From an optimization exercise on the open Yosys and OpenROAD flow, aimed at small area and few clock cycles per item; shortcuts taken in it are not production practice.
Where RTL was checked, it was by simulation tests only, not by an equivalence proof against the original.
Some runs may be left out. An edit can pass the tests and still lose a function that they never use.
Function not checked in runs 5, 12 and 13: the RTL went through the layout flow alone.

### M3 wires, run 1

Scale: 3 px per um.
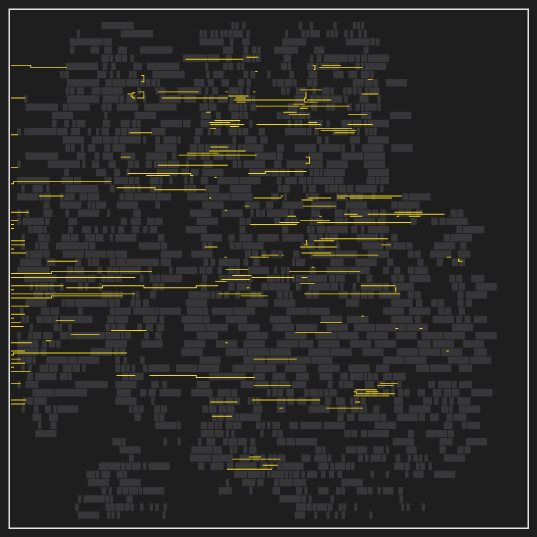
### Sequential cells colored by netlist name, run 1

Scale: 3 px per um.
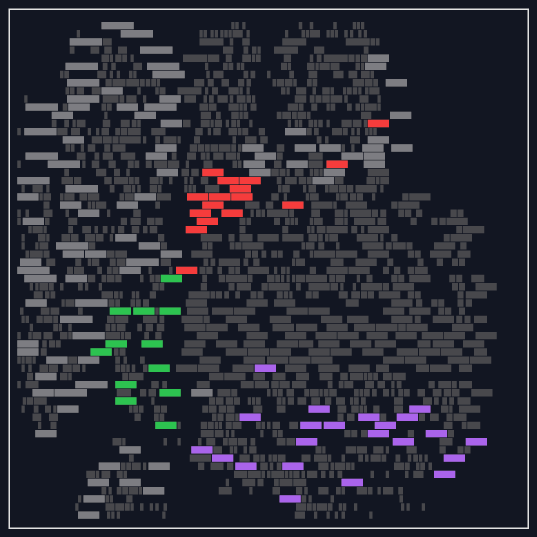
### Nets reached from selected ports, run 1

Scale: 3 px per um.
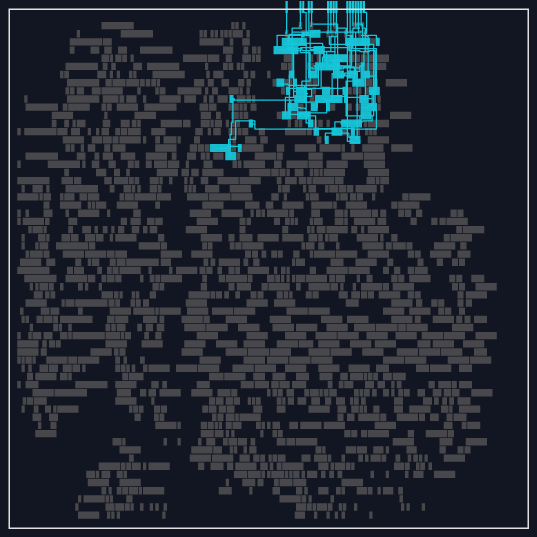
### Routing congestion, run 1

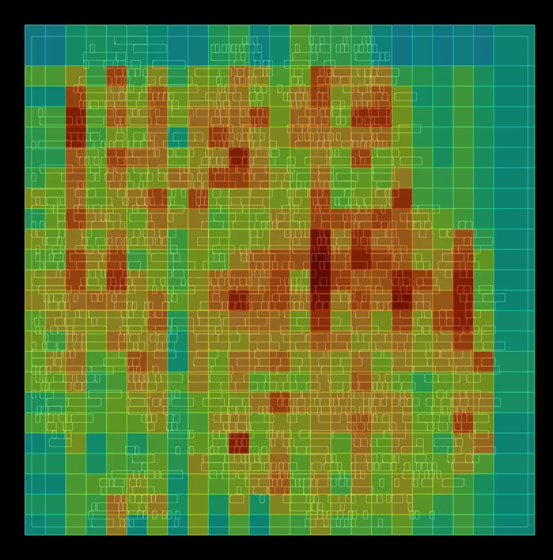
<file path="flow/design.v">
module MyDesign (dut_run, dut_busy, reset_b, clk, dut_sram_write_address,
		 dut_sram_write_data, dut_sram_write_enable,
		 dut_sram_read_address,	sram_dut_read_data,
		 dut_wmem_read_address, wmem_dut_read_data);
input clk;
input signed [15:0] sram_dut_read_data, wmem_dut_read_data;
input dut_run, reset_b;
output signed [15:0] dut_sram_write_data;
output [11:0] dut_sram_write_address;
output dut_sram_write_enable;
output [11:0] dut_sram_read_address, dut_wmem_read_address;
output dut_busy;
localparam [2:0] IDLE = 3'd0, HDR = 3'd1, SZ = 3'd2, PR = 3'd3, RUN = 3'd4;
reg [2:0] st;
reg [11:0] xa, wa, xb, oa;
reg [6:0] col;           
reg [7:0] row;           
reg [4:0] s8;            
reg [1:0] ph;            
reg x4, x8, w4, w8;      
reg lc, l2, we, first_c, first_t;
reg [15:0] xo_r, wo_r;
reg [1:0] ph_c;
reg [21:0] acc;
wire [21:0] acc_next;
wire [15:0] X = sram_dut_read_data;
wire [15:0] Wd = wmem_dut_read_data;
wire ix4 = (st == PR) ? X[2] : x4;
wire ix8 = (st == PR) ? X[3] : x8;
wire iw4 = (st == PR) ? Wd[2] : w4;
wire iw8 = (st == PR) ? Wd[3] : w8;
wire ib8 = ix8 | iw8;
wire ib4 = ~ib8 & (ix4 | iw4);
wire ixn = ib8 ? ~ix8 : (ib4 & ~ix4);   
wire iwn = ib8 ? ~iw8 : (ib4 & ~iw4);
wire ir4 = ib8 & ((~ix4 & ~ix8) | (~iw4 & ~iw8));  
wire nlast = ~(ixn | iwn) | (ir4 ? (ph == 2'd3) : ph[0]);
wire [6:0] lh = ib8 ? 7'd1 : ib4 ? 7'd2 : 7'd4;    
wire row_end = (col == lh);
wire layer_end = row_end & (row == 8'd1);
wire stepping = (st == PR) | (st == RUN);
wire is_end = &X[7:0];
always @(posedge clk) begin
	if (!reset_b) begin
		st <= IDLE;
		xa <= 12'd0;
		wa <= 12'd0;
		lc <= 1'b0;
		l2 <= 1'b0;
		we <= 1'b0;
	end else begin
		lc <= stepping & row_end;
		l2 <= lc;
		we <= l2;
		case (st)
		IDLE: if (dut_run) begin
			st <= SZ;
			xa <= xa + 12'd1;
			wa <= wa + 12'd1;
		end
		HDR: begin
			st <= SZ;
			xa <= xa + 12'd1;
			wa <= wa + 12'd1;
		end
		SZ: if (is_end) begin
			st <= IDLE;
			xa <= 12'd0;
			wa <= 12'd0;
		end else begin
			st <= PR;
			xa <= xa + 12'd1;
			wa <= wa + 12'd1;
		end
		default: begin  
			st <= layer_end ? HDR : RUN;
			if (row_end & ~layer_end)
				xa <= xb;
			else if (~ixn | nlast)
				xa <= xa + 12'd1;
			if (~iwn | nlast)
				wa <= wa + 12'd1;
		end
		endcase
	end
end
always @(posedge clk) begin
	if (st == SZ) begin
		s8 <= X[7:3];
		row <= X[7:0];
		col <= X[7:1];
	end else begin
		if (row_end) begin
			col <= {s8, 2'b00};
			row <= row - 8'd1;
		end else
			col <= col - lh;
	end
	if (st == SZ)
		xb <= xa + 12'd1;
	if (st == PR) begin
		x4 <= X[2];
		x8 <= X[3];
		w4 <= Wd[2];
		w8 <= Wd[3];
	end
	ph <= stepping ? ph + 2'd1 : 2'd0;
	ph_c <= ph;
	first_c <= lc | (st == PR);
	first_t <= first_c;
	xo_r <= xo;
	wo_r <= wo;
	oa <= (st == IDLE) ? 12'd0 : oa + {11'd0, we};
	acc <= acc_next;
end
wire m8 = x8 | w8;
wire m4 = ~m8 & (x4 | w4);
wire m2 = ~m8 & ~m4;
wire [21:0] acc_in = first_t ? 22'd0 : acc;
reg [15:0] xo, wo;
integer l, n;
always @(*) begin
	xo = 16'd0;
	wo = 16'd0;
	if (m8) begin
		for (l = 0; l < 2; l = l + 1) begin
			if (x8) xo[8*l +: 8] = X[8*l +: 8];
			else if (x4) begin n = 2*ph_c[0] + l; xo[8*l +: 8] = {{4{X[4*n+3]}}, X[4*n +: 4]}; end
			else begin n = 2*ph_c + l; xo[8*l +: 8] = {{6{X[2*n+1]}}, X[2*n +: 2]}; end
			if (w8) wo[8*l +: 8] = Wd[8*l +: 8];
			else if (w4) begin n = 2*ph_c[0] + l; wo[8*l +: 8] = {{4{Wd[4*n+3]}}, Wd[4*n +: 4]}; end
			else begin n = 2*ph_c + l; wo[8*l +: 8] = {{6{Wd[2*n+1]}}, Wd[2*n +: 2]}; end
		end
	end else if (m4) begin
		for (l = 0; l < 4; l = l + 1) begin
			if (x4) xo[4*l +: 4] = X[4*l +: 4];
			else begin n = 4*ph_c[0] + l; xo[4*l +: 4] = {{2{X[2*n+1]}}, X[2*n +: 2]}; end
			if (w4) wo[4*(2*(l/2) + 1 - (l%2)) +: 4] = Wd[4*l +: 4];
			else begin n = 4*ph_c[0] + l; wo[4*(2*(l/2) + 1 - (l%2)) +: 4] = {{2{Wd[2*n+1]}}, Wd[2*n +: 2]}; end
		end
	end else begin
		for (l = 0; l < 8; l = l + 1) begin
			xo[2*l +: 2] = X[2*l +: 2];
			wo[2*(4*(l/4) + 3 - (l%4)) +: 2] = Wd[2*l +: 2];
		end
	end
end
  wire mo_82 = m8 | m2;
  wire mo_42 = m4 | m2;
  wire mo_84 = m8 | m4;
  wire pp_0_0_0 = (xo_r[0] & wo_r[0]) & m8;
  wire pp_0_0_1 = (xo_r[0] & wo_r[1]) & m8;
  wire pp_0_0_2 = (xo_r[0] & wo_r[2]) & m8;
  wire pp_0_0_3 = (xo_r[0] & wo_r[3]) & m8;
  wire pp_0_0_4 = (xo_r[0] & wo_r[4]) & mo_84;
  wire pp_0_0_5 = (xo_r[0] & wo_r[5]) & mo_84;
  wire pp_0_0_6 = (xo_r[0] & wo_r[6]);
  wire pp_0_0_7 = ~(xo_r[0] & wo_r[7]);
  wire pp_0_1_0 = (xo_r[1] & wo_r[0]) & m8;
  wire pp_0_1_1 = (xo_r[1] & wo_r[1]) & m8;
  wire pp_0_1_2 = (xo_r[1] & wo_r[2]) & m8;
  wire pp_0_1_3 = (xo_r[1] & wo_r[3]) & m8;
  wire pp_0_1_4 = (xo_r[1] & wo_r[4]) & mo_84;
  wire pp_0_1_5 = (xo_r[1] & wo_r[5]) & mo_84;
  wire pp_0_1_6 = (xo_r[1] & wo_r[6]) ? mo_84 : m2;
  wire pp_0_1_7 = (xo_r[1] & wo_r[7]) ? m2 : mo_84;
  wire pp_0_2_0 = (xo_r[2] & wo_r[0]) & m8;
  wire pp_0_2_1 = (xo_r[2] & wo_r[1]) & m8;
  wire pp_0_2_2 = (xo_r[2] & wo_r[2]) & m8;
  wire pp_0_2_3 = (xo_r[2] & wo_r[3]) & m8;
  wire pp_0_2_4 = (xo_r[2] & wo_r[4]);
  wire pp_0_2_5 = (xo_r[2] & wo_r[5]) ? mo_84 : m2;
  wire pp_0_2_6 = (xo_r[2] & wo_r[6]) & mo_84;
  wire pp_0_2_7 = ~(xo_r[2] & wo_r[7]) & mo_84;
  wire pp_0_3_0 = (xo_r[3] & wo_r[0]) & m8;
  wire pp_0_3_1 = (xo_r[3] & wo_r[1]) & m8;
  wire pp_0_3_2 = (xo_r[3] & wo_r[2]) & m8;
  wire pp_0_3_3 = (xo_r[3] & wo_r[3]) & m8;
  wire pp_0_3_4 = (xo_r[3] & wo_r[4]) ? m8 : mo_42;
  wire pp_0_3_5 = (xo_r[3] & wo_r[5]) ? mo_82 : m4;
  wire pp_0_3_6 = (xo_r[3] & wo_r[6]) ? m8 : m4;
  wire pp_0_3_7 = (xo_r[3] & wo_r[7]) ? m4 : m8;
  wire pp_0_4_0 = (xo_r[4] & wo_r[0]) & mo_84;
  wire pp_0_4_1 = (xo_r[4] & wo_r[1]) & mo_84;
  wire pp_0_4_2 = (xo_r[4] & wo_r[2]);
  wire pp_0_4_3 = (xo_r[4] & wo_r[3]) ? m8 : mo_42;
  wire pp_0_4_4 = (xo_r[4] & wo_r[4]) & m8;
  wire pp_0_4_5 = (xo_r[4] & wo_r[5]) & m8;
  wire pp_0_4_6 = (xo_r[4] & wo_r[6]) & m8;
  wire pp_0_4_7 = ~(xo_r[4] & wo_r[7]) & m8;
  wire pp_0_5_0 = (xo_r[5] & wo_r[0]) & mo_84;
  wire pp_0_5_1 = (xo_r[5] & wo_r[1]) & mo_84;
  wire pp_0_5_2 = (xo_r[5] & wo_r[2]) ? mo_84 : m2;
  wire pp_0_5_3 = (xo_r[5] & wo_r[3]) ? mo_82 : m4;
  wire pp_0_5_4 = (xo_r[5] & wo_r[4]) & m8;
  wire pp_0_5_5 = (xo_r[5] & wo_r[5]) & m8;
  wire pp_0_5_6 = (xo_r[5] & wo_r[6]) & m8;
  wire pp_0_5_7 = ~(xo_r[5] & wo_r[7]) & m8;
  wire pp_0_6_0 = (xo_r[6] & wo_r[0]);
  wire pp_0_6_1 = (xo_r[6] & wo_r[1]) ? mo_84 : m2;
  wire pp_0_6_2 = (xo_r[6] & wo_r[2]) & mo_84;
  wire pp_0_6_3 = (xo_r[6] & wo_r[3]) ? m8 : m4;
  wire pp_0_6_4 = (xo_r[6] & wo_r[4]) & m8;
  wire pp_0_6_5 = (xo_r[6] & wo_r[5]) & m8;
  wire pp_0_6_6 = (xo_r[6] & wo_r[6]) & m8;
  wire pp_0_6_7 = ~(xo_r[6] & wo_r[7]) & m8;
  wire pp_0_7_0 = ~(xo_r[7] & wo_r[0]);
  wire pp_0_7_1 = (xo_r[7] & wo_r[1]) ? m2 : mo_84;
  wire pp_0_7_2 = ~(xo_r[7] & wo_r[2]) & mo_84;
  wire pp_0_7_3 = (xo_r[7] & wo_r[3]) ? m4 : m8;
  wire pp_0_7_4 = ~(xo_r[7] & wo_r[4]) & m8;
  wire pp_0_7_5 = ~(xo_r[7] & wo_r[5]) & m8;
  wire pp_0_7_6 = ~(xo_r[7] & wo_r[6]) & m8;
  wire pp_0_7_7 = (xo_r[7] & wo_r[7]) & m8;
  wire pp_1_0_0 = (xo_r[8] & wo_r[8]) & m8;
  wire pp_1_0_1 = (xo_r[8] & wo_r[9]) & m8;
  wire pp_1_0_2 = (xo_r[8] & wo_r[10]) & m8;
  wire pp_1_0_3 = (xo_r[8] & wo_r[11]) & m8;
  wire pp_1_0_4 = (xo_r[8] & wo_r[12]) & mo_84;
  wire pp_1_0_5 = (xo_r[8] & wo_r[13]) & mo_84;
  wire pp_1_0_6 = (xo_r[8] & wo_r[14]);
  wire pp_1_0_7 = ~(xo_r[8] & wo_r[15]);
  wire pp_1_1_0 = (xo_r[9] & wo_r[8]) & m8;
  wire pp_1_1_1 = (xo_r[9] & wo_r[9]) & m8;
  wire pp_1_1_2 = (xo_r[9] & wo_r[10]) & m8;
  wire pp_1_1_3 = (xo_r[9] & wo_r[11]) & m8;
  wire pp_1_1_4 = (xo_r[9] & wo_r[12]) & mo_84;
  wire pp_1_1_5 = (xo_r[9] & wo_r[13]) & mo_84;
  wire pp_1_1_6 = (xo_r[9] & wo_r[14]) ? mo_84 : m2;
  wire pp_1_1_7 = (xo_r[9] & wo_r[15]) ? m2 : mo_84;
  wire pp_1_2_0 = (xo_r[10] & wo_r[8]) & m8;
  wire pp_1_2_1 = (xo_r[10] & wo_r[9]) & m8;
  wire pp_1_2_2 = (xo_r[10] & wo_r[10]) & m8;
  wire pp_1_2_3 = (xo_r[10] & wo_r[11]) & m8;
  wire pp_1_2_4 = (xo_r[10] & wo_r[12]);
  wire pp_1_2_5 = (xo_r[10] & wo_r[13]) ? mo_84 : m2;
  wire pp_1_2_6 = (xo_r[10] & wo_r[14]) & mo_84;
  wire pp_1_2_7 = ~(xo_r[10] & wo_r[15]) & mo_84;
  wire pp_1_3_0 = (xo_r[11] & wo_r[8]) & m8;
  wire pp_1_3_1 = (xo_r[11] & wo_r[9]) & m8;
  wire pp_1_3_2 = (xo_r[11] & wo_r[10]) & m8;
  wire pp_1_3_3 = (xo_r[11] & wo_r[11]) & m8;
  wire pp_1_3_4 = (xo_r[11] & wo_r[12]) ? m8 : mo_42;
  wire pp_1_3_5 = (xo_r[11] & wo_r[13]) ? mo_82 : m4;
  wire pp_1_3_6 = (xo_r[11] & wo_r[14]) ? m8 : m4;
  wire pp_1_3_7 = (xo_r[11] & wo_r[15]) ? m4 : m8;
  wire pp_1_4_0 = (xo_r[12] & wo_r[8]) & mo_84;
  wire pp_1_4_1 = (xo_r[12] & wo_r[9]) & mo_84;
  wire pp_1_4_2 = (xo_r[12] & wo_r[10]);
  wire pp_1_4_3 = (xo_r[12] & wo_r[11]) ? m8 : mo_42;
  wire pp_1_4_4 = (xo_r[12] & wo_r[12]) & m8;
  wire pp_1_4_5 = (xo_r[12] & wo_r[13]) & m8;
  wire pp_1_4_6 = (xo_r[12] & wo_r[14]) & m8;
  wire pp_1_4_7 = ~(xo_r[12] & wo_r[15]) & m8;
  wire pp_1_5_0 = (xo_r[13] & wo_r[8]) & mo_84;
  wire pp_1_5_1 = (xo_r[13] & wo_r[9]) & mo_84;
  wire pp_1_5_2 = (xo_r[13] & wo_r[10]) ? mo_84 : m2;
  wire pp_1_5_3 = (xo_r[13] & wo_r[11]) ? mo_82 : m4;
  wire pp_1_5_4 = (xo_r[13] & wo_r[12]) & m8;
  wire pp_1_5_5 = (xo_r[13] & wo_r[13]) & m8;
  wire pp_1_5_6 = (xo_r[13] & wo_r[14]) & m8;
  wire pp_1_5_7 = ~(xo_r[13] & wo_r[15]) & m8;
  wire pp_1_6_0 = (xo_r[14] & wo_r[8]);
  wire pp_1_6_1 = (xo_r[14] & wo_r[9]) ? mo_84 : m2;
  wire pp_1_6_2 = (xo_r[14] & wo_r[10]) & mo_84;
  wire pp_1_6_3 = (xo_r[14] & wo_r[11]) ? m8 : m4;
  wire pp_1_6_4 = (xo_r[14] & wo_r[12]) & m8;
  wire pp_1_6_5 = (xo_r[14] & wo_r[13]) & m8;
  wire pp_1_6_6 = (xo_r[14] & wo_r[14]) & m8;
  wire pp_1_6_7 = ~(xo_r[14] & wo_r[15]) & m8;
  wire pp_1_7_0 = ~(xo_r[15] & wo_r[8]);
  wire pp_1_7_1 = (xo_r[15] & wo_r[9]) ? m2 : mo_84;
  wire pp_1_7_2 = ~(xo_r[15] & wo_r[10]) & mo_84;
  wire pp_1_7_3 = (xo_r[15] & wo_r[11]) ? m4 : m8;
  wire pp_1_7_4 = ~(xo_r[15] & wo_r[12]) & m8;
  wire pp_1_7_5 = ~(xo_r[15] & wo_r[13]) & m8;
  wire pp_1_7_6 = ~(xo_r[15] & wo_r[14]) & m8;
  wire pp_1_7_7 = (xo_r[15] & wo_r[15]) & m8;
  wire k_9 = m8;
  wire k_10 = m4;
  wire k_11 = m2;
  wire k_12 = m2;
  wire k_13 = mo_42;
  wire k_14 = mo_42;
  wire k_15 = mo_42;
  wire k_16 = 1'b1;
  wire k_17 = 1'b1;
  wire k_18 = 1'b1;
  wire k_19 = 1'b1;
  wire k_20 = 1'b1;
  wire k_21 = 1'b1;
  wire t1, t2;
  mpnn_fa u_t1 (.a(pp_0_0_6), .b(pp_0_1_5), .c(pp_0_2_4), .s(t1), .co(t2));
  wire t3, t4;
  mpnn_fa u_t3 (.a(pp_0_0_7), .b(pp_0_1_6), .c(pp_0_2_5), .s(t3), .co(t4));
  wire t5, t6;
  mpnn_fa u_t5 (.a(pp_0_3_4), .b(pp_0_4_3), .c(pp_0_5_2), .s(t5), .co(t6));
  wire t7, t8;
  mpnn_ha u_t7 (.a(pp_0_6_1), .b(pp_0_7_0), .s(t7), .co(t8));
  wire t9, t10;
  mpnn_fa u_t9 (.a(pp_0_1_7), .b(pp_0_2_6), .c(pp_0_3_5), .s(t9), .co(t10));
  wire t11, t12;
  mpnn_fa u_t11 (.a(pp_0_4_4), .b(pp_0_5_3), .c(pp_0_6_2), .s(t11), .co(t12));
  wire t13, t14;
  mpnn_ha u_t13 (.a(pp_0_7_1), .b(pp_1_1_7), .s(t13), .co(t14));
  wire t15, t16;
  mpnn_fa u_t15 (.a(pp_0_2_7), .b(pp_0_3_6), .c(pp_0_4_5), .s(t15), .co(t16));
  wire t17, t18;
  mpnn_fa u_t17 (.a(pp_0_5_4), .b(pp_0_6_3), .c(pp_0_7_2), .s(t17), .co(t18));
  wire t19, t20;
  mpnn_ha u_t19 (.a(pp_0_3_7), .b(pp_0_4_6), .s(t19), .co(t20));
  wire t21, t22;
  mpnn_fa u_t21 (.a(pp_0_0_4), .b(pp_0_1_3), .c(pp_0_2_2), .s(t21), .co(t22));
  wire t23, t24;
  mpnn_fa u_t23 (.a(pp_0_0_5), .b(pp_0_1_4), .c(pp_0_2_3), .s(t23), .co(t24));
  wire t25, t26;
  mpnn_fa u_t25 (.a(pp_0_3_2), .b(pp_0_4_1), .c(pp_0_5_0), .s(t25), .co(t26));
  wire t27, t28;
  mpnn_ha u_t27 (.a(pp_1_0_5), .b(pp_1_1_4), .s(t27), .co(t28));
  wire t29, t30;
  mpnn_fa u_t29 (.a(pp_0_3_3), .b(pp_0_4_2), .c(pp_0_5_1), .s(t29), .co(t30));
  wire t31, t32;
  mpnn_fa u_t31 (.a(pp_0_6_0), .b(pp_1_0_6), .c(pp_1_1_5), .s(t31), .co(t32));
  wire t33, t34;
  mpnn_fa u_t33 (.a(pp_1_2_4), .b(pp_1_3_3), .c(pp_1_4_2), .s(t33), .co(t34));
  wire t35, t36;
  mpnn_ha u_t35 (.a(pp_1_5_1), .b(pp_1_6_0), .s(t35), .co(t36));
  wire t37, t38;
  mpnn_fa u_t37 (.a(pp_1_0_7), .b(pp_1_1_6), .c(pp_1_2_5), .s(t37), .co(t38));
  wire t39, t40;
  mpnn_fa u_t39 (.a(pp_1_3_4), .b(pp_1_4_3), .c(pp_1_5_2), .s(t39), .co(t40));
  wire t41, t42;
  mpnn_fa u_t41 (.a(pp_1_6_1), .b(pp_1_7_0), .c(acc_in[7]), .s(t41), .co(t42));
  wire t43, t44;
  mpnn_fa u_t43 (.a(t2), .b(t3), .c(t5), .s(t43), .co(t44));
  wire t45, t46;
  mpnn_fa u_t45 (.a(pp_1_2_6), .b(pp_1_3_5), .c(pp_1_4_4), .s(t45), .co(t46));
  wire t47, t48;
  mpnn_fa u_t47 (.a(pp_1_5_3), .b(pp_1_6_2), .c(pp_1_7_1), .s(t47), .co(t48));
  wire t49, t50;
  mpnn_fa u_t49 (.a(acc_in[8]), .b(t4), .c(t6), .s(t49), .co(t50));
  wire t51, t52;
  mpnn_fa u_t51 (.a(t8), .b(t9), .c(t11), .s(t51), .co(t52));
  wire t53, t54;
  mpnn_fa u_t53 (.a(pp_1_2_7), .b(pp_1_3_6), .c(pp_1_4_5), .s(t53), .co(t54));
  wire t55, t56;
  mpnn_fa u_t55 (.a(pp_1_5_4), .b(pp_1_6_3), .c(pp_1_7_2), .s(t55), .co(t56));
  wire t57, t58;
  mpnn_fa u_t57 (.a(k_9), .b(acc_in[9]), .c(t10), .s(t57), .co(t58));
  wire t59, t60;
  mpnn_fa u_t59 (.a(t12), .b(t14), .c(t15), .s(t59), .co(t60));
  wire t61, t62;
  mpnn_fa u_t61 (.a(pp_0_5_5), .b(pp_0_6_4), .c(pp_0_7_3), .s(t61), .co(t62));
  wire t63, t64;
  mpnn_fa u_t63 (.a(pp_1_3_7), .b(pp_1_4_6), .c(pp_1_5_5), .s(t63), .co(t64));
  wire t65, t66;
  mpnn_fa u_t65 (.a(pp_1_6_4), .b(pp_1_7_3), .c(k_10), .s(t65), .co(t66));
  wire t67, t68;
  mpnn_fa u_t67 (.a(acc_in[10]), .b(t16), .c(t18), .s(t67), .co(t68));
  wire t69, t70;
  mpnn_fa u_t69 (.a(pp_0_4_7), .b(pp_0_5_6), .c(pp_0_6_5), .s(t69), .co(t70));
  wire t71, t72;
  mpnn_fa u_t71 (.a(pp_0_7_4), .b(pp_1_4_7), .c(pp_1_5_6), .s(t71), .co(t72));
  wire t73, t74;
  mpnn_fa u_t73 (.a(pp_1_6_5), .b(pp_1_7_4), .c(k_11), .s(t73), .co(t74));
  wire t75, t76;
  mpnn_fa u_t75 (.a(pp_0_5_7), .b(pp_0_6_6), .c(pp_0_7_5), .s(t75), .co(t76));
  wire t77, t78;
  mpnn_ha u_t77 (.a(pp_0_0_2), .b(pp_0_1_1), .s(t77), .co(t78));
  wire t79, t80;
  mpnn_fa u_t79 (.a(pp_0_0_3), .b(pp_0_1_2), .c(pp_0_2_1), .s(t79), .co(t80));
  wire t81, t82;
  mpnn_fa u_t81 (.a(pp_0_3_0), .b(pp_1_0_3), .c(pp_1_1_2), .s(t81), .co(t82));
  wire t83, t84;
  mpnn_fa u_t83 (.a(pp_0_3_1), .b(pp_0_4_0), .c(pp_1_0_4), .s(t83), .co(t84));
  wire t85, t86;
  mpnn_fa u_t85 (.a(pp_1_1_3), .b(pp_1_2_2), .c(pp_1_3_1), .s(t85), .co(t86));
  wire t87, t88;
  mpnn_ha u_t87 (.a(pp_1_4_0), .b(acc_in[4]), .s(t87), .co(t88));
  wire t89, t90;
  mpnn_fa u_t89 (.a(pp_1_2_3), .b(pp_1_3_2), .c(pp_1_4_1), .s(t89), .co(t90));
  wire t91, t92;
  mpnn_fa u_t91 (.a(pp_1_5_0), .b(acc_in[5]), .c(t22), .s(t91), .co(t92));
  wire t93, t94;
  mpnn_fa u_t93 (.a(t23), .b(t25), .c(t27), .s(t93), .co(t94));
  wire t95, t96;
  mpnn_fa u_t95 (.a(acc_in[6]), .b(t1), .c(t24), .s(t95), .co(t96));
  wire t97, t98;
  mpnn_fa u_t97 (.a(t26), .b(t28), .c(t29), .s(t97), .co(t98));
  wire t99, t100;
  mpnn_fa u_t99 (.a(t31), .b(t33), .c(t35), .s(t99), .co(t100));
  wire t101, t102;
  mpnn_fa u_t101 (.a(t7), .b(t30), .c(t32), .s(t101), .co(t102));
  wire t103, t104;
  mpnn_fa u_t103 (.a(t34), .b(t36), .c(t37), .s(t103), .co(t104));
  wire t105, t106;
  mpnn_fa u_t105 (.a(t39), .b(t41), .c(t43), .s(t105), .co(t106));
  wire t107, t108;
  mpnn_fa u_t107 (.a(t13), .b(t38), .c(t40), .s(t107), .co(t108));
  wire t109, t110;
  mpnn_fa u_t109 (.a(t42), .b(t44), .c(t45), .s(t109), .co(t110));
  wire t111, t112;
  mpnn_fa u_t111 (.a(t47), .b(t49), .c(t51), .s(t111), .co(t112));
  wire t113, t114;
  mpnn_fa u_t113 (.a(t17), .b(t46), .c(t48), .s(t113), .co(t114));
  wire t115, t116;
  mpnn_fa u_t115 (.a(t50), .b(t52), .c(t53), .s(t115), .co(t116));
  wire t117, t118;
  mpnn_fa u_t117 (.a(t55), .b(t57), .c(t59), .s(t117), .co(t118));
  wire t119, t120;
  mpnn_fa u_t119 (.a(t19), .b(t54), .c(t56), .s(t119), .co(t120));
  wire t121, t122;
  mpnn_fa u_t121 (.a(t58), .b(t60), .c(t61), .s(t121), .co(t122));
  wire t123, t124;
  mpnn_fa u_t123 (.a(t63), .b(t65), .c(t67), .s(t123), .co(t124));
  wire t125, t126;
  mpnn_fa u_t125 (.a(acc_in[11]), .b(t20), .c(t62), .s(t125), .co(t126));
  wire t127, t128;
  mpnn_fa u_t127 (.a(t64), .b(t66), .c(t68), .s(t127), .co(t128));
  wire t129, t130;
  mpnn_fa u_t129 (.a(t69), .b(t71), .c(t73), .s(t129), .co(t130));
  wire t131, t132;
  mpnn_fa u_t131 (.a(pp_1_5_7), .b(pp_1_6_6), .c(pp_1_7_5), .s(t131), .co(t132));
  wire t133, t134;
  mpnn_fa u_t133 (.a(k_12), .b(acc_in[12]), .c(t70), .s(t133), .co(t134));
  wire t135, t136;
  mpnn_fa u_t135 (.a(t72), .b(t74), .c(t75), .s(t135), .co(t136));
  wire t137, t138;
  mpnn_fa u_t137 (.a(pp_0_6_7), .b(pp_0_7_6), .c(pp_1_6_7), .s(t137), .co(t138));
  wire t139, t140;
  mpnn_fa u_t139 (.a(pp_1_7_6), .b(k_13), .c(acc_in[13]), .s(t139), .co(t140));
  wire t141, t142;
  mpnn_ha u_t141 (.a(pp_0_0_1), .b(pp_0_1_0), .s(t141), .co(t142));
  wire t143, t144;
  mpnn_fa u_t143 (.a(pp_0_2_0), .b(pp_1_0_2), .c(pp_1_1_1), .s(t143), .co(t144));
  wire t145, t146;
  mpnn_ha u_t145 (.a(pp_1_2_0), .b(acc_in[2]), .s(t145), .co(t146));
  wire t147, t148;
  mpnn_fa u_t147 (.a(pp_1_2_1), .b(pp_1_3_0), .c(acc_in[3]), .s(t147), .co(t148));
  wire t149, t150;
  mpnn_fa u_t149 (.a(t78), .b(t79), .c(t81), .s(t149), .co(t150));
  wire t151, t152;
  mpnn_fa u_t151 (.a(t21), .b(t80), .c(t82), .s(t151), .co(t152));
  wire t153, t154;
  mpnn_fa u_t153 (.a(t83), .b(t85), .c(t87), .s(t153), .co(t154));
  wire t155, t156;
  mpnn_fa u_t155 (.a(t84), .b(t86), .c(t88), .s(t155), .co(t156));
  wire t157, t158;
  mpnn_fa u_t157 (.a(t89), .b(t91), .c(t93), .s(t157), .co(t158));
  wire t159, t160;
  mpnn_fa u_t159 (.a(t90), .b(t92), .c(t94), .s(t159), .co(t160));
  wire t161, t162;
  mpnn_fa u_t161 (.a(t95), .b(t97), .c(t99), .s(t161), .co(t162));
  wire t163, t164;
  mpnn_fa u_t163 (.a(t96), .b(t98), .c(t100), .s(t163), .co(t164));
  wire t165, t166;
  mpnn_fa u_t165 (.a(t101), .b(t103), .c(t105), .s(t165), .co(t166));
  wire t167, t168;
  mpnn_fa u_t167 (.a(t102), .b(t104), .c(t106), .s(t167), .co(t168));
  wire t169, t170;
  mpnn_fa u_t169 (.a(t107), .b(t109), .c(t111), .s(t169), .co(t170));
  wire t171, t172;
  mpnn_fa u_t171 (.a(t108), .b(t110), .c(t112), .s(t171), .co(t172));
  wire t173, t174;
  mpnn_fa u_t173 (.a(t113), .b(t115), .c(t117), .s(t173), .co(t174));
  wire t175, t176;
  mpnn_fa u_t175 (.a(t114), .b(t116), .c(t118), .s(t175), .co(t176));
  wire t177, t178;
  mpnn_fa u_t177 (.a(t119), .b(t121), .c(t123), .s(t177), .co(t178));
  wire t179, t180;
  mpnn_fa u_t179 (.a(t120), .b(t122), .c(t124), .s(t179), .co(t180));
  wire t181, t182;
  mpnn_fa u_t181 (.a(t125), .b(t127), .c(t129), .s(t181), .co(t182));
  wire t183, t184;
  mpnn_fa u_t183 (.a(t126), .b(t128), .c(t130), .s(t183), .co(t184));
  wire t185, t186;
  mpnn_fa u_t185 (.a(t131), .b(t133), .c(t135), .s(t185), .co(t186));
  wire t187, t188;
  mpnn_fa u_t187 (.a(t76), .b(t132), .c(t134), .s(t187), .co(t188));
  wire t189, t190;
  mpnn_fa u_t189 (.a(t136), .b(t137), .c(t139), .s(t189), .co(t190));
  wire t191, t192;
  mpnn_fa u_t191 (.a(pp_0_7_7), .b(pp_1_7_7), .c(k_14), .s(t191), .co(t192));
  wire t193, t194;
  mpnn_fa u_t193 (.a(acc_in[14]), .b(t138), .c(t140), .s(t193), .co(t194));
  wire t195, t196;
  mpnn_ha u_t195 (.a(pp_1_0_1), .b(pp_1_1_0), .s(t195), .co(t196));
  wire t197, t198;
  mpnn_fa u_t197 (.a(t77), .b(t142), .c(t143), .s(t197), .co(t198));
  wire t199, t200;
  mpnn_fa u_t199 (.a(t144), .b(t146), .c(t147), .s(t199), .co(t200));
  wire t201, t202;
  mpnn_fa u_t201 (.a(t148), .b(t150), .c(t151), .s(t201), .co(t202));
  wire t203, t204;
  mpnn_fa u_t203 (.a(t152), .b(t154), .c(t155), .s(t203), .co(t204));
  wire t205, t206;
  mpnn_fa u_t205 (.a(t156), .b(t158), .c(t159), .s(t205), .co(t206));
  wire t207, t208;
  mpnn_fa u_t207 (.a(t160), .b(t162), .c(t163), .s(t207), .co(t208));
  wire t209, t210;
  mpnn_fa u_t209 (.a(t164), .b(t166), .c(t167), .s(t209), .co(t210));
  wire t211, t212;
  mpnn_fa u_t211 (.a(t168), .b(t170), .c(t171), .s(t211), .co(t212));
  wire t213, t214;
  mpnn_fa u_t213 (.a(t172), .b(t174), .c(t175), .s(t213), .co(t214));
  wire t215, t216;
  mpnn_fa u_t215 (.a(t176), .b(t178), .c(t179), .s(t215), .co(t216));
  wire t217, t218;
  mpnn_fa u_t217 (.a(t180), .b(t182), .c(t183), .s(t217), .co(t218));
  wire t219, t220;
  mpnn_fa u_t219 (.a(t184), .b(t186), .c(t187), .s(t219), .co(t220));
  wire t221, t222;
  mpnn_fa u_t221 (.a(t188), .b(t190), .c(t191), .s(t221), .co(t222));
  wire t223, t224;
  mpnn_fa u_t223 (.a(k_15), .b(acc_in[15]), .c(t192), .s(t223), .co(t224));
  wire t225, t226;
  mpnn_ha u_t225 (.a(pp_0_0_0), .b(pp_1_0_0), .s(t225), .co(t226));
  wire t227, t228;
  mpnn_fa u_t227 (.a(acc_in[1]), .b(t141), .c(t195), .s(t227), .co(t228));
  wire t229, t230;
  mpnn_fa u_t229 (.a(t145), .b(t196), .c(t197), .s(t229), .co(t230));
  wire t231, t232;
  mpnn_fa u_t231 (.a(t149), .b(t198), .c(t199), .s(t231), .co(t232));
  wire t233, t234;
  mpnn_fa u_t233 (.a(t153), .b(t200), .c(t201), .s(t233), .co(t234));
  wire t235, t236;
  mpnn_fa u_t235 (.a(t157), .b(t202), .c(t203), .s(t235), .co(t236));
  wire t237, t238;
  mpnn_fa u_t237 (.a(t161), .b(t204), .c(t205), .s(t237), .co(t238));
  wire t239, t240;
  mpnn_fa u_t239 (.a(t165), .b(t206), .c(t207), .s(t239), .co(t240));
  wire t241, t242;
  mpnn_fa u_t241 (.a(t169), .b(t208), .c(t209), .s(t241), .co(t242));
  wire t243, t244;
  mpnn_fa u_t243 (.a(t173), .b(t210), .c(t211), .s(t243), .co(t244));
  wire t245, t246;
  mpnn_fa u_t245 (.a(t177), .b(t212), .c(t213), .s(t245), .co(t246));
  wire t247, t248;
  mpnn_fa u_t247 (.a(t181), .b(t214), .c(t215), .s(t247), .co(t248));
  wire t249, t250;
  mpnn_fa u_t249 (.a(t185), .b(t216), .c(t217), .s(t249), .co(t250));
  wire t251, t252;
  mpnn_fa u_t251 (.a(t189), .b(t218), .c(t219), .s(t251), .co(t252));
  wire t253, t254;
  mpnn_fa u_t253 (.a(t193), .b(t220), .c(t221), .s(t253), .co(t254));
  wire t255, t256;
  mpnn_fa u_t255 (.a(t194), .b(t222), .c(t223), .s(t255), .co(t256));
  wire t257, t258;
  mpnn_fa u_t257 (.a(k_16), .b(acc_in[16]), .c(t224), .s(t257), .co(t258));
  wire t259, t260;
  mpnn_ha u_t259 (.a(k_17), .b(acc_in[17]), .s(t259), .co(t260));
  wire t261, t262;
  mpnn_ha u_t261 (.a(k_18), .b(acc_in[18]), .s(t261), .co(t262));
  wire t263, t264;
  mpnn_ha u_t263 (.a(k_19), .b(acc_in[19]), .s(t263), .co(t264));
  wire t265, t266;
  mpnn_ha u_t265 (.a(k_20), .b(acc_in[20]), .s(t265), .co(t266));
  wire t267, t268;
  mpnn_ha u_t267 (.a(k_21), .b(acc_in[21]), .s(t267), .co(t268));
  wire [21:0] row_a = {t266, t264, t262, t260, t258, t256, t254, t252, t250, t248, t246, t244, t242, t240, t238, t236, t234, t232, t230, t228, t226, acc_in[0]};
  wire [21:0] row_b = {t267, t265, t263, t261, t259, t257, t255, t253, t251, t249, t247, t245, t243, t241, t239, t237, t235, t233, t231, t229, t227, t225};
  assign acc_next = row_a + row_b;
assign dut_sram_read_address = xa;
assign dut_wmem_read_address = wa;
assign dut_sram_write_address = oa;
assign dut_sram_write_enable = we;
assign dut_sram_write_data = m8 ? acc[15:0] : m4 ? acc[19:4] : acc[21:6];
assign dut_busy = (st != IDLE) | we;
endmodule
module mpnn_fa (a, b, c, s, co);
input a, b, c;
output s, co;
assign s = a ^ b ^ c;
assign co = (a & b) | (a & c) | (b & c);
endmodule
module mpnn_ha (a, b, s, co);
input a, b;
output s, co;
assign s = a ^ b;
assign co = a & b;
endmodule
</file>
<file path="flow/flow/run.sh">
#!/bin/bash
# Layout flow: the standard flow (standard.sh, all ORFS steps) with two
# changes: the port buffers that global placement puts on every input and
# output use the smallest buffer cell, and clock tree synthesis uses
# clkbuf_8 buffers and adds no dummy loads.
set -o pipefail
export BUFFER_PORTS_ARGS="-buffer_cell sky130_fd_sc_hd__buf_1"
export CTS_ARGS="-sink_clustering_enable -repair_clock_nets -buf_list sky130_fd_sc_hd__clkbuf_8 -dont_use_dummy_load"
bash standard.sh > standard.log 2>&1
</file>
<file path="flow/standard.sh">
#!/bin/bash
# synth_recipe.tcl (not shown) runs the flow's synth.tcl, then flattens the netlist and writes it again
# the make line also repeats each setting of config.mk as NAME=value (left out here)
make -C /OpenROAD-flow-scripts/flow DESIGN_CONFIG=/design/flow/config.mk WORK_HOME=/design/flow/orfs CLKGATE_MAP_FILE= SYNTH_SCRIPT=/design/flow/synth_recipe.tcl "${@:-finish}"
</file>
<file path="flow/config.mk">
export PLATFORM = sky130hd
export DESIGN_NAME = MyDesign
export DESIGN_NICKNAME = MyDesign
export VERILOG_FILES = /design/flow/design.v
export SDC_FILE = /design/flow/constraint.sdc
export NUM_CORES = 4
export LEC_CHECK = 0
export CAP_MARGIN = 0
export CORE_MARGIN = 2
export CORE_UTILIZATION = 40
export SLEW_MARGIN = 0
export SYNTH_HIERARCHICAL = 1
export SYNTH_MINIMUM_KEEP_SIZE = 0
</file>
<file path="flow/constraint.sdc">
create_clock -name core_clock -period 6.0 [get_ports {clk}]
set_input_delay 1.2000 -clock core_clock [delete_from_list [all_inputs] [get_ports {clk}]]
set_output_delay 1.2000 -clock core_clock [all_outputs]
set_load 0.01 [all_outputs]
</file>
==> flow_metrics.env, run 1 <==
export IMPL_drive_above_1_share_pct=6.04
export IMPL_crit_family="adder cells"
export IMPL_ant_nets=0
export IMPL_top_regs="acc (22), wo_r (16), xo_r (16)"
export IMPL_clk_pin_slew_worst_paths_ps=80
export IMPL_nMultiInputCombCells=967
export IMPL_cp_depth=15
export IMPL_min_period_ps=5680
export IMPL_worstHoldPathType="flop to flop"
export IMPL_cp_max_fo=28
export IMPL_post_cts_buffers=0
export IMPL_dpl_instance_area_um2=12200
export IMPL_vias_per_cell=5.58
export IMPL_worst_slack_ps=316
export IMPL_finalClockSkew_ps=34.0
export IMPL_hold_viol=0
export IMPL_finalSetupViolations=0
export IMPL_critPathRequiredTime_ps=6300
export IMPL_r2r_end="acc[18]$_DFF_P_"
export IMPL_synthMuxAreaShare_pct=5.57
export IMPL_worst_setup_path_start_kind="flop"
export IMPL_cts_htree_levels=4
export IMPL_diodes=0
export IMPL_slowest_delay_ps=540
export IMPL_hold_depth=0
export IMPL_grt_max_degree=34
export IMPL_die_area_um2=29700
export IMPL_cts_root_buf="clkbuf_8"
export IMPL_timing_final_crit_share_pct=94.7
export IMPL_netlist_top_cells_count="nand2_1 (131), fa_1 (120), dfxtp_1 (113)"
export IMPL_outcome="complete, no violations"
export IMPL_synth_edf_count=25
export IMPL_cts_tree="built"
export IMPL_final_cell_mix="nand2_1 (131), fa_1 (120), dfxtp_1 (113)"
export IMPL_grt_overflow=0
export IMPL_synth_ff_type="dfxtp_1"
export IMPL_routedWlPerCell_um=18.3
export IMPL_grt_pass1_wl_um=49000
export IMPL_buffer_area_share_pct=4.39
export IMPL_async_flop_share_pct=0
export IMPL_synth_adder_area_share_pct=26.3
export IMPL_cts_buffers=17
export IMPL_drtPass1Iterations=6
export IMPL_syn_area_um2=11400
export IMPL_fin_setup_tns_ps=0
export IMPL_cts_num_sinks=138
export IMPL_grtUsageMet3_pct=3.66
export IMPL_seq_area_frac_synth_pct=26.5
export IMPL_die_h_um=172
export IMPL_largest_register_ffs=22
export IMPL_synth_warnings=7
export IMPL_maxCapViolCount=0
export IMPL_tightest_slew_ps=1100
export IMPL_reg2reg_depth=15
export IMPL_nWellTaps=378
export IMPL_cpMostUsedCell="fa_1"
export IMPL_grt_busiest_layer="met2"
export IMPL_synth_cell_type_count=69
export IMPL_critPathCapture="acc[18]$_DFF_P_"
export IMPL_place_hpwl_um=23600
export IMPL_ys_seq_elements=138
export IMPL_flops_and_latches=138
export IMPL_synthCells=1194
export IMPL_cp_arrival_ps=5980
export IMPL_fill_cells=2744
export IMPL_synth_simple_area_share_pct=18.7
export IMPL_synth_largest_area_cell="fa_1"
export IMPL_clk_path_buf_depth=2
export IMPL_rsz0062_at_grt="false"
export IMPL_synth_compound_area_share_pct=14.3
export IMPL_dr_max_layer_used="met5"
export IMPL_antenna_found_initial=2
export IMPL_final_area_um2=12400
export IMPL_place_inst=1634
export IMPL_top_register="acc"
export IMPL_synth_top_family_by_area="adder cells"
export IMPL_nets=1478
export IMPL_synthToLayoutAreaGrowth_pct=9.24
export IMPL_regToRegSetupSlack_ps=320
export IMPL_clock_fmax_mhz=176
export IMPL_clock_area_share_pct=1.89
Testbench counts for the RTL of run 1, summed over its fixed seeds: cycles 117,674, macs 306,944.
Notes on 'M3 wires' above:
- longest straight run: 41.2 um
- share of all routed wire: 5.2%

Notes on 'Sequential cells colored by netlist name' above:
- green: wa (placed flops 12)
- red: xo_r (placed flops 16)
- purple: acc (placed flops 22)
- not colored: 88
fraction of area in registers: 24.3%
sequential cell area: 3010 um^2
fin util: 44.5%

Notes on 'Nets reached from selected ports' above:
- cyan: wmem_dut_read_data (bits 16; direction input; edge north; end cells 53; wire 1,120 um)
I/O pin cnt: 89
port bufs: 88

Notes on 'Routing congestion' above:
met1 usage: 27.9%
Total GRT Usage: 21.2%
met2 Usage GRT: 35.8%

### Cell density map, run 1

Scale: 2 px per um. The die is cut into 17 by 17 equal tiles; black is low, pale yellow is high, 0 to 100% covered.
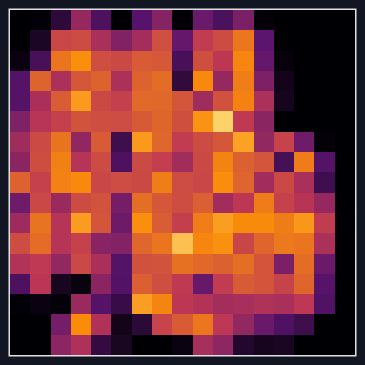

--- run 2 (diff from run 1) ---
==> flow/flow/run.sh (replaced) <==
#!/bin/bash
# Layout flow: the standard flow (standard.sh, all ORFS steps) with these
# changes: the port buffers that global placement puts on every input and
# output use the smallest buffer cell; timing-driven global placement does
# not keep the buffers its trial repair inserts; clock tree synthesis uses
# clkbuf_8 buffers and adds no dummy loads.
set -o pipefail
export BUFFER_PORTS_ARGS="-buffer_cell sky130_fd_sc_hd__buf_1"
export GPL_KEEP_OVERFLOW=0
export CTS_ARGS="-sink_clustering_enable -repair_clock_nets -buf_list sky130_fd_sc_hd__clkbuf_8 -dont_use_dummy_load"
bash standard.sh > standard.log 2>&1
--- a/flow/config.mk
+++ b/flow/config.mk
@@ -5,9 +5,9 @@
 export SDC_FILE = /design/flow/constraint.sdc
 export NUM_CORES = 4
 export LEC_CHECK = 0
-export CAP_MARGIN = 0
+export CAP_MARGIN = 20
 export CORE_MARGIN = 2
 export CORE_UTILIZATION = 40
-export SLEW_MARGIN = 0
+export SLEW_MARGIN = 20
 export SYNTH_HIERARCHICAL = 1
 export SYNTH_MINIMUM_KEEP_SIZE = 0
### Cell density map, run 2

Scale: 2 px per um. The die is cut into 17 by 17 equal tiles; black is low, pale yellow is high, 0 to 100% covered.
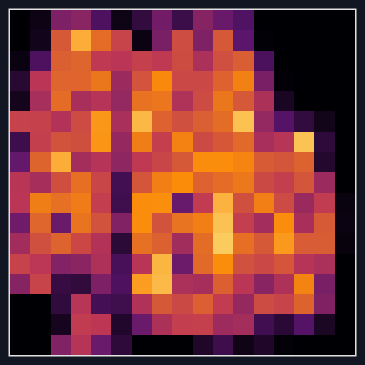
- fullest tile: 89%
- tiles over 75% full: 7.3%
- densest ninth of the die: center
- nearly empty tiles: 16%

### M3 wires, run 2

Scale: 3 px per um.
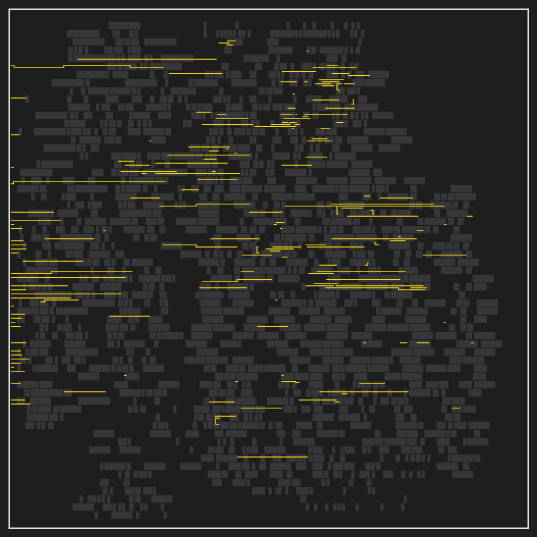
M3 GR Usage: 3.30%
total wire length: 30,700 um
Vias: 9,296

==> run 2 against run 1 <==
Still clean. Critical path depth grew 4. Count of clock-buffer cells in the layout is the same. Flip-flop and latch count is the same. Cell area grew 1.0%. First-iteration DRC count grew 3.7%. Wire length grew 1.3%. Synthesized area is the same. Sequential share of layout area shrank 0.12 points. Synthesized cell count is the same. Critical path type unchanged.
==> flow_metrics.env, run 2 <==
export IMPL_synth_top_family_by_area="adder cells"
export IMPL_synth_xor_area_share_pct=5.17
export IMPL_synth_edf_count=25
export IMPL_critPathCapture="acc[20]$_DFF_P_"
export IMPL_cp_depth=19
export IMPL_multi_input_area_share_pct=64.6
export IMPL_place_hpwl_um=23100
export IMPL_final_max_slew_viol_count=0
export IMPL_final_common_cell="nand2_1"
export IMPL_diodes=1
export IMPL_nets=1477
export IMPL_clkLatencyLatePin_ps=460
export IMPL_largest_class="multi-input combinational cells"
export IMPL_wl_met2_um=15600
export IMPL_nNonClkBuffers=112
export IMPL_stdcell_count=1652
export IMPL_timing_final_crit_share_pct=95.1
export IMPL_clock_area_share_pct=1.87
export IMPL_cts_root_buf="clkbuf_8"
export IMPL_synth_ff_type="dfxtp_1"
export IMPL_final_area_um2=12500
export IMPL_clk_pin_slew_worst_paths_ps=70
export IMPL_route_met3_wl_um=1580
export IMPL_hold_viol=0
export IMPL_cts_tree="built"
export IMPL_place_gp_congestion=0.872
export IMPL_fin_setup_tns_ps=0
export IMPL_register_area_um2=3030
export IMPL_synth_simple_area_share_pct=18.7
export IMPL_grt_pass1_vias=9083
export IMPL_cts_resized=18
export IMPL_yosysMostFrequentCell="nand2_1"
export IMPL_die_area_um2=29700
export IMPL_top_regs="acc (22), wo_r (16), xo_r (16)"
export IMPL_ant_nets=0
export IMPL_path_cells="nor2_4, buf_4, nand2_8, inv_16, xnor2_1, fa_1, fa_1, fa_1, fa_1, fa_1, fa_1, ha_2, and3_1, nand2_1, o211ai_1, buf_4, a31oi_1, o21ai_0, o31ai_1"
export IMPL_regToRegSetupSlack_ps=300
export IMPL_outcome="complete, no violations"
export IMPL_first_iter_violations=838
export IMPL_worstHoldPathType="flop to flop"
export IMPL_cpMostUsedCell="fa_1"
export IMPL_buffer_area_share_pct=4.20
export IMPL_io_pins=89
export IMPL_cp_arrival_ps=6010
export IMPL_synthCells=1194
export IMPL_clock_fmax_mhz=175
export IMPL_largest_register_ffs=22
export IMPL_grt_overflow=0
export IMPL_tightest_slew_ps=855
export IMPL_syn_area_um2=11400
export IMPL_fin_util_pct=45.0
export IMPL_min_period_ps=5700
export IMPL_holdPathEnd="first_t$_DFF_P_"
export IMPL_synthMuxAreaShare_pct=5.57
export IMPL_place_inst=1610
export IMPL_drive_above_1_share_pct=7.38
export IMPL_synth_compound_area_share_pct=14.3
export IMPL_nWellTaps=378
export IMPL_grt_util_met2_pct=36.0
export IMPL_grt_busiest_layer="met2"
export IMPL_cts_htree_levels=4
export IMPL_seq_area_share_pct=24.2
export IMPL_synth_cell_type_count=69
export IMPL_synthToLayoutAreaGrowth_pct=10.4
export IMPL_netlist_top_cells_count="nand2_1 (131), fa_1 (120), dfxtp_1 (113)"
export IMPL_syn_area_per_cell_um2=9.51
export IMPL_synth_largest_area_cell="fa_1"
export IMPL_cts_buffers=17
export IMPL_path_class="flop to flop"
export IMPL_grt_max_degree=72
export IMPL_die_h_um=172
export IMPL_crit_family="adder cells"
export IMPL_r2r_end="acc[20]$_DFF_P_"
export IMPL_synth_warnings=7
export IMPL_io_buffers=88
export IMPL_rsz0062_at_grt="false"
export IMPL_worst_setup_path_start_kind="flop"
export IMPL_reg2reg_depth=19
export IMPL_slowest_delay_ps=540
export IMPL_post_cts_buffers=5
export IMPL_grt_pass1_wl_um=48600
export IMPL_m1WireLength_um=12900
export IMPL_worst_slack_ps=296
export IMPL_maxCapViolCount=0
export IMPL_nClkBuffers=17
export IMPL_finalSetupViolations=0
export IMPL_dpl_instance_area_um2=12000
export IMPL_ys_seq_elements=138
export IMPL_critPathRequiredTime_ps=6300
export IMPL_hold_depth=0
export IMPL_synth_adder_area_share_pct=26.3
export IMPL_antenna_found_initial=1
export IMPL_flops_and_latches=138
export IMPL_async_flop_share_pct=0
export IMPL_min_from="first_c$_DFF_P_"
export IMPL_fill_cells=2689
export IMPL_cp_max_fo=28
export IMPL_grt_total_usage_pct=21.1
export IMPL_critPathLaunch="x8$_DFF_P_"
export IMPL_dr_max_layer_used="met4"
export IMPL_seq_area_frac_synth_pct=26.5
export IMPL_finalClockSkew_ps=43.9
export IMPL_grt_util_met1_pct=27.6
export IMPL_drtPass1Iterations=6
export IMPL_fin_hold_ws_ps=377
export IMPL_vias_per_cell=5.63
export IMPL_cts_num_sinks=138
export IMPL_yosys_area_top_type_share_pct=21.2
export IMPL_nNonClkInverters=37
export IMPL_clk_path_buf_depth=2
export IMPL_top_register="acc"
export IMPL_final_cell_mix="nand2_1 (130), fa_1 (120), dfxtp_1 (108)"
export IMPL_routedWlPerCell_um=18.6
export IMPL_nMultiInputCombCells=969
### Nets reached from selected ports, run 2

Scale: 3 px per um.
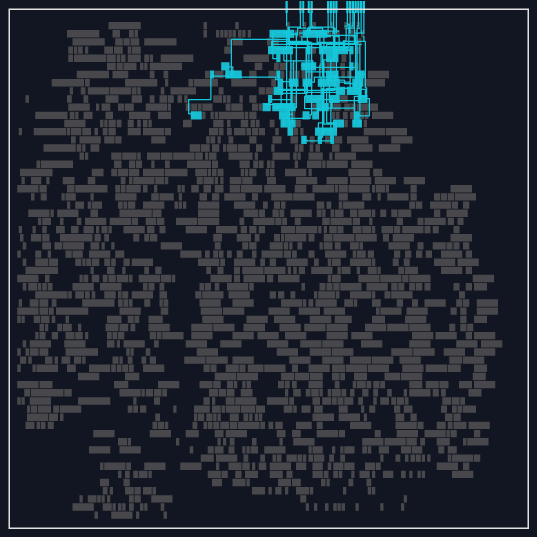

--- run 3 (diff from run 2) ---
--- a/flow/design.v
+++ b/flow/design.v
@@ -117,34 +117,9 @@
 wire m4 = ~m8 & (x4 | w4);
 wire m2 = ~m8 & ~m4;
 wire [21:0] acc_in = first_t ? 22'd0 : acc;
-reg [15:0] xo, wo;
-integer l, n;
-always @(*) begin
-	xo = 16'd0;
-	wo = 16'd0;
-	if (m8) begin
-		for (l = 0; l < 2; l = l + 1) begin
-			if (x8) xo[8*l +: 8] = X[8*l +: 8];
-			else if (x4) begin n = 2*ph_c[0] + l; xo[8*l +: 8] = {{4{X[4*n+3]}}, X[4*n +: 4]}; end
-			else begin n = 2*ph_c + l; xo[8*l +: 8] = {{6{X[2*n+1]}}, X[2*n +: 2]}; end
-			if (w8) wo[8*l +: 8] = Wd[8*l +: 8];
-			else if (w4) begin n = 2*ph_c[0] + l; wo[8*l +: 8] = {{4{Wd[4*n+3]}}, Wd[4*n +: 4]}; end
-			else begin n = 2*ph_c + l; wo[8*l +: 8] = {{6{Wd[2*n+1]}}, Wd[2*n +: 2]}; end
-		end
-	end else if (m4) begin
-		for (l = 0; l < 4; l = l + 1) begin
-			if (x4) xo[4*l +: 4] = X[4*l +: 4];
-			else begin n = 4*ph_c[0] + l; xo[4*l +: 4] = {{2{X[2*n+1]}}, X[2*n +: 2]}; end
-			if (w4) wo[4*(2*(l/2) + 1 - (l%2)) +: 4] = Wd[4*l +: 4];
-			else begin n = 4*ph_c[0] + l; wo[4*(2*(l/2) + 1 - (l%2)) +: 4] = {{2{Wd[2*n+1]}}, Wd[2*n +: 2]}; end
-		end
-	end else begin
-		for (l = 0; l < 8; l = l + 1) begin
-			xo[2*l +: 2] = X[2*l +: 2];
-			wo[2*(4*(l/4) + 3 - (l%4)) +: 2] = Wd[2*l +: 2];
-		end
-	end
-end
+wire [15:0] xo, wo;
+mpnn_steer u_steer (.X(X), .Wd(Wd), .m8(m8), .m4(m4), .m2(m2), .x8(x8), .x4(x4),
+	.w8(w8), .w4(w4), .ph_c(ph_c), .xo(xo), .wo(wo));
   wire mo_82 = m8 | m2;
   wire mo_42 = m4 | m2;
   wire mo_84 = m8 | m4;
@@ -579,3 +554,25 @@
 assign s = a ^ b;
 assign co = a & b;
 endmodule
+module mpnn_steer (X, Wd, m8, m4, m2, x8, x4, w8, w4, ph_c, xo, wo);
+input [15:0] X, Wd;
+input m8, m4, m2, x8, x4, w8, w4;
+input [1:0] ph_c;
+output [15:0] xo, wo;
+wire xfull = (m8 & x8) | (m4 & x4) | m2;       
+wire x84 = m8 & x4, x82 = m8 & ~x8 & ~x4, x42 = m4 & ~x4;
+wire wfull8 = m8 & w8, wfull4 = m4 & w4;
+wire w84 = m8 & w4, w82 = m8 & ~w8 & ~w4, w42 = m4 & ~w4;
+function [15:0] sp84; input [7:0] g; sp84 = {{4{g[7]}}, g[7:4], {4{g[3]}}, g[3:0]}; endfunction
+function [15:0] sp82; input [3:0] g; sp82 = {{6{g[3]}}, g[3:2], {6{g[1]}}, g[1:0]}; endfunction
+function [15:0] sp42; input [7:0] g; sp42 = {{2{g[7]}}, g[7:6], {2{g[5]}}, g[5:4], {2{g[3]}}, g[3:2], {2{g[1]}}, g[1:0]}; endfunction
+function [15:0] mir4; input [15:0] v; mir4 = {v[11:8], v[15:12], v[3:0], v[7:4]}; endfunction
+function [15:0] mir2; input [15:0] v; mir2 = {v[9:8], v[11:10], v[13:12], v[15:14], v[1:0], v[3:2], v[5:4], v[7:6]}; endfunction
+wire [7:0] gx8 = ph_c[0] ? X[15:8] : X[7:0];
+wire [3:0] gx4 = ph_c[1] ? (ph_c[0] ? X[15:12] : X[11:8]) : (ph_c[0] ? X[7:4] : X[3:0]);
+wire [7:0] gw8 = ph_c[0] ? Wd[15:8] : Wd[7:0];
+wire [3:0] gw4 = ph_c[1] ? (ph_c[0] ? Wd[15:12] : Wd[11:8]) : (ph_c[0] ? Wd[7:4] : Wd[3:0]);
+assign xo = ({16{xfull}} & X) | ({16{x84}} & sp84(gx8)) | ({16{x82}} & sp82(gx4)) | ({16{x42}} & sp42(gx8));
+assign wo = ({16{wfull8}} & Wd) | ({16{wfull4}} & mir4(Wd)) | ({16{m2}} & mir2(Wd))
+  | ({16{w84}} & sp84(gw8)) | ({16{w82}} & sp82(gw4)) | ({16{w42}} & mir4(sp42(gw8)));
+endmodule
==> flow/flow/run.sh (replaced) <==
#!/bin/bash
# Layout flow: the standard flow (standard.sh, all ORFS steps) with two
# changes: the port buffers that global placement puts on every input and
# output use the smallest buffer cell, and clock tree synthesis uses
# clkbuf_8 buffers, in clusters of up to 20 sinks, and adds no dummy loads.
set -o pipefail
export BUFFER_PORTS_ARGS="-buffer_cell sky130_fd_sc_hd__buf_1"
export CTS_ARGS="-sink_clustering_enable -repair_clock_nets -buf_list sky130_fd_sc_hd__clkbuf_8 -sink_clustering_size 20 -sink_clustering_max_diameter 100 -dont_use_dummy_load"
bash standard.sh > standard.log 2>&1
### Nets reached from selected ports, run 3

Scale: 3 px per um.
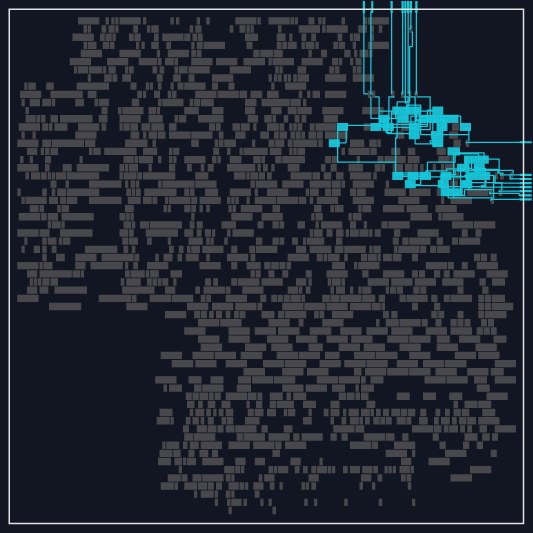
- cyan: wmem_dut_read_data (bits 16; direction input; edge 8 north, 8 east; end cells 30; wire 1,060 um)

### Routing congestion, run 3

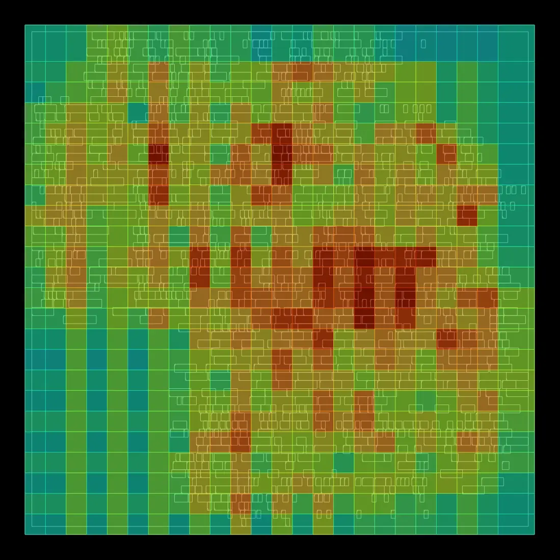
Total GRT Usage: 19.7%
M3 GR Usage: 3.35%
fin util: 44.0%
routed len/inst: 17.8 um

==> run 3 against run 2 <==
Global-route usage shrank 1.4 points. Setup slack worse by 0.63 ps. Synthesized cell count is 6.6% lower. Sequential share of layout area is 0.64 points higher. Utilization is 0.99 points lower. Non-clock buffer count decreased by 5. Highest routed layer is now met5.
==> flow_metrics.env, run 3 <==
export IMPL_dr_max_layer_used="met5"
export IMPL_cts_resized=0
export IMPL_maxCapViolCount=0
export IMPL_grt_pass1_vias=8467
export IMPL_synth_xor_area_share_pct=5.58
export IMPL_regToRegSetupSlack_ps=300
export IMPL_async_flop_share_pct=0
export IMPL_synth_simple_area_share_pct=18.1
export IMPL_top_register="acc"
export IMPL_worst_setup_path_start_kind="flop"
export IMPL_fill_cells=2752
export IMPL_crit_family="adder cells"
export IMPL_yosysMostFrequentCell="nand2_1"
export IMPL_cts_root_buf="clkbuf_8"
export IMPL_synth_top_family_by_area="adder cells"
export IMPL_clock_area_share_pct=1.93
export IMPL_m1WireLength_um=12300
export IMPL_route_met3_wl_um=1310
export IMPL_drtPass1Iterations=9
export IMPL_syn_area_um2=11100
export IMPL_cts_tree="built"
export IMPL_final_cell_mix="nand2_1 (126), fa_1 (120), dfxtp_1 (111)"
export IMPL_slowest_delay_ps=560
export IMPL_cp_max_fo=19
export IMPL_stdcell_count=1567
export IMPL_die_h_um=171
export IMPL_nNonClkInverters=22
export IMPL_clk_path_buf_depth=2
export IMPL_synthCells=1115
export IMPL_largest_register_ffs=22
export IMPL_wl_met2_um=13700
export IMPL_fin_setup_tns_ps=0
export IMPL_critPathCapture="acc[20]$_DFF_P_"
export IMPL_cp_depth=19
export IMPL_drive_above_1_share_pct=6.90
export IMPL_grt_pass1_wl_um=45100
export IMPL_min_from="first_c$_DFF_P_"
export IMPL_ant_nets=0
export IMPL_diodes=1
export IMPL_synthMuxAreaShare_pct=5.74
export IMPL_buffer_area_share_pct=3.92
export IMPL_nMultiInputCombCells=904
export IMPL_nNonClkBuffers=107
export IMPL_hold_viol=0
export IMPL_synth_ff_type="dfxtp_1"
export IMPL_clock_fmax_mhz=175
export IMPL_r2r_end="acc[20]$_DFF_P_"
export IMPL_clkLatencyLatePin_ps=450
export IMPL_synth_cell_type_count=75
export IMPL_io_buffers=88
export IMPL_synth_warnings=8
export IMPL_min_period_ps=5700
export IMPL_synth_adder_area_share_pct=26.8
export IMPL_finalWirelength_um=27900
export IMPL_synth_largest_area_cell="fa_1"
export IMPL_hold_depth=0
export IMPL_via_count=8663
export IMPL_reg2reg_depth=19
export IMPL_vias_per_cell=5.53
export IMPL_nets=1392
export IMPL_post_cts_buffers=0
export IMPL_final_area_um2=12200
export IMPL_final_max_slew_viol_count=0
export IMPL_finalClockSkew_ps=33.8
export IMPL_synth_compound_area_share_pct=13.8
export IMPL_top_regs="acc (22), wo_r (16), xo_r (16)"
export IMPL_nWellTaps=378
export IMPL_cts_htree_levels=4
export IMPL_critPathLaunch="x8$_DFF_P_"
export IMPL_holdPathEnd="first_t$_DFF_P_"
export IMPL_place_inst=1549
export IMPL_io_pins=89
export IMPL_path_class="flop to flop"
export IMPL_outcome="complete, no violations"
export IMPL_grt_util_met1_pct=27.0
export IMPL_cpMostUsedCell="fa_1"
export IMPL_multi_input_area_share_pct=64.7
export IMPL_netlist_top_cells_count="nand2_1 (127), fa_1 (120), dfxtp_1 (113)"
export IMPL_grt_overflow=0
export IMPL_fin_hold_ws_ps=332
export IMPL_cp_arrival_ps=6060
Testbench counts for the RTL of run 3, summed over its fixed seeds: cycles 117,674, macs 306,944.
--- run 4 (diff from run 3) ---
==> flow/flow/run.sh (replaced) <==
#!/bin/bash
# Layout flow: the standard flow (standard.sh, all ORFS steps) with two
# changes: the port buffers that global placement puts on every input and
# output use the smallest buffer cell, and clock tree synthesis uses
# clkbuf_8 buffers and adds no dummy loads.
set -o pipefail
export BUFFER_PORTS_ARGS="-buffer_cell sky130_fd_sc_hd__buf_1"
export CTS_ARGS="-sink_clustering_enable -repair_clock_nets -buf_list sky130_fd_sc_hd__clkbuf_8 -dont_use_dummy_load"
bash standard.sh > standard.log 2>&1
### Signal routing as the flow saved it, run 4

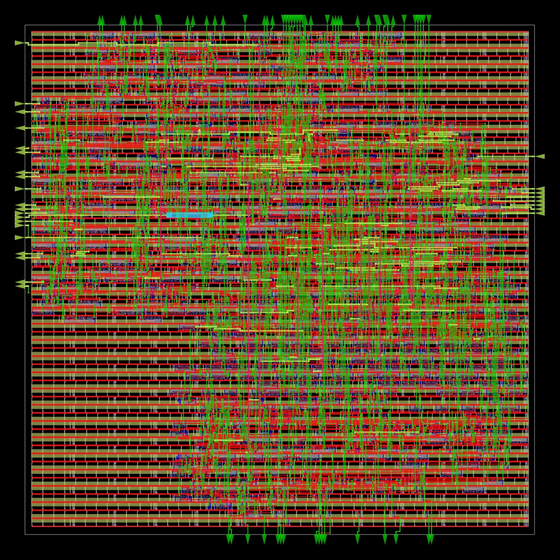
routed length on met2: 13,700 um
total wire length: 27,900 um

==> run 4 against run 3 <==
Still clean on timing, DRC and antenna. Cell area unchanged. Synthesized cell count did not move. Synthesized area did not move. Via count stayed put. Setup slack unchanged. Global-route usage is the same. Critical endpoint unchanged. First-iteration DRC count unchanged. Critical path depth did not move. Hold slack did not move. Count of clock-buffer cells in the layout is the same.
==> flow_metrics.env, run 4 <==
export IMPL_syn_area_um2=11100
export IMPL_r2r_end="acc[20]$_DFF_P_"
export IMPL_cp_max_fo=19
export IMPL_grt_util_met1_pct=27.0
export IMPL_grt_overflow=0
export IMPL_reg2reg_depth=19
export IMPL_stdcell_count=1567
export IMPL_synth_top_family_by_area="adder cells"
export IMPL_final_cell_mix="nand2_1 (126), fa_1 (120), dfxtp_1 (111)"
export IMPL_grt_total_usage_pct=19.7
export IMPL_synthCells=1115
export IMPL_final_common_cell="nand2_1"
export IMPL_worst_setup_path_start_kind="flop"
export IMPL_slowest_delay_ps=560
export IMPL_fill_cells=2752
export IMPL_finalClockSkew_ps=33.8
export IMPL_dr_max_layer_used="met5"
export IMPL_die_h_um=171
export IMPL_cts_tree="built"
export IMPL_path_cells="nor2_2, buf_4, inv_4, and3_1, fa_1, fa_1, fa_1, fa_1, fa_1, fa_1, ha_1, a21o_1, a21o_1, a41oi_1, o21ai_0, a41oi_2, a31oi_1, a31oi_1, xnor2_1"
export IMPL_largest_class="multi-input combinational cells"
export IMPL_min_from="first_c$_DFF_P_"
export IMPL_path_class="flop to flop"
export IMPL_hold_viol=0
export IMPL_outcome="complete, no violations"
export IMPL_timing_final_crit_share_pct=95.1
export IMPL_worst_slack_ps=295
export IMPL_clkLatencyLatePin_ps=450
export IMPL_nNonClkBuffers=107
export IMPL_cts_htree_levels=4
export IMPL_routedWlPerCell_um=17.8
export IMPL_post_cts_buffers=0
export IMPL_drtPass1Iterations=9
export IMPL_finalSetupViolations=0
export IMPL_synth_xor_area_share_pct=5.58
export IMPL_cts_buffers=17
export IMPL_grtUsageMet3_pct=3.35
export IMPL_crit_family="adder cells"
export IMPL_clk_path_buf_depth=2
export IMPL_worstHoldPathType="flop to flop"
export IMPL_synth_warnings=8
export IMPL_fin_setup_tns_ps=0
export IMPL_nMultiInputCombCells=904
export IMPL_die_area_um2=29200
export IMPL_synth_edf_count=25
export IMPL_dpl_instance_area_um2=11900
export IMPL_regToRegSetupSlack_ps=300
export IMPL_clock_fmax_mhz=175
export IMPL_rsz0062_at_grt="false"
export IMPL_clk_pin_slew_worst_paths_ps=60
export IMPL_drive_above_1_share_pct=6.90
export IMPL_critPathCapture="acc[20]$_DFF_P_"
export IMPL_syn_area_per_cell_um2=9.99
export IMPL_synth_largest_area_cell="fa_1"
export IMPL_critPathRequiredTime_ps=6350
export IMPL_clock_area_share_pct=1.93
export IMPL_maxCapViolCount=0
export IMPL_hold_depth=0
export IMPL_via_count=8663
export IMPL_cpMostUsedCell="fa_1"
export IMPL_top_register="acc"
export IMPL_flops_and_latches=138
export IMPL_first_iter_violations=731
export IMPL_synthMuxAreaShare_pct=5.74
export IMPL_nets=1392
export IMPL_cts_resized=0
export IMPL_critPathLaunch="x8$_DFF_P_"
export IMPL_ant_nets=0
export IMPL_synth_adder_area_share_pct=26.8
export IMPL_tightest_slew_ps=1050
export IMPL_netlist_top_cells_count="nand2_1 (127), fa_1 (120), dfxtp_1 (113)"
export IMPL_synth_compound_area_share_pct=13.8
export IMPL_cp_arrival_ps=6060
export IMPL_final_area_um2=12200
export IMPL_grt_pass1_wl_um=45100
export IMPL_holdPathEnd="first_t$_DFF_P_"
### Sequential cells colored by netlist name, run 4

Scale: 3 px per um.
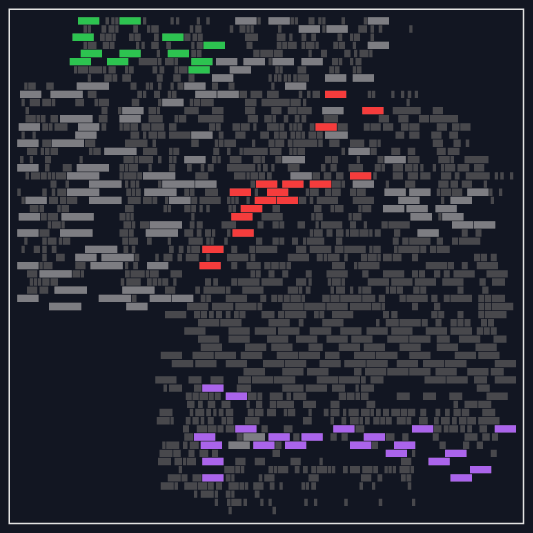
fraction of area in registers: 24.8%
sequential cell area: 3020 um^2

### Cell density map, run 4

Scale: 2 px per um. The die is cut into 17 by 17 equal tiles; black is low, pale yellow is high, 0 to 100% covered.
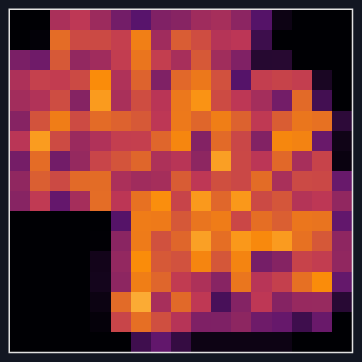

--- run 5 (diff from run 4) ---
--- a/flow/design.v
+++ b/flow/design.v
@@ -40,11 +40,19 @@
 wire layer_end = row_end & (row == 8'd1);
 wire stepping = (st == PR) | (st == RUN);
 wire is_end = &X[7:0];
+wire clr = ~reset_b | ((st == SZ) & is_end);
+wire hdr_step = ((st == IDLE) & dut_run) | (st == HDR) | (st == SZ);
+wire rewind = stepping & row_end & ~layer_end;
+wire x_inc = hdr_step | (stepping & (~ixn | nlast));
+wire w_inc = hdr_step | (stepping & (~iwn | nlast));
+wire [11:0] xa1 = xa + {11'd0, x_inc};
 always @(posedge clk) begin
+	xa <= clr ? 12'd0 : rewind ? xb : xa1;
+	wa <= clr ? 12'd0 : wa + {11'd0, w_inc};
+	if (st == SZ)
+		xb <= xa1;
 	if (!reset_b) begin
 		st <= IDLE;
-		xa <= 12'd0;
-		wa <= 12'd0;
 		lc <= 1'b0;
 		l2 <= 1'b0;
 		we <= 1'b0;
@@ -53,34 +61,10 @@
 		l2 <= lc;
 		we <= l2;
 		case (st)
-		IDLE: if (dut_run) begin
-			st <= SZ;
-			xa <= xa + 12'd1;
-			wa <= wa + 12'd1;
-		end
-		HDR: begin
-			st <= SZ;
-			xa <= xa + 12'd1;
-			wa <= wa + 12'd1;
-		end
-		SZ: if (is_end) begin
-			st <= IDLE;
-			xa <= 12'd0;
-			wa <= 12'd0;
-		end else begin
-			st <= PR;
-			xa <= xa + 12'd1;
-			wa <= wa + 12'd1;
-		end
-		default: begin  
-			st <= layer_end ? HDR : RUN;
-			if (row_end & ~layer_end)
-				xa <= xb;
-			else if (~ixn | nlast)
-				xa <= xa + 12'd1;
-			if (~iwn | nlast)
-				wa <= wa + 12'd1;
-		end
+		IDLE: if (dut_run) st <= SZ;
+		HDR: st <= SZ;
+		SZ: st <= is_end ? IDLE : PR;
+		default: st <= layer_end ? HDR : RUN;   
 		endcase
 	end
 end
@@ -90,14 +74,9 @@
 		row <= X[7:0];
 		col <= X[7:1];
 	end else begin
-		if (row_end) begin
-			col <= {s8, 2'b00};
-			row <= row - 8'd1;
-		end else
-			col <= col - lh;
+		row <= row - {7'd0, row_end};
+		col <= row_end ? {s8, 2'b00} : col - lh;
 	end
-	if (st == SZ)
-		xb <= xa + 12'd1;
 	if (st == PR) begin
 		x4 <= X[2];
 		x8 <= X[3];
### Cell density map, run 5

Scale: 2 px per um. The die is cut into 17 by 17 equal tiles; black is low, pale yellow is high, 0 to 100% covered.
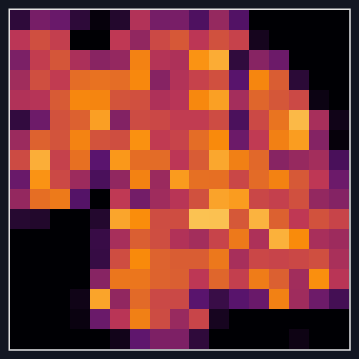
- emptiest ninth of the die: south-west
- nearly empty tiles: 20%
- densest ninth of the die: center
- fullest tile: 87%

==> run 5 against run 4 <==
Fmax down 1.6%. Cell area decreased by 1.4%. Sequential share of layout area shrank 0.34 points. Synthesized cell count shrank 0.81%. Utilization up 0.48 points.
==> flow_metrics.env, run 5 <==
export IMPL_grt_overflow=0
export IMPL_finalSetupViolations=0
export IMPL_synthToLayoutAreaGrowth_pct=9.28
export IMPL_synth_edf_count=17
export IMPL_finalWirelength_um=27900
export IMPL_clkLatencyLatePin_ps=480
export IMPL_synthMuxAreaShare_pct=6.70
export IMPL_cts_num_sinks=138
export IMPL_diodes=1
export IMPL_flops_and_latches=138
export IMPL_grt_busiest_layer="met2"
export IMPL_maxCapViolCount=0
export IMPL_cpMostUsedCell="fa_1"
export IMPL_outcome="complete, no violations"
export IMPL_top_regs="acc (22), wo_r (16), xo_r (16)"
export IMPL_ant_nets=0
export IMPL_routedWlPerCell_um=18.2
export IMPL_die_h_um=170
export IMPL_grt_total_usage_pct=20.2
export IMPL_syn_area_per_cell_um2=9.91
export IMPL_finalClockSkew_ps=46.3
export IMPL_synth_ff_type="dfxtp_1"
export IMPL_grtUsageMet3_pct=3.59
export IMPL_critPathRequiredTime_ps=6360
export IMPL_grt_util_met2_pct=32.1
export IMPL_via_count=8587
export IMPL_synth_warnings=8
export IMPL_nMultiInputCombCells=891
export IMPL_dr_max_layer_used="met4"
export IMPL_cts_resized=0
export IMPL_drive_above_1_share_pct=6.82
export IMPL_worst_setup_path_start_kind="flop"
export IMPL_grt_max_degree=59
export IMPL_final_max_slew_viol_count=0
export IMPL_cts_htree_levels=4
export IMPL_fill_cells=2575
export IMPL_wl_met2_um=13300
export IMPL_worst_slack_ps=204
export IMPL_reg2reg_depth=18
export IMPL_cts_buffers=17
export IMPL_antenna_found_initial=1
export IMPL_multi_input_area_share_pct=64.7
export IMPL_final_area_um2=12000
export IMPL_synth_largest_area_cell="dfxtp_1"
export IMPL_netlist_top_cells_count="dfxtp_1 (121), fa_1 (120), nand2_1 (108)"
export IMPL_synth_adder_area_share_pct=27.5
export IMPL_largest_class="multi-input combinational cells"
export IMPL_cp_arrival_ps=6160
export IMPL_critPathLaunch="x8$_DFF_P_"
export IMPL_m1WireLength_um=12600
export IMPL_synthCells=1106
export IMPL_seq_area_frac_synth_pct=26.7
export IMPL_stdcell_count=1530
export IMPL_nets=1394
export IMPL_nNonClkBuffers=109
export IMPL_cts_tree="built"
export IMPL_nNonClkInverters=33
export IMPL_post_cts_buffers=0
export IMPL_grt_pass1_wl_um=45600
export IMPL_place_gp_congestion=0.874
export IMPL_hold_depth=0
export IMPL_min_from="first_c$_DFF_P_"
export IMPL_synth_xor_area_share_pct=5.99
export IMPL_final_common_cell="dfxtp_1"
export IMPL_nClkBuffers=17
export IMPL_ys_seq_elements=138
export IMPL_path_class="flop to flop"
export IMPL_synth_simple_area_share_pct=17.7
export IMPL_fin_setup_tns_ps=0
export IMPL_async_flop_share_pct=0
export IMPL_worstHoldPathType="flop to flop"
export IMPL_place_inst=1508
export IMPL_io_pins=89
export IMPL_clock_area_share_pct=1.95
export IMPL_holdPathEnd="first_t$_DFF_P_"
### Sequential cells colored by netlist name, run 5

Scale: 3 px per um.
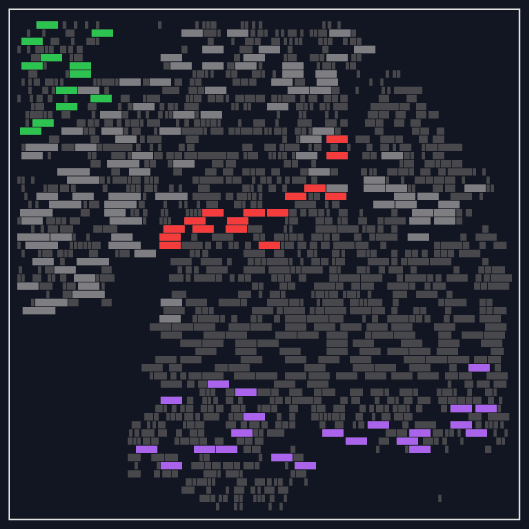
- purple: acc (placed flops 22)
- green: wa (placed flops 12; where north-west)
- red: xo_r (placed flops 16; where center)
- not colored: 88
fin util: 44.5%
sequential cell area: 2930 um^2
fraction of area in registers: 24.5%

### Routing congestion, run 5

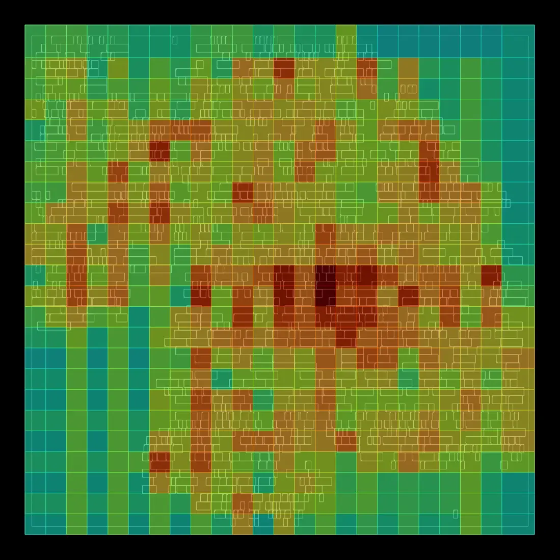

--- run 6 (diff from run 5) ---
--- a/flow/design.v
+++ b/flow/design.v
@@ -10,7 +10,8 @@
 output dut_sram_write_enable;
 output [11:0] dut_sram_read_address, dut_wmem_read_address;
 output dut_busy;
-localparam [2:0] IDLE = 3'd0, HDR = 3'd1, SZ = 3'd2, PR = 3'd3, RUN = 3'd4;
+localparam [2:0] IDLE = 3'd0, HDR = 3'd1, SZ = 3'd2, PR = 3'd3, RUN = 3'd4,
+	RUN1 = 3'd5, RUN2 = 3'd6;
 reg [2:0] st;
 reg [11:0] xa, wa, xb, oa;
 reg [6:0] col;           
@@ -18,9 +19,8 @@
 reg [4:0] s8;            
 reg [1:0] ph;            
 reg x4, x8, w4, w8;      
-reg lc, l2, we, first_c, first_t;
+reg lc, l2, we;
 reg [15:0] xo_r, wo_r;
-reg [1:0] ph_c;
 reg [21:0] acc;
 wire [21:0] acc_next;
 wire [15:0] X = sram_dut_read_data;
@@ -38,7 +38,7 @@
 wire [6:0] lh = ib8 ? 7'd1 : ib4 ? 7'd2 : 7'd4;    
 wire row_end = (col == lh);
 wire layer_end = row_end & (row == 8'd1);
-wire stepping = (st == PR) | (st == RUN);
+wire stepping = (st == PR) | st[2];
 wire is_end = &X[7:0];
 wire clr = ~reset_b | ((st == SZ) & is_end);
 wire hdr_step = ((st == IDLE) & dut_run) | (st == HDR) | (st == SZ);
@@ -64,7 +64,7 @@
 		IDLE: if (dut_run) st <= SZ;
 		HDR: st <= SZ;
 		SZ: st <= is_end ? IDLE : PR;
-		default: st <= layer_end ? HDR : RUN;   
+		default: st <= layer_end ? HDR : (st == PR) ? RUN1 : (st == RUN1) ? RUN2 : RUN;
 		endcase
 	end
 end
@@ -84,9 +84,6 @@
 		w8 <= Wd[3];
 	end
 	ph <= stepping ? ph + 2'd1 : 2'd0;
-	ph_c <= ph;
-	first_c <= lc | (st == PR);
-	first_t <= first_c;
 	xo_r <= xo;
 	wo_r <= wo;
 	oa <= (st == IDLE) ? 12'd0 : oa + {11'd0, we};
@@ -95,6 +92,8 @@
 wire m8 = x8 | w8;
 wire m4 = ~m8 & (x4 | w4);
 wire m2 = ~m8 & ~m4;
+wire [1:0] ph_c = ph - 2'd1;   
+wire first_t = we | (st == RUN2);
 wire [21:0] acc_in = first_t ? 22'd0 : acc;
 wire [15:0] xo, wo;
 mpnn_steer u_steer (.X(X), .Wd(Wd), .m8(m8), .m4(m4), .m2(m2), .x8(x8), .x4(x4),
--- a/flow/config.mk
+++ b/flow/config.mk
@@ -7,7 +7,7 @@
 export LEC_CHECK = 0
 export CAP_MARGIN = 20
 export CORE_MARGIN = 2
-export CORE_UTILIZATION = 40
+export CORE_UTILIZATION = 60
 export SLEW_MARGIN = 20
 export SYNTH_HIERARCHICAL = 1
 export SYNTH_MINIMUM_KEEP_SIZE = 0
### Routing congestion, run 6

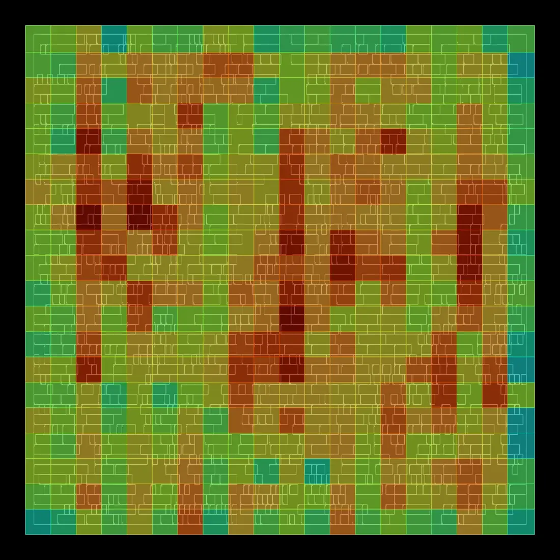
met1 usage: 39.9%
Total GRT Usage: 28.4%
met2 Usage GRT: 46.0%

==> run 6 against run 5 <==
Global-route usage is 8.2 points higher. Clock skew fell by 15 ps. Fmax is 1.5% higher. Sequential share of layout area up 0.051 points.
==> flow_metrics.env, run 6 <==
export IMPL_syn_area_per_cell_um2=9.92
export IMPL_stdcell_count=1399
export IMPL_synth_xor_area_share_pct=5.90
export IMPL_yosysMostFrequentCell="fa_1"
export IMPL_die_area_um2=19200
export IMPL_synthCells=1092
export IMPL_post_cts_buffers=0
export IMPL_synth_compound_area_share_pct=12.2
export IMPL_cp_arrival_ps=6030
export IMPL_place_hpwl_um=20600
export IMPL_flops_and_latches=134
export IMPL_nClkBuffers=17
export IMPL_routedWlPerCell_um=18.9
export IMPL_path_class="flop to flop"
export IMPL_async_flop_share_pct=0
export IMPL_path_cells="nor2_2, inv_2, buf_4, and3_1, fa_1, fa_1, fa_1, fa_1, fa_1, ha_1, or3_1, a221oi_2, o21bai_2, a21oi_2, o21a_1, o21ai_0, xnor2_1"
export IMPL_drtPass1Iterations=6
export IMPL_worstHoldPathType="flop to flop"
export IMPL_synthMuxAreaShare_pct=6.72
export IMPL_maxCapViolCount=0
export IMPL_nets=1376
export IMPL_hold_depth=1
export IMPL_top_regs="acc (22), wo_r (16), xo_r (16)"
export IMPL_grt_overflow=0
export IMPL_first_iter_violations=741
export IMPL_synth_edf_count=17
export IMPL_cts_tree="built"
export IMPL_m1WireLength_um=11800
export IMPL_netlist_top_cells_count="fa_1 (120), dfxtp_1 (117), nand2_1 (113)"
export IMPL_clk_path_buf_depth=2
export IMPL_cts_resized=0
export IMPL_final_cell_mix="fa_1 (120), dfxtp_1 (117), nand2_1 (113)"
export IMPL_clock_fmax_mhz=175
export IMPL_cp_max_fo=51
export IMPL_ys_seq_elements=134
export IMPL_buffer_area_share_pct=4.13
export IMPL_grt_max_degree=52
export IMPL_register_area_um2=2850
export IMPL_grt_busiest_layer="met2"
export IMPL_via_count=8502
export IMPL_final_common_cell="fa_1"
export IMPL_crit_family="adder cells"
export IMPL_cts_buffers=17
export IMPL_fin_setup_tns_ps=0
export IMPL_top_register="acc"
export IMPL_rsz0062_at_grt="false"
export IMPL_finalClockSkew_ps=31.2
export IMPL_die_h_um=138
export IMPL_timing_final_crit_share_pct=95.1
export IMPL_outcome="complete, no violations"
export IMPL_clkLatencyLatePin_ps=460
export IMPL_cts_num_sinks=134
export IMPL_cts_htree_levels=4
export IMPL_synth_largest_area_cell="fa_1"
export IMPL_synth_cell_type_count=75
export IMPL_cpMostUsedCell="fa_1"
export IMPL_clk_pin_slew_worst_paths_ps=70
export IMPL_final_area_um2=11600
export IMPL_fin_util_pct=65.2
export IMPL_yosys_area_top_type_share_pct=22.2
export IMPL_nMultiInputCombCells=886
export IMPL_largest_class="multi-input combinational cells"
export IMPL_nWellTaps=229
export IMPL_antenna_found_initial=0
export IMPL_synth_adder_area_share_pct=27.8
export IMPL_critPathRequiredTime_ps=6320
export IMPL_diodes=0
export IMPL_nNonClkBuffers=108
export IMPL_io_buffers=88
export IMPL_seq_area_frac_synth_pct=26.3
export IMPL_worst_setup_path_start_kind="flop"
export IMPL_synth_top_family_by_area="adder cells"
export IMPL_finalWirelength_um=26400
export IMPL_critPathCapture="acc[14]$_DFF_P_"
export IMPL_slowest_delay_ps=570
export IMPL_dpl_instance_area_um2=11400
export IMPL_holdPathEnd="we$_SDFF_PN0_"
export IMPL_grt_pass1_vias=8328
export IMPL_fill_cells=1517
export IMPL_reg2reg_depth=17
export IMPL_largest_register_ffs=22
export IMPL_tightest_slew_ps=1060
export IMPL_synth_simple_area_share_pct=18.0
export IMPL_ant_nets=0
export IMPL_clock_area_share_pct=2.01
export IMPL_min_from="l2$_SDFF_PN0_"
export IMPL_critPathLaunch="x8$_DFF_P_"
export IMPL_wl_met2_um=12600
export IMPL_synth_ff_type="dfxtp_1"
export IMPL_cts_root_buf="clkbuf_8"
export IMPL_nNonClkInverters=25
Testbench counts for the RTL of run 6, summed over its fixed seeds: cycles 117,674, macs 306,944.
### Cell density map, run 6

Scale: 3 px per um. The die is cut into 14 by 14 equal tiles; black is low, pale yellow is high, 0 to 100% covered.
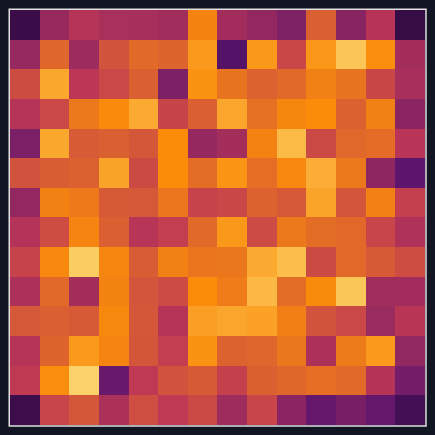
- tiles over 75% full: 15%
- fullest tile: 90%
- mean over tiles: 59%

### Sequential cells colored by netlist name, run 6

Scale: 4 px per um.
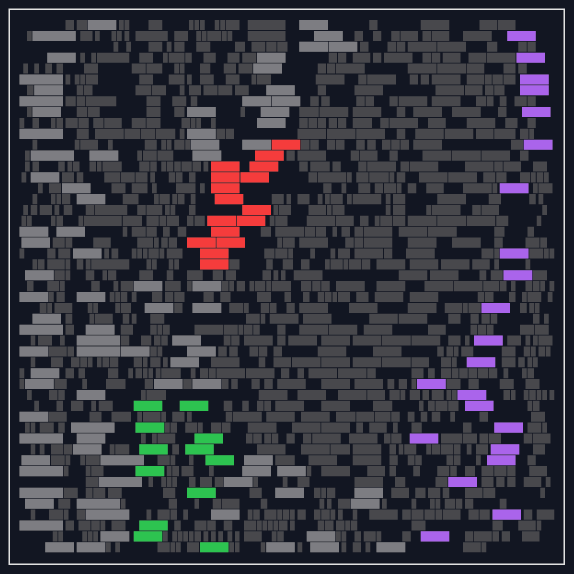

--- run 7 (diff from run 6) ---
--- a/flow/config.mk
+++ b/flow/config.mk
@@ -7,7 +7,7 @@
 export LEC_CHECK = 0
 export CAP_MARGIN = 20
 export CORE_MARGIN = 2
-export CORE_UTILIZATION = 60
+export CORE_UTILIZATION = 40
 export SLEW_MARGIN = 20
 export SYNTH_HIERARCHICAL = 1
 export SYNTH_MINIMUM_KEEP_SIZE = 0
### Sequential cells colored by netlist name, run 7

Scale: 3 px per um.
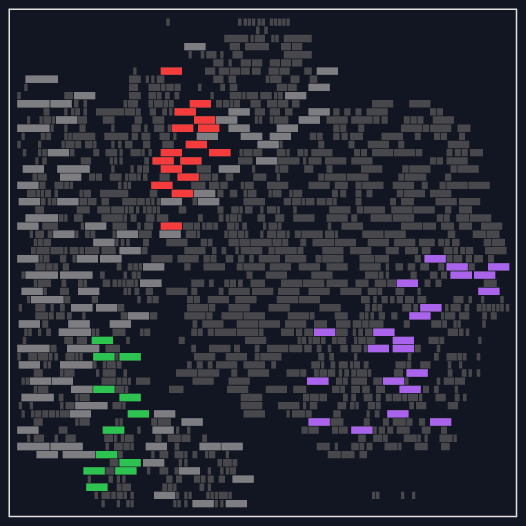
- purple: acc (placed flops 22)
- green: wa (placed flops 12; where south-west)
- red: xo_r (placed flops 16)
- not colored: 84
fin util: 44.0%
fraction of area in registers: 24.2%

### Nets reached from selected ports, run 7

Scale: 3 px per um.
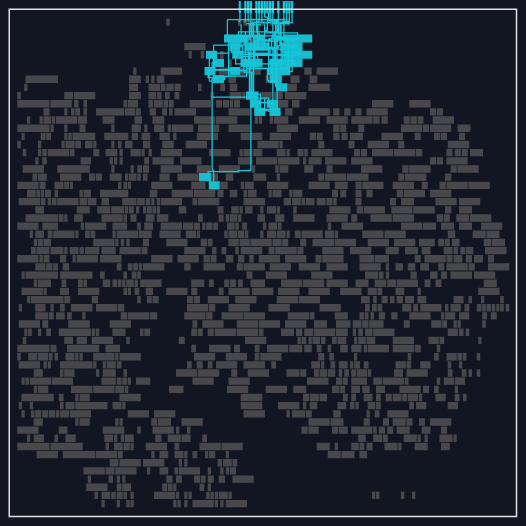
- cyan: wmem_dut_read_data (bits 16; direction input; edge north; end cells 30; wire 936 um)

==> run 7 against run 6 <==
Still clean. Clock skew up 16 ps. Flip-flop and latch count unchanged. Synthesized area unchanged. Via count down 0.98%. Non-clock buffer count down 1. Fmax up 1.3%. Hold slack better by 3.6 ps. Synthesized cell count unchanged. Cell area up 1.3%.
==> flow_metrics.env, run 7 <==
export IMPL_outcome="complete, no violations"
export IMPL_cp_arrival_ps=5980
export IMPL_synth_cell_type_count=75
export IMPL_finalSetupViolations=0
export IMPL_register_area_um2=2850
export IMPL_worst_slack_ps=364
export IMPL_cts_htree_levels=4
export IMPL_crit_buf_inv=2
export IMPL_synth_top_family_by_area="adder cells"
export IMPL_tightest_slew_ps=791
export IMPL_grt_pass1_wl_um=44500
export IMPL_syn_area_per_cell_um2=9.92
export IMPL_holdBufCountCts=0
export IMPL_synthMuxAreaShare_pct=6.72
export IMPL_grt_util_met1_pct=26.4
export IMPL_path_class="flop to flop"
export IMPL_grt_overflow=0
export IMPL_dpl_instance_area_um2=11500
export IMPL_critPathLaunch="x8$_DFF_P_"
export IMPL_critPathCapture="acc[20]$_DFF_P_"
export IMPL_min_period_ps=5640
export IMPL_fin_setup_tns_ps=0
export IMPL_cts_buffers=17
export IMPL_nNonClkBuffers=107
export IMPL_critPathSlowestCell="fa_1"
export IMPL_reg2reg_depth=19
export IMPL_synth_warnings=8
export IMPL_dr_max_layer_used="met4"
export IMPL_seq_area_frac_synth_pct=26.3
export IMPL_drtPass1Iterations=9
export IMPL_synth_simple_area_share_pct=18.0
export IMPL_cts_root_buf="clkbuf_8"
export IMPL_final_common_cell="fa_1"
export IMPL_clock_fmax_mhz=177
export IMPL_place_hpwl_um=21500
export IMPL_yosys_area_top_type_share_pct=22.2
export IMPL_multi_input_area_share_pct=65.2
export IMPL_post_place_ws_ps=411
export IMPL_m1WireLength_um=12600
export IMPL_wl_met2_um=13100
export IMPL_synthCells=1092
export IMPL_synth_adder_area_share_pct=27.8
export IMPL_path_cells="nor2_2, nand2_1, inv_1, buf_4, a21oi_1, fa_1, fa_1, fa_1, fa_1, fa_1, fa_1, ha_1, and3_4, and2_4, a221oi_2, a21bo_1, a21o_1, a21oi_2, xnor2_1"
export IMPL_largest_class="multi-input combinational cells"
export IMPL_routedWlPerCell_um=18.3
export IMPL_synth_largest_area_cell="fa_1"
export IMPL_synth_edf_count=17
export IMPL_regToRegSetupSlack_ps=360
export IMPL_hold_viol=0
export IMPL_cts_tree="built"
export IMPL_post_cts_buffers=0
export IMPL_die_area_um2=28400
export IMPL_r2r_start="x8$_DFF_P_"
export IMPL_synth_area_leaders="fa_1 (22%), dfxtp_1 (22%), ha_1 (5.7%)"
export IMPL_synth_ff_type="dfxtp_1"
export IMPL_grt_pass1_vias=8474
export IMPL_chipWidth_um=169
export IMPL_drc=0
export IMPL_syn_area_um2=10800
export IMPL_min_from="l2$_SDFF_PN0_"
export IMPL_largest_register_ffs=22
export IMPL_via_count=8419
export IMPL_yosysMostFrequentCell="fa_1"
export IMPL_cp_max_fo=8
export IMPL_antenna_found_initial=0
export IMPL_clkLatencyLatePin_ps=450
export IMPL_cts_num_sinks=134
export IMPL_nClkBuffers=17
export IMPL_rsz0062_at_grt="false"
export IMPL_holdPathEnd="we$_SDFF_PN0_"
export IMPL_io_buffers=88
export IMPL_route_met3_wl_um=1520
export IMPL_nWellTaps=341
export IMPL_cp_depth=19
export IMPL_flops_and_latches=134
export IMPL_drive_above_1_share_pct=6.33
export IMPL_place_gp_congestion=0.866
export IMPL_grt_max_degree=96
export IMPL_grtUsageMet3_pct=3.93
export IMPL_ys_seq_elements=134
export IMPL_synth_xor_area_share_pct=5.90
export IMPL_io_pins=89
export IMPL_fill_cells=2641
export IMPL_synthToLayoutAreaGrowth_pct=8.73
export IMPL_cpMostUsedCell="fa_1"
export IMPL_worst_setup_path_start_kind="flop"
export IMPL_worstHoldPathType="flop to flop"
export IMPL_final_cell_mix="fa_1 (120), dfxtp_1 (117), nand2_1 (113)"
export IMPL_maxCapViolCount=0
export IMPL_finalWirelength_um=27700
export IMPL_ant_nets=0
export IMPL_diodes=0
export IMPL_first_iter_violations=642
export IMPL_finalClockSkew_ps=46.9
export IMPL_clock_area_share_pct=1.99
export IMPL_synth_compound_area_share_pct=12.2
export IMPL_clk_path_buf_depth=2
export IMPL_nMultiInputCombCells=886
export IMPL_critPathRequiredTime_ps=6340
export IMPL_async_flop_share_pct=0
export IMPL_final_max_slew_viol_count=0
export IMPL_core_region_area_um2=26800
export IMPL_end_kind="flop"
export IMPL_floorplan_rows=60
export IMPL_slowest_delay_ps=570
export IMPL_hold_depth=1
export IMPL_timing_final_crit_share_pct=93.9
export IMPL_top_regs="acc (22), wo_r (16), xo_r (16)"
export IMPL_grt_total_usage_pct=19.7
export IMPL_r2r_end="acc[20]$_DFF_P_"
export IMPL_final_area_um2=11800
export IMPL_clk_pin_slew_worst_paths_ps=80
export IMPL_grt_util_met2_pct=32.8
export IMPL_stdcell_count=1510
export IMPL_netlist_top_cells_count="fa_1 (120), dfxtp_1 (117), nand2_1 (113)"
export IMPL_nets=1375
export IMPL_slew_headroom_pct=47.0
export IMPL_start_util_pct=40.4
export IMPL_place_inst=1492
export IMPL_top_register="acc"
export IMPL_nNonClkInverters=25
export IMPL_grt_busiest_layer="met2"
export IMPL_multi_input_area_um2=7680
export IMPL_vias_per_cell=5.58
export IMPL_fin_hold_ws_ps=439
export IMPL_buffer_area_share_pct=4.18
export IMPL_cts_resized=0
export IMPL_crit_family="adder cells"
export IMPL_die_h_um=169
### Routing congestion, run 7

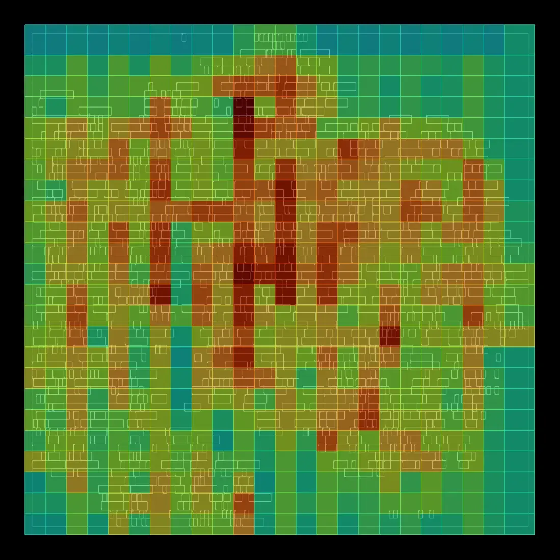

--- run 8 (diff from run 7) ---
==> flow/flow/run.sh (replaced) <==
#!/bin/bash
# Layout flow: the standard flow (standard.sh, all ORFS steps) with these
# changes: synthesis maps adders with Yosys's own Brent-Kung carry logic
# instead of ORFS's Kogge-Stone map (SYNTH_OPERATIONS_ARGS set, so the
# -extra-map is not added); the port buffers that global placement puts on
# every input and output use the smallest buffer cell; clock tree synthesis
# uses clkbuf_8 buffers and adds no dummy loads.
set -o pipefail
export SYNTH_OPERATIONS_ARGS="-noshare"
export BUFFER_PORTS_ARGS="-buffer_cell sky130_fd_sc_hd__buf_1"
export CTS_ARGS="-sink_clustering_enable -repair_clock_nets -buf_list sky130_fd_sc_hd__clkbuf_8 -dont_use_dummy_load"
bash standard.sh > standard.log 2>&1
--- a/flow/config.mk
+++ b/flow/config.mk
@@ -8,6 +8,7 @@
 export CAP_MARGIN = 20
 export CORE_MARGIN = 2
 export CORE_UTILIZATION = 40
+export PLACE_DENSITY = 0.75
 export SLEW_MARGIN = 20
 export SYNTH_HIERARCHICAL = 1
 export SYNTH_MINIMUM_KEEP_SIZE = 0
### Routing congestion, run 8

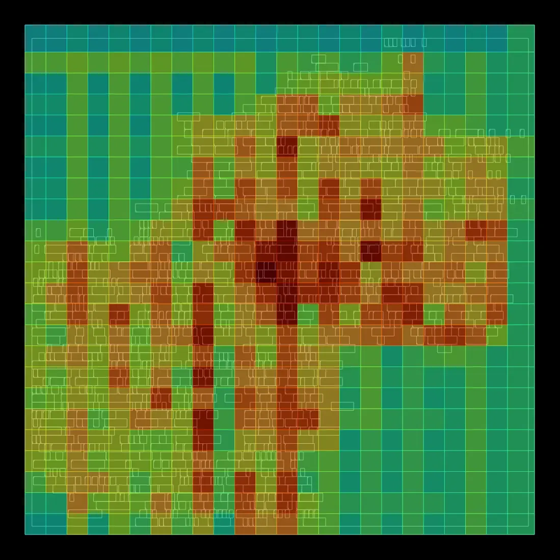
met2 Usage GRT: 32.2%
Total GRT Usage: 19.1%
fin util: 44.3%
met1 usage: 24.2%

### Sequential cells colored by netlist name, run 8

Scale: 3 px per um.
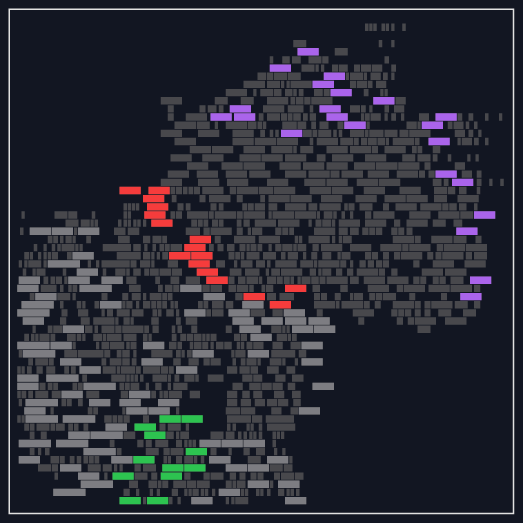
- green: wa (placed flops 12)
- red: xo_r (placed flops 16)
- purple: acc (placed flops 22)

==> run 8 against run 7 <==
Die area shrank 1.2%. Synthesized area shrank 1.2%. Count of clock-buffer cells in the layout is the same. Clock skew grew 3.1 ps. First-iteration DRC count grew 13%. Synthesized cell count shrank 5.9%. Setup slack lost 120 ps. Utilization grew 0.36 points. Register-to-register slack lost 120 ps. Cell area shrank 1.4%.
==> flow_metrics.env, run 8 <==
export IMPL_chipWidth_um=168
export IMPL_cts_buffers=17
export IMPL_wl_met2_um=12900
export IMPL_nWellTaps=335
export IMPL_largest_class="multi-input combinational cells"
export IMPL_timing_final_crit_share_pct=96.0
export IMPL_largest_register_ffs=22
export IMPL_stdcell_count=1437
export IMPL_rsz0062_at_grt="true"
export IMPL_place_inst=1419
export IMPL_dpl_instance_area_um2=11300
export IMPL_holdBufCountCts=0
export IMPL_cts_htree_levels=4
export IMPL_via_count=8042
export IMPL_vias_per_cell=5.60
export IMPL_clkLatencyLatePin_ps=460
export IMPL_synth_adder_area_share_pct=32.2
export IMPL_cp_max_fo=9
export IMPL_synth_warnings=8
export IMPL_hold_depth=1
export IMPL_yosysMostFrequentCell="fa_1"
export IMPL_synth_ff_type="dfxtp_1"
export IMPL_synth_edf_count=17
export IMPL_route_met3_wl_um=1700
export IMPL_core_region_area_um2=26200
export IMPL_crit_buf_inv=1
export IMPL_first_iter_violations=728
export IMPL_top_regs="acc (22), wo_r (16), xo_r (16)"
export IMPL_diodes=0
export IMPL_post_cts_buffers=0
export IMPL_synth_compound_area_share_pct=10.9
export IMPL_async_flop_share_pct=0
export IMPL_fin_setup_tns_ps=0
export IMPL_final_common_cell="fa_1"
export IMPL_regToRegSetupSlack_ps=240
export IMPL_grt_max_degree=54
export IMPL_end_kind="flop"
export IMPL_synth_cell_type_count=63
export IMPL_critPathCapture="acc[15]$_DFF_P_"
export IMPL_finalSetupViolations=0
export IMPL_clock_area_share_pct=2.01
export IMPL_cp_depth=17
export IMPL_drc=0
export IMPL_outcome="complete, no violations"
export IMPL_grt_overflow=0
export IMPL_cts_resized=0
export IMPL_grt_pass1_vias=8396
export IMPL_min_from="l2$_SDFF_PN0_"
export IMPL_tightest_slew_ps=773
export IMPL_dr_max_layer_used="met4"
export IMPL_place_gp_congestion=0.921
export IMPL_synth_simple_area_share_pct=16.4
export IMPL_finalWirelength_um=26100
export IMPL_antenna_found_initial=0
export IMPL_floorplan_rows=59
export IMPL_r2r_end="acc[15]$_DFF_P_"
export IMPL_multi_input_area_um2=7500
export IMPL_top_register="acc"
export IMPL_buffer_area_share_pct=4.26
export IMPL_r2r_start="x8$_DFF_P_"
export IMPL_nNonClkInverters=30
export IMPL_nNonClkBuffers=107
export IMPL_cts_root_buf="clkbuf_8"
export IMPL_io_buffers=88
export IMPL_yosys_area_top_type_share_pct=24.5
export IMPL_netlist_top_cells_count="fa_1 (131), dfxtp_1 (117), and3_1 (86)"
export IMPL_die_area_um2=28100
export IMPL_worstHoldPathType="flop to flop"
export IMPL_maxCapViolCount=0
export IMPL_ys_seq_elements=134
export IMPL_synthCells=1028
export IMPL_post_place_ws_ps=224
export IMPL_register_area_um2=2850
export IMPL_fin_hold_ws_ps=441
### M3 wires, run 8

Scale: 3 px per um.
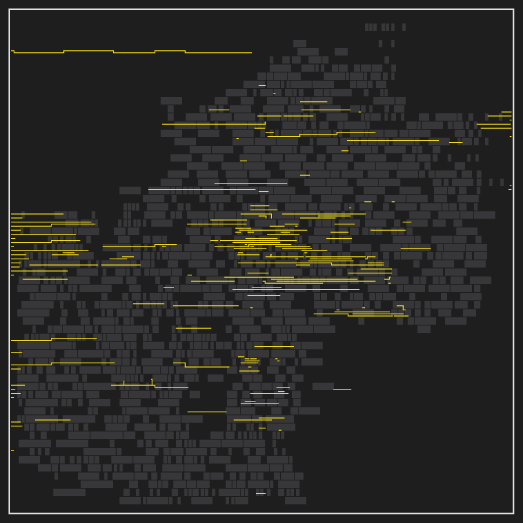

--- run 9 (diff from run 8) ---
--- a/flow/config.mk
+++ b/flow/config.mk
@@ -8,7 +8,7 @@
 export CAP_MARGIN = 20
 export CORE_MARGIN = 2
 export CORE_UTILIZATION = 40
-export PLACE_DENSITY = 0.75
+export GPL_ROUTABILITY_DRIVEN = 0
 export SLEW_MARGIN = 20
 export SYNTH_HIERARCHICAL = 1
 export SYNTH_MINIMUM_KEEP_SIZE = 0
### M3 wires, run 9

Scale: 3 px per um.
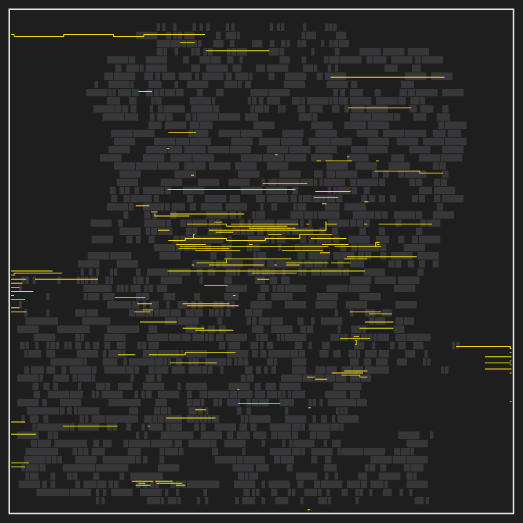
total wire length: 26,200 um
M3 GR Usage: 3.26%
Vias: 7,875

==> run 9 against run 8 <==
Setup slack improved by 41 ps. Fmax increased by 0.73%. Non-clock buffer count decreased by 1. Largest cell class unchanged. Highest routed layer unchanged.
==> flow_metrics.env, run 9 <==
export IMPL_outcome="complete, no violations"
export IMPL_hold_viol=0
export IMPL_dr_max_layer_used="met4"
export IMPL_synth_ff_type="dfxtp_1"
export IMPL_cp_depth=16
export IMPL_final_common_cell="fa_1"
export IMPL_r2r_end="acc[21]$_DFF_P_"
export IMPL_cts_resized=0
export IMPL_end_kind="flop"
export IMPL_async_flop_share_pct=0
export IMPL_final_cell_mix="fa_1 (131), dfxtp_1 (117), buf_1 (88)"
export IMPL_register_area_um2=2850
export IMPL_r2r_start="x8$_DFF_P_"
export IMPL_synth_largest_area_cell="fa_1"
export IMPL_grt_pass1_wl_um=43600
export IMPL_synth_simple_area_share_pct=16.4
export IMPL_multi_input_area_share_pct=64.8
export IMPL_nets=1335
export IMPL_drtPass1Iterations=7
export IMPL_grt_total_usage_pct=19.8
export IMPL_post_place_ws_ps=216
export IMPL_diodes=0
export IMPL_reg2reg_depth=16
export IMPL_first_iter_violations=623
export IMPL_top_regs="acc (22), wo_r (16), xo_r (16)"
export IMPL_path_cells="nor2_4, inv_1, and3_1, fa_1, fa_1, fa_1, fa_1, fa_1, fa_1, ha_1, a21oi_1, o21ai_0, a2111oi_1, a22oi_1, fa_1, xnor2_1"
export IMPL_cp_arrival_ps=6030
export IMPL_ant_nets=0
export IMPL_maxCapViolCount=0
export IMPL_buffer_area_share_pct=4.04
export IMPL_grt_util_met1_pct=27.6
export IMPL_chipWidth_um=168
export IMPL_worst_slack_ps=283
export IMPL_synthCells=1028
export IMPL_largest_class="multi-input combinational cells"
export IMPL_crit_family="adder cells"
export IMPL_synth_xor_area_share_pct=4.17
export IMPL_ys_seq_elements=134
export IMPL_synth_area_leaders="fa_1 (24%), dfxtp_1 (22%), ha_1 (7.7%)"
export IMPL_cp_max_fo=11
export IMPL_synth_adder_area_share_pct=32.2
export IMPL_grt_pass1_vias=8142
export IMPL_wl_met2_um=12500
export IMPL_seq_area_frac_synth_pct=26.6
export IMPL_clkLatencyLatePin_ps=480
export IMPL_largest_register_ffs=22
export IMPL_m1WireLength_um=11900
export IMPL_drc=0
export IMPL_grt_busiest_layer="met2"
export IMPL_grt_max_degree=35
export IMPL_seq_area_share_pct=24.6
export IMPL_fin_setup_tns_ps=0
export IMPL_synth_edf_count=17
export IMPL_post_cts_buffers=0
export IMPL_nNonClkInverters=30
export IMPL_path_class="flop to flop"
export IMPL_vias_per_cell=5.48
export IMPL_final_area_um2=11600
export IMPL_grt_overflow=0
export IMPL_yosys_area_top_type_share_pct=24.5
export IMPL_tightest_slew_ps=816
export IMPL_io_buffers=88
export IMPL_yosysMostFrequentCell="fa_1"
export IMPL_worstHoldPathType="flop to flop"
export IMPL_finalSetupViolations=0
export IMPL_die_h_um=168
export IMPL_nClkBuffers=17
export IMPL_nWellTaps=335
export IMPL_holdBufCountCts=0
export IMPL_final_max_slew_viol_count=0
export IMPL_regToRegSetupSlack_ps=280
export IMPL_synth_cell_type_count=63
export IMPL_multi_input_area_um2=7510
export IMPL_flops_and_latches=134
export IMPL_place_inst=1418
export IMPL_synthMuxAreaShare_pct=6.05
export IMPL_io_pins=89
export IMPL_critPathSlowestCell="fa_1"
export IMPL_cts_root_buf="clkbuf_8"
export IMPL_drive_above_1_share_pct=6.54
### Cell density map, run 9

Scale: 2 px per um. The die is cut into 17 by 17 equal tiles; black is low, pale yellow is high, 0 to 100% covered.
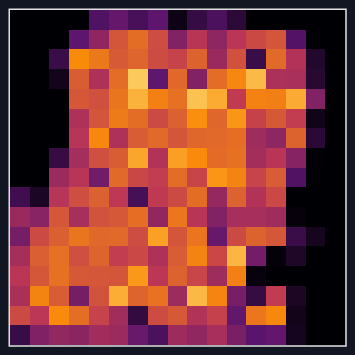
Core Footprint: 26,200 um^2
Initial Utilization: 40.9%
fin util: 44.3%

--- run 10 (diff from run 9) ---
--- a/flow/config.mk
+++ b/flow/config.mk
@@ -8,7 +8,6 @@
 export CAP_MARGIN = 20
 export CORE_MARGIN = 2
 export CORE_UTILIZATION = 40
-export GPL_ROUTABILITY_DRIVEN = 0
 export SLEW_MARGIN = 20
 export SYNTH_HIERARCHICAL = 1
 export SYNTH_MINIMUM_KEEP_SIZE = 0
### Nets reached from selected ports, run 10

Scale: 3 px per um.
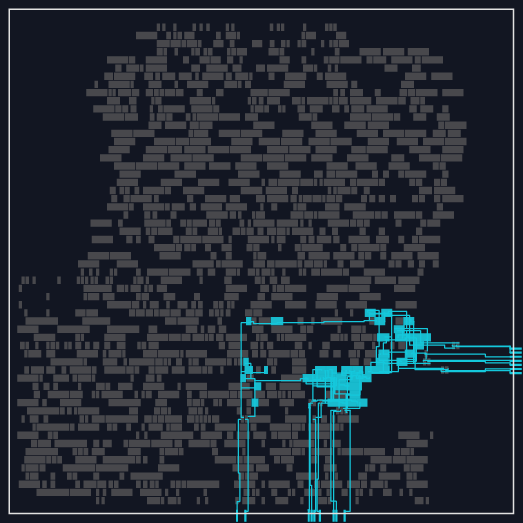
- cyan: wmem_dut_read_data (bits 16; direction input; edge 9 south, 7 east; end cells 36; wire 1,210 um)

### Routing congestion, run 10

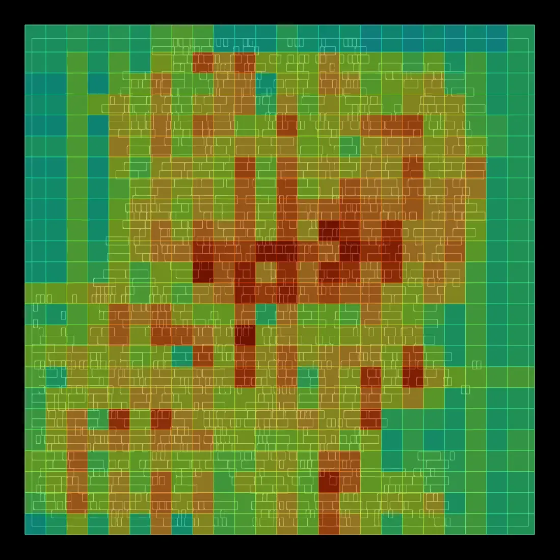
routed len/inst: 18.2 um
met1 usage: 27.6%
Total GRT Usage: 19.8%

==> run 10 against run 9 <==
Cell area is the same. Flip-flop and latch count is the same. Critical endpoint unchanged. Utilization is the same.
==> flow_metrics.env, run 10 <==
export IMPL_reg2reg_depth=16
export IMPL_cts_resized=0
export IMPL_dpl_instance_area_um2=11300
export IMPL_path_class="flop to flop"
export IMPL_post_cts_buffers=0
export IMPL_tightest_slew_ps=816
export IMPL_largest_class="multi-input combinational cells"
export IMPL_r2r_end="acc[21]$_DFF_P_"
export IMPL_first_iter_violations=623
export IMPL_grt_pass1_vias=8142
export IMPL_hold_viol=0
export IMPL_cp_depth=16
export IMPL_synthToLayoutAreaGrowth_pct=8.34
export IMPL_die_h_um=168
export IMPL_drtPass1Iterations=7
export IMPL_register_area_um2=2850
export IMPL_cpMostUsedCell="fa_1"
export IMPL_m1WireLength_um=11900
export IMPL_grtUsageMet3_pct=3.26
export IMPL_synth_ff_type="dfxtp_1"
export IMPL_path_cells="nor2_4, inv_1, and3_1, fa_1, fa_1, fa_1, fa_1, fa_1, fa_1, ha_1, a21oi_1, o21ai_0, a2111oi_1, a22oi_1, fa_1, xnor2_1"
export IMPL_multi_input_area_um2=7510
export IMPL_holdBufCountCts=0
export IMPL_via_count=7875
export IMPL_core_region_area_um2=26200
export IMPL_clock_area_share_pct=2.02
export IMPL_largest_register_ffs=22
export IMPL_worstHoldPathType="flop to flop"
export IMPL_nNonClkBuffers=106
export IMPL_synth_cell_type_count=63
export IMPL_start_util_pct=40.9
export IMPL_final_max_slew_viol_count=0
export IMPL_route_met3_wl_um=1320
export IMPL_place_hpwl_um=20200
export IMPL_fin_hold_ws_ps=445
export IMPL_nWellTaps=335
export IMPL_seq_area_share_pct=24.6
export IMPL_final_common_cell="fa_1"
export IMPL_top_regs="acc (22), wo_r (16), xo_r (16)"
export IMPL_synth_compound_area_share_pct=10.9
export IMPL_nMultiInputCombCells=814
export IMPL_synth_warnings=8
export IMPL_io_pins=89
export IMPL_cts_htree_levels=4
export IMPL_nClkBuffers=17
export IMPL_end_kind="flop"
export IMPL_outcome="complete, no violations"
export IMPL_slowest_delay_ps=460
export IMPL_synth_adder_area_share_pct=32.2
export IMPL_antenna_found_initial=0
export IMPL_cp_max_fo=11
export IMPL_synth_area_leaders="fa_1 (24%), dfxtp_1 (22%), ha_1 (7.7%)"
export IMPL_maxCapViolCount=0
export IMPL_min_from="l2$_SDFF_PN0_"
export IMPL_hold_depth=1
### Sequential cells colored by netlist name, run 10

Scale: 3 px per um.
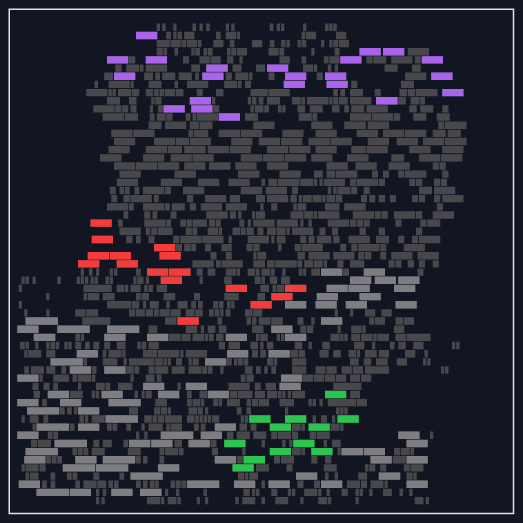

--- run 11 (diff from run 10) ---
--- a/flow/design.v
+++ b/flow/design.v
@@ -510,9 +510,16 @@
   mpnn_ha u_t265 (.a(k_20), .b(acc_in[20]), .s(t265), .co(t266));
   wire t267, t268;
   mpnn_ha u_t267 (.a(k_21), .b(acc_in[21]), .s(t267), .co(t268));
-  wire [21:0] row_a = {t266, t264, t262, t260, t258, t256, t254, t252, t250, t248, t246, t244, t242, t240, t238, t236, t234, t232, t230, t228, t226, acc_in[0]};
-  wire [21:0] row_b = {t267, t265, t263, t261, t259, t257, t255, t253, t251, t249, t247, t245, t243, t241, t239, t237, t235, t233, t231, t229, t227, t225};
-  assign acc_next = row_a + row_b;
+  wire t269, t270;
+  mpnn_ha u_t269 (.a(acc_in[0]), .b(t225), .s(t269), .co(t270));
+  wire t271, t272;
+  mpnn_fa u_t271 (.a(t226), .b(t227), .c(t270), .s(t271), .co(t272));
+  wire t273, t274;
+  mpnn_fa u_t273 (.a(t228), .b(t229), .c(t272), .s(t273), .co(t274));
+  wire [21:0] row_a = {t266, t264, t262, t260, t258, t256, t254, t252, t250, t248, t246, t244, t242, t240, t238, t236, t234, t232, t230, t273, t271, t269};
+  wire [21:0] row_b = {t267, t265, t263, t261, t259, t257, t255, t253, t251, t249, t247, t245, t243, t241, t239, t237, t235, t233, t231, 1'b0, 1'b0, 1'b0};
+  assign acc_next[21:3] = row_a[21:3] + row_b[21:3] + {18'd0, t274};
+  assign acc_next[2:0] = row_a[2:0];
 assign dut_sram_read_address = xa;
 assign dut_wmem_read_address = wa;
 assign dut_sram_write_address = oa;
### Sequential cells colored by netlist name, run 11

Scale: 3 px per um.
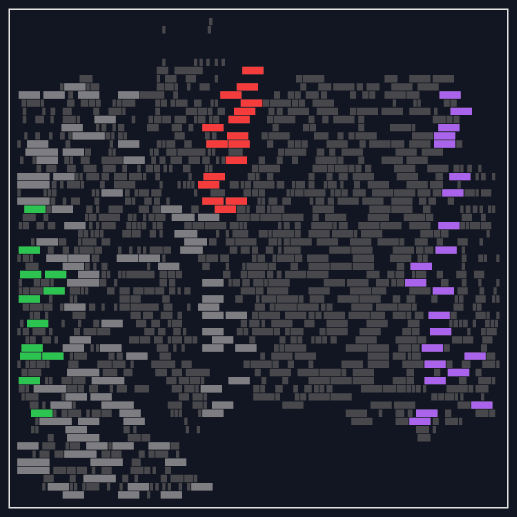
- purple: acc (placed flops 22)
- red: xo_r (placed flops 16; where north)
- green: wa (placed flops 12; where west)
- not colored: 84

==> run 11 against run 10 <==
Count of clock-buffer cells in the layout is the same. Die area shrank 2.3%.
==> flow_metrics.env, run 11 <==
export IMPL_outcome="complete, no violations"
export IMPL_post_cts_buffers=0
export IMPL_cpMostUsedCell="fa_1"
export IMPL_cts_root_buf="clkbuf_8"
export IMPL_cts_resized=0
export IMPL_antenna_found_initial=0
export IMPL_critPathRequiredTime_ps=6330
export IMPL_maxCapViolCount=0
export IMPL_fin_setup_tns_ps=0
export IMPL_drc=0
export IMPL_cts_buffers=17
export IMPL_synthMuxAreaShare_pct=7.03
export IMPL_register_area_um2=2860
export IMPL_syn_area_per_cell_um2=10.6
export IMPL_nNonClkInverters=32
export IMPL_finalWirelength_um=25700
export IMPL_drtPass1Iterations=9
export IMPL_vias_per_cell=5.42
export IMPL_yosysMostFrequentCell="fa_1"
export IMPL_fin_hold_ws_ps=436
export IMPL_largest_class="multi-input combinational cells"
export IMPL_final_cell_mix="fa_1 (132), dfxtp_1 (113), nand2_1 (94)"
export IMPL_finalClockSkew_ps=31.1
export IMPL_grt_pass1_wl_um=41100
export IMPL_slowest_delay_ps=540
export IMPL_wl_met2_um=12000
export IMPL_dpl_instance_area_um2=11300
export IMPL_clkLatencyLatePin_ps=460
export IMPL_place_hpwl_um=20400
export IMPL_flops_and_latches=134
export IMPL_regToRegSetupSlack_ps=190
export IMPL_synth_xor_area_share_pct=4.27
export IMPL_clock_area_share_pct=2.02
export IMPL_routedWlPerCell_um=18.1
export IMPL_critPathCapture="acc[18]$_DFF_P_"
export IMPL_nets=1318
export IMPL_clock_fmax_mhz=172
export IMPL_clk_path_buf_depth=2
export IMPL_cts_num_sinks=134
export IMPL_synthCells=988
export IMPL_critPathLaunch="w8$_DFF_P_"
export IMPL_syn_area_um2=10500
export IMPL_crit_buf_inv=1
export IMPL_reg2reg_depth=18
export IMPL_async_flop_share_pct=0
export IMPL_synth_edf_count=17
export IMPL_seq_area_share_pct=24.7
export IMPL_ys_seq_elements=134
export IMPL_largest_register_ffs=22
export IMPL_holdBufCountCts=0
export IMPL_m1WireLength_um=11800
export IMPL_final_common_cell="fa_1"
export IMPL_cts_tree="built"
export IMPL_slew_headroom_pct=38.5
export IMPL_finalSetupViolations=0
export IMPL_grt_max_degree=37
export IMPL_path_class="flop to flop"
export IMPL_final_max_slew_viol_count=0
export IMPL_drive_above_1_share_pct=8.20
export IMPL_grt_pass1_vias=7659
export IMPL_end_kind="flop"
export IMPL_worstHoldPathType="flop to flop"
export IMPL_io_pins=89
export IMPL_top_register="acc"
export IMPL_stdcell_count=1420
export IMPL_grt_overflow=0
export IMPL_fin_util_pct=44.8
export IMPL_cp_arrival_ps=6150
export IMPL_synth_cell_type_count=60
export IMPL_place_inst=1403
export IMPL_start_util_pct=40.5
export IMPL_place_gp_congestion=0.902
export IMPL_grt_util_met2_pct=30.5
export IMPL_buffer_area_share_pct=5.30
export IMPL_via_count=7693
export IMPL_cp_depth=18
export IMPL_critPathSlowestCell="fa_1"
export IMPL_nMultiInputCombCells=779
export IMPL_grt_busiest_layer="met2"
export IMPL_netlist_top_cells_count="fa_1 (132), dfxtp_1 (117), nand2_1 (94)"
export IMPL_crit_family="adder cells"
export IMPL_hold_viol=0
export IMPL_synth_ff_type="dfxtp_1"
export IMPL_min_from="lc$_SDFF_PN0_"
export IMPL_final_area_um2=11600
export IMPL_synth_area_leaders="fa_1 (25%), dfxtp_1 (22%), ha_1 (7.7%)"
export IMPL_nWellTaps=335
export IMPL_synth_largest_area_cell="fa_1"
export IMPL_yosys_area_top_type_share_pct=25.3
Testbench counts for the RTL of run 11, summed over its fixed seeds: cycles 117,674, macs 306,944.
### Cell density map, run 11

Scale: 2 px per um. The die is cut into 17 by 17 equal tiles; black is low, pale yellow is high, 0 to 100% covered.
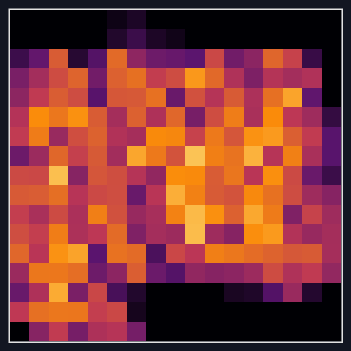
- tiles over 75% full: 7.6%
- nearly empty tiles: 20%
- fullest tile: 87%
- mean over tiles: 41%
- densest ninth of the die: center

### M3 wires, run 11

Scale: 3 px per um.
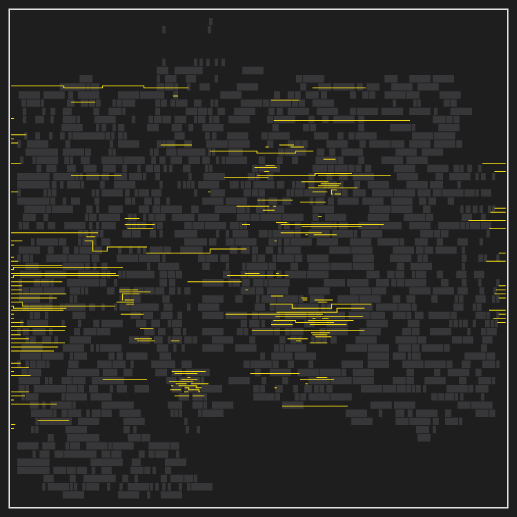

--- run 12 (diff from run 11) ---
--- a/flow/design.v
+++ b/flow/design.v
@@ -516,10 +516,16 @@
   mpnn_fa u_t271 (.a(t226), .b(t227), .c(t270), .s(t271), .co(t272));
   wire t273, t274;
   mpnn_fa u_t273 (.a(t228), .b(t229), .c(t272), .s(t273), .co(t274));
-  wire [21:0] row_a = {t266, t264, t262, t260, t258, t256, t254, t252, t250, t248, t246, t244, t242, t240, t238, t236, t234, t232, t230, t273, t271, t269};
-  wire [21:0] row_b = {t267, t265, t263, t261, t259, t257, t255, t253, t251, t249, t247, t245, t243, t241, t239, t237, t235, t233, t231, 1'b0, 1'b0, 1'b0};
-  assign acc_next[21:3] = row_a[21:3] + row_b[21:3] + {18'd0, t274};
-  assign acc_next[2:0] = row_a[2:0];
+  wire t275, t276;
+  mpnn_fa u_t275 (.a(t230), .b(t231), .c(t274), .s(t275), .co(t276));
+  wire t277, t278;
+  mpnn_fa u_t277 (.a(t232), .b(t233), .c(t276), .s(t277), .co(t278));
+  wire t279, t280;
+  mpnn_fa u_t279 (.a(t234), .b(t235), .c(t278), .s(t279), .co(t280));
+  wire [21:0] row_a = {t266, t264, t262, t260, t258, t256, t254, t252, t250, t248, t246, t244, t242, t240, t238, t236, t279, t277, t275, t273, t271, t269};
+  wire [21:0] row_b = {t267, t265, t263, t261, t259, t257, t255, t253, t251, t249, t247, t245, t243, t241, t239, t237, 1'b0, 1'b0, 1'b0, 1'b0, 1'b0, 1'b0};
+  assign acc_next[21:6] = row_a[21:6] + row_b[21:6] + {15'd0, t280};
+  assign acc_next[5:0] = row_a[5:0];
 assign dut_sram_read_address = xa;
 assign dut_wmem_read_address = wa;
 assign dut_sram_write_address = oa;
### M3 wires, run 12

Scale: 3 px per um.
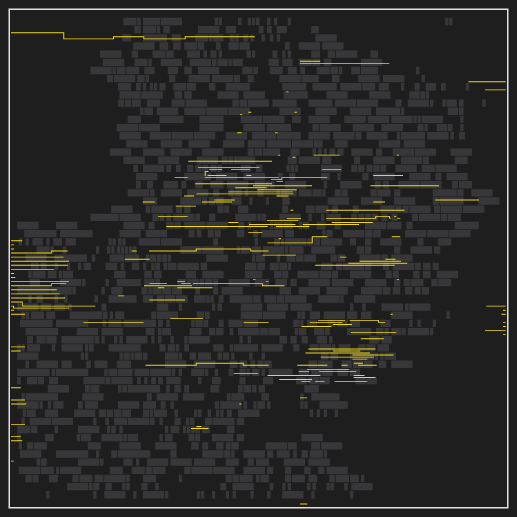
- nets with wire on the layer: 115
- share of all routed wire: 5.9%

### Nets reached from selected ports, run 12

Scale: 3 px per um.
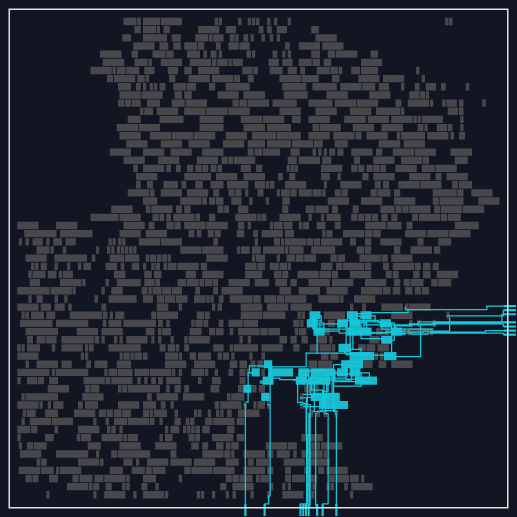
- cyan: wmem_dut_read_data (bits 16; direction input; edge 9 south, 7 east; end cells 34; wire 1,270 um)

==> run 12 against run 11 <==
Hold slack better by 3.5 ps. Fmax down 0.68%. Flip-flop and latch count did not move. Cell area grew 1.7%. Sequential share of layout area decreased by 0.43 points. Clock skew rose by 7.2 ps. Final cell count is 0.49% higher. First-iteration DRC count grew 29%.
==> flow_metrics.env, run 12 <==
export IMPL_diodes=0
export IMPL_die_area_um2=27400
export IMPL_cp_max_fo=12
export IMPL_finalWirelength_um=25800
export IMPL_hold_viol=0
export IMPL_grt_pass1_vias=7978
export IMPL_nClkBuffers=17
export IMPL_nets=1323
export IMPL_nNonClkBuffers=136
export IMPL_seq_area_share_pct=24.3
export IMPL_worst_setup_path_start_kind="flop"
export IMPL_regToRegSetupSlack_ps=150
export IMPL_cts_htree_levels=4
export IMPL_via_count=7730
export IMPL_ant_nets=0
export IMPL_clock_fmax_mhz=171
export IMPL_clock_area_share_pct=1.99
export IMPL_buffer_area_share_pct=6.39
export IMPL_min_period_ps=5850
export IMPL_cp_depth=20
export IMPL_core_region_area_um2=25800
export IMPL_place_inst=1404
export IMPL_fill_cells=2484
export IMPL_multi_input_area_share_pct=62.6
export IMPL_min_from="lc$_SDFF_PN0_"
export IMPL_grt_pass1_wl_um=42400
export IMPL_cts_buffers=17
export IMPL_synth_edf_count=17
export IMPL_grt_busiest_layer="met2"
export IMPL_cts_root_buf="clkbuf_8"
export IMPL_hold_depth=1
export IMPL_final_cell_mix="dfxtp_1 (115), fa_1 (114), nand2_1 (96)"
export IMPL_drc=0
export IMPL_clk_pin_slew_worst_paths_ps=90
export IMPL_flops_and_latches=134
export IMPL_crit_family="adder cells"
export IMPL_nMultiInputCombCells=769
export IMPL_io_pins=89
export IMPL_holdPathEnd="l2$_SDFF_PN0_"
export IMPL_cp_arrival_ps=6170
export IMPL_first_iter_violations=668
export IMPL_finalClockSkew_ps=38.3
export IMPL_worst_slack_ps=147
export IMPL_largest_register_ffs=22
export IMPL_tightest_slew_ps=862
export IMPL_synth_cell_type_count=59
export IMPL_wl_met2_um=12200
export IMPL_yosys_area_top_type_share_pct=25.7
export IMPL_grt_total_usage_pct=19.3
export IMPL_nWellTaps=335
export IMPL_nNonClkInverters=36
export IMPL_clkLatencyLatePin_ps=460
export IMPL_worstHoldPathType="flop to flop"
export IMPL_slowest_delay_ps=580
export IMPL_slew_headroom_pct=42.2
export IMPL_grt_overflow=0
export IMPL_grt_util_met1_pct=26.8
export IMPL_holdBufCountCts=0
export IMPL_top_regs="acc (22), wo_r (16), xo_r (16)"
export IMPL_synth_simple_area_share_pct=15.4
export IMPL_end_kind="flop"
export IMPL_critPathSlowestCell="fa_1"
export IMPL_path_cells="nor2_4, buf_6, buf_12, o21ai_4, mux2i_1, fa_1, fa_1, fa_1, fa_2, fa_1, fa_1, ha_1, a21o_1, a21oi_2, o21ai_4, a41o_1, a31o_2, fa_2, xnor2_2, xnor2_1"
export IMPL_path_class="flop to flop"
export IMPL_async_flop_share_pct=0
export IMPL_dr_max_layer_used="met4"
export IMPL_grt_util_met2_pct=30.8
export IMPL_largest_class="multi-input combinational cells"
export IMPL_chipWidth_um=166
export IMPL_cpMostUsedCell="fa_1"
export IMPL_netlist_top_cells_count="fa_1 (134), dfxtp_1 (117), nand2_1 (96)"
export IMPL_top_register="acc"
export IMPL_io_buffers=88
export IMPL_synth_top_family_by_area="adder cells"
export IMPL_die_h_um=166
export IMPL_fin_hold_ws_ps=440
export IMPL_finalSetupViolations=0
export IMPL_critPathLaunch="w8$_DFF_P_"
export IMPL_grtUsageMet3_pct=3.92
export IMPL_m1WireLength_um=11400
export IMPL_final_common_cell="dfxtp_1"
export IMPL_floorplan_rows=59
export IMPL_routedWlPerCell_um=18.1
export IMPL_vias_per_cell=5.42
export IMPL_drive_above_1_share_pct=11.4
export IMPL_r2r_start="w8$_DFF_P_"
export IMPL_place_hpwl_um=19800
export IMPL_drtPass1Iterations=8
export IMPL_cts_tree="built"
export IMPL_final_area_um2=11800
export IMPL_cts_resized=11
export IMPL_start_util_pct=40.5
export IMPL_multi_input_area_um2=7370
export IMPL_critPathRequiredTime_ps=6320
export IMPL_seq_area_frac_synth_pct=27.3
export IMPL_synthMuxAreaShare_pct=7.18
export IMPL_register_area_um2=2860
export IMPL_post_place_ws_ps=-56.7
export IMPL_cts_num_sinks=134
export IMPL_synth_largest_area_cell="fa_1"
export IMPL_place_gp_congestion=0.865
export IMPL_syn_area_um2=10500
export IMPL_reg2reg_depth=20
export IMPL_synth_adder_area_share_pct=32.8
export IMPL_r2r_end="acc[21]$_DFF_P_"
export IMPL_synthToLayoutAreaGrowth_pct=12.6
export IMPL_grt_max_degree=31
export IMPL_synth_area_leaders="fa_1 (26%), dfxtp_1 (22%), ha_1 (7.2%)"
export IMPL_crit_buf_inv=2
export IMPL_synthCells=983
export IMPL_fin_util_pct=45.6
export IMPL_synth_warnings=8
export IMPL_post_cts_buffers=2
export IMPL_clk_path_buf_depth=2
export IMPL_ys_seq_elements=134
export IMPL_syn_area_per_cell_um2=10.6
export IMPL_yosysMostFrequentCell="fa_1"
export IMPL_synth_compound_area_share_pct=9.51
export IMPL_timing_final_crit_share_pct=97.6
export IMPL_maxCapViolCount=0
export IMPL_antenna_found_initial=0
export IMPL_final_max_slew_viol_count=0
export IMPL_outcome="complete, no violations"
export IMPL_critPathCapture="acc[21]$_DFF_P_"
export IMPL_dpl_instance_area_um2=11300
export IMPL_fin_setup_tns_ps=0
export IMPL_synth_xor_area_share_pct=4.10
export IMPL_synth_ff_type="dfxtp_1"
export IMPL_stdcell_count=1427
export IMPL_route_met3_wl_um=1530
### Sequential cells colored by netlist name, run 12

Scale: 3 px per um.
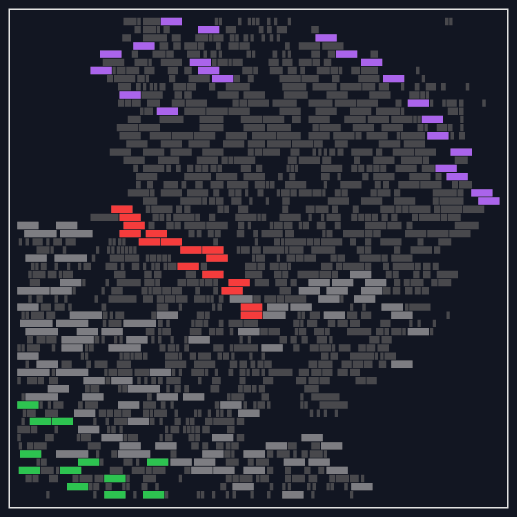

--- run 13 (diff from run 12) ---
--- a/flow/design.v
+++ b/flow/design.v
@@ -18,22 +18,25 @@
 reg [7:0] row;           
 reg [4:0] s8;            
 reg [1:0] ph;            
-reg x4, x8, w4, w8;      
+reg m8, m4;              
+reg xn, wn;              
+reg r4;                  
 reg lc, l2, we;
 reg [15:0] xo_r, wo_r;
 reg [21:0] acc;
 wire [21:0] acc_next;
 wire [15:0] X = sram_dut_read_data;
 wire [15:0] Wd = wmem_dut_read_data;
-wire ix4 = (st == PR) ? X[2] : x4;
-wire ix8 = (st == PR) ? X[3] : x8;
-wire iw4 = (st == PR) ? Wd[2] : w4;
-wire iw8 = (st == PR) ? Wd[3] : w8;
-wire ib8 = ix8 | iw8;
-wire ib4 = ~ib8 & (ix4 | iw4);
-wire ixn = ib8 ? ~ix8 : (ib4 & ~ix4);   
-wire iwn = ib8 ? ~iw8 : (ib4 & ~iw4);
-wire ir4 = ib8 & ((~ix4 & ~ix8) | (~iw4 & ~iw8));  
+wire d8 = X[3] | Wd[3];
+wire d4 = ~d8 & (X[2] | Wd[2]);
+wire dxn = d8 ? ~X[3] : (d4 & ~X[2]);
+wire dwn = d8 ? ~Wd[3] : (d4 & ~Wd[2]);
+wire dr4 = d8 & ((~X[2] & ~X[3]) | (~Wd[2] & ~Wd[3]));
+wire ib8 = (st == PR) ? d8 : m8;
+wire ib4 = (st == PR) ? d4 : m4;
+wire ixn = (st == PR) ? dxn : xn;
+wire iwn = (st == PR) ? dwn : wn;
+wire ir4 = (st == PR) ? dr4 : r4;
 wire nlast = ~(ixn | iwn) | (ir4 ? (ph == 2'd3) : ph[0]);
 wire [6:0] lh = ib8 ? 7'd1 : ib4 ? 7'd2 : 7'd4;    
 wire row_end = (col == lh);
@@ -78,10 +81,11 @@
 		col <= row_end ? {s8, 2'b00} : col - lh;
 	end
 	if (st == PR) begin
-		x4 <= X[2];
-		x8 <= X[3];
-		w4 <= Wd[2];
-		w8 <= Wd[3];
+		m8 <= d8;
+		m4 <= d4;
+		xn <= dxn;
+		wn <= dwn;
+		r4 <= dr4;
 	end
 	ph <= stepping ? ph + 2'd1 : 2'd0;
 	xo_r <= xo;
@@ -89,15 +93,13 @@
 	oa <= (st == IDLE) ? 12'd0 : oa + {11'd0, we};
 	acc <= acc_next;
 end
-wire m8 = x8 | w8;
-wire m4 = ~m8 & (x4 | w4);
 wire m2 = ~m8 & ~m4;
 wire [1:0] ph_c = ph - 2'd1;   
 wire first_t = we | (st == RUN2);
 wire [21:0] acc_in = first_t ? 22'd0 : acc;
 wire [15:0] xo, wo;
-mpnn_steer u_steer (.X(X), .Wd(Wd), .m8(m8), .m4(m4), .m2(m2), .x8(x8), .x4(x4),
-	.w8(w8), .w4(w4), .ph_c(ph_c), .xo(xo), .wo(wo));
+mpnn_steer u_steer (.X(X), .Wd(Wd), .m8(m8), .m4(m4), .m2(m2), .xn(xn), .wn(wn),
+	.r4(r4), .ph_c(ph_c), .xo(xo), .wo(wo));
   wire mo_82 = m8 | m2;
   wire mo_42 = m4 | m2;
   wire mo_84 = m8 | m4;
@@ -516,21 +518,15 @@
   mpnn_fa u_t271 (.a(t226), .b(t227), .c(t270), .s(t271), .co(t272));
   wire t273, t274;
   mpnn_fa u_t273 (.a(t228), .b(t229), .c(t272), .s(t273), .co(t274));
-  wire t275, t276;
-  mpnn_fa u_t275 (.a(t230), .b(t231), .c(t274), .s(t275), .co(t276));
-  wire t277, t278;
-  mpnn_fa u_t277 (.a(t232), .b(t233), .c(t276), .s(t277), .co(t278));
-  wire t279, t280;
-  mpnn_fa u_t279 (.a(t234), .b(t235), .c(t278), .s(t279), .co(t280));
-  wire [21:0] row_a = {t266, t264, t262, t260, t258, t256, t254, t252, t250, t248, t246, t244, t242, t240, t238, t236, t279, t277, t275, t273, t271, t269};
-  wire [21:0] row_b = {t267, t265, t263, t261, t259, t257, t255, t253, t251, t249, t247, t245, t243, t241, t239, t237, 1'b0, 1'b0, 1'b0, 1'b0, 1'b0, 1'b0};
-  assign acc_next[21:6] = row_a[21:6] + row_b[21:6] + {15'd0, t280};
-  assign acc_next[5:0] = row_a[5:0];
+  wire [21:0] row_a = {t266, t264, t262, t260, t258, t256, t254, t252, t250, t248, t246, t244, t242, t240, t238, t236, t234, t232, t230, t273, t271, t269};
+  wire [21:0] row_b = {t267, t265, t263, t261, t259, t257, t255, t253, t251, t249, t247, t245, t243, t241, t239, t237, t235, t233, t231, 1'b0, 1'b0, 1'b0};
+  assign acc_next[21:3] = row_a[21:3] + row_b[21:3] + {18'd0, t274};
+  assign acc_next[2:0] = row_a[2:0];
 assign dut_sram_read_address = xa;
 assign dut_wmem_read_address = wa;
 assign dut_sram_write_address = oa;
 assign dut_sram_write_enable = we;
-assign dut_sram_write_data = m8 ? acc[15:0] : m4 ? acc[19:4] : acc[21:6];
+assign dut_sram_write_data = ({16{m8}} & acc[15:0]) | ({16{m4}} & acc[19:4]) | ({16{m2}} & acc[21:6]);
 assign dut_busy = (st != IDLE) | we;
 endmodule
 module mpnn_fa (a, b, c, s, co);
@@ -545,15 +541,15 @@
 assign s = a ^ b;
 assign co = a & b;
 endmodule
-module mpnn_steer (X, Wd, m8, m4, m2, x8, x4, w8, w4, ph_c, xo, wo);
+module mpnn_steer (X, Wd, m8, m4, m2, xn, wn, r4, ph_c, xo, wo);
 input [15:0] X, Wd;
-input m8, m4, m2, x8, x4, w8, w4;
+input m8, m4, m2, xn, wn, r4;
 input [1:0] ph_c;
 output [15:0] xo, wo;
-wire xfull = (m8 & x8) | (m4 & x4) | m2;       
-wire x84 = m8 & x4, x82 = m8 & ~x8 & ~x4, x42 = m4 & ~x4;
-wire wfull8 = m8 & w8, wfull4 = m4 & w4;
-wire w84 = m8 & w4, w82 = m8 & ~w8 & ~w4, w42 = m4 & ~w4;
+wire xfull = ~xn;                  
+wire x84 = m8 & xn & ~r4, x82 = m8 & xn & r4, x42 = m4 & xn;
+wire wfull8 = m8 & ~wn, wfull4 = m4 & ~wn;
+wire w84 = m8 & wn & ~r4, w82 = m8 & wn & r4, w42 = m4 & wn;
 function [15:0] sp84; input [7:0] g; sp84 = {{4{g[7]}}, g[7:4], {4{g[3]}}, g[3:0]}; endfunction
 function [15:0] sp82; input [3:0] g; sp82 = {{6{g[3]}}, g[3:2], {6{g[1]}}, g[1:0]}; endfunction
 function [15:0] sp42; input [7:0] g; sp42 = {{2{g[7]}}, g[7:6], {2{g[5]}}, g[5:4], {2{g[3]}}, g[3:2], {2{g[1]}}, g[1:0]}; endfunction
### Sequential cells colored by netlist name, run 13

Scale: 3 px per um.
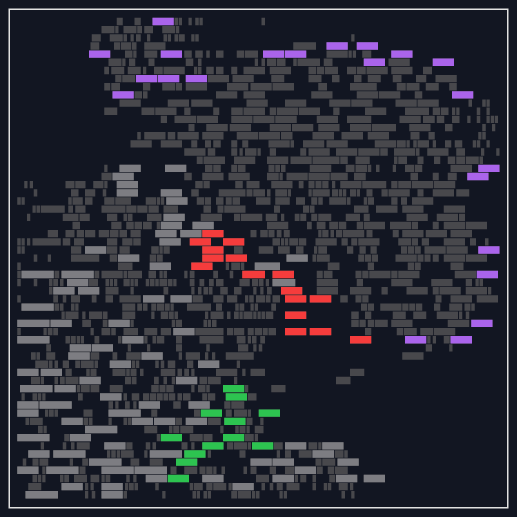
- green: wa (placed flops 12; where south)
- red: xo_r (placed flops 16; where center)
- purple: acc (placed flops 22)
- not colored: 85
sequential cell area: 2880 um^2
fraction of area in registers: 24.8%
fin util: 45.0%

==> run 13 against run 12 <==
Via count hardly changed. Synthesized cell count grew 1.6%. Die area barely moved. Fmax is 0.89% higher. Wire length rose by 2.6%. Hold slack worse by 1.6 ps. Global-route usage grew 0.33 points. Highest routed layer unchanged. Still clean. Utilization shrank 0.60 points.
==> flow_metrics.env, run 13 <==
export IMPL_synthCells=999
export IMPL_chipWidth_um=166
export IMPL_grt_util_met1_pct=27.8
export IMPL_holdPathEnd="we$_SDFF_PN0_"
export IMPL_wl_met2_um=12500
export IMPL_synth_largest_area_cell="fa_1"
export IMPL_yosys_area_top_type_share_pct=25.3
export IMPL_finalSetupViolations=0
export IMPL_r2r_end="acc[18]$_DFF_P_"
export IMPL_place_gp_congestion=0.907
export IMPL_min_from="l2$_SDFF_PN0_"
export IMPL_synth_area_leaders="fa_1 (25%), dfxtp_1 (23%), ha_1 (7.7%)"
export IMPL_final_cell_mix="fa_1 (128), dfxtp_1 (115), nand2_1 (112)"
export IMPL_grt_pass1_vias=7859
export IMPL_critPathCapture="acc[18]$_DFF_P_"
export IMPL_fill_cells=2457
export IMPL_hold_depth=1
export IMPL_routedWlPerCell_um=18.6
export IMPL_nWellTaps=335
export IMPL_multi_input_area_share_pct=63.1
export IMPL_stdcell_count=1424
export IMPL_start_util_pct=40.5
export IMPL_rsz0062_at_grt="false"
export IMPL_largest_class="multi-input combinational cells"
export IMPL_path_cells="or2_1, clkinv_4, xnor2_2, fa_1, fa_1, fa_1, fa_2, fa_1, fa_1, ha_1, a21o_2, a211oi_4, o31ai_4, a21o_1, a21o_1, fa_1, xor2_1"
export IMPL_multi_input_area_um2=7330
export IMPL_buffer_area_share_pct=5.25
export IMPL_grt_total_usage_pct=19.6
export IMPL_post_cts_buffers=0
export IMPL_synth_ff_type="dfxtp_1"
export IMPL_grt_overflow=0
export IMPL_grt_util_met2_pct=31.6
export IMPL_top_register="acc"
export IMPL_cp_max_fo=11
export IMPL_nNonClkInverters=35
export IMPL_critPathSlowestCell="fa_1"
export IMPL_io_pins=89
export IMPL_first_iter_violations=600
export IMPL_r2r_start="m4$_DFF_P_"
export IMPL_floorplan_rows=59
export IMPL_async_flop_share_pct=0
export IMPL_synth_xor_area_share_pct=3.60
export IMPL_critPathRequiredTime_ps=6330
export IMPL_yosysMostFrequentCell="fa_1"
export IMPL_nMultiInputCombCells=786
export IMPL_vias_per_cell=5.43
export IMPL_netlist_top_cells_count="fa_1 (132), dfxtp_1 (118), nand2_1 (112)"
export IMPL_place_hpwl_um=20100
export IMPL_ant_nets=0
export IMPL_grt_pass1_wl_um=42800
export IMPL_outcome="complete, no violations"
export IMPL_largest_register_ffs=22
export IMPL_post_place_ws_ps=31.2
export IMPL_clkLatencyLatePin_ps=450
export IMPL_clk_pin_slew_worst_paths_ps=80
export IMPL_cts_buffers=17
export IMPL_antenna_found_initial=2
export IMPL_synth_top_family_by_area="adder cells"
export IMPL_grtUsageMet3_pct=3.61
export IMPL_drtPass1Iterations=8
export IMPL_die_h_um=166
export IMPL_holdBufCountCts=0
export IMPL_dr_max_layer_used="met4"
export IMPL_fin_hold_ws_ps=438
export IMPL_worst_slack_ps=198
export IMPL_nClkBuffers=17
export IMPL_dpl_instance_area_um2=11200
export IMPL_nets=1321
### Signal routing as the flow saved it, run 13

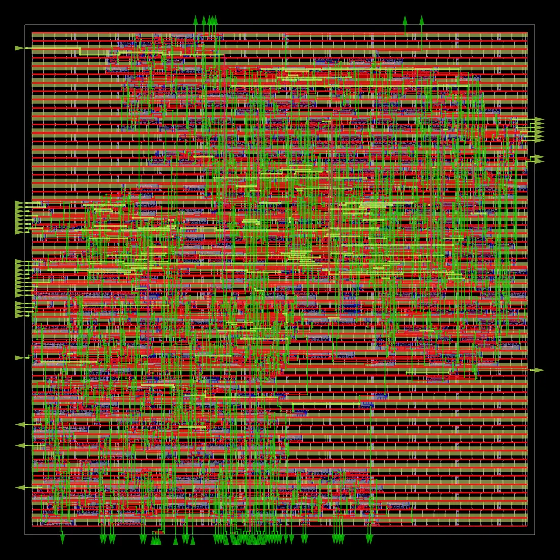
Metal-1 WL: 12,200 um
total wire length: 26,500 um

==> static timing again, ports no longer ideal <==
The results above use ideal ports. As a check the final layouts listed here were re-extracted and re-timed, cells and wires unchanged. Step 1 assumes that a clkbuf_16 drives the clock port and a buf_2 every other input. Step 2 moves the port delays by t, midway between the first and last clock arrival at a register: inputs arrive t later, outputs are due t later. That takes back most of the time a late clock gives input paths. a / b / c = ideal ports / drivers / drivers and shift; a / b = the first two.
run | t (ns) | slack for setup (ns) | hold WS [ns] | worst setup path after step 2
run 1 | 0.474 | 0.316 / 0.316 / 0.316 | 0.373 / 0.373 / 0.373 | register to register
run 2 | 0.476 | 0.296 / 0.296 / 0.296 | 0.377 / 0.377 / 0.377 | register to register
run 3 | 0.476 | 0.295 / 0.295 / 0.295 | 0.332 / 0.332 / 0.332 | register to register
run 4 | 0.476 | 0.295 / 0.295 / 0.295 | 0.332 / 0.332 / 0.332 | register to register
run 5 | 0.492 | 0.204 / 0.204 / 0.204 | 0.344 / 0.344 / 0.344 | register to register
run 6 | 0.486 | 0.292 / 0.292 / 0.292 | 0.436 / 0.436 / 0.436 | register to register
run 7 | 0.475 | 0.364 / 0.364 / 0.364 | 0.439 / 0.439 / 0.439 | register to register
run 8 | 0.479 | 0.241 / 0.241 / 0.241 | 0.441 / 0.441 / 0.441 | register to register
run 9 | 0.494 | 0.283 / 0.283 / 0.283 | 0.445 / 0.445 / 0.445 | register to register
run 10 | 0.494 | 0.283 / 0.283 / 0.283 | 0.445 / 0.445 / 0.445 | register to register
run 11 | 0.480 | 0.187 / 0.187 / 0.187 | 0.436 / 0.436 / 0.436 | register to register
run 12 | 0.482 | 0.147 / 0.147 / 0.147 | 0.440 / 0.440 / 0.440 | register to register
run 13 | 0.473 | 0.198 / 0.198 / 0.198 | 0.438 / 0.438 / 0.438 | register to register
After both steps every run listed still meets setup and hold.
